From an optimization exercise on the open Yosys and OpenROAD flow, aimed at small area, a short achievable clock period and few clock cycles per item; shortcuts taken in it are not production practice. RTL that was checked went through simulation tests only; none was proved equivalent to the original. The series may have gaps, and a smaller design here may also do less where the tests do not look. The RTL of runs 9 to 11 was laid out without a check of its function.

==> run_1/clk_routes.png <==
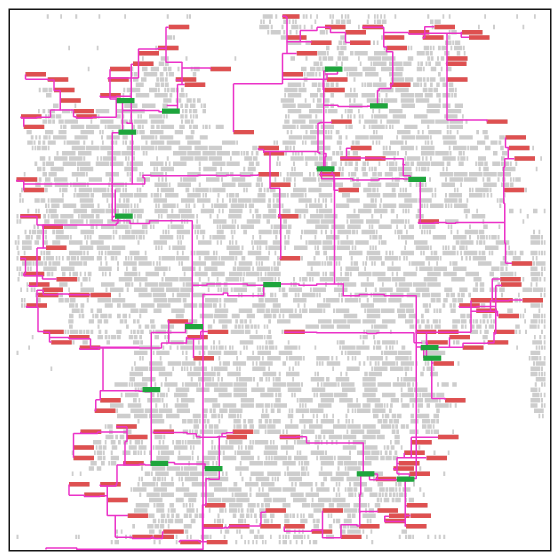
==> run_1/detail.png <==
Scale bar: 20 µm. Region (45, 45) to (95, 95) µm. Cells in grey, sequential cells in the stronger grey; small squares are vias.
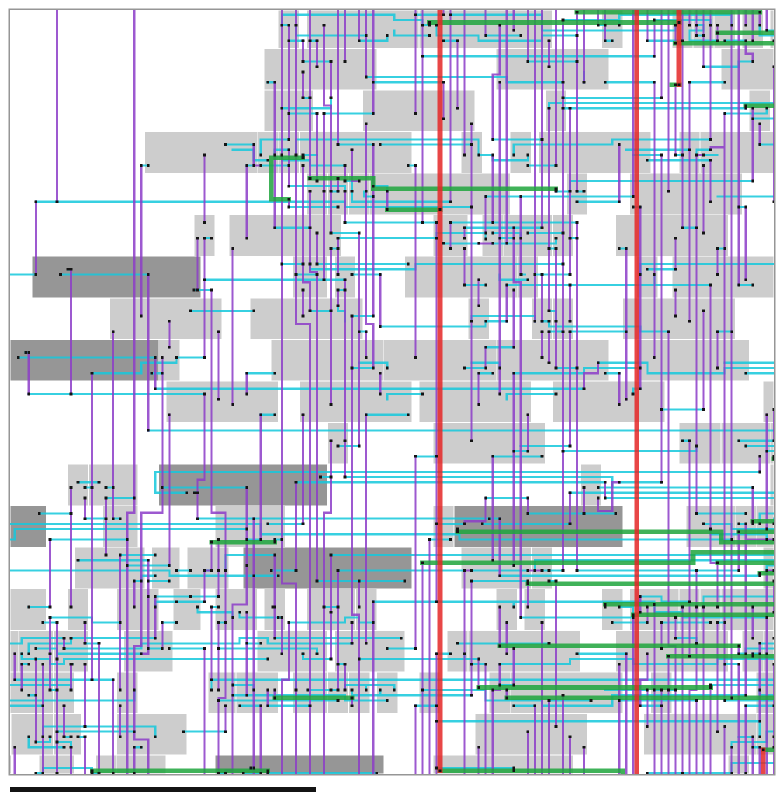
==> run_1/ir_drop.png <==
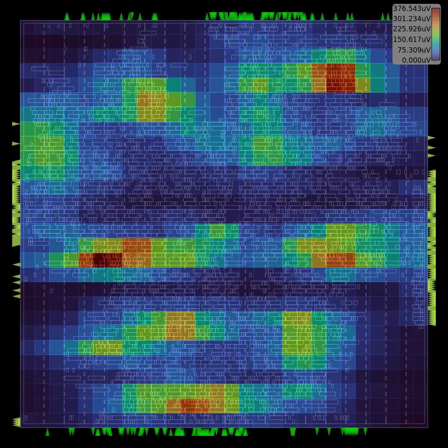
==> run_1/cell_density.png <==
The die is cut into 28 by 28 equal tiles; white is low, dark blue is high, 0 to 100% covered.
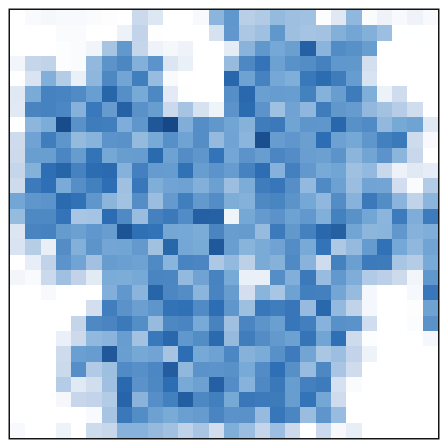
<file path="flow/flow/run.sh">
#!/bin/bash
# Standard ORFS layout; the only change: ports are buffered with buf_1 cells
# instead of the default delay buffers. Full tool output goes to standard.log.
bash standard.sh finish "BUFFER_PORTS_ARGS=-buffer_cell sky130_fd_sc_hd__buf_1" > standard.log 2>&1
</file>
<file path="flow/standard.sh">
#!/bin/bash
# synth_recipe.tcl (not shown) runs the flow's synth.tcl, then flattens the netlist and writes it again
# the make line also repeats each setting of config.mk as NAME=value (left out here)
make -C /OpenROAD-flow-scripts/flow DESIGN_CONFIG=/design/flow/config.mk WORK_HOME=/design/flow/orfs CLKGATE_MAP_FILE= SYNTH_SCRIPT=/design/flow/synth_recipe.tcl "${@:-finish}"
</file>
<file path="flow/config.mk">
export PLATFORM = sky130hd
export DESIGN_NAME = matrix_mul
export DESIGN_NICKNAME = matrix_mul
export VERILOG_FILES = /design/flow/design.v
export SDC_FILE = /design/flow/constraint.sdc
export NUM_CORES = 4
export LEC_CHECK = 0
export CAP_MARGIN = 20
export CORE_MARGIN = 2
export CORE_UTILIZATION = 40
export PLACE_DENSITY = 0.6
export SETUP_SLACK_MARGIN = 3
export SLEW_MARGIN = 20
export SYNTH_HIERARCHICAL = 1
</file>
<file path="flow/constraint.sdc">
create_clock -name core_clock -period 10.0 [get_ports {clk}]
set_input_delay 2.0000 -clock core_clock [delete_from_list [all_inputs] [get_ports {clk}]]
set_output_delay 2.0000 -clock core_clock [all_outputs]
set_load 0.01 [all_outputs]
</file>
<file path="flow/design.v">
module matrix_mul(
    input wire clk,
    input wire reset,
    input wire start,
    input wire [8:0][7:0] matrix_a,
    input wire [8:0][7:0] matrix_b,
    output reg [8:0][15:0] result,
    output reg done
);
reg phase;
always @(posedge clk or posedge reset) begin
    if (reset) begin
        phase <= 1'b0;
        done  <= 1'b0;
    end else begin
        phase <= start & ~phase;
        if (phase)
            done <= 1'b1;
        else if (start)
            done <= 1'b0;
    end
end
wire load = start | phase;
wire [8:0][3:0] nib;
genvar e;
generate
    for (e = 0; e < 9; e = e + 1) begin : g_nib
        assign nib[e] = phase ? matrix_b[e][3:0] : matrix_b[e][7:4];
    end
endgenerate
wire e0_s1, e0_c2;
wire e0_s3, e0_c4;
wire e0_s5, e0_c6;
wire e0_s7, e0_c8;
wire e0_s9, e0_c10;
wire e0_s11, e0_c12;
wire e0_s13, e0_c14;
wire e0_s15, e0_c16;
wire e0_s17, e0_c18;
wire e0_s19, e0_c20;
wire e0_s21, e0_c22;
wire e0_s23, e0_c24;
wire e0_s25, e0_c26;
wire e0_s27, e0_c28;
wire e0_s29, e0_c30;
wire e0_s31, e0_c32;
wire e0_s33, e0_c34;
wire e0_s35, e0_c36;
wire e0_s37, e0_c38;
wire e0_s39, e0_c40;
wire e0_s41, e0_c42;
wire e0_s43, e0_c44;
wire e0_s45, e0_c46;
wire e0_s47, e0_c48;
wire e0_s49, e0_c50;
wire e0_s51, e0_c52;
wire e0_s53, e0_c54;
wire e0_s55, e0_c56;
wire e0_s57, e0_c58;
wire e0_s59, e0_c60;
wire e0_s61, e0_c62;
wire e0_s63, e0_c64;
wire e0_s65, e0_c66;
wire e0_s67, e0_c68;
wire e0_s69, e0_c70;
wire e0_s71, e0_c72;
wire e0_s73, e0_c74;
wire e0_s75, e0_c76;
wire e0_s77, e0_c78;
wire e0_s79, e0_c80;
wire e0_s81, e0_c82;
wire e0_s83, e0_c84;
wire e0_s85, e0_c86;
wire e0_s87, e0_c88;
wire e0_s89, e0_c90;
wire e0_s91, e0_c92;
wire e0_s93, e0_c94;
wire e0_s95, e0_c96;
wire e0_s97, e0_c98;
wire e0_s99, e0_c100;
wire e0_s101, e0_c102;
wire e0_s103, e0_c104;
wire e0_s105, e0_c106;
wire e0_s107, e0_c108;
wire e0_s109, e0_c110;
wire e0_s111, e0_c112;
wire e0_s113, e0_c114;
wire e0_s115, e0_c116;
wire e0_s117, e0_c118;
wire e0_s119, e0_c120;
wire e0_s121, e0_c122;
wire e0_s123, e0_c124;
wire e0_s125, e0_c126;
wire e0_s127, e0_c128;
wire e0_s129, e0_c130;
wire e0_s131, e0_c132;
wire e0_s133, e0_c134;
wire e0_s135, e0_c136;
wire e0_s137, e0_c138;
wire e0_s139, e0_c140;
wire e0_s141, e0_c142;
wire e0_s143, e0_c144;
wire e0_s145, e0_c146;
wire e0_s147, e0_c148;
wire e0_s149, e0_c150;
wire e0_s151, e0_c152;
wire e0_s153, e0_c154;
wire e0_s155, e0_c156;
wire e0_s157, e0_c158;
wire e0_s159, e0_c160;
wire e0_s161, e0_c162;
wire e0_s163, e0_c164;
wire e0_s165, e0_c166;
wire e0_s167, e0_c168;
wire e0_s169, e0_c170;
wire e0_s171, e0_c172;
wire e0_s173, e0_c174;
wire e0_s175, e0_c176;
fa u_e0_s1 (.a(~(matrix_a[0][0] & nib[0][3])), .b(~(matrix_a[0][1] & nib[0][2])), .c(~(matrix_a[0][2] & nib[0][1])), .s(e0_s1), .co(e0_c2));
xnr u_e0_s3 (.a(~(matrix_a[0][3] & nib[0][0])), .b(~(matrix_a[1][0] & nib[3][3])), .y(e0_s3));
assign e0_c4 = ~(matrix_a[0][3] & nib[0][0]) | ~(matrix_a[1][0] & nib[3][3]);
fa u_e0_s5 (.a(~(phase & result[0][0])), .b(~(matrix_a[0][1] & nib[0][3])), .c(~(matrix_a[0][2] & nib[0][2])), .s(e0_s5), .co(e0_c6));
fa u_e0_s7 (.a(~(matrix_a[0][3] & nib[0][1])), .b(~(matrix_a[0][4] & nib[0][0])), .c(~(matrix_a[1][1] & nib[3][3])), .s(e0_s7), .co(e0_c8));
fa u_e0_s9 (.a(~(matrix_a[1][2] & nib[3][2])), .b(~(matrix_a[1][3] & nib[3][1])), .c(~(matrix_a[1][4] & nib[3][0])), .s(e0_s9), .co(e0_c10));
fa u_e0_s11 (.a(~(phase & result[0][1])), .b(~(matrix_a[0][2] & nib[0][3])), .c(~(matrix_a[0][3] & nib[0][2])), .s(e0_s11), .co(e0_c12));
fa u_e0_s13 (.a(~(matrix_a[0][4] & nib[0][1])), .b(~(matrix_a[0][5] & nib[0][0])), .c(~(matrix_a[1][2] & nib[3][3])), .s(e0_s13), .co(e0_c14));
fa u_e0_s15 (.a(~(matrix_a[1][3] & nib[3][2])), .b(~(matrix_a[1][4] & nib[3][1])), .c(~(matrix_a[1][5] & nib[3][0])), .s(e0_s15), .co(e0_c16));
xnr u_e0_s17 (.a(~(matrix_a[2][2] & nib[6][3])), .b(~(matrix_a[2][3] & nib[6][2])), .y(e0_s17));
assign e0_c18 = ~(matrix_a[2][2] & nib[6][3]) | ~(matrix_a[2][3] & nib[6][2]);
fa u_e0_s19 (.a(~(phase & result[0][2])), .b(~(matrix_a[0][3] & nib[0][3])), .c(~(matrix_a[0][4] & nib[0][2])), .s(e0_s19), .co(e0_c20));
fa u_e0_s21 (.a(~(matrix_a[0][5] & nib[0][1])), .b(~(matrix_a[0][6] & nib[0][0])), .c(~(matrix_a[1][3] & nib[3][3])), .s(e0_s21), .co(e0_c22));
fa u_e0_s23 (.a(~(matrix_a[1][4] & nib[3][2])), .b(~(matrix_a[1][5] & nib[3][1])), .c(~(matrix_a[1][6] & nib[3][0])), .s(e0_s23), .co(e0_c24));
fa u_e0_s25 (.a(~(matrix_a[2][3] & nib[6][3])), .b(~(matrix_a[2][4] & nib[6][2])), .c(~(matrix_a[2][5] & nib[6][1])), .s(e0_s25), .co(e0_c26));
fa u_e0_s27 (.a(~(phase & result[0][3])), .b(~(matrix_a[0][4] & nib[0][3])), .c(~(matrix_a[0][5] & nib[0][2])), .s(e0_s27), .co(e0_c28));
fa u_e0_s29 (.a(~(matrix_a[0][6] & nib[0][1])), .b(~(matrix_a[0][7] & nib[0][0])), .c(~(matrix_a[1][4] & nib[3][3])), .s(e0_s29), .co(e0_c30));
fa u_e0_s31 (.a(~(matrix_a[1][5] & nib[3][2])), .b(~(matrix_a[1][6] & nib[3][1])), .c(~(matrix_a[1][7] & nib[3][0])), .s(e0_s31), .co(e0_c32));
fa u_e0_s33 (.a(~(matrix_a[2][4] & nib[6][3])), .b(~(matrix_a[2][5] & nib[6][2])), .c(~(matrix_a[2][6] & nib[6][1])), .s(e0_s33), .co(e0_c34));
fa u_e0_s35 (.a(~(phase & result[0][4])), .b(~(matrix_a[0][5] & nib[0][3])), .c(~(matrix_a[0][6] & nib[0][2])), .s(e0_s35), .co(e0_c36));
fa u_e0_s37 (.a(~(matrix_a[0][7] & nib[0][1])), .b(~(matrix_a[1][5] & nib[3][3])), .c(~(matrix_a[1][6] & nib[3][2])), .s(e0_s37), .co(e0_c38));
xnr u_e0_s39 (.a(~(matrix_a[1][7] & nib[3][1])), .b(~(matrix_a[2][5] & nib[6][3])), .y(e0_s39));
assign e0_c40 = ~(matrix_a[1][7] & nib[3][1]) | ~(matrix_a[2][5] & nib[6][3]);
xnr u_e0_s41 (.a(~(phase & result[0][5])), .b(~(matrix_a[0][6] & nib[0][3])), .y(e0_s41));
assign e0_c42 = ~(phase & result[0][5]) | ~(matrix_a[0][6] & nib[0][3]);
fa u_e0_s43 (.a(~(matrix_a[0][0] & nib[0][2])), .b(~(matrix_a[0][1] & nib[0][1])), .c(~(matrix_a[0][2] & nib[0][0])), .s(e0_s43), .co(e0_c44));
xnr u_e0_s45 (.a(~(matrix_a[1][0] & nib[3][2])), .b(~(matrix_a[1][1] & nib[3][1])), .y(e0_s45));
assign e0_c46 = ~(matrix_a[1][0] & nib[3][2]) | ~(matrix_a[1][1] & nib[3][1]);
fa u_e0_s47 (.a(~(matrix_a[1][1] & nib[3][2])), .b(~(matrix_a[1][2] & nib[3][1])), .c(~(matrix_a[1][3] & nib[3][0])), .s(e0_s47), .co(e0_c48));
fa u_e0_s49 (.a(~(matrix_a[2][0] & nib[6][3])), .b(~(matrix_a[2][1] & nib[6][2])), .c(~(matrix_a[2][2] & nib[6][1])), .s(e0_s49), .co(e0_c50));
xnr u_e0_s51 (.a(~(matrix_a[2][3] & nib[6][0])), .b(e0_s3), .y(e0_s51));
assign e0_c52 = ~(matrix_a[2][3] & nib[6][0]) | e0_s3;
fa u_e0_s53 (.a(~(matrix_a[2][1] & nib[6][3])), .b(~(matrix_a[2][2] & nib[6][2])), .c(~(matrix_a[2][3] & nib[6][1])), .s(e0_s53), .co(e0_c54));
fa u_e0_s55 (.a(~(matrix_a[2][4] & nib[6][0])), .b(e0_c4), .c(e0_c2), .s(e0_s55), .co(e0_c56));
fa u_e0_s57 (.a(e0_s5), .b(e0_s7), .c(e0_s9), .s(e0_s57), .co(e0_c58));
fa u_e0_s59 (.a(~(matrix_a[2][4] & nib[6][1])), .b(~(matrix_a[2][5] & nib[6][0])), .c(e0_s17), .s(e0_s59), .co(e0_c60));
fa u_e0_s61 (.a(e0_c6), .b(e0_c8), .c(e0_c10), .s(e0_s61), .co(e0_c62));
fa u_e0_s63 (.a(e0_s11), .b(e0_s13), .c(e0_s15), .s(e0_s63), .co(e0_c64));
fa u_e0_s65 (.a(~(matrix_a[2][6] & nib[6][0])), .b(e0_c18), .c(e0_c12), .s(e0_s65), .co(e0_c66));
fa u_e0_s67 (.a(e0_c14), .b(e0_c16), .c(e0_s19), .s(e0_s67), .co(e0_c68));
fa u_e0_s69 (.a(e0_s21), .b(e0_s23), .c(e0_s25), .s(e0_s69), .co(e0_c70));
fa u_e0_s71 (.a(~(matrix_a[2][7] & nib[6][0])), .b(e0_c20), .c(e0_c22), .s(e0_s71), .co(e0_c72));
fa u_e0_s73 (.a(e0_c24), .b(e0_c26), .c(e0_s27), .s(e0_s73), .co(e0_c74));
fa u_e0_s75 (.a(e0_s29), .b(e0_s31), .c(e0_s33), .s(e0_s75), .co(e0_c76));
fa u_e0_s77 (.a(~(matrix_a[2][6] & nib[6][2])), .b(~(matrix_a[2][7] & nib[6][1])), .c(e0_s39), .s(e0_s77), .co(e0_c78));
fa u_e0_s79 (.a(e0_c28), .b(e0_c30), .c(e0_c32), .s(e0_s79), .co(e0_c80));
fa u_e0_s81 (.a(e0_c34), .b(e0_s35), .c(e0_s37), .s(e0_s81), .co(e0_c82));
fa u_e0_s83 (.a(~(matrix_a[0][7] & nib[0][2])), .b(~(matrix_a[1][6] & nib[3][3])), .c(~(matrix_a[1][7] & nib[3][2])), .s(e0_s83), .co(e0_c84));
fa u_e0_s85 (.a(~(matrix_a[2][6] & nib[6][3])), .b(~(matrix_a[2][7] & nib[6][2])), .c(e0_c40), .s(e0_s85), .co(e0_c86));
fa u_e0_s87 (.a(e0_s41), .b(e0_c36), .c(e0_c38), .s(e0_s87), .co(e0_c88));
fa u_e0_s89 (.a(~(phase & result[0][6])), .b(~(matrix_a[0][7] & nib[0][3])), .c(~(matrix_a[1][7] & nib[3][3])), .s(e0_s89), .co(e0_c90));
fa u_e0_s91 (.a(~(matrix_a[0][0] & nib[0][1])), .b(~(matrix_a[0][1] & nib[0][0])), .c(~(matrix_a[1][0] & nib[3][1])), .s(e0_s91), .co(e0_c92));
fa u_e0_s93 (.a(~(matrix_a[1][2] & nib[3][0])), .b(~(matrix_a[2][0] & nib[6][2])), .c(~(matrix_a[2][1] & nib[6][1])), .s(e0_s93), .co(e0_c94));
xnr u_e0_s95 (.a(~(matrix_a[2][2] & nib[6][0])), .b(e0_s45), .y(e0_s95));
assign e0_c96 = ~(matrix_a[2][2] & nib[6][0]) | e0_s45;
fa u_e0_s97 (.a(e0_c46), .b(e0_c44), .c(e0_s47), .s(e0_s97), .co(e0_c98));
fa u_e0_s99 (.a(e0_s49), .b(e0_s1), .c(e0_s51), .s(e0_s99), .co(e0_c100));
fa u_e0_s101 (.a(e0_c48), .b(e0_c50), .c(e0_s53), .s(e0_s101), .co(e0_c102));
fa u_e0_s103 (.a(e0_c52), .b(e0_s55), .c(e0_s57), .s(e0_s103), .co(e0_c104));
fa u_e0_s105 (.a(e0_c54), .b(e0_s59), .c(e0_c56), .s(e0_s105), .co(e0_c106));
fa u_e0_s107 (.a(e0_c58), .b(e0_s61), .c(e0_s63), .s(e0_s107), .co(e0_c108));
fa u_e0_s109 (.a(e0_c60), .b(e0_c62), .c(e0_c64), .s(e0_s109), .co(e0_c110));
fa u_e0_s111 (.a(e0_s65), .b(e0_s67), .c(e0_s69), .s(e0_s111), .co(e0_c112));
fa u_e0_s113 (.a(e0_c66), .b(e0_c68), .c(e0_c70), .s(e0_s113), .co(e0_c114));
fa u_e0_s115 (.a(e0_s71), .b(e0_s73), .c(e0_s75), .s(e0_s115), .co(e0_c116));
fa u_e0_s117 (.a(e0_s77), .b(e0_c72), .c(e0_c74), .s(e0_s117), .co(e0_c118));
fa u_e0_s119 (.a(e0_c76), .b(e0_s79), .c(e0_s81), .s(e0_s119), .co(e0_c120));
fa u_e0_s121 (.a(e0_s83), .b(e0_c78), .c(e0_s85), .s(e0_s121), .co(e0_c122));
fa u_e0_s123 (.a(e0_c80), .b(e0_c82), .c(e0_s87), .s(e0_s123), .co(e0_c124));
fa u_e0_s125 (.a(~(matrix_a[2][7] & nib[6][3])), .b(e0_c42), .c(e0_c84), .s(e0_s125), .co(e0_c126));
fa u_e0_s127 (.a(e0_s89), .b(e0_c86), .c(e0_c88), .s(e0_s127), .co(e0_c128));
xnr u_e0_s129 (.a(~(matrix_a[1][1] & nib[3][0])), .b(~(matrix_a[2][0] & nib[6][1])), .y(e0_s129));
assign e0_c130 = ~(matrix_a[1][1] & nib[3][0]) | ~(matrix_a[2][0] & nib[6][1]);
fa u_e0_s131 (.a(e0_c92), .b(e0_s93), .c(e0_s43), .s(e0_s131), .co(e0_c132));
fa u_e0_s133 (.a(e0_c94), .b(e0_c96), .c(e0_s97), .s(e0_s133), .co(e0_c134));
fa u_e0_s135 (.a(e0_c98), .b(e0_s101), .c(e0_c100), .s(e0_s135), .co(e0_c136));
fa u_e0_s137 (.a(e0_c102), .b(e0_s105), .c(e0_c104), .s(e0_s137), .co(e0_c138));
fa u_e0_s139 (.a(e0_c106), .b(e0_c108), .c(e0_s109), .s(e0_s139), .co(e0_c140));
fa u_e0_s141 (.a(e0_c110), .b(e0_c112), .c(e0_s113), .s(e0_s141), .co(e0_c142));
fa u_e0_s143 (.a(e0_c114), .b(e0_c116), .c(e0_s117), .s(e0_s143), .co(e0_c144));
fa u_e0_s145 (.a(e0_s121), .b(e0_c118), .c(e0_c120), .s(e0_s145), .co(e0_c146));
fa u_e0_s147 (.a(e0_s125), .b(e0_c122), .c(e0_c124), .s(e0_s147), .co(e0_c148));
fa u_e0_s149 (.a(~(phase & result[0][7])), .b(e0_c90), .c(e0_c126), .s(e0_s149), .co(e0_c150));
xnr u_e0_s151 (.a(~(matrix_a[0][0] & nib[0][0])), .b(~(matrix_a[1][0] & nib[3][0])), .y(e0_s151));
assign e0_c152 = ~(matrix_a[0][0] & nib[0][0]) | ~(matrix_a[1][0] & nib[3][0]);
fa u_e0_s153 (.a(~(matrix_a[2][1] & nib[6][0])), .b(e0_s129), .c(e0_s91), .s(e0_s153), .co(e0_c154));
fa u_e0_s155 (.a(e0_c130), .b(e0_s95), .c(e0_s131), .s(e0_s155), .co(e0_c156));
fa u_e0_s157 (.a(e0_c132), .b(e0_s99), .c(e0_s133), .s(e0_s157), .co(e0_c158));
fa u_e0_s159 (.a(e0_c134), .b(e0_s103), .c(e0_s135), .s(e0_s159), .co(e0_c160));
fa u_e0_s161 (.a(e0_c136), .b(e0_s107), .c(e0_s137), .s(e0_s161), .co(e0_c162));
fa u_e0_s163 (.a(e0_s111), .b(e0_c138), .c(e0_s139), .s(e0_s163), .co(e0_c164));
fa u_e0_s165 (.a(e0_s115), .b(e0_c140), .c(e0_s141), .s(e0_s165), .co(e0_c166));
fa u_e0_s167 (.a(e0_s119), .b(e0_c142), .c(e0_s143), .s(e0_s167), .co(e0_c168));
fa u_e0_s169 (.a(e0_s123), .b(e0_c144), .c(e0_s145), .s(e0_s169), .co(e0_c170));
fa u_e0_s171 (.a(e0_s127), .b(e0_c146), .c(e0_s147), .s(e0_s171), .co(e0_c172));
fa u_e0_s173 (.a(e0_c128), .b(e0_s149), .c(e0_c148), .s(e0_s173), .co(e0_c174));
xnr u_e0_s175 (.a(~(phase & result[0][8])), .b(e0_c150), .y(e0_s175));
assign e0_c176 = ~(phase & result[0][8]) | e0_c150;
wire [15:0] e0_ra = {~(phase & result[0][11]), ~(phase & result[0][10]), e0_c176, e0_c174, e0_c172, e0_c170, e0_c168, e0_c166, e0_c164, e0_c162, e0_c160, e0_c158, e0_c156, e0_c154, e0_c152, e0_s151};
wire [15:0] e0_rb = {1'b1, 1'b1, ~(phase & result[0][9]), e0_s175, e0_s173, e0_s171, e0_s169, e0_s167, e0_s165, e0_s163, e0_s161, e0_s159, e0_s157, e0_s155, e0_s153, ~(matrix_a[2][0] & nib[6][0])};
wire [15:0] e0_sum = ~(e0_ra + e0_rb + 16'd1);
always @(posedge clk) if (load) result[0] <= e0_sum;
wire e1_s177, e1_c178;
wire e1_s179, e1_c180;
wire e1_s181, e1_c182;
wire e1_s183, e1_c184;
wire e1_s185, e1_c186;
wire e1_s187, e1_c188;
wire e1_s189, e1_c190;
wire e1_s191, e1_c192;
wire e1_s193, e1_c194;
wire e1_s195, e1_c196;
wire e1_s197, e1_c198;
wire e1_s199, e1_c200;
wire e1_s201, e1_c202;
wire e1_s203, e1_c204;
wire e1_s205, e1_c206;
wire e1_s207, e1_c208;
wire e1_s209, e1_c210;
wire e1_s211, e1_c212;
wire e1_s213, e1_c214;
wire e1_s215, e1_c216;
wire e1_s217, e1_c218;
wire e1_s219, e1_c220;
wire e1_s221, e1_c222;
wire e1_s223, e1_c224;
wire e1_s225, e1_c226;
wire e1_s227, e1_c228;
wire e1_s229, e1_c230;
wire e1_s231, e1_c232;
wire e1_s233, e1_c234;
wire e1_s235, e1_c236;
wire e1_s237, e1_c238;
wire e1_s239, e1_c240;
wire e1_s241, e1_c242;
wire e1_s243, e1_c244;
wire e1_s245, e1_c246;
wire e1_s247, e1_c248;
wire e1_s249, e1_c250;
wire e1_s251, e1_c252;
wire e1_s253, e1_c254;
wire e1_s255, e1_c256;
wire e1_s257, e1_c258;
wire e1_s259, e1_c260;
wire e1_s261, e1_c262;
wire e1_s263, e1_c264;
wire e1_s265, e1_c266;
wire e1_s267, e1_c268;
wire e1_s269, e1_c270;
wire e1_s271, e1_c272;
wire e1_s273, e1_c274;
wire e1_s275, e1_c276;
wire e1_s277, e1_c278;
wire e1_s279, e1_c280;
wire e1_s281, e1_c282;
wire e1_s283, e1_c284;
wire e1_s285, e1_c286;
wire e1_s287, e1_c288;
wire e1_s289, e1_c290;
wire e1_s291, e1_c292;
wire e1_s293, e1_c294;
wire e1_s295, e1_c296;
wire e1_s297, e1_c298;
wire e1_s299, e1_c300;
wire e1_s301, e1_c302;
wire e1_s303, e1_c304;
wire e1_s305, e1_c306;
wire e1_s307, e1_c308;
wire e1_s309, e1_c310;
wire e1_s311, e1_c312;
wire e1_s313, e1_c314;
wire e1_s315, e1_c316;
wire e1_s317, e1_c318;
wire e1_s319, e1_c320;
wire e1_s321, e1_c322;
wire e1_s323, e1_c324;
wire e1_s325, e1_c326;
wire e1_s327, e1_c328;
wire e1_s329, e1_c330;
wire e1_s331, e1_c332;
wire e1_s333, e1_c334;
wire e1_s335, e1_c336;
wire e1_s337, e1_c338;
wire e1_s339, e1_c340;
wire e1_s341, e1_c342;
wire e1_s343, e1_c344;
wire e1_s345, e1_c346;
wire e1_s347, e1_c348;
wire e1_s349, e1_c350;
wire e1_s351, e1_c352;
fa u_e1_s177 (.a(~(matrix_a[0][0] & nib[1][3])), .b(~(matrix_a[0][1] & nib[1][2])), .c(~(matrix_a[0][2] & nib[1][1])), .s(e1_s177), .co(e1_c178));
xnr u_e1_s179 (.a(~(matrix_a[0][3] & nib[1][0])), .b(~(matrix_a[1][0] & nib[4][3])), .y(e1_s179));
assign e1_c180 = ~(matrix_a[0][3] & nib[1][0]) | ~(matrix_a[1][0] & nib[4][3]);
fa u_e1_s181 (.a(~(phase & result[1][0])), .b(~(matrix_a[0][1] & nib[1][3])), .c(~(matrix_a[0][2] & nib[1][2])), .s(e1_s181), .co(e1_c182));
fa u_e1_s183 (.a(~(matrix_a[0][3] & nib[1][1])), .b(~(matrix_a[0][4] & nib[1][0])), .c(~(matrix_a[1][1] & nib[4][3])), .s(e1_s183), .co(e1_c184));
fa u_e1_s185 (.a(~(matrix_a[1][2] & nib[4][2])), .b(~(matrix_a[1][3] & nib[4][1])), .c(~(matrix_a[1][4] & nib[4][0])), .s(e1_s185), .co(e1_c186));
fa u_e1_s187 (.a(~(phase & result[1][1])), .b(~(matrix_a[0][2] & nib[1][3])), .c(~(matrix_a[0][3] & nib[1][2])), .s(e1_s187), .co(e1_c188));
fa u_e1_s189 (.a(~(matrix_a[0][4] & nib[1][1])), .b(~(matrix_a[0][5] & nib[1][0])), .c(~(matrix_a[1][2] & nib[4][3])), .s(e1_s189), .co(e1_c190));
fa u_e1_s191 (.a(~(matrix_a[1][3] & nib[4][2])), .b(~(matrix_a[1][4] & nib[4][1])), .c(~(matrix_a[1][5] & nib[4][0])), .s(e1_s191), .co(e1_c192));
xnr u_e1_s193 (.a(~(matrix_a[2][2] & nib[7][3])), .b(~(matrix_a[2][3] & nib[7][2])), .y(e1_s193));
assign e1_c194 = ~(matrix_a[2][2] & nib[7][3]) | ~(matrix_a[2][3] & nib[7][2]);
fa u_e1_s195 (.a(~(phase & result[1][2])), .b(~(matrix_a[0][3] & nib[1][3])), .c(~(matrix_a[0][4] & nib[1][2])), .s(e1_s195), .co(e1_c196));
fa u_e1_s197 (.a(~(matrix_a[0][5] & nib[1][1])), .b(~(matrix_a[0][6] & nib[1][0])), .c(~(matrix_a[1][3] & nib[4][3])), .s(e1_s197), .co(e1_c198));
fa u_e1_s199 (.a(~(matrix_a[1][4] & nib[4][2])), .b(~(matrix_a[1][5] & nib[4][1])), .c(~(matrix_a[1][6] & nib[4][0])), .s(e1_s199), .co(e1_c200));
fa u_e1_s201 (.a(~(matrix_a[2][3] & nib[7][3])), .b(~(matrix_a[2][4] & nib[7][2])), .c(~(matrix_a[2][5] & nib[7][1])), .s(e1_s201), .co(e1_c202));
fa u_e1_s203 (.a(~(phase & result[1][3])), .b(~(matrix_a[0][4] & nib[1][3])), .c(~(matrix_a[0][5] & nib[1][2])), .s(e1_s203), .co(e1_c204));
fa u_e1_s205 (.a(~(matrix_a[0][6] & nib[1][1])), .b(~(matrix_a[0][7] & nib[1][0])), .c(~(matrix_a[1][4] & nib[4][3])), .s(e1_s205), .co(e1_c206));
fa u_e1_s207 (.a(~(matrix_a[1][5] & nib[4][2])), .b(~(matrix_a[1][6] & nib[4][1])), .c(~(matrix_a[1][7] & nib[4][0])), .s(e1_s207), .co(e1_c208));
fa u_e1_s209 (.a(~(matrix_a[2][4] & nib[7][3])), .b(~(matrix_a[2][5] & nib[7][2])), .c(~(matrix_a[2][6] & nib[7][1])), .s(e1_s209), .co(e1_c210));
fa u_e1_s211 (.a(~(phase & result[1][4])), .b(~(matrix_a[0][5] & nib[1][3])), .c(~(matrix_a[0][6] & nib[1][2])), .s(e1_s211), .co(e1_c212));
fa u_e1_s213 (.a(~(matrix_a[0][7] & nib[1][1])), .b(~(matrix_a[1][5] & nib[4][3])), .c(~(matrix_a[1][6] & nib[4][2])), .s(e1_s213), .co(e1_c214));
xnr u_e1_s215 (.a(~(matrix_a[1][7] & nib[4][1])), .b(~(matrix_a[2][5] & nib[7][3])), .y(e1_s215));
assign e1_c216 = ~(matrix_a[1][7] & nib[4][1]) | ~(matrix_a[2][5] & nib[7][3]);
xnr u_e1_s217 (.a(~(phase & result[1][5])), .b(~(matrix_a[0][6] & nib[1][3])), .y(e1_s217));
assign e1_c218 = ~(phase & result[1][5]) | ~(matrix_a[0][6] & nib[1][3]);
fa u_e1_s219 (.a(~(matrix_a[0][0] & nib[1][2])), .b(~(matrix_a[0][1] & nib[1][1])), .c(~(matrix_a[0][2] & nib[1][0])), .s(e1_s219), .co(e1_c220));
xnr u_e1_s221 (.a(~(matrix_a[1][0] & nib[4][2])), .b(~(matrix_a[1][1] & nib[4][1])), .y(e1_s221));
assign e1_c222 = ~(matrix_a[1][0] & nib[4][2]) | ~(matrix_a[1][1] & nib[4][1]);
fa u_e1_s223 (.a(~(matrix_a[1][1] & nib[4][2])), .b(~(matrix_a[1][2] & nib[4][1])), .c(~(matrix_a[1][3] & nib[4][0])), .s(e1_s223), .co(e1_c224));
fa u_e1_s225 (.a(~(matrix_a[2][0] & nib[7][3])), .b(~(matrix_a[2][1] & nib[7][2])), .c(~(matrix_a[2][2] & nib[7][1])), .s(e1_s225), .co(e1_c226));
xnr u_e1_s227 (.a(~(matrix_a[2][3] & nib[7][0])), .b(e1_s179), .y(e1_s227));
assign e1_c228 = ~(matrix_a[2][3] & nib[7][0]) | e1_s179;
fa u_e1_s229 (.a(~(matrix_a[2][1] & nib[7][3])), .b(~(matrix_a[2][2] & nib[7][2])), .c(~(matrix_a[2][3] & nib[7][1])), .s(e1_s229), .co(e1_c230));
fa u_e1_s231 (.a(~(matrix_a[2][4] & nib[7][0])), .b(e1_c180), .c(e1_c178), .s(e1_s231), .co(e1_c232));
fa u_e1_s233 (.a(e1_s181), .b(e1_s183), .c(e1_s185), .s(e1_s233), .co(e1_c234));
fa u_e1_s235 (.a(~(matrix_a[2][4] & nib[7][1])), .b(~(matrix_a[2][5] & nib[7][0])), .c(e1_s193), .s(e1_s235), .co(e1_c236));
fa u_e1_s237 (.a(e1_c182), .b(e1_c184), .c(e1_c186), .s(e1_s237), .co(e1_c238));
fa u_e1_s239 (.a(e1_s187), .b(e1_s189), .c(e1_s191), .s(e1_s239), .co(e1_c240));
fa u_e1_s241 (.a(~(matrix_a[2][6] & nib[7][0])), .b(e1_c194), .c(e1_c188), .s(e1_s241), .co(e1_c242));
fa u_e1_s243 (.a(e1_c190), .b(e1_c192), .c(e1_s195), .s(e1_s243), .co(e1_c244));
fa u_e1_s245 (.a(e1_s197), .b(e1_s199), .c(e1_s201), .s(e1_s245), .co(e1_c246));
fa u_e1_s247 (.a(~(matrix_a[2][7] & nib[7][0])), .b(e1_c196), .c(e1_c198), .s(e1_s247), .co(e1_c248));
fa u_e1_s249 (.a(e1_c200), .b(e1_c202), .c(e1_s203), .s(e1_s249), .co(e1_c250));
fa u_e1_s251 (.a(e1_s205), .b(e1_s207), .c(e1_s209), .s(e1_s251), .co(e1_c252));
fa u_e1_s253 (.a(~(matrix_a[2][6] & nib[7][2])), .b(~(matrix_a[2][7] & nib[7][1])), .c(e1_s215), .s(e1_s253), .co(e1_c254));
fa u_e1_s255 (.a(e1_c204), .b(e1_c206), .c(e1_c208), .s(e1_s255), .co(e1_c256));
fa u_e1_s257 (.a(e1_c210), .b(e1_s211), .c(e1_s213), .s(e1_s257), .co(e1_c258));
fa u_e1_s259 (.a(~(matrix_a[0][7] & nib[1][2])), .b(~(matrix_a[1][6] & nib[4][3])), .c(~(matrix_a[1][7] & nib[4][2])), .s(e1_s259), .co(e1_c260));
fa u_e1_s261 (.a(~(matrix_a[2][6] & nib[7][3])), .b(~(matrix_a[2][7] & nib[7][2])), .c(e1_c216), .s(e1_s261), .co(e1_c262));
fa u_e1_s263 (.a(e1_s217), .b(e1_c212), .c(e1_c214), .s(e1_s263), .co(e1_c264));
fa u_e1_s265 (.a(~(phase & result[1][6])), .b(~(matrix_a[0][7] & nib[1][3])), .c(~(matrix_a[1][7] & nib[4][3])), .s(e1_s265), .co(e1_c266));
fa u_e1_s267 (.a(~(matrix_a[0][0] & nib[1][1])), .b(~(matrix_a[0][1] & nib[1][0])), .c(~(matrix_a[1][0] & nib[4][1])), .s(e1_s267), .co(e1_c268));
fa u_e1_s269 (.a(~(matrix_a[1][2] & nib[4][0])), .b(~(matrix_a[2][0] & nib[7][2])), .c(~(matrix_a[2][1] & nib[7][1])), .s(e1_s269), .co(e1_c270));
xnr u_e1_s271 (.a(~(matrix_a[2][2] & nib[7][0])), .b(e1_s221), .y(e1_s271));
assign e1_c272 = ~(matrix_a[2][2] & nib[7][0]) | e1_s221;
fa u_e1_s273 (.a(e1_c222), .b(e1_c220), .c(e1_s223), .s(e1_s273), .co(e1_c274));
fa u_e1_s275 (.a(e1_s225), .b(e1_s177), .c(e1_s227), .s(e1_s275), .co(e1_c276));
fa u_e1_s277 (.a(e1_c224), .b(e1_c226), .c(e1_s229), .s(e1_s277), .co(e1_c278));
fa u_e1_s279 (.a(e1_c228), .b(e1_s231), .c(e1_s233), .s(e1_s279), .co(e1_c280));
fa u_e1_s281 (.a(e1_c230), .b(e1_s235), .c(e1_c232), .s(e1_s281), .co(e1_c282));
fa u_e1_s283 (.a(e1_c234), .b(e1_s237), .c(e1_s239), .s(e1_s283), .co(e1_c284));
fa u_e1_s285 (.a(e1_c236), .b(e1_c238), .c(e1_c240), .s(e1_s285), .co(e1_c286));
fa u_e1_s287 (.a(e1_s241), .b(e1_s243), .c(e1_s245), .s(e1_s287), .co(e1_c288));
fa u_e1_s289 (.a(e1_c242), .b(e1_c244), .c(e1_c246), .s(e1_s289), .co(e1_c290));
fa u_e1_s291 (.a(e1_s247), .b(e1_s249), .c(e1_s251), .s(e1_s291), .co(e1_c292));
fa u_e1_s293 (.a(e1_s253), .b(e1_c248), .c(e1_c250), .s(e1_s293), .co(e1_c294));
fa u_e1_s295 (.a(e1_c252), .b(e1_s255), .c(e1_s257), .s(e1_s295), .co(e1_c296));
fa u_e1_s297 (.a(e1_s259), .b(e1_c254), .c(e1_s261), .s(e1_s297), .co(e1_c298));
fa u_e1_s299 (.a(e1_c256), .b(e1_c258), .c(e1_s263), .s(e1_s299), .co(e1_c300));
fa u_e1_s301 (.a(~(matrix_a[2][7] & nib[7][3])), .b(e1_c218), .c(e1_c260), .s(e1_s301), .co(e1_c302));
fa u_e1_s303 (.a(e1_s265), .b(e1_c262), .c(e1_c264), .s(e1_s303), .co(e1_c304));
xnr u_e1_s305 (.a(~(matrix_a[1][1] & nib[4][0])), .b(~(matrix_a[2][0] & nib[7][1])), .y(e1_s305));
assign e1_c306 = ~(matrix_a[1][1] & nib[4][0]) | ~(matrix_a[2][0] & nib[7][1]);
fa u_e1_s307 (.a(e1_c268), .b(e1_s269), .c(e1_s219), .s(e1_s307), .co(e1_c308));
fa u_e1_s309 (.a(e1_c270), .b(e1_c272), .c(e1_s273), .s(e1_s309), .co(e1_c310));
fa u_e1_s311 (.a(e1_c274), .b(e1_s277), .c(e1_c276), .s(e1_s311), .co(e1_c312));
fa u_e1_s313 (.a(e1_c278), .b(e1_s281), .c(e1_c280), .s(e1_s313), .co(e1_c314));
fa u_e1_s315 (.a(e1_c282), .b(e1_c284), .c(e1_s285), .s(e1_s315), .co(e1_c316));
fa u_e1_s317 (.a(e1_c286), .b(e1_c288), .c(e1_s289), .s(e1_s317), .co(e1_c318));
fa u_e1_s319 (.a(e1_c290), .b(e1_c292), .c(e1_s293), .s(e1_s319), .co(e1_c320));
fa u_e1_s321 (.a(e1_s297), .b(e1_c294), .c(e1_c296), .s(e1_s321), .co(e1_c322));
fa u_e1_s323 (.a(e1_s301), .b(e1_c298), .c(e1_c300), .s(e1_s323), .co(e1_c324));
fa u_e1_s325 (.a(~(phase & result[1][7])), .b(e1_c266), .c(e1_c302), .s(e1_s325), .co(e1_c326));
xnr u_e1_s327 (.a(~(matrix_a[0][0] & nib[1][0])), .b(~(matrix_a[1][0] & nib[4][0])), .y(e1_s327));
assign e1_c328 = ~(matrix_a[0][0] & nib[1][0]) | ~(matrix_a[1][0] & nib[4][0]);
fa u_e1_s329 (.a(~(matrix_a[2][1] & nib[7][0])), .b(e1_s305), .c(e1_s267), .s(e1_s329), .co(e1_c330));
fa u_e1_s331 (.a(e1_c306), .b(e1_s271), .c(e1_s307), .s(e1_s331), .co(e1_c332));
fa u_e1_s333 (.a(e1_c308), .b(e1_s275), .c(e1_s309), .s(e1_s333), .co(e1_c334));
fa u_e1_s335 (.a(e1_c310), .b(e1_s279), .c(e1_s311), .s(e1_s335), .co(e1_c336));
fa u_e1_s337 (.a(e1_c312), .b(e1_s283), .c(e1_s313), .s(e1_s337), .co(e1_c338));
fa u_e1_s339 (.a(e1_s287), .b(e1_c314), .c(e1_s315), .s(e1_s339), .co(e1_c340));
fa u_e1_s341 (.a(e1_s291), .b(e1_c316), .c(e1_s317), .s(e1_s341), .co(e1_c342));
fa u_e1_s343 (.a(e1_s295), .b(e1_c318), .c(e1_s319), .s(e1_s343), .co(e1_c344));
fa u_e1_s345 (.a(e1_s299), .b(e1_c320), .c(e1_s321), .s(e1_s345), .co(e1_c346));
fa u_e1_s347 (.a(e1_s303), .b(e1_c322), .c(e1_s323), .s(e1_s347), .co(e1_c348));
fa u_e1_s349 (.a(e1_c304), .b(e1_s325), .c(e1_c324), .s(e1_s349), .co(e1_c350));
xnr u_e1_s351 (.a(~(phase & result[1][8])), .b(e1_c326), .y(e1_s351));
assign e1_c352 = ~(phase & result[1][8]) | e1_c326;
wire [15:0] e1_ra = {~(phase & result[1][11]), ~(phase & result[1][10]), e1_c352, e1_c350, e1_c348, e1_c346, e1_c344, e1_c342, e1_c340, e1_c338, e1_c336, e1_c334, e1_c332, e1_c330, e1_c328, e1_s327};
wire [15:0] e1_rb = {1'b1, 1'b1, ~(phase & result[1][9]), e1_s351, e1_s349, e1_s347, e1_s345, e1_s343, e1_s341, e1_s339, e1_s337, e1_s335, e1_s333, e1_s331, e1_s329, ~(matrix_a[2][0] & nib[7][0])};
wire [15:0] e1_sum = ~(e1_ra + e1_rb + 16'd1);
always @(posedge clk) if (load) result[1] <= e1_sum;
wire e2_s353, e2_c354;
wire e2_s355, e2_c356;
wire e2_s357, e2_c358;
wire e2_s359, e2_c360;
wire e2_s361, e2_c362;
wire e2_s363, e2_c364;
wire e2_s365, e2_c366;
wire e2_s367, e2_c368;
wire e2_s369, e2_c370;
wire e2_s371, e2_c372;
wire e2_s373, e2_c374;
wire e2_s375, e2_c376;
wire e2_s377, e2_c378;
wire e2_s379, e2_c380;
wire e2_s381, e2_c382;
wire e2_s383, e2_c384;
wire e2_s385, e2_c386;
wire e2_s387, e2_c388;
wire e2_s389, e2_c390;
wire e2_s391, e2_c392;
wire e2_s393, e2_c394;
wire e2_s395, e2_c396;
wire e2_s397, e2_c398;
wire e2_s399, e2_c400;
wire e2_s401, e2_c402;
wire e2_s403, e2_c404;
wire e2_s405, e2_c406;
wire e2_s407, e2_c408;
wire e2_s409, e2_c410;
wire e2_s411, e2_c412;
wire e2_s413, e2_c414;
wire e2_s415, e2_c416;
wire e2_s417, e2_c418;
wire e2_s419, e2_c420;
wire e2_s421, e2_c422;
wire e2_s423, e2_c424;
wire e2_s425, e2_c426;
wire e2_s427, e2_c428;
wire e2_s429, e2_c430;
wire e2_s431, e2_c432;
wire e2_s433, e2_c434;
wire e2_s435, e2_c436;
wire e2_s437, e2_c438;
wire e2_s439, e2_c440;
wire e2_s441, e2_c442;
wire e2_s443, e2_c444;
wire e2_s445, e2_c446;
wire e2_s447, e2_c448;
wire e2_s449, e2_c450;
wire e2_s451, e2_c452;
wire e2_s453, e2_c454;
wire e2_s455, e2_c456;
wire e2_s457, e2_c458;
wire e2_s459, e2_c460;
wire e2_s461, e2_c462;
wire e2_s463, e2_c464;
wire e2_s465, e2_c466;
wire e2_s467, e2_c468;
wire e2_s469, e2_c470;
wire e2_s471, e2_c472;
wire e2_s473, e2_c474;
wire e2_s475, e2_c476;
wire e2_s477, e2_c478;
wire e2_s479, e2_c480;
wire e2_s481, e2_c482;
wire e2_s483, e2_c484;
wire e2_s485, e2_c486;
wire e2_s487, e2_c488;
wire e2_s489, e2_c490;
wire e2_s491, e2_c492;
wire e2_s493, e2_c494;
wire e2_s495, e2_c496;
wire e2_s497, e2_c498;
wire e2_s499, e2_c500;
wire e2_s501, e2_c502;
wire e2_s503, e2_c504;
wire e2_s505, e2_c506;
wire e2_s507, e2_c508;
wire e2_s509, e2_c510;
wire e2_s511, e2_c512;
wire e2_s513, e2_c514;
wire e2_s515, e2_c516;
wire e2_s517, e2_c518;
wire e2_s519, e2_c520;
wire e2_s521, e2_c522;
wire e2_s523, e2_c524;
wire e2_s525, e2_c526;
wire e2_s527, e2_c528;
fa u_e2_s353 (.a(~(matrix_a[0][0] & nib[2][3])), .b(~(matrix_a[0][1] & nib[2][2])), .c(~(matrix_a[0][2] & nib[2][1])), .s(e2_s353), .co(e2_c354));
xnr u_e2_s355 (.a(~(matrix_a[0][3] & nib[2][0])), .b(~(matrix_a[1][0] & nib[5][3])), .y(e2_s355));
assign e2_c356 = ~(matrix_a[0][3] & nib[2][0]) | ~(matrix_a[1][0] & nib[5][3]);
fa u_e2_s357 (.a(~(phase & result[2][0])), .b(~(matrix_a[0][1] & nib[2][3])), .c(~(matrix_a[0][2] & nib[2][2])), .s(e2_s357), .co(e2_c358));
fa u_e2_s359 (.a(~(matrix_a[0][3] & nib[2][1])), .b(~(matrix_a[0][4] & nib[2][0])), .c(~(matrix_a[1][1] & nib[5][3])), .s(e2_s359), .co(e2_c360));
fa u_e2_s361 (.a(~(matrix_a[1][2] & nib[5][2])), .b(~(matrix_a[1][3] & nib[5][1])), .c(~(matrix_a[1][4] & nib[5][0])), .s(e2_s361), .co(e2_c362));
fa u_e2_s363 (.a(~(phase & result[2][1])), .b(~(matrix_a[0][2] & nib[2][3])), .c(~(matrix_a[0][3] & nib[2][2])), .s(e2_s363), .co(e2_c364));
fa u_e2_s365 (.a(~(matrix_a[0][4] & nib[2][1])), .b(~(matrix_a[0][5] & nib[2][0])), .c(~(matrix_a[1][2] & nib[5][3])), .s(e2_s365), .co(e2_c366));
fa u_e2_s367 (.a(~(matrix_a[1][3] & nib[5][2])), .b(~(matrix_a[1][4] & nib[5][1])), .c(~(matrix_a[1][5] & nib[5][0])), .s(e2_s367), .co(e2_c368));
xnr u_e2_s369 (.a(~(matrix_a[2][2] & nib[8][3])), .b(~(matrix_a[2][3] & nib[8][2])), .y(e2_s369));
assign e2_c370 = ~(matrix_a[2][2] & nib[8][3]) | ~(matrix_a[2][3] & nib[8][2]);
fa u_e2_s371 (.a(~(phase & result[2][2])), .b(~(matrix_a[0][3] & nib[2][3])), .c(~(matrix_a[0][4] & nib[2][2])), .s(e2_s371), .co(e2_c372));
fa u_e2_s373 (.a(~(matrix_a[0][5] & nib[2][1])), .b(~(matrix_a[0][6] & nib[2][0])), .c(~(matrix_a[1][3] & nib[5][3])), .s(e2_s373), .co(e2_c374));
fa u_e2_s375 (.a(~(matrix_a[1][4] & nib[5][2])), .b(~(matrix_a[1][5] & nib[5][1])), .c(~(matrix_a[1][6] & nib[5][0])), .s(e2_s375), .co(e2_c376));
fa u_e2_s377 (.a(~(matrix_a[2][3] & nib[8][3])), .b(~(matrix_a[2][4] & nib[8][2])), .c(~(matrix_a[2][5] & nib[8][1])), .s(e2_s377), .co(e2_c378));
fa u_e2_s379 (.a(~(phase & result[2][3])), .b(~(matrix_a[0][4] & nib[2][3])), .c(~(matrix_a[0][5] & nib[2][2])), .s(e2_s379), .co(e2_c380));
fa u_e2_s381 (.a(~(matrix_a[0][6] & nib[2][1])), .b(~(matrix_a[0][7] & nib[2][0])), .c(~(matrix_a[1][4] & nib[5][3])), .s(e2_s381), .co(e2_c382));
fa u_e2_s383 (.a(~(matrix_a[1][5] & nib[5][2])), .b(~(matrix_a[1][6] & nib[5][1])), .c(~(matrix_a[1][7] & nib[5][0])), .s(e2_s383), .co(e2_c384));
fa u_e2_s385 (.a(~(matrix_a[2][4] & nib[8][3])), .b(~(matrix_a[2][5] & nib[8][2])), .c(~(matrix_a[2][6] & nib[8][1])), .s(e2_s385), .co(e2_c386));
fa u_e2_s387 (.a(~(phase & result[2][4])), .b(~(matrix_a[0][5] & nib[2][3])), .c(~(matrix_a[0][6] & nib[2][2])), .s(e2_s387), .co(e2_c388));
fa u_e2_s389 (.a(~(matrix_a[0][7] & nib[2][1])), .b(~(matrix_a[1][5] & nib[5][3])), .c(~(matrix_a[1][6] & nib[5][2])), .s(e2_s389), .co(e2_c390));
xnr u_e2_s391 (.a(~(matrix_a[1][7] & nib[5][1])), .b(~(matrix_a[2][5] & nib[8][3])), .y(e2_s391));
assign e2_c392 = ~(matrix_a[1][7] & nib[5][1]) | ~(matrix_a[2][5] & nib[8][3]);
xnr u_e2_s393 (.a(~(phase & result[2][5])), .b(~(matrix_a[0][6] & nib[2][3])), .y(e2_s393));
assign e2_c394 = ~(phase & result[2][5]) | ~(matrix_a[0][6] & nib[2][3]);
fa u_e2_s395 (.a(~(matrix_a[0][0] & nib[2][2])), .b(~(matrix_a[0][1] & nib[2][1])), .c(~(matrix_a[0][2] & nib[2][0])), .s(e2_s395), .co(e2_c396));
xnr u_e2_s397 (.a(~(matrix_a[1][0] & nib[5][2])), .b(~(matrix_a[1][1] & nib[5][1])), .y(e2_s397));
assign e2_c398 = ~(matrix_a[1][0] & nib[5][2]) | ~(matrix_a[1][1] & nib[5][1]);
fa u_e2_s399 (.a(~(matrix_a[1][1] & nib[5][2])), .b(~(matrix_a[1][2] & nib[5][1])), .c(~(matrix_a[1][3] & nib[5][0])), .s(e2_s399), .co(e2_c400));
fa u_e2_s401 (.a(~(matrix_a[2][0] & nib[8][3])), .b(~(matrix_a[2][1] & nib[8][2])), .c(~(matrix_a[2][2] & nib[8][1])), .s(e2_s401), .co(e2_c402));
xnr u_e2_s403 (.a(~(matrix_a[2][3] & nib[8][0])), .b(e2_s355), .y(e2_s403));
assign e2_c404 = ~(matrix_a[2][3] & nib[8][0]) | e2_s355;
fa u_e2_s405 (.a(~(matrix_a[2][1] & nib[8][3])), .b(~(matrix_a[2][2] & nib[8][2])), .c(~(matrix_a[2][3] & nib[8][1])), .s(e2_s405), .co(e2_c406));
fa u_e2_s407 (.a(~(matrix_a[2][4] & nib[8][0])), .b(e2_c356), .c(e2_c354), .s(e2_s407), .co(e2_c408));
fa u_e2_s409 (.a(e2_s357), .b(e2_s359), .c(e2_s361), .s(e2_s409), .co(e2_c410));
fa u_e2_s411 (.a(~(matrix_a[2][4] & nib[8][1])), .b(~(matrix_a[2][5] & nib[8][0])), .c(e2_s369), .s(e2_s411), .co(e2_c412));
fa u_e2_s413 (.a(e2_c358), .b(e2_c360), .c(e2_c362), .s(e2_s413), .co(e2_c414));
fa u_e2_s415 (.a(e2_s363), .b(e2_s365), .c(e2_s367), .s(e2_s415), .co(e2_c416));
fa u_e2_s417 (.a(~(matrix_a[2][6] & nib[8][0])), .b(e2_c370), .c(e2_c364), .s(e2_s417), .co(e2_c418));
fa u_e2_s419 (.a(e2_c366), .b(e2_c368), .c(e2_s371), .s(e2_s419), .co(e2_c420));
fa u_e2_s421 (.a(e2_s373), .b(e2_s375), .c(e2_s377), .s(e2_s421), .co(e2_c422));
fa u_e2_s423 (.a(~(matrix_a[2][7] & nib[8][0])), .b(e2_c372), .c(e2_c374), .s(e2_s423), .co(e2_c424));
fa u_e2_s425 (.a(e2_c376), .b(e2_c378), .c(e2_s379), .s(e2_s425), .co(e2_c426));
fa u_e2_s427 (.a(e2_s381), .b(e2_s383), .c(e2_s385), .s(e2_s427), .co(e2_c428));
fa u_e2_s429 (.a(~(matrix_a[2][6] & nib[8][2])), .b(~(matrix_a[2][7] & nib[8][1])), .c(e2_s391), .s(e2_s429), .co(e2_c430));
fa u_e2_s431 (.a(e2_c380), .b(e2_c382), .c(e2_c384), .s(e2_s431), .co(e2_c432));
fa u_e2_s433 (.a(e2_c386), .b(e2_s387), .c(e2_s389), .s(e2_s433), .co(e2_c434));
fa u_e2_s435 (.a(~(matrix_a[0][7] & nib[2][2])), .b(~(matrix_a[1][6] & nib[5][3])), .c(~(matrix_a[1][7] & nib[5][2])), .s(e2_s435), .co(e2_c436));
fa u_e2_s437 (.a(~(matrix_a[2][6] & nib[8][3])), .b(~(matrix_a[2][7] & nib[8][2])), .c(e2_c392), .s(e2_s437), .co(e2_c438));
fa u_e2_s439 (.a(e2_s393), .b(e2_c388), .c(e2_c390), .s(e2_s439), .co(e2_c440));
fa u_e2_s441 (.a(~(phase & result[2][6])), .b(~(matrix_a[0][7] & nib[2][3])), .c(~(matrix_a[1][7] & nib[5][3])), .s(e2_s441), .co(e2_c442));
fa u_e2_s443 (.a(~(matrix_a[0][0] & nib[2][1])), .b(~(matrix_a[0][1] & nib[2][0])), .c(~(matrix_a[1][0] & nib[5][1])), .s(e2_s443), .co(e2_c444));
fa u_e2_s445 (.a(~(matrix_a[1][2] & nib[5][0])), .b(~(matrix_a[2][0] & nib[8][2])), .c(~(matrix_a[2][1] & nib[8][1])), .s(e2_s445), .co(e2_c446));
xnr u_e2_s447 (.a(~(matrix_a[2][2] & nib[8][0])), .b(e2_s397), .y(e2_s447));
assign e2_c448 = ~(matrix_a[2][2] & nib[8][0]) | e2_s397;
fa u_e2_s449 (.a(e2_c398), .b(e2_c396), .c(e2_s399), .s(e2_s449), .co(e2_c450));
fa u_e2_s451 (.a(e2_s401), .b(e2_s353), .c(e2_s403), .s(e2_s451), .co(e2_c452));
fa u_e2_s453 (.a(e2_c400), .b(e2_c402), .c(e2_s405), .s(e2_s453), .co(e2_c454));
fa u_e2_s455 (.a(e2_c404), .b(e2_s407), .c(e2_s409), .s(e2_s455), .co(e2_c456));
fa u_e2_s457 (.a(e2_c406), .b(e2_s411), .c(e2_c408), .s(e2_s457), .co(e2_c458));
fa u_e2_s459 (.a(e2_c410), .b(e2_s413), .c(e2_s415), .s(e2_s459), .co(e2_c460));
fa u_e2_s461 (.a(e2_c412), .b(e2_c414), .c(e2_c416), .s(e2_s461), .co(e2_c462));
fa u_e2_s463 (.a(e2_s417), .b(e2_s419), .c(e2_s421), .s(e2_s463), .co(e2_c464));
fa u_e2_s465 (.a(e2_c418), .b(e2_c420), .c(e2_c422), .s(e2_s465), .co(e2_c466));
fa u_e2_s467 (.a(e2_s423), .b(e2_s425), .c(e2_s427), .s(e2_s467), .co(e2_c468));
fa u_e2_s469 (.a(e2_s429), .b(e2_c424), .c(e2_c426), .s(e2_s469), .co(e2_c470));
fa u_e2_s471 (.a(e2_c428), .b(e2_s431), .c(e2_s433), .s(e2_s471), .co(e2_c472));
fa u_e2_s473 (.a(e2_s435), .b(e2_c430), .c(e2_s437), .s(e2_s473), .co(e2_c474));
fa u_e2_s475 (.a(e2_c432), .b(e2_c434), .c(e2_s439), .s(e2_s475), .co(e2_c476));
fa u_e2_s477 (.a(~(matrix_a[2][7] & nib[8][3])), .b(e2_c394), .c(e2_c436), .s(e2_s477), .co(e2_c478));
fa u_e2_s479 (.a(e2_s441), .b(e2_c438), .c(e2_c440), .s(e2_s479), .co(e2_c480));
xnr u_e2_s481 (.a(~(matrix_a[1][1] & nib[5][0])), .b(~(matrix_a[2][0] & nib[8][1])), .y(e2_s481));
assign e2_c482 = ~(matrix_a[1][1] & nib[5][0]) | ~(matrix_a[2][0] & nib[8][1]);
fa u_e2_s483 (.a(e2_c444), .b(e2_s445), .c(e2_s395), .s(e2_s483), .co(e2_c484));
fa u_e2_s485 (.a(e2_c446), .b(e2_c448), .c(e2_s449), .s(e2_s485), .co(e2_c486));
fa u_e2_s487 (.a(e2_c450), .b(e2_s453), .c(e2_c452), .s(e2_s487), .co(e2_c488));
fa u_e2_s489 (.a(e2_c454), .b(e2_s457), .c(e2_c456), .s(e2_s489), .co(e2_c490));
fa u_e2_s491 (.a(e2_c458), .b(e2_c460), .c(e2_s461), .s(e2_s491), .co(e2_c492));
fa u_e2_s493 (.a(e2_c462), .b(e2_c464), .c(e2_s465), .s(e2_s493), .co(e2_c494));
fa u_e2_s495 (.a(e2_c466), .b(e2_c468), .c(e2_s469), .s(e2_s495), .co(e2_c496));
fa u_e2_s497 (.a(e2_s473), .b(e2_c470), .c(e2_c472), .s(e2_s497), .co(e2_c498));
fa u_e2_s499 (.a(e2_s477), .b(e2_c474), .c(e2_c476), .s(e2_s499), .co(e2_c500));
fa u_e2_s501 (.a(~(phase & result[2][7])), .b(e2_c442), .c(e2_c478), .s(e2_s501), .co(e2_c502));
xnr u_e2_s503 (.a(~(matrix_a[0][0] & nib[2][0])), .b(~(matrix_a[1][0] & nib[5][0])), .y(e2_s503));
assign e2_c504 = ~(matrix_a[0][0] & nib[2][0]) | ~(matrix_a[1][0] & nib[5][0]);
fa u_e2_s505 (.a(~(matrix_a[2][1] & nib[8][0])), .b(e2_s481), .c(e2_s443), .s(e2_s505), .co(e2_c506));
fa u_e2_s507 (.a(e2_c482), .b(e2_s447), .c(e2_s483), .s(e2_s507), .co(e2_c508));
fa u_e2_s509 (.a(e2_c484), .b(e2_s451), .c(e2_s485), .s(e2_s509), .co(e2_c510));
fa u_e2_s511 (.a(e2_c486), .b(e2_s455), .c(e2_s487), .s(e2_s511), .co(e2_c512));
fa u_e2_s513 (.a(e2_c488), .b(e2_s459), .c(e2_s489), .s(e2_s513), .co(e2_c514));
fa u_e2_s515 (.a(e2_s463), .b(e2_c490), .c(e2_s491), .s(e2_s515), .co(e2_c516));
fa u_e2_s517 (.a(e2_s467), .b(e2_c492), .c(e2_s493), .s(e2_s517), .co(e2_c518));
fa u_e2_s519 (.a(e2_s471), .b(e2_c494), .c(e2_s495), .s(e2_s519), .co(e2_c520));
fa u_e2_s521 (.a(e2_s475), .b(e2_c496), .c(e2_s497), .s(e2_s521), .co(e2_c522));
fa u_e2_s523 (.a(e2_s479), .b(e2_c498), .c(e2_s499), .s(e2_s523), .co(e2_c524));
fa u_e2_s525 (.a(e2_c480), .b(e2_s501), .c(e2_c500), .s(e2_s525), .co(e2_c526));
xnr u_e2_s527 (.a(~(phase & result[2][8])), .b(e2_c502), .y(e2_s527));
assign e2_c528 = ~(phase & result[2][8]) | e2_c502;
wire [15:0] e2_ra = {~(phase & result[2][11]), ~(phase & result[2][10]), e2_c528, e2_c526, e2_c524, e2_c522, e2_c520, e2_c518, e2_c516, e2_c514, e2_c512, e2_c510, e2_c508, e2_c506, e2_c504, e2_s503};
wire [15:0] e2_rb = {1'b1, 1'b1, ~(phase & result[2][9]), e2_s527, e2_s525, e2_s523, e2_s521, e2_s519, e2_s517, e2_s515, e2_s513, e2_s511, e2_s509, e2_s507, e2_s505, ~(matrix_a[2][0] & nib[8][0])};
wire [15:0] e2_sum = ~(e2_ra + e2_rb + 16'd1);
always @(posedge clk) if (load) result[2] <= e2_sum;
wire e3_s529, e3_c530;
wire e3_s531, e3_c532;
wire e3_s533, e3_c534;
wire e3_s535, e3_c536;
wire e3_s537, e3_c538;
wire e3_s539, e3_c540;
wire e3_s541, e3_c542;
wire e3_s543, e3_c544;
wire e3_s545, e3_c546;
wire e3_s547, e3_c548;
wire e3_s549, e3_c550;
wire e3_s551, e3_c552;
wire e3_s553, e3_c554;
wire e3_s555, e3_c556;
wire e3_s557, e3_c558;
wire e3_s559, e3_c560;
wire e3_s561, e3_c562;
wire e3_s563, e3_c564;
wire e3_s565, e3_c566;
wire e3_s567, e3_c568;
wire e3_s569, e3_c570;
wire e3_s571, e3_c572;
wire e3_s573, e3_c574;
wire e3_s575, e3_c576;
wire e3_s577, e3_c578;
wire e3_s579, e3_c580;
wire e3_s581, e3_c582;
wire e3_s583, e3_c584;
wire e3_s585, e3_c586;
wire e3_s587, e3_c588;
wire e3_s589, e3_c590;
wire e3_s591, e3_c592;
wire e3_s593, e3_c594;
wire e3_s595, e3_c596;
wire e3_s597, e3_c598;
wire e3_s599, e3_c600;
wire e3_s601, e3_c602;
wire e3_s603, e3_c604;
wire e3_s605, e3_c606;
wire e3_s607, e3_c608;
wire e3_s609, e3_c610;
wire e3_s611, e3_c612;
wire e3_s613, e3_c614;
wire e3_s615, e3_c616;
wire e3_s617, e3_c618;
wire e3_s619, e3_c620;
wire e3_s621, e3_c622;
wire e3_s623, e3_c624;
wire e3_s625, e3_c626;
wire e3_s627, e3_c628;
wire e3_s629, e3_c630;
wire e3_s631, e3_c632;
wire e3_s633, e3_c634;
wire e3_s635, e3_c636;
wire e3_s637, e3_c638;
wire e3_s639, e3_c640;
wire e3_s641, e3_c642;
wire e3_s643, e3_c644;
wire e3_s645, e3_c646;
wire e3_s647, e3_c648;
wire e3_s649, e3_c650;
wire e3_s651, e3_c652;
wire e3_s653, e3_c654;
wire e3_s655, e3_c656;
wire e3_s657, e3_c658;
wire e3_s659, e3_c660;
wire e3_s661, e3_c662;
wire e3_s663, e3_c664;
wire e3_s665, e3_c666;
wire e3_s667, e3_c668;
wire e3_s669, e3_c670;
wire e3_s671, e3_c672;
wire e3_s673, e3_c674;
wire e3_s675, e3_c676;
wire e3_s677, e3_c678;
wire e3_s679, e3_c680;
wire e3_s681, e3_c682;
wire e3_s683, e3_c684;
wire e3_s685, e3_c686;
wire e3_s687, e3_c688;
wire e3_s689, e3_c690;
wire e3_s691, e3_c692;
wire e3_s693, e3_c694;
wire e3_s695, e3_c696;
wire e3_s697, e3_c698;
wire e3_s699, e3_c700;
wire e3_s701, e3_c702;
wire e3_s703, e3_c704;
fa u_e3_s529 (.a(~(matrix_a[3][0] & nib[0][3])), .b(~(matrix_a[3][1] & nib[0][2])), .c(~(matrix_a[3][2] & nib[0][1])), .s(e3_s529), .co(e3_c530));
xnr u_e3_s531 (.a(~(matrix_a[3][3] & nib[0][0])), .b(~(matrix_a[4][0] & nib[3][3])), .y(e3_s531));
assign e3_c532 = ~(matrix_a[3][3] & nib[0][0]) | ~(matrix_a[4][0] & nib[3][3]);
fa u_e3_s533 (.a(~(phase & result[3][0])), .b(~(matrix_a[3][1] & nib[0][3])), .c(~(matrix_a[3][2] & nib[0][2])), .s(e3_s533), .co(e3_c534));
fa u_e3_s535 (.a(~(matrix_a[3][3] & nib[0][1])), .b(~(matrix_a[3][4] & nib[0][0])), .c(~(matrix_a[4][1] & nib[3][3])), .s(e3_s535), .co(e3_c536));
fa u_e3_s537 (.a(~(matrix_a[4][2] & nib[3][2])), .b(~(matrix_a[4][3] & nib[3][1])), .c(~(matrix_a[4][4] & nib[3][0])), .s(e3_s537), .co(e3_c538));
fa u_e3_s539 (.a(~(phase & result[3][1])), .b(~(matrix_a[3][2] & nib[0][3])), .c(~(matrix_a[3][3] & nib[0][2])), .s(e3_s539), .co(e3_c540));
fa u_e3_s541 (.a(~(matrix_a[3][4] & nib[0][1])), .b(~(matrix_a[3][5] & nib[0][0])), .c(~(matrix_a[4][2] & nib[3][3])), .s(e3_s541), .co(e3_c542));
fa u_e3_s543 (.a(~(matrix_a[4][3] & nib[3][2])), .b(~(matrix_a[4][4] & nib[3][1])), .c(~(matrix_a[4][5] & nib[3][0])), .s(e3_s543), .co(e3_c544));
xnr u_e3_s545 (.a(~(matrix_a[5][2] & nib[6][3])), .b(~(matrix_a[5][3] & nib[6][2])), .y(e3_s545));
assign e3_c546 = ~(matrix_a[5][2] & nib[6][3]) | ~(matrix_a[5][3] & nib[6][2]);
fa u_e3_s547 (.a(~(phase & result[3][2])), .b(~(matrix_a[3][3] & nib[0][3])), .c(~(matrix_a[3][4] & nib[0][2])), .s(e3_s547), .co(e3_c548));
fa u_e3_s549 (.a(~(matrix_a[3][5] & nib[0][1])), .b(~(matrix_a[3][6] & nib[0][0])), .c(~(matrix_a[4][3] & nib[3][3])), .s(e3_s549), .co(e3_c550));
fa u_e3_s551 (.a(~(matrix_a[4][4] & nib[3][2])), .b(~(matrix_a[4][5] & nib[3][1])), .c(~(matrix_a[4][6] & nib[3][0])), .s(e3_s551), .co(e3_c552));
fa u_e3_s553 (.a(~(matrix_a[5][3] & nib[6][3])), .b(~(matrix_a[5][4] & nib[6][2])), .c(~(matrix_a[5][5] & nib[6][1])), .s(e3_s553), .co(e3_c554));
fa u_e3_s555 (.a(~(phase & result[3][3])), .b(~(matrix_a[3][4] & nib[0][3])), .c(~(matrix_a[3][5] & nib[0][2])), .s(e3_s555), .co(e3_c556));
fa u_e3_s557 (.a(~(matrix_a[3][6] & nib[0][1])), .b(~(matrix_a[3][7] & nib[0][0])), .c(~(matrix_a[4][4] & nib[3][3])), .s(e3_s557), .co(e3_c558));
fa u_e3_s559 (.a(~(matrix_a[4][5] & nib[3][2])), .b(~(matrix_a[4][6] & nib[3][1])), .c(~(matrix_a[4][7] & nib[3][0])), .s(e3_s559), .co(e3_c560));
fa u_e3_s561 (.a(~(matrix_a[5][4] & nib[6][3])), .b(~(matrix_a[5][5] & nib[6][2])), .c(~(matrix_a[5][6] & nib[6][1])), .s(e3_s561), .co(e3_c562));
fa u_e3_s563 (.a(~(phase & result[3][4])), .b(~(matrix_a[3][5] & nib[0][3])), .c(~(matrix_a[3][6] & nib[0][2])), .s(e3_s563), .co(e3_c564));
fa u_e3_s565 (.a(~(matrix_a[3][7] & nib[0][1])), .b(~(matrix_a[4][5] & nib[3][3])), .c(~(matrix_a[4][6] & nib[3][2])), .s(e3_s565), .co(e3_c566));
xnr u_e3_s567 (.a(~(matrix_a[4][7] & nib[3][1])), .b(~(matrix_a[5][5] & nib[6][3])), .y(e3_s567));
assign e3_c568 = ~(matrix_a[4][7] & nib[3][1]) | ~(matrix_a[5][5] & nib[6][3]);
xnr u_e3_s569 (.a(~(phase & result[3][5])), .b(~(matrix_a[3][6] & nib[0][3])), .y(e3_s569));
assign e3_c570 = ~(phase & result[3][5]) | ~(matrix_a[3][6] & nib[0][3]);
fa u_e3_s571 (.a(~(matrix_a[3][0] & nib[0][2])), .b(~(matrix_a[3][1] & nib[0][1])), .c(~(matrix_a[3][2] & nib[0][0])), .s(e3_s571), .co(e3_c572));
xnr u_e3_s573 (.a(~(matrix_a[4][0] & nib[3][2])), .b(~(matrix_a[4][1] & nib[3][1])), .y(e3_s573));
assign e3_c574 = ~(matrix_a[4][0] & nib[3][2]) | ~(matrix_a[4][1] & nib[3][1]);
fa u_e3_s575 (.a(~(matrix_a[4][1] & nib[3][2])), .b(~(matrix_a[4][2] & nib[3][1])), .c(~(matrix_a[4][3] & nib[3][0])), .s(e3_s575), .co(e3_c576));
fa u_e3_s577 (.a(~(matrix_a[5][0] & nib[6][3])), .b(~(matrix_a[5][1] & nib[6][2])), .c(~(matrix_a[5][2] & nib[6][1])), .s(e3_s577), .co(e3_c578));
xnr u_e3_s579 (.a(~(matrix_a[5][3] & nib[6][0])), .b(e3_s531), .y(e3_s579));
assign e3_c580 = ~(matrix_a[5][3] & nib[6][0]) | e3_s531;
fa u_e3_s581 (.a(~(matrix_a[5][1] & nib[6][3])), .b(~(matrix_a[5][2] & nib[6][2])), .c(~(matrix_a[5][3] & nib[6][1])), .s(e3_s581), .co(e3_c582));
fa u_e3_s583 (.a(~(matrix_a[5][4] & nib[6][0])), .b(e3_c532), .c(e3_c530), .s(e3_s583), .co(e3_c584));
fa u_e3_s585 (.a(e3_s533), .b(e3_s535), .c(e3_s537), .s(e3_s585), .co(e3_c586));
fa u_e3_s587 (.a(~(matrix_a[5][4] & nib[6][1])), .b(~(matrix_a[5][5] & nib[6][0])), .c(e3_s545), .s(e3_s587), .co(e3_c588));
fa u_e3_s589 (.a(e3_c534), .b(e3_c536), .c(e3_c538), .s(e3_s589), .co(e3_c590));
fa u_e3_s591 (.a(e3_s539), .b(e3_s541), .c(e3_s543), .s(e3_s591), .co(e3_c592));
fa u_e3_s593 (.a(~(matrix_a[5][6] & nib[6][0])), .b(e3_c546), .c(e3_c540), .s(e3_s593), .co(e3_c594));
fa u_e3_s595 (.a(e3_c542), .b(e3_c544), .c(e3_s547), .s(e3_s595), .co(e3_c596));
fa u_e3_s597 (.a(e3_s549), .b(e3_s551), .c(e3_s553), .s(e3_s597), .co(e3_c598));
fa u_e3_s599 (.a(~(matrix_a[5][7] & nib[6][0])), .b(e3_c548), .c(e3_c550), .s(e3_s599), .co(e3_c600));
fa u_e3_s601 (.a(e3_c552), .b(e3_c554), .c(e3_s555), .s(e3_s601), .co(e3_c602));
fa u_e3_s603 (.a(e3_s557), .b(e3_s559), .c(e3_s561), .s(e3_s603), .co(e3_c604));
fa u_e3_s605 (.a(~(matrix_a[5][6] & nib[6][2])), .b(~(matrix_a[5][7] & nib[6][1])), .c(e3_s567), .s(e3_s605), .co(e3_c606));
fa u_e3_s607 (.a(e3_c556), .b(e3_c558), .c(e3_c560), .s(e3_s607), .co(e3_c608));
fa u_e3_s609 (.a(e3_c562), .b(e3_s563), .c(e3_s565), .s(e3_s609), .co(e3_c610));
fa u_e3_s611 (.a(~(matrix_a[3][7] & nib[0][2])), .b(~(matrix_a[4][6] & nib[3][3])), .c(~(matrix_a[4][7] & nib[3][2])), .s(e3_s611), .co(e3_c612));
fa u_e3_s613 (.a(~(matrix_a[5][6] & nib[6][3])), .b(~(matrix_a[5][7] & nib[6][2])), .c(e3_c568), .s(e3_s613), .co(e3_c614));
fa u_e3_s615 (.a(e3_s569), .b(e3_c564), .c(e3_c566), .s(e3_s615), .co(e3_c616));
fa u_e3_s617 (.a(~(phase & result[3][6])), .b(~(matrix_a[3][7] & nib[0][3])), .c(~(matrix_a[4][7] & nib[3][3])), .s(e3_s617), .co(e3_c618));
fa u_e3_s619 (.a(~(matrix_a[3][0] & nib[0][1])), .b(~(matrix_a[3][1] & nib[0][0])), .c(~(matrix_a[4][0] & nib[3][1])), .s(e3_s619), .co(e3_c620));
fa u_e3_s621 (.a(~(matrix_a[4][2] & nib[3][0])), .b(~(matrix_a[5][0] & nib[6][2])), .c(~(matrix_a[5][1] & nib[6][1])), .s(e3_s621), .co(e3_c622));
xnr u_e3_s623 (.a(~(matrix_a[5][2] & nib[6][0])), .b(e3_s573), .y(e3_s623));
assign e3_c624 = ~(matrix_a[5][2] & nib[6][0]) | e3_s573;
fa u_e3_s625 (.a(e3_c574), .b(e3_c572), .c(e3_s575), .s(e3_s625), .co(e3_c626));
fa u_e3_s627 (.a(e3_s577), .b(e3_s529), .c(e3_s579), .s(e3_s627), .co(e3_c628));
fa u_e3_s629 (.a(e3_c576), .b(e3_c578), .c(e3_s581), .s(e3_s629), .co(e3_c630));
fa u_e3_s631 (.a(e3_c580), .b(e3_s583), .c(e3_s585), .s(e3_s631), .co(e3_c632));
fa u_e3_s633 (.a(e3_c582), .b(e3_s587), .c(e3_c584), .s(e3_s633), .co(e3_c634));
fa u_e3_s635 (.a(e3_c586), .b(e3_s589), .c(e3_s591), .s(e3_s635), .co(e3_c636));
fa u_e3_s637 (.a(e3_c588), .b(e3_c590), .c(e3_c592), .s(e3_s637), .co(e3_c638));
fa u_e3_s639 (.a(e3_s593), .b(e3_s595), .c(e3_s597), .s(e3_s639), .co(e3_c640));
fa u_e3_s641 (.a(e3_c594), .b(e3_c596), .c(e3_c598), .s(e3_s641), .co(e3_c642));
fa u_e3_s643 (.a(e3_s599), .b(e3_s601), .c(e3_s603), .s(e3_s643), .co(e3_c644));
fa u_e3_s645 (.a(e3_s605), .b(e3_c600), .c(e3_c602), .s(e3_s645), .co(e3_c646));
fa u_e3_s647 (.a(e3_c604), .b(e3_s607), .c(e3_s609), .s(e3_s647), .co(e3_c648));
fa u_e3_s649 (.a(e3_s611), .b(e3_c606), .c(e3_s613), .s(e3_s649), .co(e3_c650));
fa u_e3_s651 (.a(e3_c608), .b(e3_c610), .c(e3_s615), .s(e3_s651), .co(e3_c652));
fa u_e3_s653 (.a(~(matrix_a[5][7] & nib[6][3])), .b(e3_c570), .c(e3_c612), .s(e3_s653), .co(e3_c654));
fa u_e3_s655 (.a(e3_s617), .b(e3_c614), .c(e3_c616), .s(e3_s655), .co(e3_c656));
xnr u_e3_s657 (.a(~(matrix_a[4][1] & nib[3][0])), .b(~(matrix_a[5][0] & nib[6][1])), .y(e3_s657));
assign e3_c658 = ~(matrix_a[4][1] & nib[3][0]) | ~(matrix_a[5][0] & nib[6][1]);
fa u_e3_s659 (.a(e3_c620), .b(e3_s621), .c(e3_s571), .s(e3_s659), .co(e3_c660));
fa u_e3_s661 (.a(e3_c622), .b(e3_c624), .c(e3_s625), .s(e3_s661), .co(e3_c662));
fa u_e3_s663 (.a(e3_c626), .b(e3_s629), .c(e3_c628), .s(e3_s663), .co(e3_c664));
fa u_e3_s665 (.a(e3_c630), .b(e3_s633), .c(e3_c632), .s(e3_s665), .co(e3_c666));
fa u_e3_s667 (.a(e3_c634), .b(e3_c636), .c(e3_s637), .s(e3_s667), .co(e3_c668));
fa u_e3_s669 (.a(e3_c638), .b(e3_c640), .c(e3_s641), .s(e3_s669), .co(e3_c670));
fa u_e3_s671 (.a(e3_c642), .b(e3_c644), .c(e3_s645), .s(e3_s671), .co(e3_c672));
fa u_e3_s673 (.a(e3_s649), .b(e3_c646), .c(e3_c648), .s(e3_s673), .co(e3_c674));
fa u_e3_s675 (.a(e3_s653), .b(e3_c650), .c(e3_c652), .s(e3_s675), .co(e3_c676));
fa u_e3_s677 (.a(~(phase & result[3][7])), .b(e3_c618), .c(e3_c654), .s(e3_s677), .co(e3_c678));
xnr u_e3_s679 (.a(~(matrix_a[3][0] & nib[0][0])), .b(~(matrix_a[4][0] & nib[3][0])), .y(e3_s679));
assign e3_c680 = ~(matrix_a[3][0] & nib[0][0]) | ~(matrix_a[4][0] & nib[3][0]);
fa u_e3_s681 (.a(~(matrix_a[5][1] & nib[6][0])), .b(e3_s657), .c(e3_s619), .s(e3_s681), .co(e3_c682));
fa u_e3_s683 (.a(e3_c658), .b(e3_s623), .c(e3_s659), .s(e3_s683), .co(e3_c684));
fa u_e3_s685 (.a(e3_c660), .b(e3_s627), .c(e3_s661), .s(e3_s685), .co(e3_c686));
fa u_e3_s687 (.a(e3_c662), .b(e3_s631), .c(e3_s663), .s(e3_s687), .co(e3_c688));
fa u_e3_s689 (.a(e3_c664), .b(e3_s635), .c(e3_s665), .s(e3_s689), .co(e3_c690));
fa u_e3_s691 (.a(e3_s639), .b(e3_c666), .c(e3_s667), .s(e3_s691), .co(e3_c692));
fa u_e3_s693 (.a(e3_s643), .b(e3_c668), .c(e3_s669), .s(e3_s693), .co(e3_c694));
fa u_e3_s695 (.a(e3_s647), .b(e3_c670), .c(e3_s671), .s(e3_s695), .co(e3_c696));
fa u_e3_s697 (.a(e3_s651), .b(e3_c672), .c(e3_s673), .s(e3_s697), .co(e3_c698));
fa u_e3_s699 (.a(e3_s655), .b(e3_c674), .c(e3_s675), .s(e3_s699), .co(e3_c700));
fa u_e3_s701 (.a(e3_c656), .b(e3_s677), .c(e3_c676), .s(e3_s701), .co(e3_c702));
xnr u_e3_s703 (.a(~(phase & result[3][8])), .b(e3_c678), .y(e3_s703));
assign e3_c704 = ~(phase & result[3][8]) | e3_c678;
wire [15:0] e3_ra = {~(phase & result[3][11]), ~(phase & result[3][10]), e3_c704, e3_c702, e3_c700, e3_c698, e3_c696, e3_c694, e3_c692, e3_c690, e3_c688, e3_c686, e3_c684, e3_c682, e3_c680, e3_s679};
wire [15:0] e3_rb = {1'b1, 1'b1, ~(phase & result[3][9]), e3_s703, e3_s701, e3_s699, e3_s697, e3_s695, e3_s693, e3_s691, e3_s689, e3_s687, e3_s685, e3_s683, e3_s681, ~(matrix_a[5][0] & nib[6][0])};
wire [15:0] e3_sum = ~(e3_ra + e3_rb + 16'd1);
always @(posedge clk) if (load) result[3] <= e3_sum;
wire e4_s705, e4_c706;
wire e4_s707, e4_c708;
wire e4_s709, e4_c710;
wire e4_s711, e4_c712;
wire e4_s713, e4_c714;
wire e4_s715, e4_c716;
wire e4_s717, e4_c718;
wire e4_s719, e4_c720;
wire e4_s721, e4_c722;
wire e4_s723, e4_c724;
wire e4_s725, e4_c726;
wire e4_s727, e4_c728;
wire e4_s729, e4_c730;
wire e4_s731, e4_c732;
wire e4_s733, e4_c734;
wire e4_s735, e4_c736;
wire e4_s737, e4_c738;
wire e4_s739, e4_c740;
wire e4_s741, e4_c742;
wire e4_s743, e4_c744;
wire e4_s745, e4_c746;
wire e4_s747, e4_c748;
wire e4_s749, e4_c750;
wire e4_s751, e4_c752;
wire e4_s753, e4_c754;
wire e4_s755, e4_c756;
wire e4_s757, e4_c758;
wire e4_s759, e4_c760;
wire e4_s761, e4_c762;
wire e4_s763, e4_c764;
wire e4_s765, e4_c766;
wire e4_s767, e4_c768;
wire e4_s769, e4_c770;
wire e4_s771, e4_c772;
wire e4_s773, e4_c774;
wire e4_s775, e4_c776;
wire e4_s777, e4_c778;
wire e4_s779, e4_c780;
wire e4_s781, e4_c782;
wire e4_s783, e4_c784;
wire e4_s785, e4_c786;
wire e4_s787, e4_c788;
wire e4_s789, e4_c790;
wire e4_s791, e4_c792;
wire e4_s793, e4_c794;
wire e4_s795, e4_c796;
wire e4_s797, e4_c798;
wire e4_s799, e4_c800;
wire e4_s801, e4_c802;
wire e4_s803, e4_c804;
wire e4_s805, e4_c806;
wire e4_s807, e4_c808;
wire e4_s809, e4_c810;
wire e4_s811, e4_c812;
wire e4_s813, e4_c814;
wire e4_s815, e4_c816;
wire e4_s817, e4_c818;
wire e4_s819, e4_c820;
wire e4_s821, e4_c822;
wire e4_s823, e4_c824;
wire e4_s825, e4_c826;
wire e4_s827, e4_c828;
wire e4_s829, e4_c830;
wire e4_s831, e4_c832;
wire e4_s833, e4_c834;
wire e4_s835, e4_c836;
wire e4_s837, e4_c838;
wire e4_s839, e4_c840;
wire e4_s841, e4_c842;
wire e4_s843, e4_c844;
wire e4_s845, e4_c846;
wire e4_s847, e4_c848;
wire e4_s849, e4_c850;
wire e4_s851, e4_c852;
wire e4_s853, e4_c854;
wire e4_s855, e4_c856;
wire e4_s857, e4_c858;
wire e4_s859, e4_c860;
wire e4_s861, e4_c862;
wire e4_s863, e4_c864;
wire e4_s865, e4_c866;
wire e4_s867, e4_c868;
wire e4_s869, e4_c870;
wire e4_s871, e4_c872;
wire e4_s873, e4_c874;
wire e4_s875, e4_c876;
wire e4_s877, e4_c878;
wire e4_s879, e4_c880;
fa u_e4_s705 (.a(~(matrix_a[3][0] & nib[1][3])), .b(~(matrix_a[3][1] & nib[1][2])), .c(~(matrix_a[3][2] & nib[1][1])), .s(e4_s705), .co(e4_c706));
xnr u_e4_s707 (.a(~(matrix_a[3][3] & nib[1][0])), .b(~(matrix_a[4][0] & nib[4][3])), .y(e4_s707));
assign e4_c708 = ~(matrix_a[3][3] & nib[1][0]) | ~(matrix_a[4][0] & nib[4][3]);
fa u_e4_s709 (.a(~(phase & result[4][0])), .b(~(matrix_a[3][1] & nib[1][3])), .c(~(matrix_a[3][2] & nib[1][2])), .s(e4_s709), .co(e4_c710));
fa u_e4_s711 (.a(~(matrix_a[3][3] & nib[1][1])), .b(~(matrix_a[3][4] & nib[1][0])), .c(~(matrix_a[4][1] & nib[4][3])), .s(e4_s711), .co(e4_c712));
fa u_e4_s713 (.a(~(matrix_a[4][2] & nib[4][2])), .b(~(matrix_a[4][3] & nib[4][1])), .c(~(matrix_a[4][4] & nib[4][0])), .s(e4_s713), .co(e4_c714));
fa u_e4_s715 (.a(~(phase & result[4][1])), .b(~(matrix_a[3][2] & nib[1][3])), .c(~(matrix_a[3][3] & nib[1][2])), .s(e4_s715), .co(e4_c716));
fa u_e4_s717 (.a(~(matrix_a[3][4] & nib[1][1])), .b(~(matrix_a[3][5] & nib[1][0])), .c(~(matrix_a[4][2] & nib[4][3])), .s(e4_s717), .co(e4_c718));
fa u_e4_s719 (.a(~(matrix_a[4][3] & nib[4][2])), .b(~(matrix_a[4][4] & nib[4][1])), .c(~(matrix_a[4][5] & nib[4][0])), .s(e4_s719), .co(e4_c720));
xnr u_e4_s721 (.a(~(matrix_a[5][2] & nib[7][3])), .b(~(matrix_a[5][3] & nib[7][2])), .y(e4_s721));
assign e4_c722 = ~(matrix_a[5][2] & nib[7][3]) | ~(matrix_a[5][3] & nib[7][2]);
fa u_e4_s723 (.a(~(phase & result[4][2])), .b(~(matrix_a[3][3] & nib[1][3])), .c(~(matrix_a[3][4] & nib[1][2])), .s(e4_s723), .co(e4_c724));
fa u_e4_s725 (.a(~(matrix_a[3][5] & nib[1][1])), .b(~(matrix_a[3][6] & nib[1][0])), .c(~(matrix_a[4][3] & nib[4][3])), .s(e4_s725), .co(e4_c726));
fa u_e4_s727 (.a(~(matrix_a[4][4] & nib[4][2])), .b(~(matrix_a[4][5] & nib[4][1])), .c(~(matrix_a[4][6] & nib[4][0])), .s(e4_s727), .co(e4_c728));
fa u_e4_s729 (.a(~(matrix_a[5][3] & nib[7][3])), .b(~(matrix_a[5][4] & nib[7][2])), .c(~(matrix_a[5][5] & nib[7][1])), .s(e4_s729), .co(e4_c730));
fa u_e4_s731 (.a(~(phase & result[4][3])), .b(~(matrix_a[3][4] & nib[1][3])), .c(~(matrix_a[3][5] & nib[1][2])), .s(e4_s731), .co(e4_c732));
fa u_e4_s733 (.a(~(matrix_a[3][6] & nib[1][1])), .b(~(matrix_a[3][7] & nib[1][0])), .c(~(matrix_a[4][4] & nib[4][3])), .s(e4_s733), .co(e4_c734));
fa u_e4_s735 (.a(~(matrix_a[4][5] & nib[4][2])), .b(~(matrix_a[4][6] & nib[4][1])), .c(~(matrix_a[4][7] & nib[4][0])), .s(e4_s735), .co(e4_c736));
fa u_e4_s737 (.a(~(matrix_a[5][4] & nib[7][3])), .b(~(matrix_a[5][5] & nib[7][2])), .c(~(matrix_a[5][6] & nib[7][1])), .s(e4_s737), .co(e4_c738));
fa u_e4_s739 (.a(~(phase & result[4][4])), .b(~(matrix_a[3][5] & nib[1][3])), .c(~(matrix_a[3][6] & nib[1][2])), .s(e4_s739), .co(e4_c740));
fa u_e4_s741 (.a(~(matrix_a[3][7] & nib[1][1])), .b(~(matrix_a[4][5] & nib[4][3])), .c(~(matrix_a[4][6] & nib[4][2])), .s(e4_s741), .co(e4_c742));
xnr u_e4_s743 (.a(~(matrix_a[4][7] & nib[4][1])), .b(~(matrix_a[5][5] & nib[7][3])), .y(e4_s743));
assign e4_c744 = ~(matrix_a[4][7] & nib[4][1]) | ~(matrix_a[5][5] & nib[7][3]);
xnr u_e4_s745 (.a(~(phase & result[4][5])), .b(~(matrix_a[3][6] & nib[1][3])), .y(e4_s745));
assign e4_c746 = ~(phase & result[4][5]) | ~(matrix_a[3][6] & nib[1][3]);
fa u_e4_s747 (.a(~(matrix_a[3][0] & nib[1][2])), .b(~(matrix_a[3][1] & nib[1][1])), .c(~(matrix_a[3][2] & nib[1][0])), .s(e4_s747), .co(e4_c748));
xnr u_e4_s749 (.a(~(matrix_a[4][0] & nib[4][2])), .b(~(matrix_a[4][1] & nib[4][1])), .y(e4_s749));
assign e4_c750 = ~(matrix_a[4][0] & nib[4][2]) | ~(matrix_a[4][1] & nib[4][1]);
fa u_e4_s751 (.a(~(matrix_a[4][1] & nib[4][2])), .b(~(matrix_a[4][2] & nib[4][1])), .c(~(matrix_a[4][3] & nib[4][0])), .s(e4_s751), .co(e4_c752));
fa u_e4_s753 (.a(~(matrix_a[5][0] & nib[7][3])), .b(~(matrix_a[5][1] & nib[7][2])), .c(~(matrix_a[5][2] & nib[7][1])), .s(e4_s753), .co(e4_c754));
xnr u_e4_s755 (.a(~(matrix_a[5][3] & nib[7][0])), .b(e4_s707), .y(e4_s755));
assign e4_c756 = ~(matrix_a[5][3] & nib[7][0]) | e4_s707;
fa u_e4_s757 (.a(~(matrix_a[5][1] & nib[7][3])), .b(~(matrix_a[5][2] & nib[7][2])), .c(~(matrix_a[5][3] & nib[7][1])), .s(e4_s757), .co(e4_c758));
fa u_e4_s759 (.a(~(matrix_a[5][4] & nib[7][0])), .b(e4_c708), .c(e4_c706), .s(e4_s759), .co(e4_c760));
fa u_e4_s761 (.a(e4_s709), .b(e4_s711), .c(e4_s713), .s(e4_s761), .co(e4_c762));
fa u_e4_s763 (.a(~(matrix_a[5][4] & nib[7][1])), .b(~(matrix_a[5][5] & nib[7][0])), .c(e4_s721), .s(e4_s763), .co(e4_c764));
fa u_e4_s765 (.a(e4_c710), .b(e4_c712), .c(e4_c714), .s(e4_s765), .co(e4_c766));
fa u_e4_s767 (.a(e4_s715), .b(e4_s717), .c(e4_s719), .s(e4_s767), .co(e4_c768));
fa u_e4_s769 (.a(~(matrix_a[5][6] & nib[7][0])), .b(e4_c722), .c(e4_c716), .s(e4_s769), .co(e4_c770));
fa u_e4_s771 (.a(e4_c718), .b(e4_c720), .c(e4_s723), .s(e4_s771), .co(e4_c772));
fa u_e4_s773 (.a(e4_s725), .b(e4_s727), .c(e4_s729), .s(e4_s773), .co(e4_c774));
fa u_e4_s775 (.a(~(matrix_a[5][7] & nib[7][0])), .b(e4_c724), .c(e4_c726), .s(e4_s775), .co(e4_c776));
fa u_e4_s777 (.a(e4_c728), .b(e4_c730), .c(e4_s731), .s(e4_s777), .co(e4_c778));
fa u_e4_s779 (.a(e4_s733), .b(e4_s735), .c(e4_s737), .s(e4_s779), .co(e4_c780));
fa u_e4_s781 (.a(~(matrix_a[5][6] & nib[7][2])), .b(~(matrix_a[5][7] & nib[7][1])), .c(e4_s743), .s(e4_s781), .co(e4_c782));
fa u_e4_s783 (.a(e4_c732), .b(e4_c734), .c(e4_c736), .s(e4_s783), .co(e4_c784));
fa u_e4_s785 (.a(e4_c738), .b(e4_s739), .c(e4_s741), .s(e4_s785), .co(e4_c786));
fa u_e4_s787 (.a(~(matrix_a[3][7] & nib[1][2])), .b(~(matrix_a[4][6] & nib[4][3])), .c(~(matrix_a[4][7] & nib[4][2])), .s(e4_s787), .co(e4_c788));
fa u_e4_s789 (.a(~(matrix_a[5][6] & nib[7][3])), .b(~(matrix_a[5][7] & nib[7][2])), .c(e4_c744), .s(e4_s789), .co(e4_c790));
fa u_e4_s791 (.a(e4_s745), .b(e4_c740), .c(e4_c742), .s(e4_s791), .co(e4_c792));
fa u_e4_s793 (.a(~(phase & result[4][6])), .b(~(matrix_a[3][7] & nib[1][3])), .c(~(matrix_a[4][7] & nib[4][3])), .s(e4_s793), .co(e4_c794));
fa u_e4_s795 (.a(~(matrix_a[3][0] & nib[1][1])), .b(~(matrix_a[3][1] & nib[1][0])), .c(~(matrix_a[4][0] & nib[4][1])), .s(e4_s795), .co(e4_c796));
fa u_e4_s797 (.a(~(matrix_a[4][2] & nib[4][0])), .b(~(matrix_a[5][0] & nib[7][2])), .c(~(matrix_a[5][1] & nib[7][1])), .s(e4_s797), .co(e4_c798));
xnr u_e4_s799 (.a(~(matrix_a[5][2] & nib[7][0])), .b(e4_s749), .y(e4_s799));
assign e4_c800 = ~(matrix_a[5][2] & nib[7][0]) | e4_s749;
fa u_e4_s801 (.a(e4_c750), .b(e4_c748), .c(e4_s751), .s(e4_s801), .co(e4_c802));
fa u_e4_s803 (.a(e4_s753), .b(e4_s705), .c(e4_s755), .s(e4_s803), .co(e4_c804));
fa u_e4_s805 (.a(e4_c752), .b(e4_c754), .c(e4_s757), .s(e4_s805), .co(e4_c806));
fa u_e4_s807 (.a(e4_c756), .b(e4_s759), .c(e4_s761), .s(e4_s807), .co(e4_c808));
fa u_e4_s809 (.a(e4_c758), .b(e4_s763), .c(e4_c760), .s(e4_s809), .co(e4_c810));
fa u_e4_s811 (.a(e4_c762), .b(e4_s765), .c(e4_s767), .s(e4_s811), .co(e4_c812));
fa u_e4_s813 (.a(e4_c764), .b(e4_c766), .c(e4_c768), .s(e4_s813), .co(e4_c814));
fa u_e4_s815 (.a(e4_s769), .b(e4_s771), .c(e4_s773), .s(e4_s815), .co(e4_c816));
fa u_e4_s817 (.a(e4_c770), .b(e4_c772), .c(e4_c774), .s(e4_s817), .co(e4_c818));
fa u_e4_s819 (.a(e4_s775), .b(e4_s777), .c(e4_s779), .s(e4_s819), .co(e4_c820));
fa u_e4_s821 (.a(e4_s781), .b(e4_c776), .c(e4_c778), .s(e4_s821), .co(e4_c822));
fa u_e4_s823 (.a(e4_c780), .b(e4_s783), .c(e4_s785), .s(e4_s823), .co(e4_c824));
fa u_e4_s825 (.a(e4_s787), .b(e4_c782), .c(e4_s789), .s(e4_s825), .co(e4_c826));
fa u_e4_s827 (.a(e4_c784), .b(e4_c786), .c(e4_s791), .s(e4_s827), .co(e4_c828));
fa u_e4_s829 (.a(~(matrix_a[5][7] & nib[7][3])), .b(e4_c746), .c(e4_c788), .s(e4_s829), .co(e4_c830));
fa u_e4_s831 (.a(e4_s793), .b(e4_c790), .c(e4_c792), .s(e4_s831), .co(e4_c832));
xnr u_e4_s833 (.a(~(matrix_a[4][1] & nib[4][0])), .b(~(matrix_a[5][0] & nib[7][1])), .y(e4_s833));
assign e4_c834 = ~(matrix_a[4][1] & nib[4][0]) | ~(matrix_a[5][0] & nib[7][1]);
fa u_e4_s835 (.a(e4_c796), .b(e4_s797), .c(e4_s747), .s(e4_s835), .co(e4_c836));
fa u_e4_s837 (.a(e4_c798), .b(e4_c800), .c(e4_s801), .s(e4_s837), .co(e4_c838));
fa u_e4_s839 (.a(e4_c802), .b(e4_s805), .c(e4_c804), .s(e4_s839), .co(e4_c840));
fa u_e4_s841 (.a(e4_c806), .b(e4_s809), .c(e4_c808), .s(e4_s841), .co(e4_c842));
fa u_e4_s843 (.a(e4_c810), .b(e4_c812), .c(e4_s813), .s(e4_s843), .co(e4_c844));
fa u_e4_s845 (.a(e4_c814), .b(e4_c816), .c(e4_s817), .s(e4_s845), .co(e4_c846));
fa u_e4_s847 (.a(e4_c818), .b(e4_c820), .c(e4_s821), .s(e4_s847), .co(e4_c848));
fa u_e4_s849 (.a(e4_s825), .b(e4_c822), .c(e4_c824), .s(e4_s849), .co(e4_c850));
fa u_e4_s851 (.a(e4_s829), .b(e4_c826), .c(e4_c828), .s(e4_s851), .co(e4_c852));
fa u_e4_s853 (.a(~(phase & result[4][7])), .b(e4_c794), .c(e4_c830), .s(e4_s853), .co(e4_c854));
xnr u_e4_s855 (.a(~(matrix_a[3][0] & nib[1][0])), .b(~(matrix_a[4][0] & nib[4][0])), .y(e4_s855));
assign e4_c856 = ~(matrix_a[3][0] & nib[1][0]) | ~(matrix_a[4][0] & nib[4][0]);
fa u_e4_s857 (.a(~(matrix_a[5][1] & nib[7][0])), .b(e4_s833), .c(e4_s795), .s(e4_s857), .co(e4_c858));
fa u_e4_s859 (.a(e4_c834), .b(e4_s799), .c(e4_s835), .s(e4_s859), .co(e4_c860));
fa u_e4_s861 (.a(e4_c836), .b(e4_s803), .c(e4_s837), .s(e4_s861), .co(e4_c862));
fa u_e4_s863 (.a(e4_c838), .b(e4_s807), .c(e4_s839), .s(e4_s863), .co(e4_c864));
fa u_e4_s865 (.a(e4_c840), .b(e4_s811), .c(e4_s841), .s(e4_s865), .co(e4_c866));
fa u_e4_s867 (.a(e4_s815), .b(e4_c842), .c(e4_s843), .s(e4_s867), .co(e4_c868));
fa u_e4_s869 (.a(e4_s819), .b(e4_c844), .c(e4_s845), .s(e4_s869), .co(e4_c870));
fa u_e4_s871 (.a(e4_s823), .b(e4_c846), .c(e4_s847), .s(e4_s871), .co(e4_c872));
fa u_e4_s873 (.a(e4_s827), .b(e4_c848), .c(e4_s849), .s(e4_s873), .co(e4_c874));
fa u_e4_s875 (.a(e4_s831), .b(e4_c850), .c(e4_s851), .s(e4_s875), .co(e4_c876));
fa u_e4_s877 (.a(e4_c832), .b(e4_s853), .c(e4_c852), .s(e4_s877), .co(e4_c878));
xnr u_e4_s879 (.a(~(phase & result[4][8])), .b(e4_c854), .y(e4_s879));
assign e4_c880 = ~(phase & result[4][8]) | e4_c854;
wire [15:0] e4_ra = {~(phase & result[4][11]), ~(phase & result[4][10]), e4_c880, e4_c878, e4_c876, e4_c874, e4_c872, e4_c870, e4_c868, e4_c866, e4_c864, e4_c862, e4_c860, e4_c858, e4_c856, e4_s855};
wire [15:0] e4_rb = {1'b1, 1'b1, ~(phase & result[4][9]), e4_s879, e4_s877, e4_s875, e4_s873, e4_s871, e4_s869, e4_s867, e4_s865, e4_s863, e4_s861, e4_s859, e4_s857, ~(matrix_a[5][0] & nib[7][0])};
wire [15:0] e4_sum = ~(e4_ra + e4_rb + 16'd1);
always @(posedge clk) if (load) result[4] <= e4_sum;
wire e5_s881, e5_c882;
wire e5_s883, e5_c884;
wire e5_s885, e5_c886;
wire e5_s887, e5_c888;
wire e5_s889, e5_c890;
wire e5_s891, e5_c892;
wire e5_s893, e5_c894;
wire e5_s895, e5_c896;
wire e5_s897, e5_c898;
wire e5_s899, e5_c900;
wire e5_s901, e5_c902;
wire e5_s903, e5_c904;
wire e5_s905, e5_c906;
wire e5_s907, e5_c908;
wire e5_s909, e5_c910;
wire e5_s911, e5_c912;
wire e5_s913, e5_c914;
wire e5_s915, e5_c916;
wire e5_s917, e5_c918;
wire e5_s919, e5_c920;
wire e5_s921, e5_c922;
wire e5_s923, e5_c924;
wire e5_s925, e5_c926;
wire e5_s927, e5_c928;
wire e5_s929, e5_c930;
wire e5_s931, e5_c932;
wire e5_s933, e5_c934;
wire e5_s935, e5_c936;
wire e5_s937, e5_c938;
wire e5_s939, e5_c940;
wire e5_s941, e5_c942;
wire e5_s943, e5_c944;
wire e5_s945, e5_c946;
wire e5_s947, e5_c948;
wire e5_s949, e5_c950;
wire e5_s951, e5_c952;
wire e5_s953, e5_c954;
wire e5_s955, e5_c956;
wire e5_s957, e5_c958;
wire e5_s959, e5_c960;
wire e5_s961, e5_c962;
wire e5_s963, e5_c964;
wire e5_s965, e5_c966;
wire e5_s967, e5_c968;
wire e5_s969, e5_c970;
wire e5_s971, e5_c972;
wire e5_s973, e5_c974;
wire e5_s975, e5_c976;
wire e5_s977, e5_c978;
wire e5_s979, e5_c980;
wire e5_s981, e5_c982;
wire e5_s983, e5_c984;
wire e5_s985, e5_c986;
wire e5_s987, e5_c988;
wire e5_s989, e5_c990;
wire e5_s991, e5_c992;
wire e5_s993, e5_c994;
wire e5_s995, e5_c996;
wire e5_s997, e5_c998;
wire e5_s999, e5_c1000;
wire e5_s1001, e5_c1002;
wire e5_s1003, e5_c1004;
wire e5_s1005, e5_c1006;
wire e5_s1007, e5_c1008;
wire e5_s1009, e5_c1010;
wire e5_s1011, e5_c1012;
wire e5_s1013, e5_c1014;
wire e5_s1015, e5_c1016;
wire e5_s1017, e5_c1018;
wire e5_s1019, e5_c1020;
wire e5_s1021, e5_c1022;
wire e5_s1023, e5_c1024;
wire e5_s1025, e5_c1026;
wire e5_s1027, e5_c1028;
wire e5_s1029, e5_c1030;
wire e5_s1031, e5_c1032;
wire e5_s1033, e5_c1034;
wire e5_s1035, e5_c1036;
wire e5_s1037, e5_c1038;
wire e5_s1039, e5_c1040;
wire e5_s1041, e5_c1042;
wire e5_s1043, e5_c1044;
wire e5_s1045, e5_c1046;
wire e5_s1047, e5_c1048;
wire e5_s1049, e5_c1050;
wire e5_s1051, e5_c1052;
wire e5_s1053, e5_c1054;
wire e5_s1055, e5_c1056;
fa u_e5_s881 (.a(~(matrix_a[3][0] & nib[2][3])), .b(~(matrix_a[3][1] & nib[2][2])), .c(~(matrix_a[3][2] & nib[2][1])), .s(e5_s881), .co(e5_c882));
xnr u_e5_s883 (.a(~(matrix_a[3][3] & nib[2][0])), .b(~(matrix_a[4][0] & nib[5][3])), .y(e5_s883));
assign e5_c884 = ~(matrix_a[3][3] & nib[2][0]) | ~(matrix_a[4][0] & nib[5][3]);
fa u_e5_s885 (.a(~(phase & result[5][0])), .b(~(matrix_a[3][1] & nib[2][3])), .c(~(matrix_a[3][2] & nib[2][2])), .s(e5_s885), .co(e5_c886));
fa u_e5_s887 (.a(~(matrix_a[3][3] & nib[2][1])), .b(~(matrix_a[3][4] & nib[2][0])), .c(~(matrix_a[4][1] & nib[5][3])), .s(e5_s887), .co(e5_c888));
fa u_e5_s889 (.a(~(matrix_a[4][2] & nib[5][2])), .b(~(matrix_a[4][3] & nib[5][1])), .c(~(matrix_a[4][4] & nib[5][0])), .s(e5_s889), .co(e5_c890));
fa u_e5_s891 (.a(~(phase & result[5][1])), .b(~(matrix_a[3][2] & nib[2][3])), .c(~(matrix_a[3][3] & nib[2][2])), .s(e5_s891), .co(e5_c892));
fa u_e5_s893 (.a(~(matrix_a[3][4] & nib[2][1])), .b(~(matrix_a[3][5] & nib[2][0])), .c(~(matrix_a[4][2] & nib[5][3])), .s(e5_s893), .co(e5_c894));
fa u_e5_s895 (.a(~(matrix_a[4][3] & nib[5][2])), .b(~(matrix_a[4][4] & nib[5][1])), .c(~(matrix_a[4][5] & nib[5][0])), .s(e5_s895), .co(e5_c896));
xnr u_e5_s897 (.a(~(matrix_a[5][2] & nib[8][3])), .b(~(matrix_a[5][3] & nib[8][2])), .y(e5_s897));
assign e5_c898 = ~(matrix_a[5][2] & nib[8][3]) | ~(matrix_a[5][3] & nib[8][2]);
fa u_e5_s899 (.a(~(phase & result[5][2])), .b(~(matrix_a[3][3] & nib[2][3])), .c(~(matrix_a[3][4] & nib[2][2])), .s(e5_s899), .co(e5_c900));
fa u_e5_s901 (.a(~(matrix_a[3][5] & nib[2][1])), .b(~(matrix_a[3][6] & nib[2][0])), .c(~(matrix_a[4][3] & nib[5][3])), .s(e5_s901), .co(e5_c902));
fa u_e5_s903 (.a(~(matrix_a[4][4] & nib[5][2])), .b(~(matrix_a[4][5] & nib[5][1])), .c(~(matrix_a[4][6] & nib[5][0])), .s(e5_s903), .co(e5_c904));
fa u_e5_s905 (.a(~(matrix_a[5][3] & nib[8][3])), .b(~(matrix_a[5][4] & nib[8][2])), .c(~(matrix_a[5][5] & nib[8][1])), .s(e5_s905), .co(e5_c906));
fa u_e5_s907 (.a(~(phase & result[5][3])), .b(~(matrix_a[3][4] & nib[2][3])), .c(~(matrix_a[3][5] & nib[2][2])), .s(e5_s907), .co(e5_c908));
fa u_e5_s909 (.a(~(matrix_a[3][6] & nib[2][1])), .b(~(matrix_a[3][7] & nib[2][0])), .c(~(matrix_a[4][4] & nib[5][3])), .s(e5_s909), .co(e5_c910));
fa u_e5_s911 (.a(~(matrix_a[4][5] & nib[5][2])), .b(~(matrix_a[4][6] & nib[5][1])), .c(~(matrix_a[4][7] & nib[5][0])), .s(e5_s911), .co(e5_c912));
fa u_e5_s913 (.a(~(matrix_a[5][4] & nib[8][3])), .b(~(matrix_a[5][5] & nib[8][2])), .c(~(matrix_a[5][6] & nib[8][1])), .s(e5_s913), .co(e5_c914));
fa u_e5_s915 (.a(~(phase & result[5][4])), .b(~(matrix_a[3][5] & nib[2][3])), .c(~(matrix_a[3][6] & nib[2][2])), .s(e5_s915), .co(e5_c916));
fa u_e5_s917 (.a(~(matrix_a[3][7] & nib[2][1])), .b(~(matrix_a[4][5] & nib[5][3])), .c(~(matrix_a[4][6] & nib[5][2])), .s(e5_s917), .co(e5_c918));
xnr u_e5_s919 (.a(~(matrix_a[4][7] & nib[5][1])), .b(~(matrix_a[5][5] & nib[8][3])), .y(e5_s919));
assign e5_c920 = ~(matrix_a[4][7] & nib[5][1]) | ~(matrix_a[5][5] & nib[8][3]);
xnr u_e5_s921 (.a(~(phase & result[5][5])), .b(~(matrix_a[3][6] & nib[2][3])), .y(e5_s921));
assign e5_c922 = ~(phase & result[5][5]) | ~(matrix_a[3][6] & nib[2][3]);
fa u_e5_s923 (.a(~(matrix_a[3][0] & nib[2][2])), .b(~(matrix_a[3][1] & nib[2][1])), .c(~(matrix_a[3][2] & nib[2][0])), .s(e5_s923), .co(e5_c924));
xnr u_e5_s925 (.a(~(matrix_a[4][0] & nib[5][2])), .b(~(matrix_a[4][1] & nib[5][1])), .y(e5_s925));
assign e5_c926 = ~(matrix_a[4][0] & nib[5][2]) | ~(matrix_a[4][1] & nib[5][1]);
fa u_e5_s927 (.a(~(matrix_a[4][1] & nib[5][2])), .b(~(matrix_a[4][2] & nib[5][1])), .c(~(matrix_a[4][3] & nib[5][0])), .s(e5_s927), .co(e5_c928));
fa u_e5_s929 (.a(~(matrix_a[5][0] & nib[8][3])), .b(~(matrix_a[5][1] & nib[8][2])), .c(~(matrix_a[5][2] & nib[8][1])), .s(e5_s929), .co(e5_c930));
xnr u_e5_s931 (.a(~(matrix_a[5][3] & nib[8][0])), .b(e5_s883), .y(e5_s931));
assign e5_c932 = ~(matrix_a[5][3] & nib[8][0]) | e5_s883;
fa u_e5_s933 (.a(~(matrix_a[5][1] & nib[8][3])), .b(~(matrix_a[5][2] & nib[8][2])), .c(~(matrix_a[5][3] & nib[8][1])), .s(e5_s933), .co(e5_c934));
fa u_e5_s935 (.a(~(matrix_a[5][4] & nib[8][0])), .b(e5_c884), .c(e5_c882), .s(e5_s935), .co(e5_c936));
fa u_e5_s937 (.a(e5_s885), .b(e5_s887), .c(e5_s889), .s(e5_s937), .co(e5_c938));
fa u_e5_s939 (.a(~(matrix_a[5][4] & nib[8][1])), .b(~(matrix_a[5][5] & nib[8][0])), .c(e5_s897), .s(e5_s939), .co(e5_c940));
fa u_e5_s941 (.a(e5_c886), .b(e5_c888), .c(e5_c890), .s(e5_s941), .co(e5_c942));
fa u_e5_s943 (.a(e5_s891), .b(e5_s893), .c(e5_s895), .s(e5_s943), .co(e5_c944));
fa u_e5_s945 (.a(~(matrix_a[5][6] & nib[8][0])), .b(e5_c898), .c(e5_c892), .s(e5_s945), .co(e5_c946));
fa u_e5_s947 (.a(e5_c894), .b(e5_c896), .c(e5_s899), .s(e5_s947), .co(e5_c948));
fa u_e5_s949 (.a(e5_s901), .b(e5_s903), .c(e5_s905), .s(e5_s949), .co(e5_c950));
fa u_e5_s951 (.a(~(matrix_a[5][7] & nib[8][0])), .b(e5_c900), .c(e5_c902), .s(e5_s951), .co(e5_c952));
fa u_e5_s953 (.a(e5_c904), .b(e5_c906), .c(e5_s907), .s(e5_s953), .co(e5_c954));
fa u_e5_s955 (.a(e5_s909), .b(e5_s911), .c(e5_s913), .s(e5_s955), .co(e5_c956));
fa u_e5_s957 (.a(~(matrix_a[5][6] & nib[8][2])), .b(~(matrix_a[5][7] & nib[8][1])), .c(e5_s919), .s(e5_s957), .co(e5_c958));
fa u_e5_s959 (.a(e5_c908), .b(e5_c910), .c(e5_c912), .s(e5_s959), .co(e5_c960));
fa u_e5_s961 (.a(e5_c914), .b(e5_s915), .c(e5_s917), .s(e5_s961), .co(e5_c962));
fa u_e5_s963 (.a(~(matrix_a[3][7] & nib[2][2])), .b(~(matrix_a[4][6] & nib[5][3])), .c(~(matrix_a[4][7] & nib[5][2])), .s(e5_s963), .co(e5_c964));
fa u_e5_s965 (.a(~(matrix_a[5][6] & nib[8][3])), .b(~(matrix_a[5][7] & nib[8][2])), .c(e5_c920), .s(e5_s965), .co(e5_c966));
fa u_e5_s967 (.a(e5_s921), .b(e5_c916), .c(e5_c918), .s(e5_s967), .co(e5_c968));
fa u_e5_s969 (.a(~(phase & result[5][6])), .b(~(matrix_a[3][7] & nib[2][3])), .c(~(matrix_a[4][7] & nib[5][3])), .s(e5_s969), .co(e5_c970));
fa u_e5_s971 (.a(~(matrix_a[3][0] & nib[2][1])), .b(~(matrix_a[3][1] & nib[2][0])), .c(~(matrix_a[4][0] & nib[5][1])), .s(e5_s971), .co(e5_c972));
fa u_e5_s973 (.a(~(matrix_a[4][2] & nib[5][0])), .b(~(matrix_a[5][0] & nib[8][2])), .c(~(matrix_a[5][1] & nib[8][1])), .s(e5_s973), .co(e5_c974));
xnr u_e5_s975 (.a(~(matrix_a[5][2] & nib[8][0])), .b(e5_s925), .y(e5_s975));
assign e5_c976 = ~(matrix_a[5][2] & nib[8][0]) | e5_s925;
fa u_e5_s977 (.a(e5_c926), .b(e5_c924), .c(e5_s927), .s(e5_s977), .co(e5_c978));
fa u_e5_s979 (.a(e5_s929), .b(e5_s881), .c(e5_s931), .s(e5_s979), .co(e5_c980));
fa u_e5_s981 (.a(e5_c928), .b(e5_c930), .c(e5_s933), .s(e5_s981), .co(e5_c982));
fa u_e5_s983 (.a(e5_c932), .b(e5_s935), .c(e5_s937), .s(e5_s983), .co(e5_c984));
fa u_e5_s985 (.a(e5_c934), .b(e5_s939), .c(e5_c936), .s(e5_s985), .co(e5_c986));
fa u_e5_s987 (.a(e5_c938), .b(e5_s941), .c(e5_s943), .s(e5_s987), .co(e5_c988));
fa u_e5_s989 (.a(e5_c940), .b(e5_c942), .c(e5_c944), .s(e5_s989), .co(e5_c990));
fa u_e5_s991 (.a(e5_s945), .b(e5_s947), .c(e5_s949), .s(e5_s991), .co(e5_c992));
fa u_e5_s993 (.a(e5_c946), .b(e5_c948), .c(e5_c950), .s(e5_s993), .co(e5_c994));
fa u_e5_s995 (.a(e5_s951), .b(e5_s953), .c(e5_s955), .s(e5_s995), .co(e5_c996));
fa u_e5_s997 (.a(e5_s957), .b(e5_c952), .c(e5_c954), .s(e5_s997), .co(e5_c998));
fa u_e5_s999 (.a(e5_c956), .b(e5_s959), .c(e5_s961), .s(e5_s999), .co(e5_c1000));
fa u_e5_s1001 (.a(e5_s963), .b(e5_c958), .c(e5_s965), .s(e5_s1001), .co(e5_c1002));
fa u_e5_s1003 (.a(e5_c960), .b(e5_c962), .c(e5_s967), .s(e5_s1003), .co(e5_c1004));
fa u_e5_s1005 (.a(~(matrix_a[5][7] & nib[8][3])), .b(e5_c922), .c(e5_c964), .s(e5_s1005), .co(e5_c1006));
fa u_e5_s1007 (.a(e5_s969), .b(e5_c966), .c(e5_c968), .s(e5_s1007), .co(e5_c1008));
xnr u_e5_s1009 (.a(~(matrix_a[4][1] & nib[5][0])), .b(~(matrix_a[5][0] & nib[8][1])), .y(e5_s1009));
assign e5_c1010 = ~(matrix_a[4][1] & nib[5][0]) | ~(matrix_a[5][0] & nib[8][1]);
fa u_e5_s1011 (.a(e5_c972), .b(e5_s973), .c(e5_s923), .s(e5_s1011), .co(e5_c1012));
fa u_e5_s1013 (.a(e5_c974), .b(e5_c976), .c(e5_s977), .s(e5_s1013), .co(e5_c1014));
fa u_e5_s1015 (.a(e5_c978), .b(e5_s981), .c(e5_c980), .s(e5_s1015), .co(e5_c1016));
fa u_e5_s1017 (.a(e5_c982), .b(e5_s985), .c(e5_c984), .s(e5_s1017), .co(e5_c1018));
fa u_e5_s1019 (.a(e5_c986), .b(e5_c988), .c(e5_s989), .s(e5_s1019), .co(e5_c1020));
fa u_e5_s1021 (.a(e5_c990), .b(e5_c992), .c(e5_s993), .s(e5_s1021), .co(e5_c1022));
fa u_e5_s1023 (.a(e5_c994), .b(e5_c996), .c(e5_s997), .s(e5_s1023), .co(e5_c1024));
fa u_e5_s1025 (.a(e5_s1001), .b(e5_c998), .c(e5_c1000), .s(e5_s1025), .co(e5_c1026));
fa u_e5_s1027 (.a(e5_s1005), .b(e5_c1002), .c(e5_c1004), .s(e5_s1027), .co(e5_c1028));
fa u_e5_s1029 (.a(~(phase & result[5][7])), .b(e5_c970), .c(e5_c1006), .s(e5_s1029), .co(e5_c1030));
xnr u_e5_s1031 (.a(~(matrix_a[3][0] & nib[2][0])), .b(~(matrix_a[4][0] & nib[5][0])), .y(e5_s1031));
assign e5_c1032 = ~(matrix_a[3][0] & nib[2][0]) | ~(matrix_a[4][0] & nib[5][0]);
fa u_e5_s1033 (.a(~(matrix_a[5][1] & nib[8][0])), .b(e5_s1009), .c(e5_s971), .s(e5_s1033), .co(e5_c1034));
fa u_e5_s1035 (.a(e5_c1010), .b(e5_s975), .c(e5_s1011), .s(e5_s1035), .co(e5_c1036));
fa u_e5_s1037 (.a(e5_c1012), .b(e5_s979), .c(e5_s1013), .s(e5_s1037), .co(e5_c1038));
fa u_e5_s1039 (.a(e5_c1014), .b(e5_s983), .c(e5_s1015), .s(e5_s1039), .co(e5_c1040));
fa u_e5_s1041 (.a(e5_c1016), .b(e5_s987), .c(e5_s1017), .s(e5_s1041), .co(e5_c1042));
fa u_e5_s1043 (.a(e5_s991), .b(e5_c1018), .c(e5_s1019), .s(e5_s1043), .co(e5_c1044));
fa u_e5_s1045 (.a(e5_s995), .b(e5_c1020), .c(e5_s1021), .s(e5_s1045), .co(e5_c1046));
fa u_e5_s1047 (.a(e5_s999), .b(e5_c1022), .c(e5_s1023), .s(e5_s1047), .co(e5_c1048));
fa u_e5_s1049 (.a(e5_s1003), .b(e5_c1024), .c(e5_s1025), .s(e5_s1049), .co(e5_c1050));
fa u_e5_s1051 (.a(e5_s1007), .b(e5_c1026), .c(e5_s1027), .s(e5_s1051), .co(e5_c1052));
fa u_e5_s1053 (.a(e5_c1008), .b(e5_s1029), .c(e5_c1028), .s(e5_s1053), .co(e5_c1054));
xnr u_e5_s1055 (.a(~(phase & result[5][8])), .b(e5_c1030), .y(e5_s1055));
assign e5_c1056 = ~(phase & result[5][8]) | e5_c1030;
wire [15:0] e5_ra = {~(phase & result[5][11]), ~(phase & result[5][10]), e5_c1056, e5_c1054, e5_c1052, e5_c1050, e5_c1048, e5_c1046, e5_c1044, e5_c1042, e5_c1040, e5_c1038, e5_c1036, e5_c1034, e5_c1032, e5_s1031};
wire [15:0] e5_rb = {1'b1, 1'b1, ~(phase & result[5][9]), e5_s1055, e5_s1053, e5_s1051, e5_s1049, e5_s1047, e5_s1045, e5_s1043, e5_s1041, e5_s1039, e5_s1037, e5_s1035, e5_s1033, ~(matrix_a[5][0] & nib[8][0])};
wire [15:0] e5_sum = ~(e5_ra + e5_rb + 16'd1);
always @(posedge clk) if (load) result[5] <= e5_sum;
wire e6_s1057, e6_c1058;
wire e6_s1059, e6_c1060;
wire e6_s1061, e6_c1062;
wire e6_s1063, e6_c1064;
wire e6_s1065, e6_c1066;
wire e6_s1067, e6_c1068;
wire e6_s1069, e6_c1070;
wire e6_s1071, e6_c1072;
wire e6_s1073, e6_c1074;
wire e6_s1075, e6_c1076;
wire e6_s1077, e6_c1078;
wire e6_s1079, e6_c1080;
wire e6_s1081, e6_c1082;
wire e6_s1083, e6_c1084;
wire e6_s1085, e6_c1086;
wire e6_s1087, e6_c1088;
wire e6_s1089, e6_c1090;
wire e6_s1091, e6_c1092;
wire e6_s1093, e6_c1094;
wire e6_s1095, e6_c1096;
wire e6_s1097, e6_c1098;
wire e6_s1099, e6_c1100;
wire e6_s1101, e6_c1102;
wire e6_s1103, e6_c1104;
wire e6_s1105, e6_c1106;
wire e6_s1107, e6_c1108;
wire e6_s1109, e6_c1110;
wire e6_s1111, e6_c1112;
wire e6_s1113, e6_c1114;
wire e6_s1115, e6_c1116;
wire e6_s1117, e6_c1118;
wire e6_s1119, e6_c1120;
wire e6_s1121, e6_c1122;
wire e6_s1123, e6_c1124;
wire e6_s1125, e6_c1126;
wire e6_s1127, e6_c1128;
wire e6_s1129, e6_c1130;
wire e6_s1131, e6_c1132;
wire e6_s1133, e6_c1134;
wire e6_s1135, e6_c1136;
wire e6_s1137, e6_c1138;
wire e6_s1139, e6_c1140;
wire e6_s1141, e6_c1142;
wire e6_s1143, e6_c1144;
wire e6_s1145, e6_c1146;
wire e6_s1147, e6_c1148;
wire e6_s1149, e6_c1150;
wire e6_s1151, e6_c1152;
wire e6_s1153, e6_c1154;
wire e6_s1155, e6_c1156;
wire e6_s1157, e6_c1158;
wire e6_s1159, e6_c1160;
wire e6_s1161, e6_c1162;
wire e6_s1163, e6_c1164;
wire e6_s1165, e6_c1166;
wire e6_s1167, e6_c1168;
wire e6_s1169, e6_c1170;
wire e6_s1171, e6_c1172;
wire e6_s1173, e6_c1174;
wire e6_s1175, e6_c1176;
wire e6_s1177, e6_c1178;
wire e6_s1179, e6_c1180;
wire e6_s1181, e6_c1182;
wire e6_s1183, e6_c1184;
wire e6_s1185, e6_c1186;
wire e6_s1187, e6_c1188;
wire e6_s1189, e6_c1190;
wire e6_s1191, e6_c1192;
wire e6_s1193, e6_c1194;
wire e6_s1195, e6_c1196;
wire e6_s1197, e6_c1198;
wire e6_s1199, e6_c1200;
wire e6_s1201, e6_c1202;
wire e6_s1203, e6_c1204;
wire e6_s1205, e6_c1206;
wire e6_s1207, e6_c1208;
wire e6_s1209, e6_c1210;
wire e6_s1211, e6_c1212;
wire e6_s1213, e6_c1214;
wire e6_s1215, e6_c1216;
wire e6_s1217, e6_c1218;
wire e6_s1219, e6_c1220;
wire e6_s1221, e6_c1222;
wire e6_s1223, e6_c1224;
wire e6_s1225, e6_c1226;
wire e6_s1227, e6_c1228;
wire e6_s1229, e6_c1230;
wire e6_s1231, e6_c1232;
fa u_e6_s1057 (.a(~(matrix_a[6][0] & nib[0][3])), .b(~(matrix_a[6][1] & nib[0][2])), .c(~(matrix_a[6][2] & nib[0][1])), .s(e6_s1057), .co(e6_c1058));
xnr u_e6_s1059 (.a(~(matrix_a[6][3] & nib[0][0])), .b(~(matrix_a[7][0] & nib[3][3])), .y(e6_s1059));
assign e6_c1060 = ~(matrix_a[6][3] & nib[0][0]) | ~(matrix_a[7][0] & nib[3][3]);
fa u_e6_s1061 (.a(~(phase & result[6][0])), .b(~(matrix_a[6][1] & nib[0][3])), .c(~(matrix_a[6][2] & nib[0][2])), .s(e6_s1061), .co(e6_c1062));
fa u_e6_s1063 (.a(~(matrix_a[6][3] & nib[0][1])), .b(~(matrix_a[6][4] & nib[0][0])), .c(~(matrix_a[7][1] & nib[3][3])), .s(e6_s1063), .co(e6_c1064));
fa u_e6_s1065 (.a(~(matrix_a[7][2] & nib[3][2])), .b(~(matrix_a[7][3] & nib[3][1])), .c(~(matrix_a[7][4] & nib[3][0])), .s(e6_s1065), .co(e6_c1066));
fa u_e6_s1067 (.a(~(phase & result[6][1])), .b(~(matrix_a[6][2] & nib[0][3])), .c(~(matrix_a[6][3] & nib[0][2])), .s(e6_s1067), .co(e6_c1068));
fa u_e6_s1069 (.a(~(matrix_a[6][4] & nib[0][1])), .b(~(matrix_a[6][5] & nib[0][0])), .c(~(matrix_a[7][2] & nib[3][3])), .s(e6_s1069), .co(e6_c1070));
fa u_e6_s1071 (.a(~(matrix_a[7][3] & nib[3][2])), .b(~(matrix_a[7][4] & nib[3][1])), .c(~(matrix_a[7][5] & nib[3][0])), .s(e6_s1071), .co(e6_c1072));
xnr u_e6_s1073 (.a(~(matrix_a[8][2] & nib[6][3])), .b(~(matrix_a[8][3] & nib[6][2])), .y(e6_s1073));
assign e6_c1074 = ~(matrix_a[8][2] & nib[6][3]) | ~(matrix_a[8][3] & nib[6][2]);
fa u_e6_s1075 (.a(~(phase & result[6][2])), .b(~(matrix_a[6][3] & nib[0][3])), .c(~(matrix_a[6][4] & nib[0][2])), .s(e6_s1075), .co(e6_c1076));
fa u_e6_s1077 (.a(~(matrix_a[6][5] & nib[0][1])), .b(~(matrix_a[6][6] & nib[0][0])), .c(~(matrix_a[7][3] & nib[3][3])), .s(e6_s1077), .co(e6_c1078));
fa u_e6_s1079 (.a(~(matrix_a[7][4] & nib[3][2])), .b(~(matrix_a[7][5] & nib[3][1])), .c(~(matrix_a[7][6] & nib[3][0])), .s(e6_s1079), .co(e6_c1080));
fa u_e6_s1081 (.a(~(matrix_a[8][3] & nib[6][3])), .b(~(matrix_a[8][4] & nib[6][2])), .c(~(matrix_a[8][5] & nib[6][1])), .s(e6_s1081), .co(e6_c1082));
fa u_e6_s1083 (.a(~(phase & result[6][3])), .b(~(matrix_a[6][4] & nib[0][3])), .c(~(matrix_a[6][5] & nib[0][2])), .s(e6_s1083), .co(e6_c1084));
fa u_e6_s1085 (.a(~(matrix_a[6][6] & nib[0][1])), .b(~(matrix_a[6][7] & nib[0][0])), .c(~(matrix_a[7][4] & nib[3][3])), .s(e6_s1085), .co(e6_c1086));
fa u_e6_s1087 (.a(~(matrix_a[7][5] & nib[3][2])), .b(~(matrix_a[7][6] & nib[3][1])), .c(~(matrix_a[7][7] & nib[3][0])), .s(e6_s1087), .co(e6_c1088));
fa u_e6_s1089 (.a(~(matrix_a[8][4] & nib[6][3])), .b(~(matrix_a[8][5] & nib[6][2])), .c(~(matrix_a[8][6] & nib[6][1])), .s(e6_s1089), .co(e6_c1090));
fa u_e6_s1091 (.a(~(phase & result[6][4])), .b(~(matrix_a[6][5] & nib[0][3])), .c(~(matrix_a[6][6] & nib[0][2])), .s(e6_s1091), .co(e6_c1092));
fa u_e6_s1093 (.a(~(matrix_a[6][7] & nib[0][1])), .b(~(matrix_a[7][5] & nib[3][3])), .c(~(matrix_a[7][6] & nib[3][2])), .s(e6_s1093), .co(e6_c1094));
xnr u_e6_s1095 (.a(~(matrix_a[7][7] & nib[3][1])), .b(~(matrix_a[8][5] & nib[6][3])), .y(e6_s1095));
assign e6_c1096 = ~(matrix_a[7][7] & nib[3][1]) | ~(matrix_a[8][5] & nib[6][3]);
xnr u_e6_s1097 (.a(~(phase & result[6][5])), .b(~(matrix_a[6][6] & nib[0][3])), .y(e6_s1097));
assign e6_c1098 = ~(phase & result[6][5]) | ~(matrix_a[6][6] & nib[0][3]);
fa u_e6_s1099 (.a(~(matrix_a[6][0] & nib[0][2])), .b(~(matrix_a[6][1] & nib[0][1])), .c(~(matrix_a[6][2] & nib[0][0])), .s(e6_s1099), .co(e6_c1100));
xnr u_e6_s1101 (.a(~(matrix_a[7][0] & nib[3][2])), .b(~(matrix_a[7][1] & nib[3][1])), .y(e6_s1101));
assign e6_c1102 = ~(matrix_a[7][0] & nib[3][2]) | ~(matrix_a[7][1] & nib[3][1]);
fa u_e6_s1103 (.a(~(matrix_a[7][1] & nib[3][2])), .b(~(matrix_a[7][2] & nib[3][1])), .c(~(matrix_a[7][3] & nib[3][0])), .s(e6_s1103), .co(e6_c1104));
fa u_e6_s1105 (.a(~(matrix_a[8][0] & nib[6][3])), .b(~(matrix_a[8][1] & nib[6][2])), .c(~(matrix_a[8][2] & nib[6][1])), .s(e6_s1105), .co(e6_c1106));
xnr u_e6_s1107 (.a(~(matrix_a[8][3] & nib[6][0])), .b(e6_s1059), .y(e6_s1107));
assign e6_c1108 = ~(matrix_a[8][3] & nib[6][0]) | e6_s1059;
fa u_e6_s1109 (.a(~(matrix_a[8][1] & nib[6][3])), .b(~(matrix_a[8][2] & nib[6][2])), .c(~(matrix_a[8][3] & nib[6][1])), .s(e6_s1109), .co(e6_c1110));
fa u_e6_s1111 (.a(~(matrix_a[8][4] & nib[6][0])), .b(e6_c1060), .c(e6_c1058), .s(e6_s1111), .co(e6_c1112));
fa u_e6_s1113 (.a(e6_s1061), .b(e6_s1063), .c(e6_s1065), .s(e6_s1113), .co(e6_c1114));
fa u_e6_s1115 (.a(~(matrix_a[8][4] & nib[6][1])), .b(~(matrix_a[8][5] & nib[6][0])), .c(e6_s1073), .s(e6_s1115), .co(e6_c1116));
fa u_e6_s1117 (.a(e6_c1062), .b(e6_c1064), .c(e6_c1066), .s(e6_s1117), .co(e6_c1118));
fa u_e6_s1119 (.a(e6_s1067), .b(e6_s1069), .c(e6_s1071), .s(e6_s1119), .co(e6_c1120));
fa u_e6_s1121 (.a(~(matrix_a[8][6] & nib[6][0])), .b(e6_c1074), .c(e6_c1068), .s(e6_s1121), .co(e6_c1122));
fa u_e6_s1123 (.a(e6_c1070), .b(e6_c1072), .c(e6_s1075), .s(e6_s1123), .co(e6_c1124));
fa u_e6_s1125 (.a(e6_s1077), .b(e6_s1079), .c(e6_s1081), .s(e6_s1125), .co(e6_c1126));
fa u_e6_s1127 (.a(~(matrix_a[8][7] & nib[6][0])), .b(e6_c1076), .c(e6_c1078), .s(e6_s1127), .co(e6_c1128));
fa u_e6_s1129 (.a(e6_c1080), .b(e6_c1082), .c(e6_s1083), .s(e6_s1129), .co(e6_c1130));
fa u_e6_s1131 (.a(e6_s1085), .b(e6_s1087), .c(e6_s1089), .s(e6_s1131), .co(e6_c1132));
fa u_e6_s1133 (.a(~(matrix_a[8][6] & nib[6][2])), .b(~(matrix_a[8][7] & nib[6][1])), .c(e6_s1095), .s(e6_s1133), .co(e6_c1134));
fa u_e6_s1135 (.a(e6_c1084), .b(e6_c1086), .c(e6_c1088), .s(e6_s1135), .co(e6_c1136));
fa u_e6_s1137 (.a(e6_c1090), .b(e6_s1091), .c(e6_s1093), .s(e6_s1137), .co(e6_c1138));
fa u_e6_s1139 (.a(~(matrix_a[6][7] & nib[0][2])), .b(~(matrix_a[7][6] & nib[3][3])), .c(~(matrix_a[7][7] & nib[3][2])), .s(e6_s1139), .co(e6_c1140));
fa u_e6_s1141 (.a(~(matrix_a[8][6] & nib[6][3])), .b(~(matrix_a[8][7] & nib[6][2])), .c(e6_c1096), .s(e6_s1141), .co(e6_c1142));
fa u_e6_s1143 (.a(e6_s1097), .b(e6_c1092), .c(e6_c1094), .s(e6_s1143), .co(e6_c1144));
fa u_e6_s1145 (.a(~(phase & result[6][6])), .b(~(matrix_a[6][7] & nib[0][3])), .c(~(matrix_a[7][7] & nib[3][3])), .s(e6_s1145), .co(e6_c1146));
fa u_e6_s1147 (.a(~(matrix_a[6][0] & nib[0][1])), .b(~(matrix_a[6][1] & nib[0][0])), .c(~(matrix_a[7][0] & nib[3][1])), .s(e6_s1147), .co(e6_c1148));
fa u_e6_s1149 (.a(~(matrix_a[7][2] & nib[3][0])), .b(~(matrix_a[8][0] & nib[6][2])), .c(~(matrix_a[8][1] & nib[6][1])), .s(e6_s1149), .co(e6_c1150));
xnr u_e6_s1151 (.a(~(matrix_a[8][2] & nib[6][0])), .b(e6_s1101), .y(e6_s1151));
assign e6_c1152 = ~(matrix_a[8][2] & nib[6][0]) | e6_s1101;
fa u_e6_s1153 (.a(e6_c1102), .b(e6_c1100), .c(e6_s1103), .s(e6_s1153), .co(e6_c1154));
fa u_e6_s1155 (.a(e6_s1105), .b(e6_s1057), .c(e6_s1107), .s(e6_s1155), .co(e6_c1156));
fa u_e6_s1157 (.a(e6_c1104), .b(e6_c1106), .c(e6_s1109), .s(e6_s1157), .co(e6_c1158));
fa u_e6_s1159 (.a(e6_c1108), .b(e6_s1111), .c(e6_s1113), .s(e6_s1159), .co(e6_c1160));
fa u_e6_s1161 (.a(e6_c1110), .b(e6_s1115), .c(e6_c1112), .s(e6_s1161), .co(e6_c1162));
fa u_e6_s1163 (.a(e6_c1114), .b(e6_s1117), .c(e6_s1119), .s(e6_s1163), .co(e6_c1164));
fa u_e6_s1165 (.a(e6_c1116), .b(e6_c1118), .c(e6_c1120), .s(e6_s1165), .co(e6_c1166));
fa u_e6_s1167 (.a(e6_s1121), .b(e6_s1123), .c(e6_s1125), .s(e6_s1167), .co(e6_c1168));
fa u_e6_s1169 (.a(e6_c1122), .b(e6_c1124), .c(e6_c1126), .s(e6_s1169), .co(e6_c1170));
fa u_e6_s1171 (.a(e6_s1127), .b(e6_s1129), .c(e6_s1131), .s(e6_s1171), .co(e6_c1172));
fa u_e6_s1173 (.a(e6_s1133), .b(e6_c1128), .c(e6_c1130), .s(e6_s1173), .co(e6_c1174));
fa u_e6_s1175 (.a(e6_c1132), .b(e6_s1135), .c(e6_s1137), .s(e6_s1175), .co(e6_c1176));
fa u_e6_s1177 (.a(e6_s1139), .b(e6_c1134), .c(e6_s1141), .s(e6_s1177), .co(e6_c1178));
fa u_e6_s1179 (.a(e6_c1136), .b(e6_c1138), .c(e6_s1143), .s(e6_s1179), .co(e6_c1180));
fa u_e6_s1181 (.a(~(matrix_a[8][7] & nib[6][3])), .b(e6_c1098), .c(e6_c1140), .s(e6_s1181), .co(e6_c1182));
fa u_e6_s1183 (.a(e6_s1145), .b(e6_c1142), .c(e6_c1144), .s(e6_s1183), .co(e6_c1184));
xnr u_e6_s1185 (.a(~(matrix_a[7][1] & nib[3][0])), .b(~(matrix_a[8][0] & nib[6][1])), .y(e6_s1185));
assign e6_c1186 = ~(matrix_a[7][1] & nib[3][0]) | ~(matrix_a[8][0] & nib[6][1]);
fa u_e6_s1187 (.a(e6_c1148), .b(e6_s1149), .c(e6_s1099), .s(e6_s1187), .co(e6_c1188));
fa u_e6_s1189 (.a(e6_c1150), .b(e6_c1152), .c(e6_s1153), .s(e6_s1189), .co(e6_c1190));
fa u_e6_s1191 (.a(e6_c1154), .b(e6_s1157), .c(e6_c1156), .s(e6_s1191), .co(e6_c1192));
fa u_e6_s1193 (.a(e6_c1158), .b(e6_s1161), .c(e6_c1160), .s(e6_s1193), .co(e6_c1194));
fa u_e6_s1195 (.a(e6_c1162), .b(e6_c1164), .c(e6_s1165), .s(e6_s1195), .co(e6_c1196));
fa u_e6_s1197 (.a(e6_c1166), .b(e6_c1168), .c(e6_s1169), .s(e6_s1197), .co(e6_c1198));
fa u_e6_s1199 (.a(e6_c1170), .b(e6_c1172), .c(e6_s1173), .s(e6_s1199), .co(e6_c1200));
fa u_e6_s1201 (.a(e6_s1177), .b(e6_c1174), .c(e6_c1176), .s(e6_s1201), .co(e6_c1202));
fa u_e6_s1203 (.a(e6_s1181), .b(e6_c1178), .c(e6_c1180), .s(e6_s1203), .co(e6_c1204));
fa u_e6_s1205 (.a(~(phase & result[6][7])), .b(e6_c1146), .c(e6_c1182), .s(e6_s1205), .co(e6_c1206));
xnr u_e6_s1207 (.a(~(matrix_a[6][0] & nib[0][0])), .b(~(matrix_a[7][0] & nib[3][0])), .y(e6_s1207));
assign e6_c1208 = ~(matrix_a[6][0] & nib[0][0]) | ~(matrix_a[7][0] & nib[3][0]);
fa u_e6_s1209 (.a(~(matrix_a[8][1] & nib[6][0])), .b(e6_s1185), .c(e6_s1147), .s(e6_s1209), .co(e6_c1210));
fa u_e6_s1211 (.a(e6_c1186), .b(e6_s1151), .c(e6_s1187), .s(e6_s1211), .co(e6_c1212));
fa u_e6_s1213 (.a(e6_c1188), .b(e6_s1155), .c(e6_s1189), .s(e6_s1213), .co(e6_c1214));
fa u_e6_s1215 (.a(e6_c1190), .b(e6_s1159), .c(e6_s1191), .s(e6_s1215), .co(e6_c1216));
fa u_e6_s1217 (.a(e6_c1192), .b(e6_s1163), .c(e6_s1193), .s(e6_s1217), .co(e6_c1218));
fa u_e6_s1219 (.a(e6_s1167), .b(e6_c1194), .c(e6_s1195), .s(e6_s1219), .co(e6_c1220));
fa u_e6_s1221 (.a(e6_s1171), .b(e6_c1196), .c(e6_s1197), .s(e6_s1221), .co(e6_c1222));
fa u_e6_s1223 (.a(e6_s1175), .b(e6_c1198), .c(e6_s1199), .s(e6_s1223), .co(e6_c1224));
fa u_e6_s1225 (.a(e6_s1179), .b(e6_c1200), .c(e6_s1201), .s(e6_s1225), .co(e6_c1226));
fa u_e6_s1227 (.a(e6_s1183), .b(e6_c1202), .c(e6_s1203), .s(e6_s1227), .co(e6_c1228));
fa u_e6_s1229 (.a(e6_c1184), .b(e6_s1205), .c(e6_c1204), .s(e6_s1229), .co(e6_c1230));
xnr u_e6_s1231 (.a(~(phase & result[6][8])), .b(e6_c1206), .y(e6_s1231));
assign e6_c1232 = ~(phase & result[6][8]) | e6_c1206;
wire [15:0] e6_ra = {~(phase & result[6][11]), ~(phase & result[6][10]), e6_c1232, e6_c1230, e6_c1228, e6_c1226, e6_c1224, e6_c1222, e6_c1220, e6_c1218, e6_c1216, e6_c1214, e6_c1212, e6_c1210, e6_c1208, e6_s1207};
wire [15:0] e6_rb = {1'b1, 1'b1, ~(phase & result[6][9]), e6_s1231, e6_s1229, e6_s1227, e6_s1225, e6_s1223, e6_s1221, e6_s1219, e6_s1217, e6_s1215, e6_s1213, e6_s1211, e6_s1209, ~(matrix_a[8][0] & nib[6][0])};
wire [15:0] e6_sum = ~(e6_ra + e6_rb + 16'd1);
always @(posedge clk) if (load) result[6] <= e6_sum;
wire e7_s1233, e7_c1234;
wire e7_s1235, e7_c1236;
wire e7_s1237, e7_c1238;
wire e7_s1239, e7_c1240;
wire e7_s1241, e7_c1242;
wire e7_s1243, e7_c1244;
wire e7_s1245, e7_c1246;
wire e7_s1247, e7_c1248;
wire e7_s1249, e7_c1250;
wire e7_s1251, e7_c1252;
wire e7_s1253, e7_c1254;
wire e7_s1255, e7_c1256;
wire e7_s1257, e7_c1258;
wire e7_s1259, e7_c1260;
wire e7_s1261, e7_c1262;
wire e7_s1263, e7_c1264;
wire e7_s1265, e7_c1266;
wire e7_s1267, e7_c1268;
wire e7_s1269, e7_c1270;
wire e7_s1271, e7_c1272;
wire e7_s1273, e7_c1274;
wire e7_s1275, e7_c1276;
wire e7_s1277, e7_c1278;
wire e7_s1279, e7_c1280;
wire e7_s1281, e7_c1282;
wire e7_s1283, e7_c1284;
wire e7_s1285, e7_c1286;
wire e7_s1287, e7_c1288;
wire e7_s1289, e7_c1290;
wire e7_s1291, e7_c1292;
wire e7_s1293, e7_c1294;
wire e7_s1295, e7_c1296;
wire e7_s1297, e7_c1298;
wire e7_s1299, e7_c1300;
wire e7_s1301, e7_c1302;
wire e7_s1303, e7_c1304;
wire e7_s1305, e7_c1306;
wire e7_s1307, e7_c1308;
wire e7_s1309, e7_c1310;
wire e7_s1311, e7_c1312;
wire e7_s1313, e7_c1314;
wire e7_s1315, e7_c1316;
wire e7_s1317, e7_c1318;
wire e7_s1319, e7_c1320;
wire e7_s1321, e7_c1322;
wire e7_s1323, e7_c1324;
wire e7_s1325, e7_c1326;
wire e7_s1327, e7_c1328;
wire e7_s1329, e7_c1330;
wire e7_s1331, e7_c1332;
wire e7_s1333, e7_c1334;
wire e7_s1335, e7_c1336;
wire e7_s1337, e7_c1338;
wire e7_s1339, e7_c1340;
wire e7_s1341, e7_c1342;
wire e7_s1343, e7_c1344;
wire e7_s1345, e7_c1346;
wire e7_s1347, e7_c1348;
wire e7_s1349, e7_c1350;
wire e7_s1351, e7_c1352;
wire e7_s1353, e7_c1354;
wire e7_s1355, e7_c1356;
wire e7_s1357, e7_c1358;
wire e7_s1359, e7_c1360;
wire e7_s1361, e7_c1362;
wire e7_s1363, e7_c1364;
wire e7_s1365, e7_c1366;
wire e7_s1367, e7_c1368;
wire e7_s1369, e7_c1370;
wire e7_s1371, e7_c1372;
wire e7_s1373, e7_c1374;
wire e7_s1375, e7_c1376;
wire e7_s1377, e7_c1378;
wire e7_s1379, e7_c1380;
wire e7_s1381, e7_c1382;
wire e7_s1383, e7_c1384;
wire e7_s1385, e7_c1386;
wire e7_s1387, e7_c1388;
wire e7_s1389, e7_c1390;
wire e7_s1391, e7_c1392;
wire e7_s1393, e7_c1394;
wire e7_s1395, e7_c1396;
wire e7_s1397, e7_c1398;
wire e7_s1399, e7_c1400;
wire e7_s1401, e7_c1402;
wire e7_s1403, e7_c1404;
wire e7_s1405, e7_c1406;
wire e7_s1407, e7_c1408;
fa u_e7_s1233 (.a(~(matrix_a[6][0] & nib[1][3])), .b(~(matrix_a[6][1] & nib[1][2])), .c(~(matrix_a[6][2] & nib[1][1])), .s(e7_s1233), .co(e7_c1234));
xnr u_e7_s1235 (.a(~(matrix_a[6][3] & nib[1][0])), .b(~(matrix_a[7][0] & nib[4][3])), .y(e7_s1235));
assign e7_c1236 = ~(matrix_a[6][3] & nib[1][0]) | ~(matrix_a[7][0] & nib[4][3]);
fa u_e7_s1237 (.a(~(phase & result[7][0])), .b(~(matrix_a[6][1] & nib[1][3])), .c(~(matrix_a[6][2] & nib[1][2])), .s(e7_s1237), .co(e7_c1238));
fa u_e7_s1239 (.a(~(matrix_a[6][3] & nib[1][1])), .b(~(matrix_a[6][4] & nib[1][0])), .c(~(matrix_a[7][1] & nib[4][3])), .s(e7_s1239), .co(e7_c1240));
fa u_e7_s1241 (.a(~(matrix_a[7][2] & nib[4][2])), .b(~(matrix_a[7][3] & nib[4][1])), .c(~(matrix_a[7][4] & nib[4][0])), .s(e7_s1241), .co(e7_c1242));
fa u_e7_s1243 (.a(~(phase & result[7][1])), .b(~(matrix_a[6][2] & nib[1][3])), .c(~(matrix_a[6][3] & nib[1][2])), .s(e7_s1243), .co(e7_c1244));
fa u_e7_s1245 (.a(~(matrix_a[6][4] & nib[1][1])), .b(~(matrix_a[6][5] & nib[1][0])), .c(~(matrix_a[7][2] & nib[4][3])), .s(e7_s1245), .co(e7_c1246));
fa u_e7_s1247 (.a(~(matrix_a[7][3] & nib[4][2])), .b(~(matrix_a[7][4] & nib[4][1])), .c(~(matrix_a[7][5] & nib[4][0])), .s(e7_s1247), .co(e7_c1248));
xnr u_e7_s1249 (.a(~(matrix_a[8][2] & nib[7][3])), .b(~(matrix_a[8][3] & nib[7][2])), .y(e7_s1249));
assign e7_c1250 = ~(matrix_a[8][2] & nib[7][3]) | ~(matrix_a[8][3] & nib[7][2]);
fa u_e7_s1251 (.a(~(phase & result[7][2])), .b(~(matrix_a[6][3] & nib[1][3])), .c(~(matrix_a[6][4] & nib[1][2])), .s(e7_s1251), .co(e7_c1252));
fa u_e7_s1253 (.a(~(matrix_a[6][5] & nib[1][1])), .b(~(matrix_a[6][6] & nib[1][0])), .c(~(matrix_a[7][3] & nib[4][3])), .s(e7_s1253), .co(e7_c1254));
fa u_e7_s1255 (.a(~(matrix_a[7][4] & nib[4][2])), .b(~(matrix_a[7][5] & nib[4][1])), .c(~(matrix_a[7][6] & nib[4][0])), .s(e7_s1255), .co(e7_c1256));
fa u_e7_s1257 (.a(~(matrix_a[8][3] & nib[7][3])), .b(~(matrix_a[8][4] & nib[7][2])), .c(~(matrix_a[8][5] & nib[7][1])), .s(e7_s1257), .co(e7_c1258));
fa u_e7_s1259 (.a(~(phase & result[7][3])), .b(~(matrix_a[6][4] & nib[1][3])), .c(~(matrix_a[6][5] & nib[1][2])), .s(e7_s1259), .co(e7_c1260));
fa u_e7_s1261 (.a(~(matrix_a[6][6] & nib[1][1])), .b(~(matrix_a[6][7] & nib[1][0])), .c(~(matrix_a[7][4] & nib[4][3])), .s(e7_s1261), .co(e7_c1262));
fa u_e7_s1263 (.a(~(matrix_a[7][5] & nib[4][2])), .b(~(matrix_a[7][6] & nib[4][1])), .c(~(matrix_a[7][7] & nib[4][0])), .s(e7_s1263), .co(e7_c1264));
fa u_e7_s1265 (.a(~(matrix_a[8][4] & nib[7][3])), .b(~(matrix_a[8][5] & nib[7][2])), .c(~(matrix_a[8][6] & nib[7][1])), .s(e7_s1265), .co(e7_c1266));
fa u_e7_s1267 (.a(~(phase & result[7][4])), .b(~(matrix_a[6][5] & nib[1][3])), .c(~(matrix_a[6][6] & nib[1][2])), .s(e7_s1267), .co(e7_c1268));
fa u_e7_s1269 (.a(~(matrix_a[6][7] & nib[1][1])), .b(~(matrix_a[7][5] & nib[4][3])), .c(~(matrix_a[7][6] & nib[4][2])), .s(e7_s1269), .co(e7_c1270));
xnr u_e7_s1271 (.a(~(matrix_a[7][7] & nib[4][1])), .b(~(matrix_a[8][5] & nib[7][3])), .y(e7_s1271));
assign e7_c1272 = ~(matrix_a[7][7] & nib[4][1]) | ~(matrix_a[8][5] & nib[7][3]);
xnr u_e7_s1273 (.a(~(phase & result[7][5])), .b(~(matrix_a[6][6] & nib[1][3])), .y(e7_s1273));
assign e7_c1274 = ~(phase & result[7][5]) | ~(matrix_a[6][6] & nib[1][3]);
fa u_e7_s1275 (.a(~(matrix_a[6][0] & nib[1][2])), .b(~(matrix_a[6][1] & nib[1][1])), .c(~(matrix_a[6][2] & nib[1][0])), .s(e7_s1275), .co(e7_c1276));
xnr u_e7_s1277 (.a(~(matrix_a[7][0] & nib[4][2])), .b(~(matrix_a[7][1] & nib[4][1])), .y(e7_s1277));
assign e7_c1278 = ~(matrix_a[7][0] & nib[4][2]) | ~(matrix_a[7][1] & nib[4][1]);
fa u_e7_s1279 (.a(~(matrix_a[7][1] & nib[4][2])), .b(~(matrix_a[7][2] & nib[4][1])), .c(~(matrix_a[7][3] & nib[4][0])), .s(e7_s1279), .co(e7_c1280));
fa u_e7_s1281 (.a(~(matrix_a[8][0] & nib[7][3])), .b(~(matrix_a[8][1] & nib[7][2])), .c(~(matrix_a[8][2] & nib[7][1])), .s(e7_s1281), .co(e7_c1282));
xnr u_e7_s1283 (.a(~(matrix_a[8][3] & nib[7][0])), .b(e7_s1235), .y(e7_s1283));
assign e7_c1284 = ~(matrix_a[8][3] & nib[7][0]) | e7_s1235;
fa u_e7_s1285 (.a(~(matrix_a[8][1] & nib[7][3])), .b(~(matrix_a[8][2] & nib[7][2])), .c(~(matrix_a[8][3] & nib[7][1])), .s(e7_s1285), .co(e7_c1286));
fa u_e7_s1287 (.a(~(matrix_a[8][4] & nib[7][0])), .b(e7_c1236), .c(e7_c1234), .s(e7_s1287), .co(e7_c1288));
fa u_e7_s1289 (.a(e7_s1237), .b(e7_s1239), .c(e7_s1241), .s(e7_s1289), .co(e7_c1290));
fa u_e7_s1291 (.a(~(matrix_a[8][4] & nib[7][1])), .b(~(matrix_a[8][5] & nib[7][0])), .c(e7_s1249), .s(e7_s1291), .co(e7_c1292));
fa u_e7_s1293 (.a(e7_c1238), .b(e7_c1240), .c(e7_c1242), .s(e7_s1293), .co(e7_c1294));
fa u_e7_s1295 (.a(e7_s1243), .b(e7_s1245), .c(e7_s1247), .s(e7_s1295), .co(e7_c1296));
fa u_e7_s1297 (.a(~(matrix_a[8][6] & nib[7][0])), .b(e7_c1250), .c(e7_c1244), .s(e7_s1297), .co(e7_c1298));
fa u_e7_s1299 (.a(e7_c1246), .b(e7_c1248), .c(e7_s1251), .s(e7_s1299), .co(e7_c1300));
fa u_e7_s1301 (.a(e7_s1253), .b(e7_s1255), .c(e7_s1257), .s(e7_s1301), .co(e7_c1302));
fa u_e7_s1303 (.a(~(matrix_a[8][7] & nib[7][0])), .b(e7_c1252), .c(e7_c1254), .s(e7_s1303), .co(e7_c1304));
fa u_e7_s1305 (.a(e7_c1256), .b(e7_c1258), .c(e7_s1259), .s(e7_s1305), .co(e7_c1306));
fa u_e7_s1307 (.a(e7_s1261), .b(e7_s1263), .c(e7_s1265), .s(e7_s1307), .co(e7_c1308));
fa u_e7_s1309 (.a(~(matrix_a[8][6] & nib[7][2])), .b(~(matrix_a[8][7] & nib[7][1])), .c(e7_s1271), .s(e7_s1309), .co(e7_c1310));
fa u_e7_s1311 (.a(e7_c1260), .b(e7_c1262), .c(e7_c1264), .s(e7_s1311), .co(e7_c1312));
fa u_e7_s1313 (.a(e7_c1266), .b(e7_s1267), .c(e7_s1269), .s(e7_s1313), .co(e7_c1314));
fa u_e7_s1315 (.a(~(matrix_a[6][7] & nib[1][2])), .b(~(matrix_a[7][6] & nib[4][3])), .c(~(matrix_a[7][7] & nib[4][2])), .s(e7_s1315), .co(e7_c1316));
fa u_e7_s1317 (.a(~(matrix_a[8][6] & nib[7][3])), .b(~(matrix_a[8][7] & nib[7][2])), .c(e7_c1272), .s(e7_s1317), .co(e7_c1318));
fa u_e7_s1319 (.a(e7_s1273), .b(e7_c1268), .c(e7_c1270), .s(e7_s1319), .co(e7_c1320));
fa u_e7_s1321 (.a(~(phase & result[7][6])), .b(~(matrix_a[6][7] & nib[1][3])), .c(~(matrix_a[7][7] & nib[4][3])), .s(e7_s1321), .co(e7_c1322));
fa u_e7_s1323 (.a(~(matrix_a[6][0] & nib[1][1])), .b(~(matrix_a[6][1] & nib[1][0])), .c(~(matrix_a[7][0] & nib[4][1])), .s(e7_s1323), .co(e7_c1324));
fa u_e7_s1325 (.a(~(matrix_a[7][2] & nib[4][0])), .b(~(matrix_a[8][0] & nib[7][2])), .c(~(matrix_a[8][1] & nib[7][1])), .s(e7_s1325), .co(e7_c1326));
xnr u_e7_s1327 (.a(~(matrix_a[8][2] & nib[7][0])), .b(e7_s1277), .y(e7_s1327));
assign e7_c1328 = ~(matrix_a[8][2] & nib[7][0]) | e7_s1277;
fa u_e7_s1329 (.a(e7_c1278), .b(e7_c1276), .c(e7_s1279), .s(e7_s1329), .co(e7_c1330));
fa u_e7_s1331 (.a(e7_s1281), .b(e7_s1233), .c(e7_s1283), .s(e7_s1331), .co(e7_c1332));
fa u_e7_s1333 (.a(e7_c1280), .b(e7_c1282), .c(e7_s1285), .s(e7_s1333), .co(e7_c1334));
fa u_e7_s1335 (.a(e7_c1284), .b(e7_s1287), .c(e7_s1289), .s(e7_s1335), .co(e7_c1336));
fa u_e7_s1337 (.a(e7_c1286), .b(e7_s1291), .c(e7_c1288), .s(e7_s1337), .co(e7_c1338));
fa u_e7_s1339 (.a(e7_c1290), .b(e7_s1293), .c(e7_s1295), .s(e7_s1339), .co(e7_c1340));
fa u_e7_s1341 (.a(e7_c1292), .b(e7_c1294), .c(e7_c1296), .s(e7_s1341), .co(e7_c1342));
fa u_e7_s1343 (.a(e7_s1297), .b(e7_s1299), .c(e7_s1301), .s(e7_s1343), .co(e7_c1344));
fa u_e7_s1345 (.a(e7_c1298), .b(e7_c1300), .c(e7_c1302), .s(e7_s1345), .co(e7_c1346));
fa u_e7_s1347 (.a(e7_s1303), .b(e7_s1305), .c(e7_s1307), .s(e7_s1347), .co(e7_c1348));
fa u_e7_s1349 (.a(e7_s1309), .b(e7_c1304), .c(e7_c1306), .s(e7_s1349), .co(e7_c1350));
fa u_e7_s1351 (.a(e7_c1308), .b(e7_s1311), .c(e7_s1313), .s(e7_s1351), .co(e7_c1352));
fa u_e7_s1353 (.a(e7_s1315), .b(e7_c1310), .c(e7_s1317), .s(e7_s1353), .co(e7_c1354));
fa u_e7_s1355 (.a(e7_c1312), .b(e7_c1314), .c(e7_s1319), .s(e7_s1355), .co(e7_c1356));
fa u_e7_s1357 (.a(~(matrix_a[8][7] & nib[7][3])), .b(e7_c1274), .c(e7_c1316), .s(e7_s1357), .co(e7_c1358));
fa u_e7_s1359 (.a(e7_s1321), .b(e7_c1318), .c(e7_c1320), .s(e7_s1359), .co(e7_c1360));
xnr u_e7_s1361 (.a(~(matrix_a[7][1] & nib[4][0])), .b(~(matrix_a[8][0] & nib[7][1])), .y(e7_s1361));
assign e7_c1362 = ~(matrix_a[7][1] & nib[4][0]) | ~(matrix_a[8][0] & nib[7][1]);
fa u_e7_s1363 (.a(e7_c1324), .b(e7_s1325), .c(e7_s1275), .s(e7_s1363), .co(e7_c1364));
fa u_e7_s1365 (.a(e7_c1326), .b(e7_c1328), .c(e7_s1329), .s(e7_s1365), .co(e7_c1366));
fa u_e7_s1367 (.a(e7_c1330), .b(e7_s1333), .c(e7_c1332), .s(e7_s1367), .co(e7_c1368));
fa u_e7_s1369 (.a(e7_c1334), .b(e7_s1337), .c(e7_c1336), .s(e7_s1369), .co(e7_c1370));
fa u_e7_s1371 (.a(e7_c1338), .b(e7_c1340), .c(e7_s1341), .s(e7_s1371), .co(e7_c1372));
fa u_e7_s1373 (.a(e7_c1342), .b(e7_c1344), .c(e7_s1345), .s(e7_s1373), .co(e7_c1374));
fa u_e7_s1375 (.a(e7_c1346), .b(e7_c1348), .c(e7_s1349), .s(e7_s1375), .co(e7_c1376));
fa u_e7_s1377 (.a(e7_s1353), .b(e7_c1350), .c(e7_c1352), .s(e7_s1377), .co(e7_c1378));
fa u_e7_s1379 (.a(e7_s1357), .b(e7_c1354), .c(e7_c1356), .s(e7_s1379), .co(e7_c1380));
fa u_e7_s1381 (.a(~(phase & result[7][7])), .b(e7_c1322), .c(e7_c1358), .s(e7_s1381), .co(e7_c1382));
xnr u_e7_s1383 (.a(~(matrix_a[6][0] & nib[1][0])), .b(~(matrix_a[7][0] & nib[4][0])), .y(e7_s1383));
assign e7_c1384 = ~(matrix_a[6][0] & nib[1][0]) | ~(matrix_a[7][0] & nib[4][0]);
fa u_e7_s1385 (.a(~(matrix_a[8][1] & nib[7][0])), .b(e7_s1361), .c(e7_s1323), .s(e7_s1385), .co(e7_c1386));
fa u_e7_s1387 (.a(e7_c1362), .b(e7_s1327), .c(e7_s1363), .s(e7_s1387), .co(e7_c1388));
fa u_e7_s1389 (.a(e7_c1364), .b(e7_s1331), .c(e7_s1365), .s(e7_s1389), .co(e7_c1390));
fa u_e7_s1391 (.a(e7_c1366), .b(e7_s1335), .c(e7_s1367), .s(e7_s1391), .co(e7_c1392));
fa u_e7_s1393 (.a(e7_c1368), .b(e7_s1339), .c(e7_s1369), .s(e7_s1393), .co(e7_c1394));
fa u_e7_s1395 (.a(e7_s1343), .b(e7_c1370), .c(e7_s1371), .s(e7_s1395), .co(e7_c1396));
fa u_e7_s1397 (.a(e7_s1347), .b(e7_c1372), .c(e7_s1373), .s(e7_s1397), .co(e7_c1398));
fa u_e7_s1399 (.a(e7_s1351), .b(e7_c1374), .c(e7_s1375), .s(e7_s1399), .co(e7_c1400));
fa u_e7_s1401 (.a(e7_s1355), .b(e7_c1376), .c(e7_s1377), .s(e7_s1401), .co(e7_c1402));
fa u_e7_s1403 (.a(e7_s1359), .b(e7_c1378), .c(e7_s1379), .s(e7_s1403), .co(e7_c1404));
fa u_e7_s1405 (.a(e7_c1360), .b(e7_s1381), .c(e7_c1380), .s(e7_s1405), .co(e7_c1406));
xnr u_e7_s1407 (.a(~(phase & result[7][8])), .b(e7_c1382), .y(e7_s1407));
assign e7_c1408 = ~(phase & result[7][8]) | e7_c1382;
wire [15:0] e7_ra = {~(phase & result[7][11]), ~(phase & result[7][10]), e7_c1408, e7_c1406, e7_c1404, e7_c1402, e7_c1400, e7_c1398, e7_c1396, e7_c1394, e7_c1392, e7_c1390, e7_c1388, e7_c1386, e7_c1384, e7_s1383};
wire [15:0] e7_rb = {1'b1, 1'b1, ~(phase & result[7][9]), e7_s1407, e7_s1405, e7_s1403, e7_s1401, e7_s1399, e7_s1397, e7_s1395, e7_s1393, e7_s1391, e7_s1389, e7_s1387, e7_s1385, ~(matrix_a[8][0] & nib[7][0])};
wire [15:0] e7_sum = ~(e7_ra + e7_rb + 16'd1);
always @(posedge clk) if (load) result[7] <= e7_sum;
wire e8_s1409, e8_c1410;
wire e8_s1411, e8_c1412;
wire e8_s1413, e8_c1414;
wire e8_s1415, e8_c1416;
wire e8_s1417, e8_c1418;
wire e8_s1419, e8_c1420;
wire e8_s1421, e8_c1422;
wire e8_s1423, e8_c1424;
wire e8_s1425, e8_c1426;
wire e8_s1427, e8_c1428;
wire e8_s1429, e8_c1430;
wire e8_s1431, e8_c1432;
wire e8_s1433, e8_c1434;
wire e8_s1435, e8_c1436;
wire e8_s1437, e8_c1438;
wire e8_s1439, e8_c1440;
wire e8_s1441, e8_c1442;
wire e8_s1443, e8_c1444;
wire e8_s1445, e8_c1446;
wire e8_s1447, e8_c1448;
wire e8_s1449, e8_c1450;
wire e8_s1451, e8_c1452;
wire e8_s1453, e8_c1454;
wire e8_s1455, e8_c1456;
wire e8_s1457, e8_c1458;
wire e8_s1459, e8_c1460;
wire e8_s1461, e8_c1462;
wire e8_s1463, e8_c1464;
wire e8_s1465, e8_c1466;
wire e8_s1467, e8_c1468;
wire e8_s1469, e8_c1470;
wire e8_s1471, e8_c1472;
wire e8_s1473, e8_c1474;
wire e8_s1475, e8_c1476;
wire e8_s1477, e8_c1478;
wire e8_s1479, e8_c1480;
wire e8_s1481, e8_c1482;
wire e8_s1483, e8_c1484;
wire e8_s1485, e8_c1486;
wire e8_s1487, e8_c1488;
wire e8_s1489, e8_c1490;
wire e8_s1491, e8_c1492;
wire e8_s1493, e8_c1494;
wire e8_s1495, e8_c1496;
wire e8_s1497, e8_c1498;
wire e8_s1499, e8_c1500;
wire e8_s1501, e8_c1502;
wire e8_s1503, e8_c1504;
wire e8_s1505, e8_c1506;
wire e8_s1507, e8_c1508;
wire e8_s1509, e8_c1510;
wire e8_s1511, e8_c1512;
wire e8_s1513, e8_c1514;
wire e8_s1515, e8_c1516;
wire e8_s1517, e8_c1518;
wire e8_s1519, e8_c1520;
wire e8_s1521, e8_c1522;
wire e8_s1523, e8_c1524;
wire e8_s1525, e8_c1526;
wire e8_s1527, e8_c1528;
wire e8_s1529, e8_c1530;
wire e8_s1531, e8_c1532;
wire e8_s1533, e8_c1534;
wire e8_s1535, e8_c1536;
wire e8_s1537, e8_c1538;
wire e8_s1539, e8_c1540;
wire e8_s1541, e8_c1542;
wire e8_s1543, e8_c1544;
wire e8_s1545, e8_c1546;
wire e8_s1547, e8_c1548;
wire e8_s1549, e8_c1550;
wire e8_s1551, e8_c1552;
wire e8_s1553, e8_c1554;
wire e8_s1555, e8_c1556;
wire e8_s1557, e8_c1558;
wire e8_s1559, e8_c1560;
wire e8_s1561, e8_c1562;
wire e8_s1563, e8_c1564;
wire e8_s1565, e8_c1566;
wire e8_s1567, e8_c1568;
wire e8_s1569, e8_c1570;
wire e8_s1571, e8_c1572;
wire e8_s1573, e8_c1574;
wire e8_s1575, e8_c1576;
wire e8_s1577, e8_c1578;
wire e8_s1579, e8_c1580;
wire e8_s1581, e8_c1582;
wire e8_s1583, e8_c1584;
fa u_e8_s1409 (.a(~(matrix_a[6][0] & nib[2][3])), .b(~(matrix_a[6][1] & nib[2][2])), .c(~(matrix_a[6][2] & nib[2][1])), .s(e8_s1409), .co(e8_c1410));
xnr u_e8_s1411 (.a(~(matrix_a[6][3] & nib[2][0])), .b(~(matrix_a[7][0] & nib[5][3])), .y(e8_s1411));
assign e8_c1412 = ~(matrix_a[6][3] & nib[2][0]) | ~(matrix_a[7][0] & nib[5][3]);
fa u_e8_s1413 (.a(~(phase & result[8][0])), .b(~(matrix_a[6][1] & nib[2][3])), .c(~(matrix_a[6][2] & nib[2][2])), .s(e8_s1413), .co(e8_c1414));
fa u_e8_s1415 (.a(~(matrix_a[6][3] & nib[2][1])), .b(~(matrix_a[6][4] & nib[2][0])), .c(~(matrix_a[7][1] & nib[5][3])), .s(e8_s1415), .co(e8_c1416));
fa u_e8_s1417 (.a(~(matrix_a[7][2] & nib[5][2])), .b(~(matrix_a[7][3] & nib[5][1])), .c(~(matrix_a[7][4] & nib[5][0])), .s(e8_s1417), .co(e8_c1418));
fa u_e8_s1419 (.a(~(phase & result[8][1])), .b(~(matrix_a[6][2] & nib[2][3])), .c(~(matrix_a[6][3] & nib[2][2])), .s(e8_s1419), .co(e8_c1420));
fa u_e8_s1421 (.a(~(matrix_a[6][4] & nib[2][1])), .b(~(matrix_a[6][5] & nib[2][0])), .c(~(matrix_a[7][2] & nib[5][3])), .s(e8_s1421), .co(e8_c1422));
fa u_e8_s1423 (.a(~(matrix_a[7][3] & nib[5][2])), .b(~(matrix_a[7][4] & nib[5][1])), .c(~(matrix_a[7][5] & nib[5][0])), .s(e8_s1423), .co(e8_c1424));
xnr u_e8_s1425 (.a(~(matrix_a[8][2] & nib[8][3])), .b(~(matrix_a[8][3] & nib[8][2])), .y(e8_s1425));
assign e8_c1426 = ~(matrix_a[8][2] & nib[8][3]) | ~(matrix_a[8][3] & nib[8][2]);
fa u_e8_s1427 (.a(~(phase & result[8][2])), .b(~(matrix_a[6][3] & nib[2][3])), .c(~(matrix_a[6][4] & nib[2][2])), .s(e8_s1427), .co(e8_c1428));
fa u_e8_s1429 (.a(~(matrix_a[6][5] & nib[2][1])), .b(~(matrix_a[6][6] & nib[2][0])), .c(~(matrix_a[7][3] & nib[5][3])), .s(e8_s1429), .co(e8_c1430));
fa u_e8_s1431 (.a(~(matrix_a[7][4] & nib[5][2])), .b(~(matrix_a[7][5] & nib[5][1])), .c(~(matrix_a[7][6] & nib[5][0])), .s(e8_s1431), .co(e8_c1432));
fa u_e8_s1433 (.a(~(matrix_a[8][3] & nib[8][3])), .b(~(matrix_a[8][4] & nib[8][2])), .c(~(matrix_a[8][5] & nib[8][1])), .s(e8_s1433), .co(e8_c1434));
fa u_e8_s1435 (.a(~(phase & result[8][3])), .b(~(matrix_a[6][4] & nib[2][3])), .c(~(matrix_a[6][5] & nib[2][2])), .s(e8_s1435), .co(e8_c1436));
fa u_e8_s1437 (.a(~(matrix_a[6][6] & nib[2][1])), .b(~(matrix_a[6][7] & nib[2][0])), .c(~(matrix_a[7][4] & nib[5][3])), .s(e8_s1437), .co(e8_c1438));
fa u_e8_s1439 (.a(~(matrix_a[7][5] & nib[5][2])), .b(~(matrix_a[7][6] & nib[5][1])), .c(~(matrix_a[7][7] & nib[5][0])), .s(e8_s1439), .co(e8_c1440));
fa u_e8_s1441 (.a(~(matrix_a[8][4] & nib[8][3])), .b(~(matrix_a[8][5] & nib[8][2])), .c(~(matrix_a[8][6] & nib[8][1])), .s(e8_s1441), .co(e8_c1442));
fa u_e8_s1443 (.a(~(phase & result[8][4])), .b(~(matrix_a[6][5] & nib[2][3])), .c(~(matrix_a[6][6] & nib[2][2])), .s(e8_s1443), .co(e8_c1444));
fa u_e8_s1445 (.a(~(matrix_a[6][7] & nib[2][1])), .b(~(matrix_a[7][5] & nib[5][3])), .c(~(matrix_a[7][6] & nib[5][2])), .s(e8_s1445), .co(e8_c1446));
xnr u_e8_s1447 (.a(~(matrix_a[7][7] & nib[5][1])), .b(~(matrix_a[8][5] & nib[8][3])), .y(e8_s1447));
assign e8_c1448 = ~(matrix_a[7][7] & nib[5][1]) | ~(matrix_a[8][5] & nib[8][3]);
xnr u_e8_s1449 (.a(~(phase & result[8][5])), .b(~(matrix_a[6][6] & nib[2][3])), .y(e8_s1449));
assign e8_c1450 = ~(phase & result[8][5]) | ~(matrix_a[6][6] & nib[2][3]);
fa u_e8_s1451 (.a(~(matrix_a[6][0] & nib[2][2])), .b(~(matrix_a[6][1] & nib[2][1])), .c(~(matrix_a[6][2] & nib[2][0])), .s(e8_s1451), .co(e8_c1452));
xnr u_e8_s1453 (.a(~(matrix_a[7][0] & nib[5][2])), .b(~(matrix_a[7][1] & nib[5][1])), .y(e8_s1453));
assign e8_c1454 = ~(matrix_a[7][0] & nib[5][2]) | ~(matrix_a[7][1] & nib[5][1]);
fa u_e8_s1455 (.a(~(matrix_a[7][1] & nib[5][2])), .b(~(matrix_a[7][2] & nib[5][1])), .c(~(matrix_a[7][3] & nib[5][0])), .s(e8_s1455), .co(e8_c1456));
fa u_e8_s1457 (.a(~(matrix_a[8][0] & nib[8][3])), .b(~(matrix_a[8][1] & nib[8][2])), .c(~(matrix_a[8][2] & nib[8][1])), .s(e8_s1457), .co(e8_c1458));
xnr u_e8_s1459 (.a(~(matrix_a[8][3] & nib[8][0])), .b(e8_s1411), .y(e8_s1459));
assign e8_c1460 = ~(matrix_a[8][3] & nib[8][0]) | e8_s1411;
fa u_e8_s1461 (.a(~(matrix_a[8][1] & nib[8][3])), .b(~(matrix_a[8][2] & nib[8][2])), .c(~(matrix_a[8][3] & nib[8][1])), .s(e8_s1461), .co(e8_c1462));
fa u_e8_s1463 (.a(~(matrix_a[8][4] & nib[8][0])), .b(e8_c1412), .c(e8_c1410), .s(e8_s1463), .co(e8_c1464));
fa u_e8_s1465 (.a(e8_s1413), .b(e8_s1415), .c(e8_s1417), .s(e8_s1465), .co(e8_c1466));
fa u_e8_s1467 (.a(~(matrix_a[8][4] & nib[8][1])), .b(~(matrix_a[8][5] & nib[8][0])), .c(e8_s1425), .s(e8_s1467), .co(e8_c1468));
fa u_e8_s1469 (.a(e8_c1414), .b(e8_c1416), .c(e8_c1418), .s(e8_s1469), .co(e8_c1470));
fa u_e8_s1471 (.a(e8_s1419), .b(e8_s1421), .c(e8_s1423), .s(e8_s1471), .co(e8_c1472));
fa u_e8_s1473 (.a(~(matrix_a[8][6] & nib[8][0])), .b(e8_c1426), .c(e8_c1420), .s(e8_s1473), .co(e8_c1474));
fa u_e8_s1475 (.a(e8_c1422), .b(e8_c1424), .c(e8_s1427), .s(e8_s1475), .co(e8_c1476));
fa u_e8_s1477 (.a(e8_s1429), .b(e8_s1431), .c(e8_s1433), .s(e8_s1477), .co(e8_c1478));
fa u_e8_s1479 (.a(~(matrix_a[8][7] & nib[8][0])), .b(e8_c1428), .c(e8_c1430), .s(e8_s1479), .co(e8_c1480));
fa u_e8_s1481 (.a(e8_c1432), .b(e8_c1434), .c(e8_s1435), .s(e8_s1481), .co(e8_c1482));
fa u_e8_s1483 (.a(e8_s1437), .b(e8_s1439), .c(e8_s1441), .s(e8_s1483), .co(e8_c1484));
fa u_e8_s1485 (.a(~(matrix_a[8][6] & nib[8][2])), .b(~(matrix_a[8][7] & nib[8][1])), .c(e8_s1447), .s(e8_s1485), .co(e8_c1486));
fa u_e8_s1487 (.a(e8_c1436), .b(e8_c1438), .c(e8_c1440), .s(e8_s1487), .co(e8_c1488));
fa u_e8_s1489 (.a(e8_c1442), .b(e8_s1443), .c(e8_s1445), .s(e8_s1489), .co(e8_c1490));
fa u_e8_s1491 (.a(~(matrix_a[6][7] & nib[2][2])), .b(~(matrix_a[7][6] & nib[5][3])), .c(~(matrix_a[7][7] & nib[5][2])), .s(e8_s1491), .co(e8_c1492));
fa u_e8_s1493 (.a(~(matrix_a[8][6] & nib[8][3])), .b(~(matrix_a[8][7] & nib[8][2])), .c(e8_c1448), .s(e8_s1493), .co(e8_c1494));
fa u_e8_s1495 (.a(e8_s1449), .b(e8_c1444), .c(e8_c1446), .s(e8_s1495), .co(e8_c1496));
fa u_e8_s1497 (.a(~(phase & result[8][6])), .b(~(matrix_a[6][7] & nib[2][3])), .c(~(matrix_a[7][7] & nib[5][3])), .s(e8_s1497), .co(e8_c1498));
fa u_e8_s1499 (.a(~(matrix_a[6][0] & nib[2][1])), .b(~(matrix_a[6][1] & nib[2][0])), .c(~(matrix_a[7][0] & nib[5][1])), .s(e8_s1499), .co(e8_c1500));
fa u_e8_s1501 (.a(~(matrix_a[7][2] & nib[5][0])), .b(~(matrix_a[8][0] & nib[8][2])), .c(~(matrix_a[8][1] & nib[8][1])), .s(e8_s1501), .co(e8_c1502));
xnr u_e8_s1503 (.a(~(matrix_a[8][2] & nib[8][0])), .b(e8_s1453), .y(e8_s1503));
assign e8_c1504 = ~(matrix_a[8][2] & nib[8][0]) | e8_s1453;
fa u_e8_s1505 (.a(e8_c1454), .b(e8_c1452), .c(e8_s1455), .s(e8_s1505), .co(e8_c1506));
fa u_e8_s1507 (.a(e8_s1457), .b(e8_s1409), .c(e8_s1459), .s(e8_s1507), .co(e8_c1508));
fa u_e8_s1509 (.a(e8_c1456), .b(e8_c1458), .c(e8_s1461), .s(e8_s1509), .co(e8_c1510));
fa u_e8_s1511 (.a(e8_c1460), .b(e8_s1463), .c(e8_s1465), .s(e8_s1511), .co(e8_c1512));
fa u_e8_s1513 (.a(e8_c1462), .b(e8_s1467), .c(e8_c1464), .s(e8_s1513), .co(e8_c1514));
fa u_e8_s1515 (.a(e8_c1466), .b(e8_s1469), .c(e8_s1471), .s(e8_s1515), .co(e8_c1516));
fa u_e8_s1517 (.a(e8_c1468), .b(e8_c1470), .c(e8_c1472), .s(e8_s1517), .co(e8_c1518));
fa u_e8_s1519 (.a(e8_s1473), .b(e8_s1475), .c(e8_s1477), .s(e8_s1519), .co(e8_c1520));
fa u_e8_s1521 (.a(e8_c1474), .b(e8_c1476), .c(e8_c1478), .s(e8_s1521), .co(e8_c1522));
fa u_e8_s1523 (.a(e8_s1479), .b(e8_s1481), .c(e8_s1483), .s(e8_s1523), .co(e8_c1524));
fa u_e8_s1525 (.a(e8_s1485), .b(e8_c1480), .c(e8_c1482), .s(e8_s1525), .co(e8_c1526));
fa u_e8_s1527 (.a(e8_c1484), .b(e8_s1487), .c(e8_s1489), .s(e8_s1527), .co(e8_c1528));
fa u_e8_s1529 (.a(e8_s1491), .b(e8_c1486), .c(e8_s1493), .s(e8_s1529), .co(e8_c1530));
fa u_e8_s1531 (.a(e8_c1488), .b(e8_c1490), .c(e8_s1495), .s(e8_s1531), .co(e8_c1532));
fa u_e8_s1533 (.a(~(matrix_a[8][7] & nib[8][3])), .b(e8_c1450), .c(e8_c1492), .s(e8_s1533), .co(e8_c1534));
fa u_e8_s1535 (.a(e8_s1497), .b(e8_c1494), .c(e8_c1496), .s(e8_s1535), .co(e8_c1536));
xnr u_e8_s1537 (.a(~(matrix_a[7][1] & nib[5][0])), .b(~(matrix_a[8][0] & nib[8][1])), .y(e8_s1537));
assign e8_c1538 = ~(matrix_a[7][1] & nib[5][0]) | ~(matrix_a[8][0] & nib[8][1]);
fa u_e8_s1539 (.a(e8_c1500), .b(e8_s1501), .c(e8_s1451), .s(e8_s1539), .co(e8_c1540));
fa u_e8_s1541 (.a(e8_c1502), .b(e8_c1504), .c(e8_s1505), .s(e8_s1541), .co(e8_c1542));
fa u_e8_s1543 (.a(e8_c1506), .b(e8_s1509), .c(e8_c1508), .s(e8_s1543), .co(e8_c1544));
fa u_e8_s1545 (.a(e8_c1510), .b(e8_s1513), .c(e8_c1512), .s(e8_s1545), .co(e8_c1546));
fa u_e8_s1547 (.a(e8_c1514), .b(e8_c1516), .c(e8_s1517), .s(e8_s1547), .co(e8_c1548));
fa u_e8_s1549 (.a(e8_c1518), .b(e8_c1520), .c(e8_s1521), .s(e8_s1549), .co(e8_c1550));
fa u_e8_s1551 (.a(e8_c1522), .b(e8_c1524), .c(e8_s1525), .s(e8_s1551), .co(e8_c1552));
fa u_e8_s1553 (.a(e8_s1529), .b(e8_c1526), .c(e8_c1528), .s(e8_s1553), .co(e8_c1554));
fa u_e8_s1555 (.a(e8_s1533), .b(e8_c1530), .c(e8_c1532), .s(e8_s1555), .co(e8_c1556));
fa u_e8_s1557 (.a(~(phase & result[8][7])), .b(e8_c1498), .c(e8_c1534), .s(e8_s1557), .co(e8_c1558));
xnr u_e8_s1559 (.a(~(matrix_a[6][0] & nib[2][0])), .b(~(matrix_a[7][0] & nib[5][0])), .y(e8_s1559));
assign e8_c1560 = ~(matrix_a[6][0] & nib[2][0]) | ~(matrix_a[7][0] & nib[5][0]);
fa u_e8_s1561 (.a(~(matrix_a[8][1] & nib[8][0])), .b(e8_s1537), .c(e8_s1499), .s(e8_s1561), .co(e8_c1562));
fa u_e8_s1563 (.a(e8_c1538), .b(e8_s1503), .c(e8_s1539), .s(e8_s1563), .co(e8_c1564));
fa u_e8_s1565 (.a(e8_c1540), .b(e8_s1507), .c(e8_s1541), .s(e8_s1565), .co(e8_c1566));
fa u_e8_s1567 (.a(e8_c1542), .b(e8_s1511), .c(e8_s1543), .s(e8_s1567), .co(e8_c1568));
fa u_e8_s1569 (.a(e8_c1544), .b(e8_s1515), .c(e8_s1545), .s(e8_s1569), .co(e8_c1570));
fa u_e8_s1571 (.a(e8_s1519), .b(e8_c1546), .c(e8_s1547), .s(e8_s1571), .co(e8_c1572));
fa u_e8_s1573 (.a(e8_s1523), .b(e8_c1548), .c(e8_s1549), .s(e8_s1573), .co(e8_c1574));
fa u_e8_s1575 (.a(e8_s1527), .b(e8_c1550), .c(e8_s1551), .s(e8_s1575), .co(e8_c1576));
fa u_e8_s1577 (.a(e8_s1531), .b(e8_c1552), .c(e8_s1553), .s(e8_s1577), .co(e8_c1578));
fa u_e8_s1579 (.a(e8_s1535), .b(e8_c1554), .c(e8_s1555), .s(e8_s1579), .co(e8_c1580));
fa u_e8_s1581 (.a(e8_c1536), .b(e8_s1557), .c(e8_c1556), .s(e8_s1581), .co(e8_c1582));
xnr u_e8_s1583 (.a(~(phase & result[8][8])), .b(e8_c1558), .y(e8_s1583));
assign e8_c1584 = ~(phase & result[8][8]) | e8_c1558;
wire [15:0] e8_ra = {~(phase & result[8][11]), ~(phase & result[8][10]), e8_c1584, e8_c1582, e8_c1580, e8_c1578, e8_c1576, e8_c1574, e8_c1572, e8_c1570, e8_c1568, e8_c1566, e8_c1564, e8_c1562, e8_c1560, e8_s1559};
wire [15:0] e8_rb = {1'b1, 1'b1, ~(phase & result[8][9]), e8_s1583, e8_s1581, e8_s1579, e8_s1577, e8_s1575, e8_s1573, e8_s1571, e8_s1569, e8_s1567, e8_s1565, e8_s1563, e8_s1561, ~(matrix_a[8][0] & nib[8][0])};
wire [15:0] e8_sum = ~(e8_ra + e8_rb + 16'd1);
always @(posedge clk) if (load) result[8] <= e8_sum;
endmodule
module fa(input wire a, input wire b, input wire c, output wire s, output wire co);
    assign s = a ^ b ^ c;
    assign co = (a & b) | (a & c) | (b & c);
endmodule
module xnr(input wire a, input wire b, output wire y);
    assign y = ~(a ^ b);
endmodule
</file>
==> metrics.csv, run 1 <==
metric,value,unit
fillers,7333,
cts_buffers,17,
max_freq,0.147,GHz
worstSetupStartpointType,input port,
drv_cap,0,
ys.flop_type,edfxtp_1,
cts_sinks,146,
path_class,in2reg,
boundaryPins,292,
holdCritPathClass,reg2reg,
cp_max_fo,27,
synth_seq_cells,146,
synth_warnings,7,
rsz0062_at_grt,true,
cts_htree_levels,4,
timing.slew.headroom,29.9,%
via_per_inst,5.74,
endpoint_kind,flip-flop,
fp-row-count,101,
run_status,"complete, no violations",
area_growth,8.84,%
dieArea,78100,µm²
async_reset_ff_share,1.37,%
worst_ep_arrival_time,7.04,ns
hpwlAfterDp,74600,µm
hold_viol,0,
worst_slew_pin_slew,1.05,ns
tns,0,ns
drt-total-wl,102000,µm
setup-violations-final,0,
die_y,279,µm
fin_crit,6.79,ns
nNetsFinal,4152,
antenna_found_initial,2,
cts_buffer_depth,2,
required,10.25,ns
remaining_drc_errors,0,
Testbench counts for the RTL of run 1, summed over its fixed seeds: cycles 1,024, items 512.
Notes on clk_routes.png above:
[clock drivers] green | count: 17
[flip-flops] red | count: 146
[clock wires] magenta | length: 3,690 µm
routed clock nets	18
flops lie	widely spread
clock skew: 0.0189 ns
worst skew pair latency: 0.52 ns

Notes on detail.png above:
layer	colour
metal 1	cyan
metal 3	green
metal 4	red
metal 2	purple
most frequent	nand2_1 (48), fa_1 (31)
netlist names of flops here include	result (5)
sequential cells in the window	5
cells with their middle in the window	126

Notes on ir_drop.png above:

Notes on cell_density.png above:
emptiest ninth of the die	bottom right
fullest tile	91%
nearly empty tiles	17%
mean over tiles	41%
tiles over 75% full	5.4%
Final Util: 43.7%
Initial Util: 40.2%
core box area: 75,600 µm²

[run 1: through the flow]
| stage | instances | util (%) | worst slack [ns] |
|---|---|---|---|
| 4_1_cts | 4157 | 43.5 | 3.08 |
| 3_3_place_gp | 4125 | 42.7 | 2.43 |
| 5_1_grt | 4161 | 43.7 | 2.96 |
| 2_1_floorplan | 2998 | - | 3.33 |
| 3_5_place_dp | 4125 | 42.7 | 2.34 |
| 6_report | 4161 | 43.7 | 3.21 |
[run 1: per-module statistics from Yosys (local to each module, per instance)]
module	area, µm²	copies in the design	cells inside
fa	20.0	702	1
xnr	8.76	90	1
matrix_mul	15500	1	2206
[run 1: registers in the layout (all words and copies together) (netlist names)]
name	flops
result	144
done	1
phase	1
[run 1: routing by layer]
metal | vias up | global-route usage (%) | wire [µm]
met5 | - | 0 | 0
met4 | 0 | 8.75 | 2900
met3 | 174 | 5.56 | 9530
met2 | 1282 | 43.2 | 48500
met1 | 12400 | 35.6 | 41200
li1 | 10000 | - | -
[run 1: cell type report]
type / count / area (µm²) / share of cell area (%)
Multi-Input combinational cell: 2613 / 25200 / 76.2
Sequential cell: 146 / 4380 / 13.3
Timing Repair Buffer: 331 / 1420 / 4.29
Tap cell: 978 / 1220 / 3.70
Clock buffer: 18 / 429 / 1.30
Inverter: 59 / 221 / 0.670
Clock inverter: 14 / 180 / 0.545
Antenna cell: 2 / 5.00 / 0.0152
[run 1: worst paths after layout]
path / slack [ns] / start / cells after the start / to
worst max-delay path: 3.21 / matrix_b[65] / 16 / result[94]
worst min register to register: 0.48 / done / 1 / done
worst min-delay path: 0.48 / done / 1 / done
worst max register to register: 3.37 / phase / 16 / result[62]
max in group asynchronous: 8.57 / reset / 2 / phase
min in group asynchronous: 1.30 / reset / 2 / phase
[run 1: synth_stat cells (all sizes together) (16+ instances only)]
library cell  number  area [µm²]
o211ai            16         130
edfxtp           144        4320
a21o              34         257
xor2              58         508
nor2b             18         113
ha               126        1580
inv               59         221
o21ai             47         235
nor2              51         191
nand2           1009        3790
nand4             68         425
mux2              36         405
xnor2            142        1240
buf               34         135
fa               711       14200
or2               29         181
clkbuf           148         556
o21a              24         180
a21oi             82         433
nand2b            24         150
nand3             18        90.1
[run 1: logic make-up after synthesis]
family | Yosys count | synth area share [%]
xor gates and xnor gates | 200 | 5.77
buffers and inverters | 241 | 3.01
DFF | 146 | 14.4
and+or+nand+nor | 1269 | 17.3
adders and majority gates | 837 | 52.1
AOI/OAI and AO/OA | 266 | 5.93
muxes | 39 | 1.43
[run 1: critical path: stages]
cell	delay, ns
buf_1	0.09
mux2_2	0.76
nand2_1	0.19
fa_1	0.54
fa_1	0.44
fa_1	0.41
fa_1	0.53
fa_1	0.41
ha_1	0.38
a2111oi_2	0.31
o21ai_1	0.14
a41o_1	0.29
a21oi_2	0.17
o21ai_1	0.09
a21oi_1	0.19
xnor2_1	0.08
[run 1: placed cells by master, fill, tap and decap left out, drive strengths merged, types with 3 or more instances in the layout]
master,count
o21ai,47
and3,9
a21oi,82
inv,63
nand2,1009
a211oi,8
o311a,3
clkbuf,20
ha,126
nor2b,18
a211o,3
mux2,38
a41o,3
and2,15
xor2,58
or3,6
buf,328
clkinv,5
o21bai,8
nand3,18
nor3,15
nand4,68
a2111oi,4
xnor2,142
mux2i,3
a31oi,12
or2,29
o31ai,5
nor2,51
bufinv,3
o21a,24
fa,711
nand2b,24
a21o,34
edfxtp,144
o211ai,16
[run 1: what timing repair did]
action                                  in CTS  in global routing
gates cloned                                 0                  2
hold buffers                                 0                  0
gates resized for setup                      2                 26
endpoints found under the setup margin      11                 17
hold endpoints to repair                     0                  0
==> run 1 -> run 2 <==
--- a/flow/config.mk
+++ b/flow/config.mk
@@ -9,6 +9,6 @@
 export CORE_MARGIN = 2
 export CORE_UTILIZATION = 40
 export PLACE_DENSITY = 0.6
-export SETUP_SLACK_MARGIN = 3
+export SETUP_SLACK_MARGIN = 4
 export SLEW_MARGIN = 20
 export SYNTH_HIERARCHICAL = 1
==> run_2/clk_routes.png <==
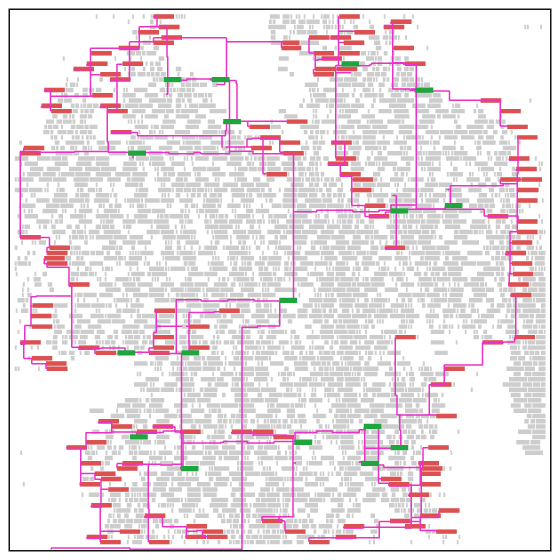
worst skew pair latency: 0.51 ns

==> run_2/io_fan.png <==
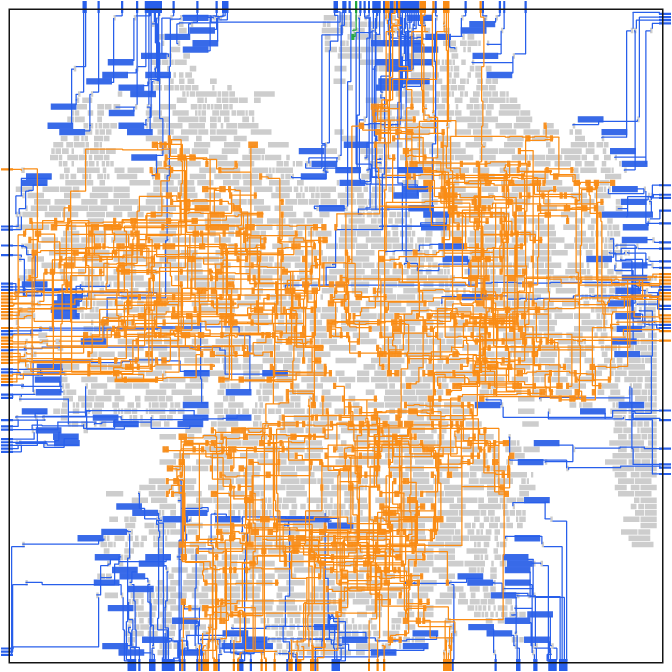
port	colour	bits	direction	edge	end cells	buffers	wire
result	blue	144	output	50 top, 43 bottom, 26 left, 25 right	144	144	8,510 µm
matrix_a	orange	72	input	26 bottom, 22 left, 12 right, 12 top	927	99	22.5 mm
reset	green	1	input	top	1	1	12.8 µm
IO Pins: 292
Port-buffer cells: 291

==> run 2 against run 1 <==
  * Cell area grew 19%
  * Non-clock buffer count up 254
  * Worst setup slack improved by 0.56 ns
  * Core utilization up 8.2 points
  * Synthesized area unchanged
  * Via count is 12% higher
==> metrics.csv, run 2 <==
metric,value,unit,change
seqCellArea,4380,µm²,unchanged
rsz0062_at_grt,true,,unchanged
hold_viol,0,,unchanged
worst-path-stages,17,,was 16
worst_slew_pin_slew,1.05,ns,about the same
via_per_inst,6.01,,was 5.74
coreArea,75600,µm²,unchanged
setup-violations-final,0,,unchanged
cts_htree_levels,4,,unchanged
start_util,40.2,%,unchanged
area_growth,29.3,%,was 8.84%
r2r_slack,3.87,ns,was 3.37 ns
crit_top_cell,fa_1,,unchanged
endpoint_kind,flip-flop,,unchanged
drt-total-wl,132000,µm,"was 102,000 µm"
timing.slew.headroom,30.1,%,was 29.9%
worstRegToRegCells,18,,was 16
synth_warnings,7,,unchanged
fp-row-count,101,,unchanged
crit_path_max_incr_delay,0.52,ns,was 0.76 ns
max_freq,0.160,GHz,was 0.147 GHz
cts_sinks,146,,unchanged
drv_cap,0,,unchanged
run_status,"complete, no violations",,unchanged
yosys-top-cells-count,"1,009 x nand2_1, 711 x fa_1, 148 x clkbuf_1, 144 x edfxtp_1, 142 x xnor2_1",,unchanged
## run 2: cell counts after synthesis
No cell type changed its count.
## run 2: metrics by stage
stage	hold slack, ns	cells	setup WS, ns	util, %
global route	0.522	4451	3.67	51.9
global placement	0.469	4122	2.49	43.8
CTS	0.502	4353	3.86	49.4
floorplan	0.518	2998	3.61	-
detailed placement	0.484	4122	2.47	43.8
finish	0.497	4457	3.77	51.9
## run 2: worst min-delay path by stage
stage               endpoint  slack (ns)  depth (start not counted)
floorplan               done        0.52                          1
global placement        done        0.47                          1
detailed placement      done        0.48                          1
CTS                     done        0.50                          1
global route            done        0.52                          1
finish                  done        0.50                          1
## run 2: cells by family after synthesis
logic type | Yosys count | share of synthesized area (%)
compound gates | 266 | 5.93
mux | 39 | 1.43
simple gates | 1269 | 17.3
xor+xnor | 200 | 5.77
buf+inv | 241 | 3.01
flops | 146 | 14.4
fa+ha+maj | 837 | 52.1
## run 2: per-layer routing
| layer | vias up | routed length [µm] | global-route usage [%] |
|---|---|---|---|
| met5 | - | 210 | 0 |
| met1 | 13600 | 47300 | 40.9 |
| met2 | 1986 | 55500 | 48.4 |
| met4 | 12 | 8890 | 17.8 |
| li1 | 10600 | - | - |
| met3 | 476 | 20000 | 14.4 |
## run 2: layout make-up
type / instances / area share (%)
diodes: 8 / 0.0510
clock buffers: 18 / 1.09
clock inverters: 14 / 0.386
inverters: 59 / 0.571
multi-input cells: 2649 / 71.0
flip-flops and latches: 146 / 11.2
well taps: 978 / 3.12
repair buffers: 585 / 12.6
## run 2: Yosys stat by module (local to each module, per instance)
module / copies in the design / flip-flops and latches / cells inside / area [µm²]
matrix_mul: 1 / 146 / 2206 / 15500
fa: 702 / 0 / 1 / 20.0
xnr: 90 / 0 / 1 / 8.76
## run 2: what timing repair did
item,CTS,global route
pin swaps,154,201
setup buffers,164,90
cloned,35,6
setup endpoints to repair,81,61
gates resized for setup,383,283
==> run 2 -> run 3 <==
--- a/flow/config.mk
+++ b/flow/config.mk
@@ -12,3 +12,4 @@
 export SETUP_SLACK_MARGIN = 4
 export SLEW_MARGIN = 20
 export SYNTH_HIERARCHICAL = 1
+export TNS_END_PERCENT = 5
==> run_3/cell_density.png <==
The die is cut into 28 by 28 equal tiles; white is low, dark blue is high, 0 to 100% covered.
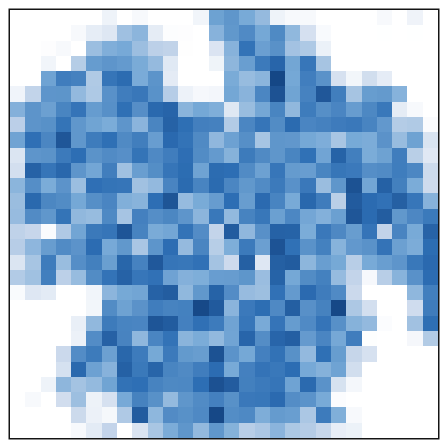
mean over tiles	44%
tiles over 75% full	10%
fullest tile	91%
nearly empty tiles	18%
Final Util: 47.1%

==> run_3/io_fan.png <==
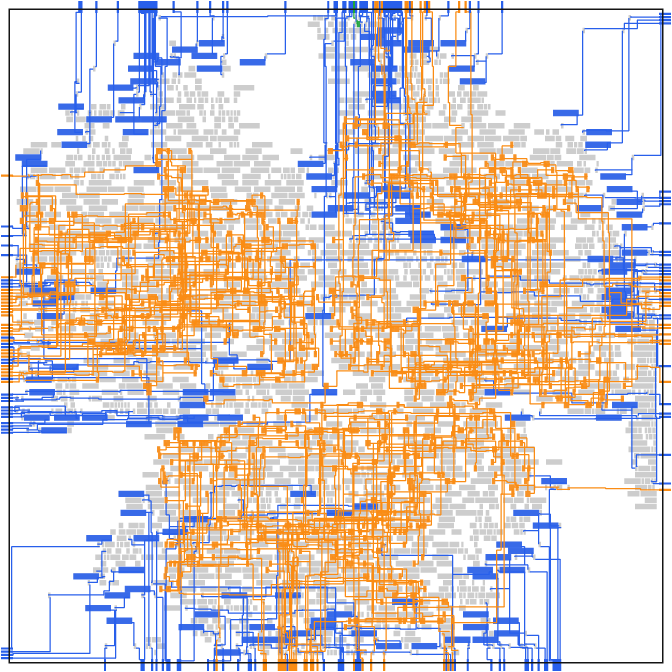

==> run 3 against run 2 <==
  * Critical endpoint is now result[63]
  * Global-route usage is 2.6 points lower
==> metrics.csv, run 3 <==
metric,value,unit,change
crit_path_max_incr_delay,0.53,ns,was 0.52 ns
coreArea,75600,µm²,unchanged
start_util,40.2,%,unchanged
cp_num_buf_inv,4,,unchanged
cts_buffers,17,,unchanged
final_cells,4294,,"was 4,457"
crit_chain,"clkbuf_4, mux2_8, buf_12, buf_12, buf_4, nand2_1, fa_1, fa_1, fa_2, fa_1, fa_1, ha_4, nand4_1, o21a_2, o211ai_2, a31oi_2, o311a_1",,"was buf_6, buf_8, mux2_4, buf_4, buf_12, nand2_1, fa_1, fa_2, fa_1, fa_1, fa_1, ha_4, nand4_1, o21a_1, o211ai_2, a31oi_4, o311a_1"
run_status,"complete, no violations",,unchanged
fillers,7032,,"was 6,588"
synth_seq_cells,146,,unchanged
worstSetupStartpointType,input port,,unchanged
multiInputGateArea,26300,µm²,"was 27,900 µm²"
remaining_drc_errors,0,,unchanged
cts_htree_levels,4,,unchanged
cpLargestDelayFamily,adder cells,,unchanged
dr.max_layer_used,met4,,was met5
cp_max_fo,7,,was 5
antenna_found_initial,2,,was 11
holdCritPathClass,reg2reg,,unchanged
finalWorstSetupSlack,3.70,ns,was 3.77 ns
pre_cts_slack,2.09,ns,was 2.47 ns
rsz0062_at_grt,true,,unchanged
top_regs,"result: 144 flops, done: 1 flops, phase: 1 flops",,unchanged
cp_slowest_cell,fa_1,,unchanged
ys.flop_type,edfxtp_1,,unchanged
dr_wl_met3,15700,µm,"was 20,000 µm"
synth_warnings,7,,unchanged
port_buffers,291,,unchanged
hpwlAfterDp,74800,µm,"was 74,200 µm"
nNetsFinal,4285,,"was 4,442"
largest_register_ffs,144,,unchanged
crit_top_cell,fa_1,,unchanged
yosysTopAreaCellShare,46.9,%,unchanged
die_y,279,µm,unchanged
met2WireLength,53400,µm,"was 55,500 µm"
required,10.26,ns,about the same
endpoint_kind,flip-flop,,unchanged
dieArea,78100,µm²,unchanged
layout_commonest_cell,nand2_1,,unchanged
run 3: cell counts after synthesis:
No cell type changed its count.
run 3: kinds of logic after synthesis:
family,Yosys count,share of synthesized area [%]
AO/OA/AOI/OAI,266,5.93
XOR/XNOR,200,5.77
adder cells (fa/ha/maj),837,52.1
buffers and inverters,241,3.01
flip-flops,146,14.4
multiplexers,39,1.43
AND/OR/NAND/NOR,1269,17.3
run 3: layer usage:
metal	up-vias	track usage, %
met2	1691	47.4
li1	10300	-
met5	-	0
met3	381	10.0
met4	0	15.4
met1	13100	38.0
run 3: metrics by stage:
| step | area [µm²] | hold slack (ns) |
|---|---|---|
| global route | 35600 | 0.523 |
| detailed placement | 32400 | 0.472 |
| global placement | 32400 | 0.468 |
| CTS | 35100 | 0.491 |
| floorplan | 30600 | 0.518 |
| finish | 35600 | 0.487 |
run 3: path summary, 6_finish.rpt:
path,slack [ns],to,cells after the start,startpoint
max,3.70,result[63],17,matrix_b[30]
min,0.49,done,1,done
max reg2reg,3.87,result[126],17,phase
min reg2reg,0.49,done,1,done
max in group asynchronous,8.58,phase,2,reset
min in group asynchronous,1.30,phase,2,reset
run 3: timing repair:
action,4_1_cts,5_1_grt
endpoints found under the setup margin,87,66
hold buffers,0,0
hold endpoints to repair,0,0
gates cloned,24,3
pin swaps,55,45
resized for setup,247,56
buffers inserted,90,20
run 3: cell type report:
class / instances / area share [%]
Antenna cell: 2 / 0.0141
Clock buffer: 17 / 1.20
Clock inverter: 15 / 0.482
Inverter: 59 / 0.622
Multi-Input combinational cell: 2637 / 73.9
Sequential cell: 146 / 12.3
Tap cell: 978 / 3.44
Timing Repair Buffer: 440 / 8.08
run 3: Yosys stat by module (local to each module, per instance):
module      flip-flops and latches  area [µm²]  times used
fa                               0        20.0         702
xnr                              0        8.76          90
matrix_mul                     146       15500           1
==> run 3 -> run 4 <==
--- a/flow/config.mk
+++ b/flow/config.mk
@@ -9,7 +9,7 @@
 export CORE_MARGIN = 2
 export CORE_UTILIZATION = 40
 export PLACE_DENSITY = 0.6
-export SETUP_SLACK_MARGIN = 4
+export SETUP_SLACK_MARGIN = 3.5
 export SLEW_MARGIN = 20
 export SYNTH_HIERARCHICAL = 1
 export TNS_END_PERCENT = 5
==> run_4/detail.png <==
Scale bar: 20 µm. Region (45, 45) to (95, 95) µm. Cells in grey, sequential cells in the stronger grey; small squares are vias.
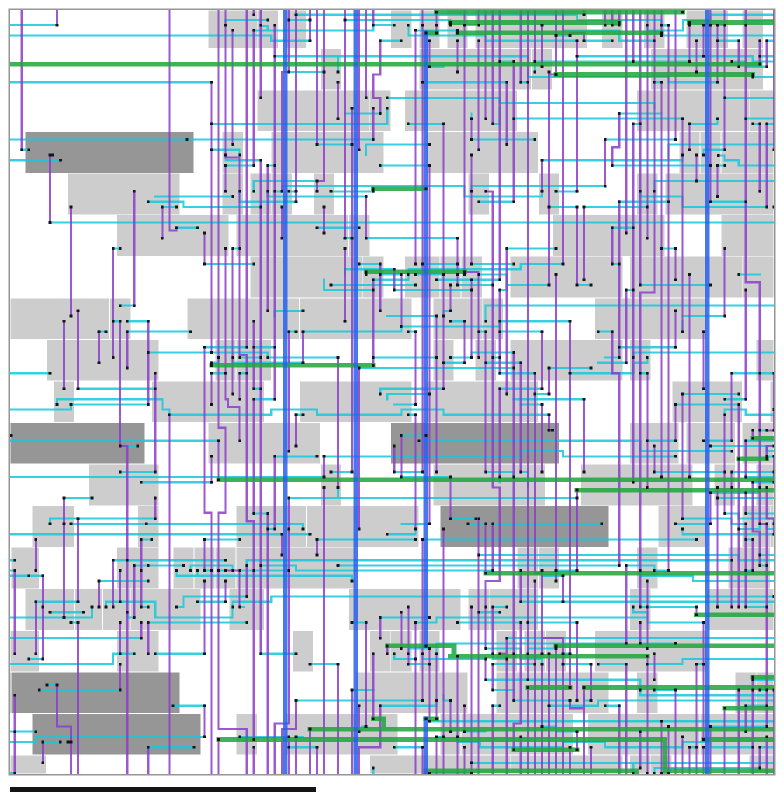
layer	colour
metal 4	blue
metal 2	purple
metal 1	cyan
metal 3	green
most frequent	nand2_1 (50), fa_1 (37), edfxtp_1 (6)
cells with their middle in the window	127
sequential cells in the window	6
netlist names of flops here include	result (6)

==> run_4/clk_routes.png <==
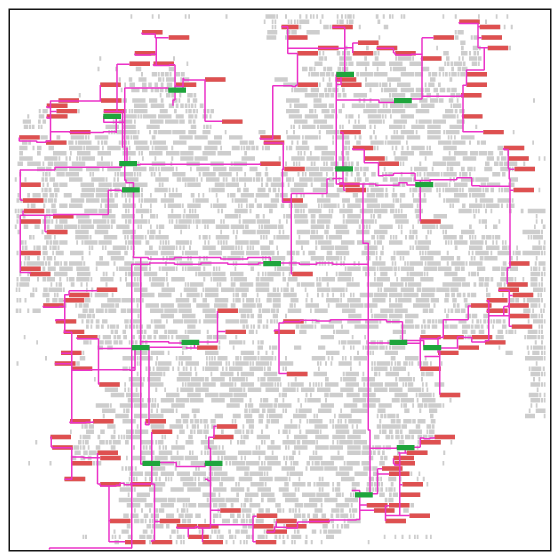
clock skew: 0.0128 ns

==> run 4 against run 3 <==
  * First-iteration DRC count down 3.9%
  * Synthesized area unchanged
  * Critical path type unchanged
  * Via count decreased by 4.8%
  * Final cell count shrank 2.4%
  * Routed wire length shrank 12%
  * Maximum frequency down 2.9%
  * Register-to-register slack worse by 0.25 ns
  * Largest cell class unchanged
  * Non-clock buffer count decreased by 84
  * Global-route usage shrank 3.8 points
  * Die area did not move
==> metrics.csv, run 4 <==
metric,value,unit,change
cts_buffers,17,,unchanged
start_util,40.2,%,unchanged
area_growth,10.9,%,was 17.3%
yosysTopAreaCellShare,46.9,%,unchanged
boundaryPins,292,,unchanged
regToRegEndpoint,result[30],,was result[126]
fp-row-count,101,,unchanged
hpwlAfterDp,74300,µm,"was 74,800 µm"
coreArea,75600,µm²,unchanged
path_class,in2reg,,unchanged
synth_seq_cells,146,,unchanged
yosys-top-cells-count,"1,009 x nand2_1, 711 x fa_1, 148 x clkbuf_1, 144 x edfxtp_1, 142 x xnor2_1",,unchanged
largest_register_ffs,144,,unchanged
worst_slew_pin_slew,1.03,ns,was 1.00 ns
max_freq,0.154,GHz,was 0.159 GHz
die_y,279,µm,unchanged
fin_util,44.5,%,was 47.1%
worstSkewPairLatency,0.51,ns,was 0.52 ns
layout_commonest_cell,nand2_1,,unchanged
holdCritPathClass,reg2reg,,unchanged
top_register,result,,unchanged
r2r-start,phase,,unchanged
setup-violations-final,0,,unchanged
cts_htree_levels,4,,unchanged
remaining_drc_errors,0,,unchanged
cp-endpoint,result[30],,was result[63]
tns,0,ns,unchanged
rsz0062_at_grt,true,,unchanged
run_status,"complete, no violations",,unchanged
holdWs,0.489,ns,was 0.487 ns
pre_cts_slack,2.21,ns,was 2.09 ns
antenna_found_initial,2,,unchanged
r2r_slack,3.62,ns,was 3.87 ns
synth_warnings,7,,unchanged
cp_max_fo,6,,was 7
hold_start,done,,unchanged
worstSetupStartpointType,input port,,unchanged
layout_common_cells,"1,009 x nand2_1, 710 x fa_1, 242 x buf_1",,"was 1,002 x nand2_1, 681 x fa_1, 204 x buf_1"
required,10.26,ns,about the same
fin_crit,6.49,ns,was 6.30 ns
via_per_inst,5.77,,was 5.92
nNetsFinal,4183,,"was 4,285"
endpoint_kind,flip-flop,,unchanged
worstRegToRegCells,17,,unchanged
async_reset_ff_share,1.37,%,unchanged
-- run 4: cell counts after synthesis --
Identical to the previous run, type by type.
-- run 4: cell families (layout without fill, tap and decap cells) --
family                     after synthesis  after routing  synth area share, %
adders and majority gates              837            837                 52.1
xor gates and xnor gates               200            200                 5.77
and+or+nand+nor                       1269           1269                 17.3
buffers and inverters                  241            446                 3.01
muxes                                   39             47                 1.43
AOI/OAI and AO/OA                      266            266                 5.93
DFF                                    146            146                 14.4
other                                    0              1                    0
-- run 4: worst min-delay path by stage --
stage               endpoint  slack, ns  cells after the start
floorplan               done       0.52                      1
global placement        done       0.48                      1
detailed placement      done       0.47                      1
CTS                     done       0.49                      1
global route            done       0.52                      1
finish                  done       0.49                      1
-- run 4: per-module statistics from Yosys (local to each module, per instance) --
module      flip-flops and latches  times used  cells inside  area, µm²
matrix_mul                     146           1          2206      15500
fa                               0         702             1       20.0
xnr                              0          90             1       8.76
-- run 4: worst max-delay path: stages --
cell and delay [ns]:
clkbuf_4 0.21, mux2_4 0.36, buf_4 0.16, nand2_1 0.08, fa_1 0.46, fa_1 0.51, fa_1 0.40, fa_1 0.52
fa_1 0.41, ha_1 0.35, nand3_1 0.11, o211ai_1 0.10, buf_4 0.16, o41ai_2 0.34, nand2b_1 0.19, nor3_1 0.05
o22ai_1 0.22, xnor2_1 0.11
-- run 4: layer usage --
layer	vias to the layer above	global-route usage (%)	part of all wire [%]
met3	187	6.01	11
met5	-	0	0.11
met1	12500	35.8	40
met2	1363	42.7	47
met4	4	9.12	2.8
li1	10100	-	-
-- run 4: timing repair --
action,4_1_cts,5_1_grt
endpoints found under the setup margin,64,50
gates resized for setup,45,107
setup buffers,2,24
pin swaps,0,10
cloned,2,6
-- run 4: final cells by class --
class	instances	area share (%)
Antenna cell	1	0.00744
Clock buffer	17	1.26
Clock inverter	14	0.342
Inverter	59	0.658
Multi-Input combinational cell	2619	75.7
Sequential cell	146	13.0
Tap cell	978	3.64
Timing Repair Buffer	356	5.41
-- run 4: metrics by stage --
stage               cells  instance area, µm²
finish               4190               33700
global route         4190               33700
global placement     4124               32300
CTS                  4159               33100
detailed placement   4124               32300
floorplan            2998               30400
==> run 4 -> run 5 <==
--- a/flow/config.mk
+++ b/flow/config.mk
@@ -9,7 +9,7 @@
 export CORE_MARGIN = 2
 export CORE_UTILIZATION = 40
 export PLACE_DENSITY = 0.6
-export SETUP_SLACK_MARGIN = 3.5
+export SETUP_SLACK_MARGIN = 3
 export SLEW_MARGIN = 20
 export SYNTH_HIERARCHICAL = 1
 export TNS_END_PERCENT = 5
==> run_5/io_fan.png <==
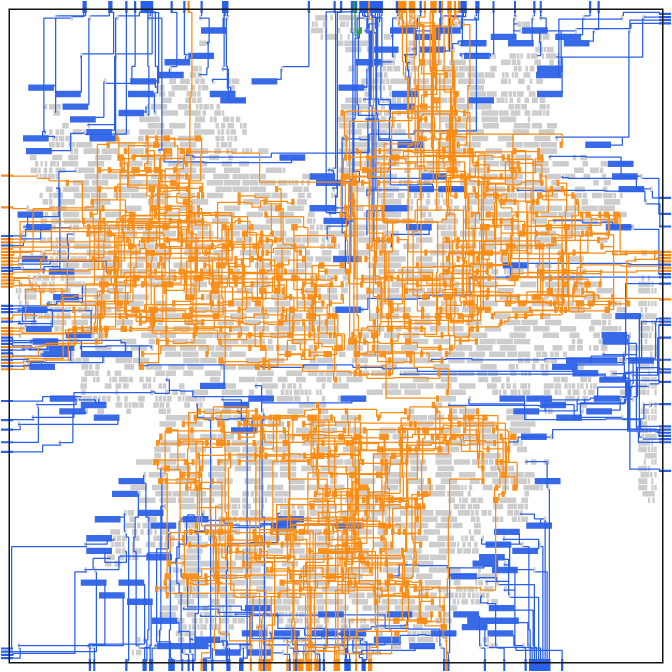
port	colour	bits	direction	edge	end cells	buffers	wire
reset	green	1	input	top	1	1	14.3 µm
matrix_a	orange	72	input	24 bottom, 23 left, 18 top, 7 right	927	96	22.4 mm
result	blue	144	output	47 top, 46 bottom, 27 right, 24 left	144	144	9,580 µm

==> run_5/cell_density.png <==
The die is cut into 28 by 28 equal tiles; white is low, dark blue is high, 0 to 100% covered.
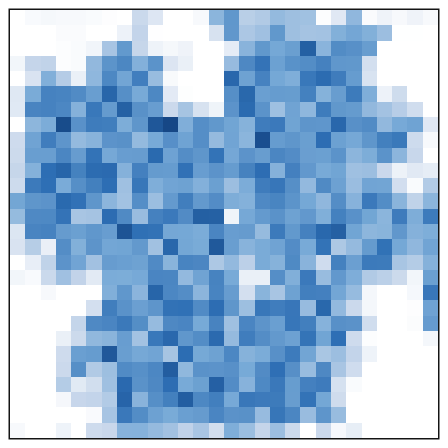
emptiest ninth of the die	bottom right
fullest tile	91%
mean over tiles	41%
nearly empty tiles	17%
tiles over 75% full	5.4%
Final Util: 43.7%

==> run 5 against run 4 <==
  * Highest routed layer is now met4
  * Final cell count is 0.69% lower
  * Cell area decreased by 1.9%
  * Critical path depth fell by 3
  * Still clean
  * Routed wire length shrank 3.0%
  * Worst hold slack worse by 0.0068 ns
==> metrics.csv, run 5 <==
metric,value,unit,change
worst_slew_pin_slew,1.05,ns,was 1.03 ns
finalWorstSetupSlack,3.11,ns,was 3.51 ns
antenna_found_initial,2,,unchanged
cts_buffer_depth,2,,unchanged
cts_sinks,146,,unchanged
required,10.26,ns,about the same
synth_warnings,7,,unchanged
tns,0,ns,unchanged
place_area,32300,µm²,about the same
hold_viol,0,,unchanged
yosys-top-cells-count,"1,009 x nand2_1, 711 x fa_1, 148 x clkbuf_1, 144 x edfxtp_1, 142 x xnor2_1",,unchanged
cts_buffers,17,,unchanged
run_status,"complete, no violations",,unchanged
endpoint_kind,flip-flop,,unchanged
pre_cts_slack,2.34,ns,was 2.21 ns
port_buffers,291,,unchanged
hold_path_depth,1,,unchanged
finClkSkew,0.0195,ns,was 0.0128 ns
top_register,result,,unchanged
coreArea,75600,µm²,unchanged
worst_ep_arrival_time,7.16,ns,was 6.75 ns
remaining_drc_errors,0,,unchanged
timing.slew.headroom,29.8,%,was 31.0%
worstSkewPairLatency,0.52,ns,was 0.51 ns
fin_crit,6.89,ns,was 6.49 ns
max_freq,0.145,GHz,was 0.154 GHz
[run 5: how the worst max path moves through the flow]
stage | end | depth (start not counted) | startpoint | slack [ns]
floorplan | result[126] | 16 | matrix_b[34] | 3.33
global placement | result[78] | 15 | matrix_b[11] | 2.43
detailed placement | result[62] | 15 | matrix_b[3] | 2.34
CTS | result[62] | 15 | matrix_b[3] | 2.89
global route | result[15] | 16 | matrix_b[31] | 2.96
finish | result[62] | 15 | matrix_b[54] | 3.11
[run 5: area by class of cell]
type                            instances  area (µm²)  share of cell area (%)
Antenna cell                            2        5.00                  0.0152
Tap cell                              978        1220                    3.71
Clock buffer                           18         429                    1.30
Clock inverter                         14         180                   0.546
Timing Repair Buffer                  331        1410                    4.26
Sequential cell                       146        4380                    13.3
Inverter                               59         221                   0.671
Multi-Input combinational cell       2613       25200                    76.2
[run 5: modules after synthesis (local to each module, per instance)]
| module | copies in the design | flip-flops and latches | cells inside | cell area, µm² |
|---|---|---|---|---|
| fa | 702 | 0 | 1 | 20.0 |
| matrix_mul | 1 | 146 | 2206 | 15500 |
| xnr | 90 | 0 | 1 | 8.76 |
[run 5: routing by layer]
metal / global-route usage [%] / up-vias / part of all wire [%]
met5: 0 / - / 0
met4: 8.75 / 0 / 2.7
met3: 5.56 / 162 / 9.4
met2: 43.2 / 1256 / 48
met1: 35.6 / 12400 / 40
li1: - / 10000 / -
[run 5: through the flow]
step / hold slack (ns) / utilization, % / cells
2_1_floorplan: 0.518 / - / 2998
3_3_place_gp: 0.467 / 42.7 / 4125
3_5_place_dp: 0.467 / 42.7 / 4125
4_1_cts: 0.485 / 43.5 / 4157
5_1_grt: 0.499 / 43.7 / 4161
6_report: 0.482 / 43.7 / 4161
[run 5: critical path, cell delays in order]
cell      delay [ns]
buf_1           0.07
mux2_2          0.78
nand2_1         0.18
fa_1            0.58
fa_1            0.44
fa_1            0.40
fa_1            0.54
fa_1            0.41
ha_1            0.35
a21oi_1         0.26
o211ai_1        0.15
a31oi_1         0.42
o21ai_1         0.17
a211oi_2        0.25
xnor2_1         0.10
[run 5: logic make-up (layout without fill, tap and decap cells)]
group | Yosys count | count (layout) | synth area share [%]
buffers and inverters | 241 | 422 | 3.01
AO/OA/AOI/OAI | 266 | 266 | 5.93
other | 0 | 2 | 0
multiplexers | 39 | 41 | 1.43
AND/OR/NAND/NOR | 1269 | 1269 | 17.3
adder cells (fa/ha/maj) | 837 | 837 | 52.1
XOR/XNOR | 200 | 200 | 5.77
flip-flops | 146 | 146 | 14.4
[run 5: timing repair]
item | 4_1_cts | 5_1_grt
hold buffers | 0 | 0
setup endpoints to repair | 11 | 24
endpoints found under the hold margin | 0 | 0
gates resized for setup | 1 | 22
cloned | 0 | 2
==> run 5 -> run 6 <==
--- a/flow/config.mk
+++ b/flow/config.mk
@@ -9,7 +9,7 @@
 export CORE_MARGIN = 2
 export CORE_UTILIZATION = 40
 export PLACE_DENSITY = 0.6
-export SETUP_SLACK_MARGIN = 3
+export SETUP_SLACK_MARGIN = 4.5
 export SLEW_MARGIN = 20
 export SYNTH_HIERARCHICAL = 1
 export TNS_END_PERCENT = 5
==> run_6/cell_density.png <==
The die is cut into 28 by 28 equal tiles; white is low, dark blue is high, 0 to 100% covered.
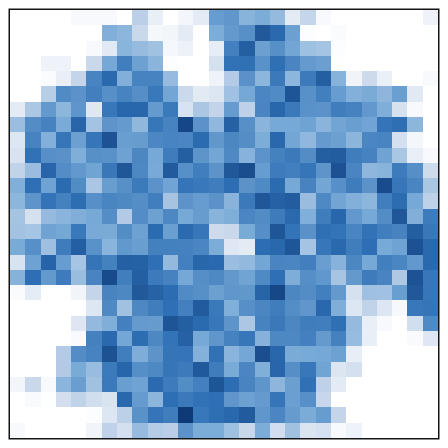
Final Util: 47.5%

==> run_6/ir_drop.png <==
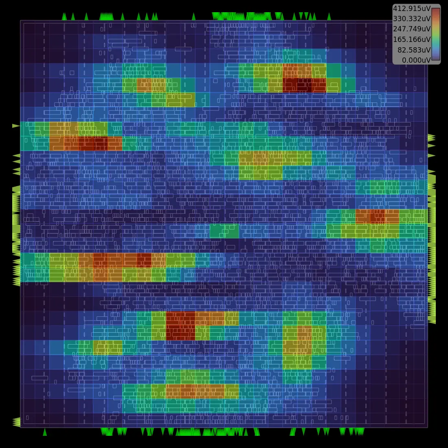

==> run 6 against run 5 <==
  * Routed wire length grew 21%
  * Maximum frequency grew 9.4%
  * Non-clock buffer count grew 119
  * Sequential cell count is the same
  * Global-route usage grew 4.3 points
  * Still clean
  * Cell area grew 8.8%
  * Via count grew 8.2%
  * Synthesized area is the same
==> metrics.csv, run 6 <==
metric,value,unit,change
run_status,"complete, no violations",,unchanged
cp_slowest_cell,fa_2,,was mux2_2
worstSkewPairLatency,0.52,ns,about the same
port_buffers,291,,unchanged
fillers,6971,,"was 7,331"
remaining_drc_errors,0,,unchanged
pre_cts_slack,2.09,ns,was 2.34 ns
die_y,279,µm,unchanged
layout_common_cells,"1,001 x nand2_1, 669 x fa_1, 200 x buf_1",,"was 1,009 x nand2_1, 711 x fa_1, 289 x buf_1"
finClkSkew,0.0186,ns,was 0.0195 ns
cts_buffer_depth,2,,unchanged
drt-total-wl,124000,µm,"was 102,000 µm"
worst_ep_arrival_time,6.57,ns,was 7.16 ns
cp_max_fo,7,,was 27
holdCritPathClass,reg2reg,,unchanged
finalWorstSetupSlack,3.70,ns,was 3.11 ns
crit_chain,"buf_2, mux2_4, buf_6, nand2_1, fa_1, fa_1, fa_2, fa_2, fa_1, ha_4, nand3_1, nor2_2, inv_1, a211oi_2, o31ai_1, xor2_1, and2_1",,"was buf_1, mux2_2, nand2_1, fa_1, fa_1, fa_1, fa_1, fa_1, ha_1, a21oi_1, o211ai_1, a31oi_1, o21ai_1, a211oi_2, xnor2_1"
coreArea,75600,µm²,unchanged
worst_slew_pin_slew,1.08,ns,was 1.05 ns
place_area,32400,µm²,"was 32,300 µm²"
drv_cap,0,,unchanged
nNetsFinal,4296,,"was 4,152"
holdWs,0.543,ns,was 0.482 ns
ys_top_cells_by_area,"fa_1 47%, edfxtp_1 14%, nand2_1 12%",,unchanged
timing.slew.headroom,28.3,%,was 29.8%
synth_area_leader_cell,fa_1,,unchanged
## run 6: changes by cell type in the layout (fill, tap and decap cells not counted), moves of 20 or more
| cell | previous run | this run |
|---|---|---|
| ha_1 | 126 | 97 |
| ha_4 | 0 | 20 |
| buf_2 | 0 | 43 |
| fa_2 | 0 | 42 |
| buf_1 | 289 | 200 |
| buf_4 | 39 | 123 |
| buf_12 | 1 | 35 |
| fa_1 | 711 | 669 |
## run 6: cell type report
| type | instances | area [µm²] | share of cell area, % |
|---|---|---|---|
| Clock buffer | 18 | 429 | 1.19 |
| Antenna cell | 1 | 2.50 | 0.00697 |
| Tap cell | 978 | 1220 | 3.41 |
| Multi-Input combinational cell | 2638 | 26300 | 73.3 |
| Timing Repair Buffer | 450 | 3190 | 8.88 |
| Clock inverter | 13 | 161 | 0.449 |
| Sequential cell | 146 | 4380 | 12.2 |
| Inverter | 59 | 221 | 0.616 |
## run 6: per-module statistics from Yosys, one instance, submodules excluded
module,area [µm²],flops+latches
matrix_mul,15500,146
fa,20.0,0
xnr,8.76,0
## run 6: repair_timing
item,CTS,global route
endpoints found under the setup margin,104,96
gates resized for setup,226,126
setup buffers,83,38
pin swaps,38,55
cloned,24,6
hold buffers,0,0
## run 6: cell families after synthesis
group                    after synthesis  synth area share, %
adder cells (fa/ha/maj)              837                 52.1
AO/OA/AOI/OAI                        266                 5.93
multiplexers                          39                 1.43
XOR/XNOR                             200                 5.77
flip-flops                           146                 14.4
buffers and inverters                241                 3.01
AND/OR/NAND/NOR                     1269                 17.3
## run 6: worst max path at each step
stage	from	endpoint	slack [ns]	depth (start not counted)
final	matrix_b[42]	result[47]	3.70	17
after global placement	matrix_b[3]	result[62]	2.09	15
after floorplan	matrix_b[69]	result[94]	3.61	16
after detailed placement	matrix_b[3]	result[62]	2.09	15
after CTS	matrix_b[11]	result[30]	3.79	17
after global routing	matrix_b[11]	result[79]	3.62	18
## run 6: metal layers
| layer | share of wire, % | wire (µm) | GRT usage, % |
|---|---|---|---|
| met5 | 0.17 | 215 | 0.813 |
| met4 | 5.7 | 7070 | 14.0 |
| met3 | 15 | 18100 | 11.1 |
| met2 | 43 | 53900 | 47.4 |
| met1 | 36 | 44700 | 39.1 |
## run 6: metrics by stage
stage	std cells
2_1_floorplan	2998
3_3_place_gp	4120
3_5_place_dp	4120
4_1_cts	4258
5_1_grt	4302
6_report	4303
==> run 6 -> run 7 <==
--- a/flow/config.mk
+++ b/flow/config.mk
@@ -7,9 +7,8 @@
 export LEC_CHECK = 0
 export CAP_MARGIN = 20
 export CORE_MARGIN = 2
-export CORE_UTILIZATION = 40
-export PLACE_DENSITY = 0.6
-export SETUP_SLACK_MARGIN = 4.5
+export CORE_UTILIZATION = 65
+export PLACE_DENSITY = 0.8
+export SETUP_SLACK_MARGIN = 3
 export SLEW_MARGIN = 20
 export SYNTH_HIERARCHICAL = 1
-export TNS_END_PERCENT = 5
==> run_7/io_fan.png <==
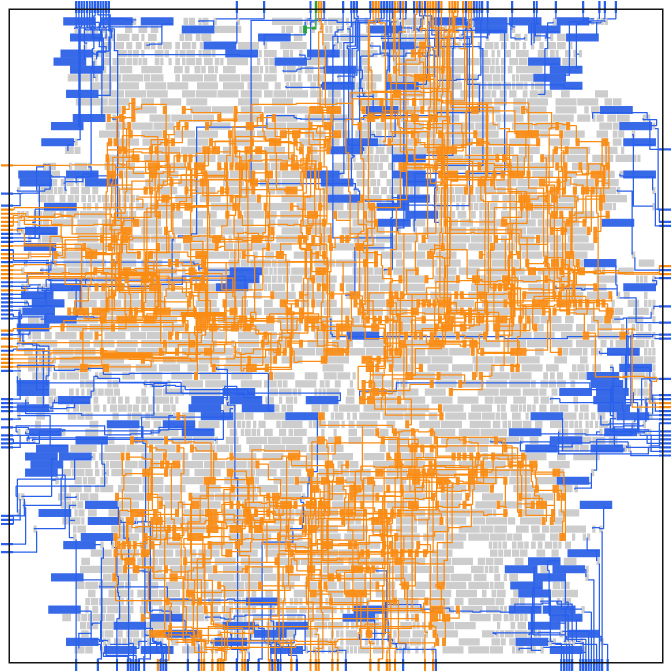

==> run_7/cell_density.png <==
The die is cut into 22 by 22 equal tiles; white is low, dark blue is high, 0 to 100% covered.
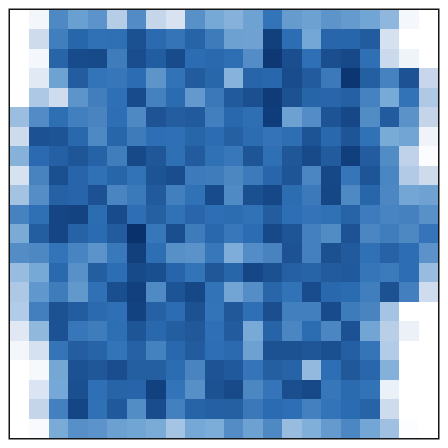
fullest tile	99%
nearly empty tiles	5.6%
tiles over 75% full	43%
Final Util: 69.7%
Initial Util: 65.5%
core box area: 46,400 µm²

==> run 7 against run 6 <==
  * Still clean on timing, DRC and antenna
  * First-iteration DRC count rose by 6.8%
  * Count of clock-buffer cells in the layout fell by 1
  * Worst hold slack got worse by 0.052 ns
  * Sequential cell count did not move
  * Synthesized cell count did not move
  * Critical path type unchanged
  * Highest routed layer unchanged
==> metrics.csv, run 7 <==
metric,value,unit,change
r2r_slack,3.26,ns,was 3.81 ns
cts_htree_levels,4,,unchanged
min_to,done,,unchanged
synth_area_leader_cell,fa_1,,unchanged
placed_cells,3729,,"was 4,120"
cp_slowest_cell,mux2_2,,was fa_2
r2r-start,phase,,unchanged
grt_use_met2,61.5,%,was 47.4%
required,10.27,ns,about the same
top_regs,"result: 144 flops, done: 1 flops, phase: 1 flops",,unchanged
worstSetupStartpointType,input port,,unchanged
yosys-top-cells-count,"1,009 x nand2_1, 711 x fa_1, 148 x clkbuf_1, 144 x edfxtp_1, 142 x xnor2_1",,unchanged
met3_usage,15.3,%,was 11.1%
drv_cap,0,,unchanged
layout_commonest_cell,nand2_1,,unchanged
run_status,"complete, no violations",,unchanged
layout_common_cells,"1,009 x nand2_1, 711 x fa_1, 289 x buf_1",,"was 1,001 x nand2_1, 669 x fa_1, 200 x buf_1"
die_y,220,µm,was 279 µm
worstSkewPairLatency,0.53,ns,was 0.52 ns
yosysTopAreaCellShare,46.9,%,unchanged
fp-row-count,79,,was 101
remaining_drc_errors,0,,unchanged
run 7: per-stage QoR:
stage | hold slack, ns
5_1_grt | 0.503
2_1_floorplan | 0.518
4_1_cts | 0.493
6_report | 0.490
3_5_place_dp | 0.478
3_3_place_gp | 0.458
run 7: per-layer routing:
metal	up-vias	part of all wire, %	wire length [µm]
li1	9967	-	-
met1	12400	34	32400
met2	2125	45	42700
met3	510	14	13500
met4	6	6.6	6250
met5	-	0.043	41
run 7: Yosys stat by module, one instance, submodules excluded:
module      area, µm²  flops+latches
xnr              8.76              0
matrix_mul      15500            146
fa               20.0              0
run 7: worst reg2reg max path, delay by kind of cell (launching register included):
family                   cells  cell delay [ns]
AO/OA/AOI/OAI                6             1.26
XOR/XNOR                     1             0.07
AND/OR/NAND/NOR              1             0.24
flip-flops                   1             0.68
adder cells (fa/ha/maj)      6             2.78
buffers and inverters        1             0.49
multiplexers                 1             0.96
run 7: what timing repair did:
action | in CTS | in global routing
setup endpoints to repair | 17 | 26
hold buffers | 0 | 0
cloned | 0 | 1
resized for setup | 3 | 15
run 7: cell type report:
type                            count  area [µm²]
Fill cell                        3413       14000
Tap cell                          607         759
Clock inverter                     15         160
Inverter                           59         221
Timing Repair Buffer              306        1220
Clock buffer                       17         425
Sequential cell                   146        4380
Multi-Input combinational cell   2612       25100
Antenna cell                        6        15.0
run 7: how the worst max path moves through the flow:
stage                 start          end  slack, ns
6_report       matrix_b[38]  result[126]       3.14
5_1_grt        matrix_b[44]   result[94]       2.96
4_1_cts        matrix_b[11]   result[78]       3.02
3_5_place_dp   matrix_b[11]  result[126]       2.26
3_3_place_gp   matrix_b[11]   result[78]       2.41
2_1_floorplan  matrix_b[34]  result[126]       3.33
run 7: logic make-up after synthesis:
logic type | count (synthesis) | share of synthesized area [%]
DFF | 146 | 14.4
muxes | 39 | 1.43
buffers and inverters | 241 | 3.01
adders and majority gates | 837 | 52.1
AOI/OAI and AO/OA | 266 | 5.93
xor gates and xnor gates | 200 | 5.77
and+or+nand+nor | 1269 | 17.3
==> run 7 -> run 8 <==
==> flow/run.sh (new file) <==
#!/bin/bash
# synth_recipe.tcl (not shown) runs the flow's synth.tcl, then flattens the netlist and writes it again
# the make line also repeats each setting of config.mk as NAME=value (left out here)
make -C /OpenROAD-flow-scripts/flow DESIGN_CONFIG=/design/flow/config.mk WORK_HOME=/design/flow/orfs CLKGATE_MAP_FILE= SYNTH_SCRIPT=/design/flow/synth_recipe.tcl finish
--- a/flow/config.mk
+++ b/flow/config.mk
@@ -7,8 +7,8 @@
 export LEC_CHECK = 0
 export CAP_MARGIN = 20
 export CORE_MARGIN = 2
-export CORE_UTILIZATION = 65
-export PLACE_DENSITY = 0.8
+export CORE_UTILIZATION = 40
+export PLACE_DENSITY = 0.6
 export SETUP_SLACK_MARGIN = 3
 export SLEW_MARGIN = 20
 export SYNTH_HIERARCHICAL = 1
removed: flow/flow/run.sh
removed: flow/standard.sh
==> run_8/ir_drop.png <==
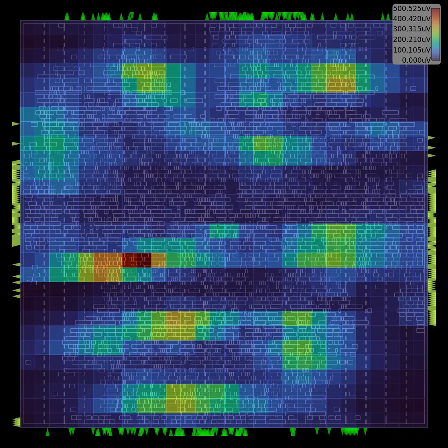

==> run_8/io_fan.png <==
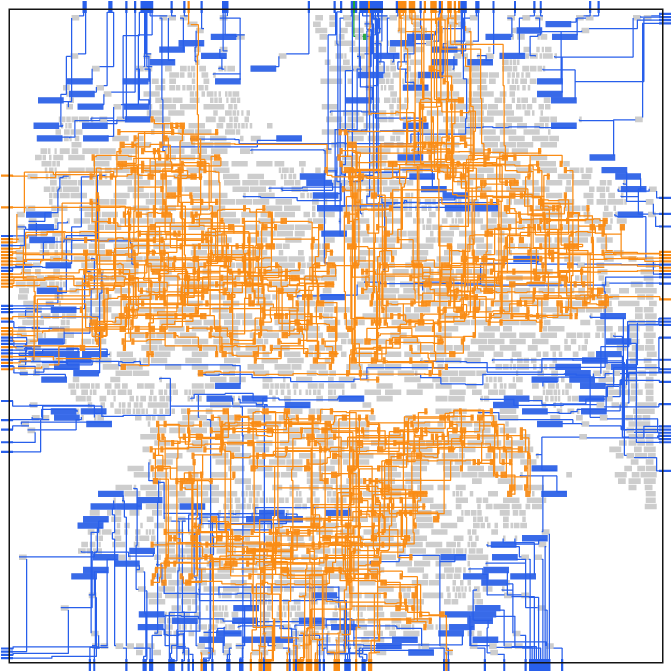
port	colour	bits	direction	edge	end cells	buffers	wire
matrix_a	orange	72	input	24 bottom, 23 left, 18 top, 7 right	927	79	22.3 mm
reset	green	1	input	top	1	1	12.1 µm
result	blue	144	output	47 top, 46 bottom, 27 right, 24 left	144	144	10,100 µm

==> run 8 against run 7 <==
  * Still clean
  * Register-to-register slack improved by 0.07 ns
  * Die area rose by 61%
  * Maximum frequency fell by 1.2%
  * Largest cell class unchanged
  * Highest routed layer is now met4
==> metrics.csv, run 8 <==
metric,value,unit,change
regToRegEndpoint,result[15],,was result[126]
ctsHoldBuffers,0,,unchanged
rsz0062_at_grt,true,,unchanged
hold_path_depth,1,,unchanged
cts_buffer_depth,2,,unchanged
cts_htree_levels,4,,unchanged
cts_sinks,146,,unchanged
endpoint_kind,flip-flop,,unchanged
setup-violations-final,0,,unchanged
path_class,in2reg,,unchanged
die_y,279,µm,was 220 µm
final_cells,4210,,"was 3,768"
remaining_drc_errors,0,,unchanged
drv_cap,0,,unchanged
timing.slew.headroom,26.5,%,was 27.3%
boundaryPins,292,,unchanged
nNetsFinal,4202,,"was 4,126"
run_status,"complete, no violations",,unchanged
yosys-top-cells-count,"1,009 x nand2_1, 711 x fa_1, 148 x clkbuf_1, 144 x edfxtp_1, 142 x xnor2_1",,unchanged
start_util,40.2,%,was 65.5%
worstRegToRegCells,16,,unchanged
antenna_found_initial,3,,was 6
async_reset_ff_share,1.37,%,unchanged
hold_viol,0,,unchanged
hpwlAfterDp,75100,µm,"was 69,400 µm"
area_growth,17.5,%,was 6.49%
layout_common_cells,"1,009 x nand2_1, 711 x fa_1, 234 x clkdlybuf4s50_1",,"was 1,009 x nand2_1, 711 x fa_1, 289 x buf_1"
tns,0,ns,unchanged
synth_area_leader_cell,fa_1,,unchanged
ys.flop_type,edfxtp_1,,unchanged
hold_start,done,,unchanged
-- run 8: cell counts after synthesis --
No cell type changed its count.
-- run 8: area by class of cell --
cell class	count	area, µm²
flip-flops and latches	146	4380
clock inverters	13	87.6
diodes	1	2.50
multi-input cells	2625	25500
clock buffers	19	433
inverters	59	221
repair buffers	369	3790
fillers	7051	39900
well taps	978	1220
-- run 8: worst max path at each step --
| stage | depth (start not counted) | end | startpoint |
|---|---|---|---|
| global route | 17 | result[61] | matrix_b[7] |
| detailed placement | 15 | result[62] | matrix_b[3] |
| floorplan | 16 | result[126] | matrix_b[34] |
| finish | 14 | result[63] | matrix_b[7] |
| global placement | 16 | result[15] | matrix_b[3] |
| CTS | 15 | result[126] | matrix_a[51] |
-- run 8: critical path: stages --
cell and delay, ns:
clkdlybuf4s50_1 0.65, mux2_2 0.57, nand2_1 0.15, fa_1 0.56
fa_1 0.45, fa_1 0.43, fa_1 0.53, fa_1 0.41
ha_1 0.38, nand4_1 0.10, o21a_1 0.26, o211ai_2 0.26
a31oi_2 0.15, o311a_1 0.31
-- run 8: metrics by stage --
step / worst slack, ns / cell area [µm²] / utilization (%)
finish: 3.06 / 35700 / 47.2
global route: 2.91 / 35700 / 47.2
CTS: 3.01 / 34700 / 45.9
detailed placement: 1.98 / 34000 / 45.0
global placement: 2.05 / 34000 / 45.0
floorplan: 3.33 / 30300 / -
-- run 8: logic make-up (layout without fill, tap and decap cells) --
family	Yosys count	after routing	synth area share, %
AO/OA/AOI/OAI	266	266	5.93
flip-flops	146	146	14.4
AND/OR/NAND/NOR	1269	1269	17.3
multiplexers	39	53	1.43
other	0	1	0
buffers and inverters	241	460	3.01
XOR/XNOR	200	200	5.77
adder cells (fa/ha/maj)	837	837	52.1
-- run 8: timing repair --
item / 4_1_cts / 5_1_grt
endpoints found under the setup margin: 48 / 32
setup buffers: 0 / 53
pin swaps: 0 / 3
gates cloned: 3 / 11
resized for setup: 36 / 85
-- run 8: per-module statistics from Yosys, one instance, submodules excluded --
module | cells | copies in the design
fa | 1 | 702
xnr | 1 | 90
matrix_mul | 2206 | 1
-- run 8: metal layers --
metal | wire (µm) | vias to the layer above | part of all wire (%) | track usage, %
met3 | 12500 | 251 | 12 | 6.01
met4 | 4230 | 0 | 3.9 | 9.60
li1 | - | 10100 | - | -
met1 | 42500 | 12600 | 39 | 36.1
met5 | 0 | - | 0 | 0
met2 | 49200 | 1402 | 45 | 42.9
## Run 9: large edit since run 8, in outline
flow/design.v: 1748 -> 3845 lines; modules unchanged: 2
  matrix_mul: edited, 1741 -> 3811 lines
  g_inv: new, 3 lines
  g_nand: new, 3 lines
  g_nor: new, 3 lines
  g_xor: new, 3 lines
  g_xnor: new, 3 lines
  g_aoi21b: new, 3 lines
  g_oai21b: new, 3 lines
  g_aoi21: new, 3 lines
  g_oai21: new, 3 lines
==> module g_xor as of run 9 <==
module g_xor(input wire a, input wire b, output wire y);
    assign y = a ^ b;
endmodule
==> module g_inv as of run 9 <==
module g_inv(input wire a, output wire y);
    assign y = ~a;
endmodule
==> module g_oai21b as of run 9 <==
module g_oai21b(input wire a, input wire b, input wire c, output wire y);
    assign y = ~((a | b) & ~c);
endmodule
==> module g_nor as of run 9 <==
module g_nor(input wire a, input wire b, output wire y);
    assign y = ~(a | b);
endmodule
==> module g_aoi21 as of run 9 <==
module g_aoi21(input wire a, input wire b, input wire c, output wire y);
    assign y = ~((a & b) | c);
endmodule
==> module g_xnor as of run 9 <==
module g_xnor(input wire a, input wire b, output wire y);
    assign y = ~(a ^ b);
endmodule
==> module g_nand as of run 9 <==
module g_nand(input wire a, input wire b, output wire y);
    assign y = ~(a & b);
endmodule
==> module g_aoi21b as of run 9 <==
module g_aoi21b(input wire a, input wire b, input wire c, output wire y);
    assign y = ~((a & b) | ~c);
endmodule
==> module g_oai21 as of run 9 <==
module g_oai21(input wire a, input wire b, input wire c, output wire y);
    assign y = ~((a | b) & c);
endmodule
==> flow/flow/run.sh (new file) <==
#!/bin/bash
# Standard ORFS layout; the only change: ports are buffered with buf_1 cells
# instead of the default delay buffers. Full tool output goes to standard.log.
bash standard.sh finish "BUFFER_PORTS_ARGS=-buffer_cell sky130_fd_sc_hd__buf_1" > standard.log 2>&1
==> flow/standard.sh (new file) <==
#!/bin/bash
# synth_recipe.tcl (not shown) runs the flow's synth.tcl, then flattens the netlist and writes it again
# the make line also repeats each setting of config.mk as NAME=value (left out here)
make -C /OpenROAD-flow-scripts/flow DESIGN_CONFIG=/design/flow/config.mk WORK_HOME=/design/flow/orfs CLKGATE_MAP_FILE= SYNTH_SCRIPT=/design/flow/synth_recipe.tcl "${@:-finish}"
--- a/flow/config.mk
+++ b/flow/config.mk
@@ -10,5 +10,6 @@
 export CORE_UTILIZATION = 40
 export PLACE_DENSITY = 0.6
-export SETUP_SLACK_MARGIN = 3
+export SETUP_SLACK_MARGIN = 4
 export SLEW_MARGIN = 20
 export SYNTH_HIERARCHICAL = 1
+export TNS_END_PERCENT = 5
removed: flow/run.sh
==> run_9/cell_density.png <==
The die is cut into 28 by 28 equal tiles; white is low, dark blue is high, 0 to 100% covered.
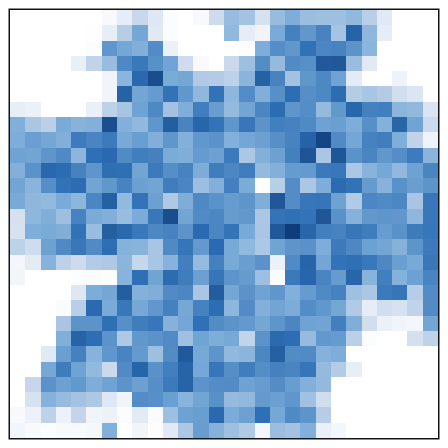
Initial Util: 40.3%
core box area: 75,900 µm²
Final Util: 45.5%

==> run_9/detail.png <==
Scale bar: 20 µm. Region (45, 45) to (95, 95) µm. Cells in grey, sequential cells in the stronger grey; small squares are vias.
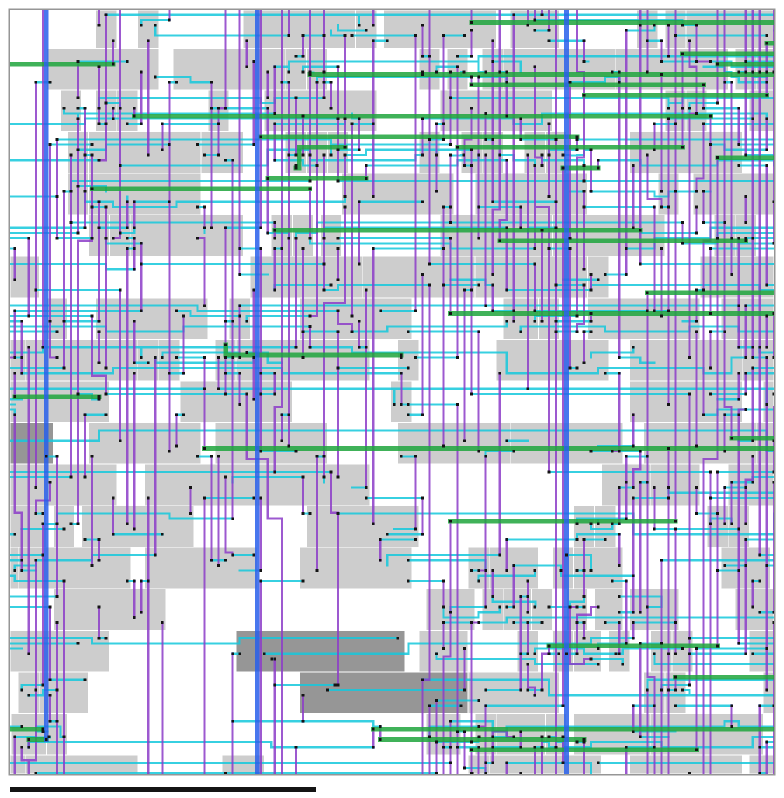
layer	colour
metal 4	blue
metal 3	green
metal 2	purple
metal 1	cyan
netlist names of flops here include	result (2)
cells with their middle in the window	144
sequential cells in the window	2
most frequent	nand2_1 (62), fa_1 (48), xor2_1 (5)

==> run 9 against run 8 <==
  * Sequential share of layout area grew 0.40 points
  * Synthesized area is 0.96% higher
  * Cell area decreased by 3.2%
  * Maximum frequency is 16% higher
  * Sequential cell count did not move
  * Synthesized cell count rose by 6.5%
  * First-iteration DRC count up 14%
  * Worst hold slack better by 0.0031 ns
  * Final cell count is 5.9% higher
==> metrics.csv, run 9 <==
metric,value,unit,change
run_status,"complete, no violations",,unchanged
finalInstanceArea,34500,µm²,"was 35,700 µm²"
finClkSkew,0.0229,ns,was 0.0172 ns
die_y,281,µm,was 279 µm
fp-row-count,101,,unchanged
timing.slew.headroom,35.5,%,was 26.5%
drv_cap,0,,unchanged
yosys.area_share.simple,18.5,%,was 17.3%
synth_compound_area_share,5.83,%,was 5.93%
place_area,32400,µm²,"was 34,000 µm²"
ys_top_cells_by_area,"fa_1 46%, nand2_1 15%, edfxtp_1 14%",,"was fa_1 47%, edfxtp_1 14%, nand2_1 12%"
ctsHoldBuffers,0,,unchanged
tns,0,ns,unchanged
r2r_slack,4.12,ns,was 3.33 ns
worst_ep_arrival_time,6.24,ns,was 7.21 ns
synth_mux_area_share,1.41,%,was 1.43%
r2r-start,phase,,unchanged
synth_area_leader_cell,fa_1,,unchanged
cp_slowest_cell,fa_1,,was clkdlybuf4s50_1
post_synth_xor_area_fraction,10.0,%,was 5.77%
drt-total-wl,111000,µm,"was 108,000 µm"
worstRegToRegCells,15,,was 16
synth-adder-area-share,45.9,%,was 52.1%
async_reset_ff_share,1.37,%,unchanged
area_growth,12.7,%,was 17.5%
endpoint_kind,flip-flop,,unchanged
worstSkewPairLatency,0.51,ns,was 0.52 ns
hold_path_depth,1,,unchanged
layout_commonest_cell,nand2_1,,unchanged
max_freq,0.167,GHz,was 0.144 GHz
fin_crit,5.98,ns,was 6.94 ns
yosysMostFrequentCell,nand2_1,,unchanged
nNetsFinal,4260,,"was 4,202"
setup-violations-final,0,,unchanged
via_per_inst,5.56,,was 5.78
hold_start,done,,unchanged
port_buffers,291,,unchanged
cp_max_fo,12,,unchanged
antenna_found_initial,12,,was 3
yosys-top-cells-count,"1,188 x nand2_1, 702 x fa_1, 189 x xor2_1, 163 x nor2_1, 162 x xnor2_1",,"was 1,009 x nand2_1, 711 x fa_1, 148 x clkbuf_1, 144 x edfxtp_1, 142 x xnor2_1"
worst_slew_pin_slew,0.968,ns,was 1.10 ns
synth_seq_cells,146,,unchanged
final_cells,4459,,"was 4,210"
holdCritPathClass,reg2reg,,unchanged
rsz0062_at_grt,true,,unchanged
crit_chain,"clkdlybuf4s15_2, nand2_1, fa_1, fa_2, fa_1, fa_1, fa_1, nand2_2, a21oi_2, o21ai_2, a21oi_4, buf_6, o21ai_1, xnor2_1",,"was clkdlybuf4s50_1, mux2_2, nand2_1, fa_1, fa_1, fa_1, fa_1, fa_1, ha_1, nand4_1, o21a_1, o211ai_2, a31oi_2, o311a_1"
synth_warnings,7,,unchanged
==> run 9: changes by cell type in the layout (fill, tap and decap cells not counted), moves of 123 or more <==
cell and change:
clkdlybuf4s50_1 -234, buf_1 +225, nand2_1 +176, xor2_1 +131, a21oi_2 +125, ha_1 -123
==> run 9: worst register-to-register path, cell delays in order, from the launching register on <==
cell	delay, ns
dfrtp_4	0.72
buf_12	0.41
mux2_8	0.79
nand2_1	0.21
fa_1	0.45
fa_1	0.55
fa_1	0.41
fa_1	0.51
fa_1	0.57
nand2_1	0.10
a21oi_2	0.14
o21ai_1	0.08
a21oi_2	0.33
inv_1	0.14
a21oi_2	0.16
xnor2_1	0.08
==> run 9: worst max path at each step <==
stage / startpoint / endpoint / cells past startpoint / slack, ns
finish: matrix_a[35] / result[79] / 14 / 4.02
global route: matrix_b[4] / result[57] / 15 / 3.95
CTS: matrix_a[60] / result[140] / 14 / 3.94
detailed placement: matrix_b[3] / result[108] / 15 / 2.40
global placement: matrix_b[3] / result[108] / 15 / 2.44
floorplan: matrix_a[9] / result[12] / 15 / 3.95
==> run 9: per-module statistics from Yosys, one instance, submodules excluded, excerpt <==
module | flip-flops and latches | cells inside | times used | cell area [µm²]
g_oai21 | 0 | 1 | 90 | 5.00
matrix_mul | 146 | 1437 | 1 | 10000
g_xnor | 0 | 1 | 72 | 8.76
xnr | 0 | 1 | 90 | 8.76
g_xor | 0 | 1 | 189 | 8.76
g_aoi21 | 0 | 1 | 144 | 8.76
g_nor | 0 | 1 | 162 | 3.75
==> run 9: per-stage QoR <==
step                      hold WS (ns)  setup slack, ns
after global routing             0.516             3.95
after CTS                        0.491             3.94
after global placement           0.462             2.44
after detailed placement         0.474             2.40
after floorplan                  0.518             3.95
final                            0.487             4.02
==> run 9: layer usage <==
| metal | part of all wire (%) | global-route usage [%] | vias up |
|---|---|---|---|
| li1 | - | - | 10400 |
| met5 | 0.14 | 0 | - |
| met2 | 45 | 41.7 | 1463 |
| met1 | 39 | 35.4 | 12700 |
| met4 | 3.9 | 10.8 | 12 |
| met3 | 12 | 6.33 | 230 |
==> run 9: kinds of logic (layout without fill, tap and decap cells) <==
logic type | count (synthesis) | in the layout
and+or+nand+nor | 1442 | 1442
adders and majority gates | 702 | 702
DFF | 146 | 146
other | 0 | 5
xor gates and xnor gates | 351 | 351
buffers and inverters | 271 | 488
AOI/OAI and AO/OA | 244 | 244
muxes | 36 | 51
==> run 9: repair_timing <==
item / in CTS / in global routing
setup endpoints to repair: 84 / 64
setup buffers: 5 / 43
gates resized for setup: 87 / 141
endpoints found under the hold margin: 0 / 0
pin swaps: 0 / 20
gates cloned: 4 / 11
==> run 9: cell type report <==
| type | instances | area [µm²] |
|---|---|---|
| Timing Repair Buffer | 373 | 2210 |
| Clock buffer | 22 | 474 |
| Sequential cell | 146 | 4380 |
| Clock inverter | 10 | 146 |
| Fill cell | 7227 | 41400 |
| Antenna cell | 5 | 12.5 |
| Inverter | 83 | 312 |
| Tap cell | 1030 | 1290 |
| Multi-Input combinational cell | 2790 | 25700 |
==> run 9 -> run 10 <==
--- a/flow/config.mk
+++ b/flow/config.mk
@@ -7,8 +7,8 @@
 export LEC_CHECK = 0
 export CAP_MARGIN = 20
 export CORE_MARGIN = 2
-export CORE_UTILIZATION = 40
-export PLACE_DENSITY = 0.6
+export CORE_UTILIZATION = 30
+export PLACE_DENSITY = 0.5
 export SETUP_SLACK_MARGIN = 4
 export SLEW_MARGIN = 20
 export SYNTH_HIERARCHICAL = 1
==> run_10/detail.png <==
Scale bar: 20 µm. Region (56, 56) to (106, 106) µm. Cells in grey, sequential cells in the stronger grey; small squares are vias.
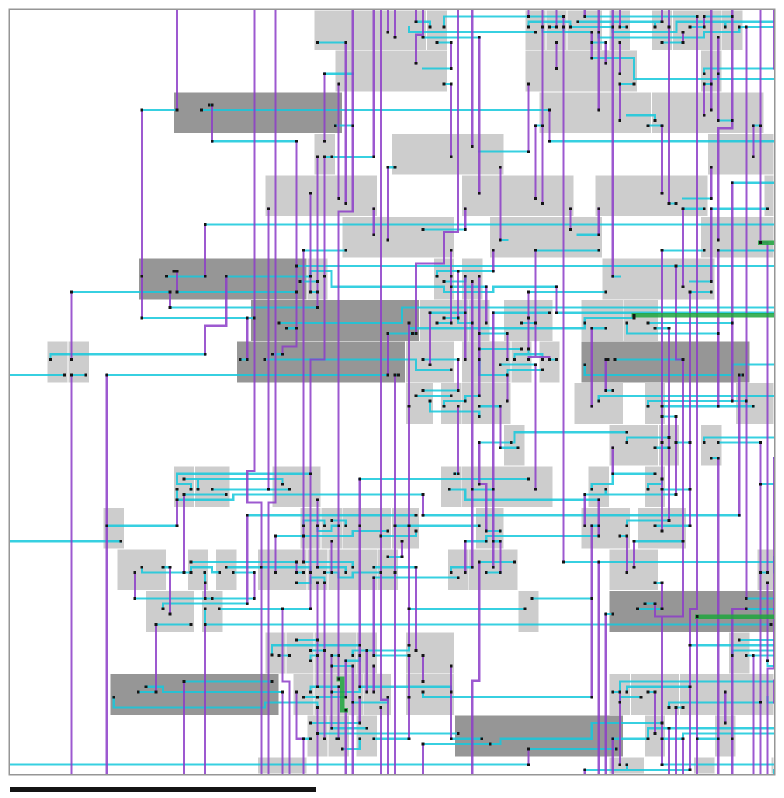
layer	colour
metal 1	cyan
metal 2	purple
metal 3	green
netlist names of flops here include	result (8)
cells with their middle in the window	103
most frequent	nand2_1 (30), fa_1 (15), xor2_1 (9)
sequential cells in the window	8

==> run_10/cell_density.png <==
The die is cut into 32 by 32 equal tiles; white is low, dark blue is high, 0 to 100% covered.
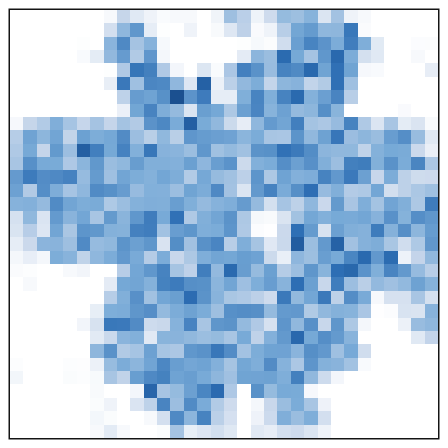
core box area: 102,000 µm²
Initial Util: 30.2%
Final Util: 34.2%

==> run 10 against run 9 <==
  * First-iteration DRC count fell by 34%
  * Maximum frequency rose by 0.84%
  * Routed wire length rose by 4.0%
  * Non-clock buffer count did not move
  * Still clean
  * Via count fell by 1.5%
  * Critical endpoint is now result[78]
  * Highest routed layer unchanged
==> metrics.csv, run 10 <==
metric,value,unit,change
run_status,"complete, no violations",,unchanged
worst_slew_pin_slew,0.968,ns,about the same
port_buffers,291,,unchanged
timing.slew.headroom,35.4,%,was 35.5%
required,10.28,ns,was 10.26 ns
drv_cap,0,,unchanged
worstSkewPairLatency,0.53,ns,was 0.51 ns
worstSetupStartpointType,input port,,unchanged
area_growth,13.4,%,was 12.7%
max_freq,0.169,GHz,was 0.167 GHz
final_cells,4789,,"was 4,459"
finalWorstSetupSlack,4.07,ns,was 4.02 ns
ys_seq_area_share,14.3,%,unchanged
cp_slowest_cell,fa_1,,unchanged
cts_buffer_depth,2,,unchanged
boundaryPins,292,,unchanged
dieArea,105000,µm²,"was 78,800 µm²"
tns,0,ns,unchanged
nNetsFinal,4255,,"was 4,260"
setup-violations-final,0,,unchanged
cp_max_fo,30,,was 12
yosysTopAreaCellShare,45.9,%,unchanged
ys_top_cells_by_area,"fa_1 46%, nand2_1 15%, edfxtp_1 14%",,unchanged
largest_register_ffs,144,,unchanged
antenna_found_initial,15,,was 12
layout_commonest_cell,nand2_1,,unchanged
async_reset_ff_share,1.37,%,unchanged
die_y,324,µm,was 281 µm
place_area,32900,µm²,"was 32,400 µm²"
top_regs,"result: 144 flops, done: 1 flops, phase: 1 flops",,unchanged
top_register,result,,unchanged
finalInstanceArea,34700,µm²,"was 34,500 µm²"
crit_top_cell,fa_1,,unchanged
via_per_inst,5.10,,was 5.56
hold_viol,0,,unchanged
remaining_drc_errors,0,,unchanged
crit_path_max_incr_delay,0.56,ns,was 0.61 ns
layout_common_cells,"1,188 x nand2_1, 695 x fa_1, 245 x buf_1",,"was 1,185 x nand2_1, 694 x fa_1, 225 x buf_1"
yosys-top-cells-count,"1,188 x nand2_1, 702 x fa_1, 189 x xor2_1, 163 x nor2_1, 162 x xnor2_1",,unchanged
drtIter0Drc,1822,,"was 2,750"
worst_ep_arrival_time,6.21,ns,was 6.24 ns
yosysMostFrequentCell,nand2_1,,unchanged
pre_cts_slack,2.27,ns,was 2.40 ns
finClkSkew,0.0154,ns,was 0.0229 ns
synth_warnings,7,,unchanged
placed_cells,4710,,"was 4,358"
crit_chain,"buf_1, mux2_2, clkbuf_8, nand2_1, fa_1, fa_1, fa_1, fa_1, fa_1, nor2_1, a21oi_2, o21ai_2, inv_1, o21ai_1, o21bai_1, xnor2_1",,"was clkdlybuf4s15_2, nand2_1, fa_1, fa_2, fa_1, fa_1, fa_1, nand2_2, a21oi_2, o21ai_2, a21oi_4, buf_6, o21ai_1, xnor2_1"
rsz0062_at_grt,true,,unchanged
fin_crit,5.93,ns,was 5.98 ns
endpoint_kind,flip-flop,,unchanged
path_class,in2reg,,unchanged
synth_area_leader_cell,fa_1,,unchanged
holdCritPathClass,reg2reg,,unchanged
fp-row-count,117,,was 101
cpLargestDelayFamily,adder cells,,unchanged
## run 10: cell counts after synthesis
No cell type changed its count.
## run 10: worst paths after layout
| path | startpoint | cells after the start | slack, ns | end |
|---|---|---|---|---|
| hold reg to reg | done | 1 | 0.48 | done |
| setup / recovery | matrix_b[33] | 16 | 4.07 | result[78] |
| hold / removal | done | 1 | 0.48 | done |
| min in group asynchronous | reset | 2 | 1.30 | phase |
| setup reg to reg | phase | 16 | 4.16 | result[91] |
| max in group asynchronous | reset | 2 | 8.57 | phase |
## run 10: Yosys stat by module, one instance, submodules excluded
| module | copies in the design | cells | area [µm²] | flip-flops and latches |
|---|---|---|---|---|
| fa | 702 | 1 | 20.0 | 0 |
| g_aoi21 | 144 | 1 | 8.76 | 0 |
| g_inv | 81 | 1 | 3.75 | 0 |
| g_nand | 216 | 1 | 3.75 | 0 |
| g_nor | 162 | 1 | 3.75 | 0 |
| g_oai21 | 90 | 1 | 5.00 | 0 |
| g_oai21b | 9 | 1 | 7.51 | 0 |
| g_xnor | 72 | 1 | 8.76 | 0 |
| g_xor | 189 | 1 | 8.76 | 0 |
| matrix_mul | 1 | 1437 | 10000 | 146 |
| xnr | 90 | 1 | 8.76 | 0 |
## run 10: cell families (layout without fill, tap and decap cells)
family | count (synthesis) | in the layout | share of synthesized area (%)
AO/OA/AOI/OAI | 244 | 244 | 5.83
AND/OR/NAND/NOR | 1442 | 1442 | 18.5
flip-flops | 146 | 146 | 14.3
buffers and inverters | 271 | 488 | 4.10
other | 0 | 2 | 0
XOR/XNOR | 351 | 351 | 10.0
adder cells (fa/ha/maj) | 702 | 702 | 45.9
multiplexers | 36 | 46 | 1.41
## run 10: metal layers
metal,part of all wire [%],up-vias,track usage (%)
li1,-,10300,-
met1,42,12900,29.6
met2,47,1048,34.8
met3,9.2,143,5.19
met4,2.2,26,5.84
met5,0.15,-,0
## run 10: timing repair
item	4_1_cts	5_1_grt
pin swaps	0	12
resized for setup	84	104
endpoints found under the hold margin	0	0
setup buffers	7	28
cloned	3	7
endpoints found under the setup margin	87	68
hold buffers	0	0
## run 10: per-stage QoR
| step | hold slack, ns |
|---|---|
| after floorplan | 0.518 |
| after global placement | 0.464 |
| after detailed placement | 0.465 |
| after CTS | 0.480 |
| after global routing | 0.526 |
| final | 0.479 |
## run 10: layout make-up
type,instances,area (µm²)
antenna,2,5.00
clock buffer,20,437
clock inverter,12,181
fill,10500,66800
inverter,83,312
multi-input combinational,2785,25600
sequential,146,4380
tap,1368,1710
timing repair buffer,373,2110
==> run 10 -> run 11 <==
--- a/flow/config.mk
+++ b/flow/config.mk
@@ -9,7 +9,7 @@
 export CORE_MARGIN = 2
 export CORE_UTILIZATION = 30
 export PLACE_DENSITY = 0.5
-export SETUP_SLACK_MARGIN = 4
+export SETUP_SLACK_MARGIN = 4.2
 export SLEW_MARGIN = 20
 export SYNTH_HIERARCHICAL = 1
 export TNS_END_PERCENT = 5
==> run_11/detail.png <==
Scale bar: 20 µm. Region (56, 56) to (106, 106) µm. Cells in grey, sequential cells in the stronger grey; small squares are vias.
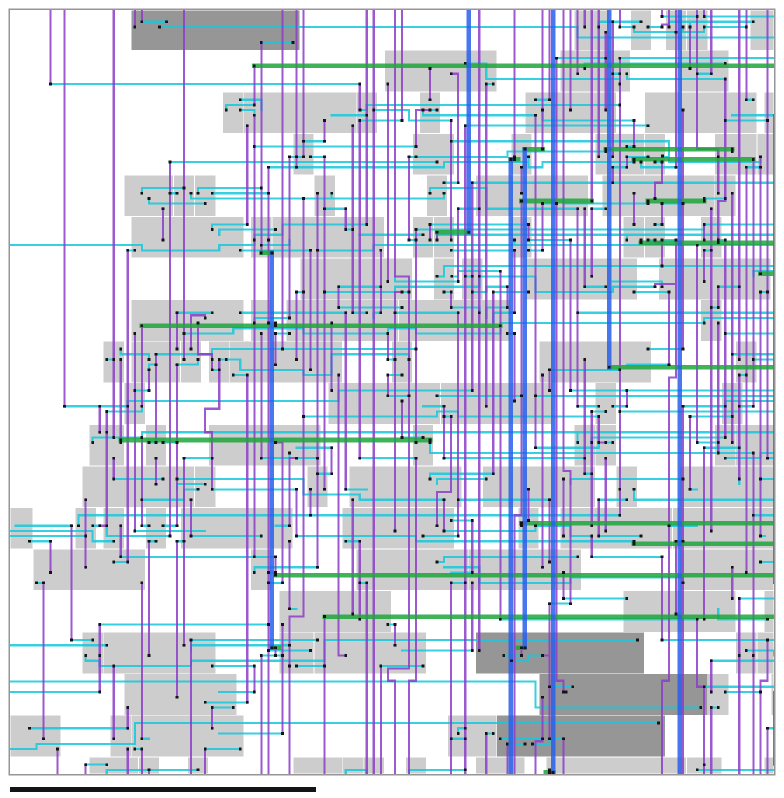

==> run_11/io_fan.png <==
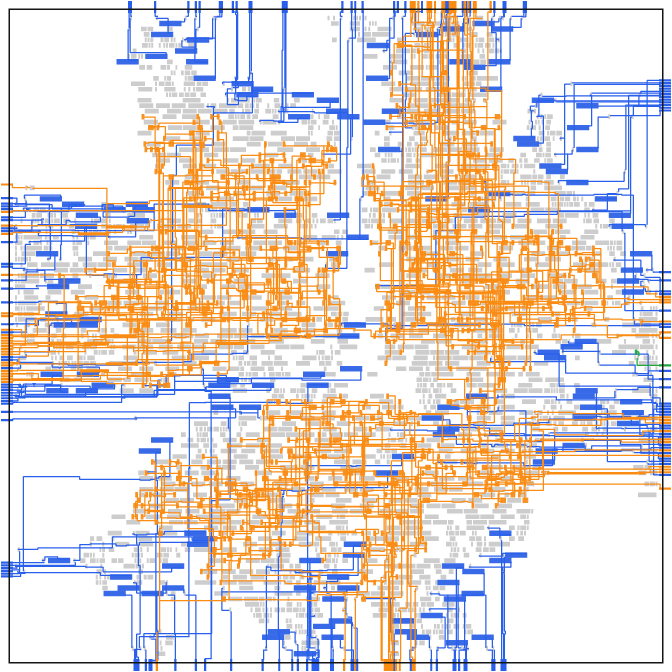

==> run 11 against run 10 <==
  * First-iteration DRC count grew 3.3%
  * Core utilization grew 0.87 points
  * Synthesized cell count stayed put
  * Worst hold slack gained 0.0058 ns
  * Synthesized area is the same
  * Sequential share of layout area down 0.31 points
  * Via count is 0.52% higher
  * Critical path depth shrank 1
  * Final cell count grew 0.81%
  * Non-clock buffer count is 37 higher
  * Register-to-register slack better by 0.10 ns
  * Count of clock-buffer cells in the layout unchanged
==> metrics.csv, run 11 <==
metric,value,unit,change
ys_seq_area_share,14.3,%,unchanged
hold_viol,0,,unchanged
remaining_drc_errors,0,,unchanged
drv_cap,0,,unchanged
holdWs,0.485,ns,was 0.479 ns
fp-row-count,117,,unchanged
async_reset_ff_share,1.37,%,unchanged
ys.flop_type,edfxtp_1,,unchanged
run_status,"complete, no violations",,unchanged
cp_max_fo,7,,was 30
layout_common_cells,"1,171 x nand2_1, 645 x fa_1, 239 x buf_1",,"was 1,188 x nand2_1, 695 x fa_1, 245 x buf_1"
port_buffers,291,,unchanged
drtIter0Drc,1883,,"was 1,822"
finalWorstSetupSlack,4.13,ns,was 4.07 ns
top_register,result,,unchanged
tns,0,ns,unchanged
max_freq,0.170,GHz,was 0.169 GHz
required,10.26,ns,was 10.28 ns
worst_ep_arrival_time,6.13,ns,was 6.21 ns
synth_warnings,7,,unchanged
worstSetupStartpointType,input port,,unchanged
coreArea,102000,µm²,unchanged
hold_start,done,,unchanged
synth_area_leader_cell,fa_1,,unchanged
drt-total-wl,117000,µm,"was 115,000 µm"
cts_buffer_depth,2,,unchanged
worstRegToRegCells,16,,unchanged
final_cells,4828,,"was 4,789"
fillers,10400,,"was 10,500"
cts_buffers,17,,unchanged
ys_top_cells_by_area,"fa_1 46%, nand2_1 15%, edfxtp_1 14%",,unchanged
start_util,30.2,%,unchanged
fin_crit,5.87,ns,was 5.93 ns
min_to,done,,unchanged
hpwlAfterDp,81200,µm,"was 81,500 µm"
placed_cells,4711,,"was 4,710"
pre_cts_slack,2.37,ns,was 2.27 ns
boundaryPins,292,,unchanged
r2r_slack,4.26,ns,was 4.16 ns
yosysTopAreaCellShare,45.9,%,unchanged
endpoint_kind,flip-flop,,unchanged
die_y,324,µm,unchanged
antenna_found_initial,17,,was 15
yosys-top-cells-count,"1,188 x nand2_1, 702 x fa_1, 189 x xor2_1, 163 x nor2_1, 162 x xnor2_1",,unchanged
timing.slew.headroom,31.4,%,was 35.4%
setup-violations-final,0,,unchanged
via_per_inst,5.08,,was 5.10
area_growth,16.3,%,was 13.4%
finClkSkew,0.0220,ns,was 0.0154 ns
worst_slew_pin_slew,1.03,ns,was 0.968 ns
worstSkewPairLatency,0.53,ns,about the same
largest_register_ffs,144,,unchanged
cts_sinks,146,,unchanged
cts_htree_levels,4,,unchanged
nNetsFinal,4293,,"was 4,255"
[run 11: worst max-delay path by stage]
| stage | from | end | slack, ns | depth (start not counted) |
|---|---|---|---|---|
| after detailed placement | matrix_b[3] | result[108] | 2.37 | 15 |
| after CTS | matrix_b[32] | result[124] | 4.16 | 16 |
| after global placement | matrix_b[3] | result[108] | 2.43 | 15 |
| after floorplan | matrix_b[30] | result[108] | 4.04 | 15 |
| final | matrix_b[46] | result[45] | 4.13 | 15 |
| after global routing | matrix_b[19] | result[89] | 4.03 | 18 |
[run 11: layout make-up]
class                   count  share of cell area (%)
inverters                  83                   0.874
multi-input cells        2786                    73.0
clock inverters            12                   0.509
well taps                1368                    4.80
repair buffers            410                    7.22
diodes                      3                  0.0211
flip-flops and latches    146                    12.3
clock buffers              20                    1.25
[run 11: layer usage]
layer	track usage, %	part of all wire, %
met5	0	0.12
met4	6.65	3.0
met3	4.53	8.8
met2	34.2	45
met1	30.8	43
[run 11: critical path, stage by stage]
cell	delay (ns)
clkbuf_4	0.20
mux2_8	0.31
nand2_1	0.12
fa_1	0.56
fa_2	0.41
fa_2	0.54
fa_1	0.45
fa_2	0.63
nor2_2	0.07
a21oi_2	0.14
o21ai_2	0.08
a21oi_4	0.21
buf_6	0.14
o21ai_1	0.08
xor2_1	0.16
[run 11: modules after synthesis (local to each module, per instance)]
module,flops+latches,cell area (µm²),times used,cells inside
fa,0,20.0,702,1
g_aoi21,0,8.76,144,1
g_inv,0,3.75,81,1
g_nand,0,3.75,216,1
g_nor,0,3.75,162,1
g_oai21,0,5.00,90,1
g_oai21b,0,7.51,9,1
g_xnor,0,8.76,72,1
g_xor,0,8.76,189,1
matrix_mul,146,10000,1,1437
xnr,0,8.76,90,1
[run 11: logic make-up after synthesis]
kind of cell | count (synthesis) | synth area share (%)
and+or+nand+nor | 1442 | 18.5
adders and majority gates | 702 | 45.9
xor gates and xnor gates | 351 | 10.0
buffers and inverters | 271 | 4.10
AOI/OAI and AO/OA | 244 | 5.83
DFF | 146 | 14.3
muxes | 36 | 1.41
[run 11: stage by stage]
stage	area (µm²)
6_report	35600
5_1_grt	35600
4_1_cts	34600
3_5_place_dp	33000
3_3_place_gp	33000
2_1_floorplan	30800
[run 11: what timing repair did]
| action | 4_1_cts | 5_1_grt |
|---|---|---|
| gates cloned | 6 | 6 |
| buffers inserted | 29 | 41 |
| gates resized for setup | 146 | 167 |
| endpoints found under the setup margin | 94 | 73 |
| pin swaps | 6 | 75 |

## Gallery

Routed clock nets over the placement.
picture 1
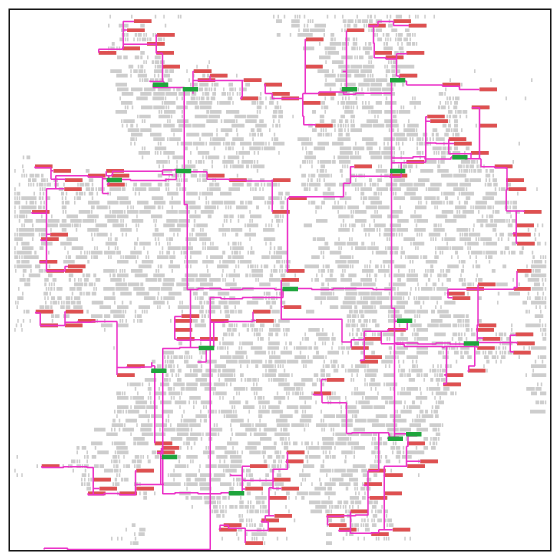
picture 2
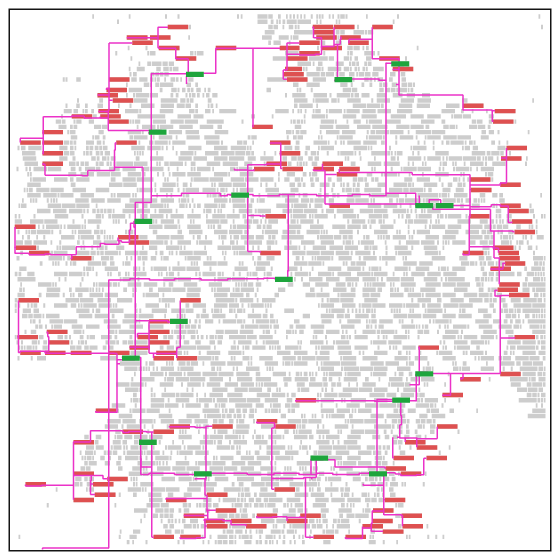
picture 3
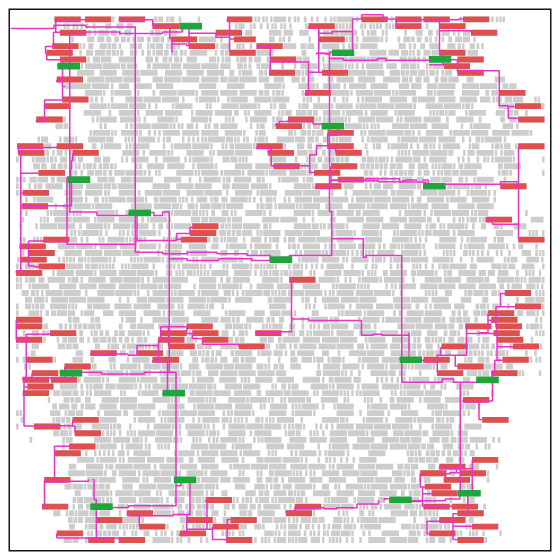
picture 4
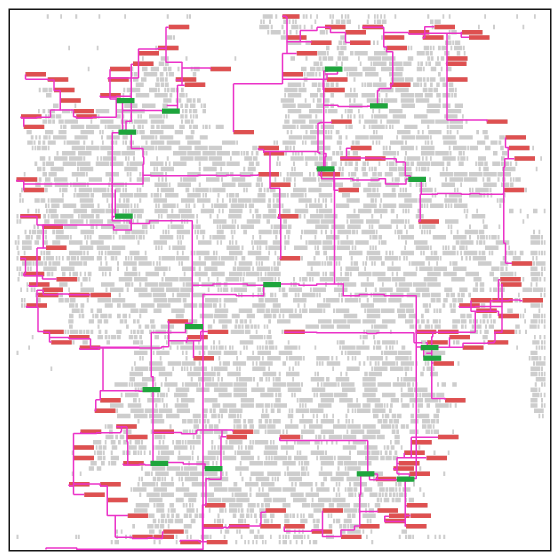
Picture 3 is run 7.
Picture 4 is run 5.
Picture 2 is run 6.
Picture 1 is run 11.


## Gallery

Placement density heat map.
image #1
The die is cut into 32 by 32 equal tiles; white is low, dark blue is high, 0 to 100% covered.
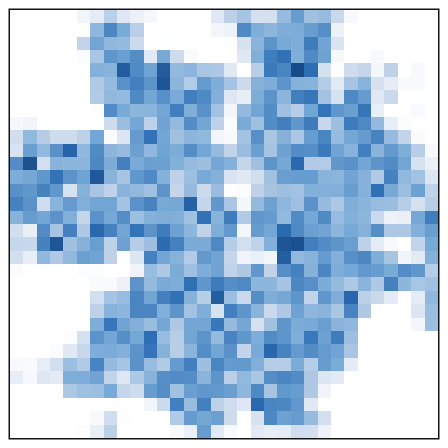
image #2
The die is cut into 28 by 28 equal tiles; white is low, dark blue is high, 0 to 100% covered.
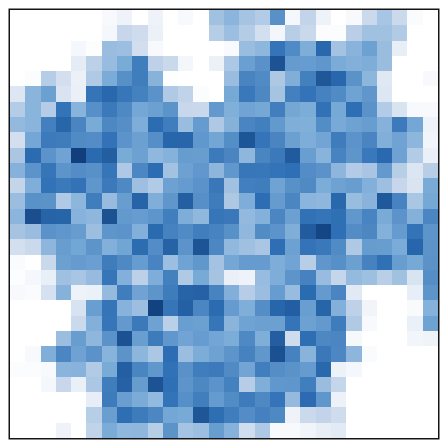
- highest utilization: image #2
Image #2 is run 4.
Image #1 is run 11.

-- static timing again, ports no longer ideal --
Ports are ideal in the flow. The routed layouts listed here were re-timed in OpenROAD. Step 1, drivers: a clkbuf_16 drives clk and a buf_2 each remaining input, both assumed. Step 2 adds t to the input delays and takes it off the output delays; t is the mean of the earliest and latest rising clock arrival at the registers after step 1. Input paths then give back, and output paths get back, about the clock's delay inside the block. a / b / c = ideal ports / drivers / drivers and shift; a / b = the first two.
run	shift t [ns]	slack for setup (ns)	cell pins on the clock port's net
run 1	0.570	3.209 / 3.231 / 2.661	1
run 2	0.570	3.767 / 3.784 / 3.214	1
run 3	0.574	3.698 / 3.730 / 3.156	1
run 4	0.572	3.507 / 3.556 / 2.984	1
run 5	0.570	3.109 / 3.150 / 2.580	1
run 6	0.578	3.700 / 3.743 / 3.165	1
run 7	0.579	3.143 / 3.178 / 2.598	1
run 8	0.569	3.056 / 3.091 / 2.522	1
run 9	0.567	4.016 / 4.060 / 3.494	1
run 10	0.595	4.066 / 4.017 / 3.422	1
run 11	0.579	4.132 / 4.140 / 3.561	1
After both steps setup and hold are still met in every run listed. The setup slack of run 10, which loses most, moves by -0.049 ns with the drivers and by -0.644 ns with both steps.
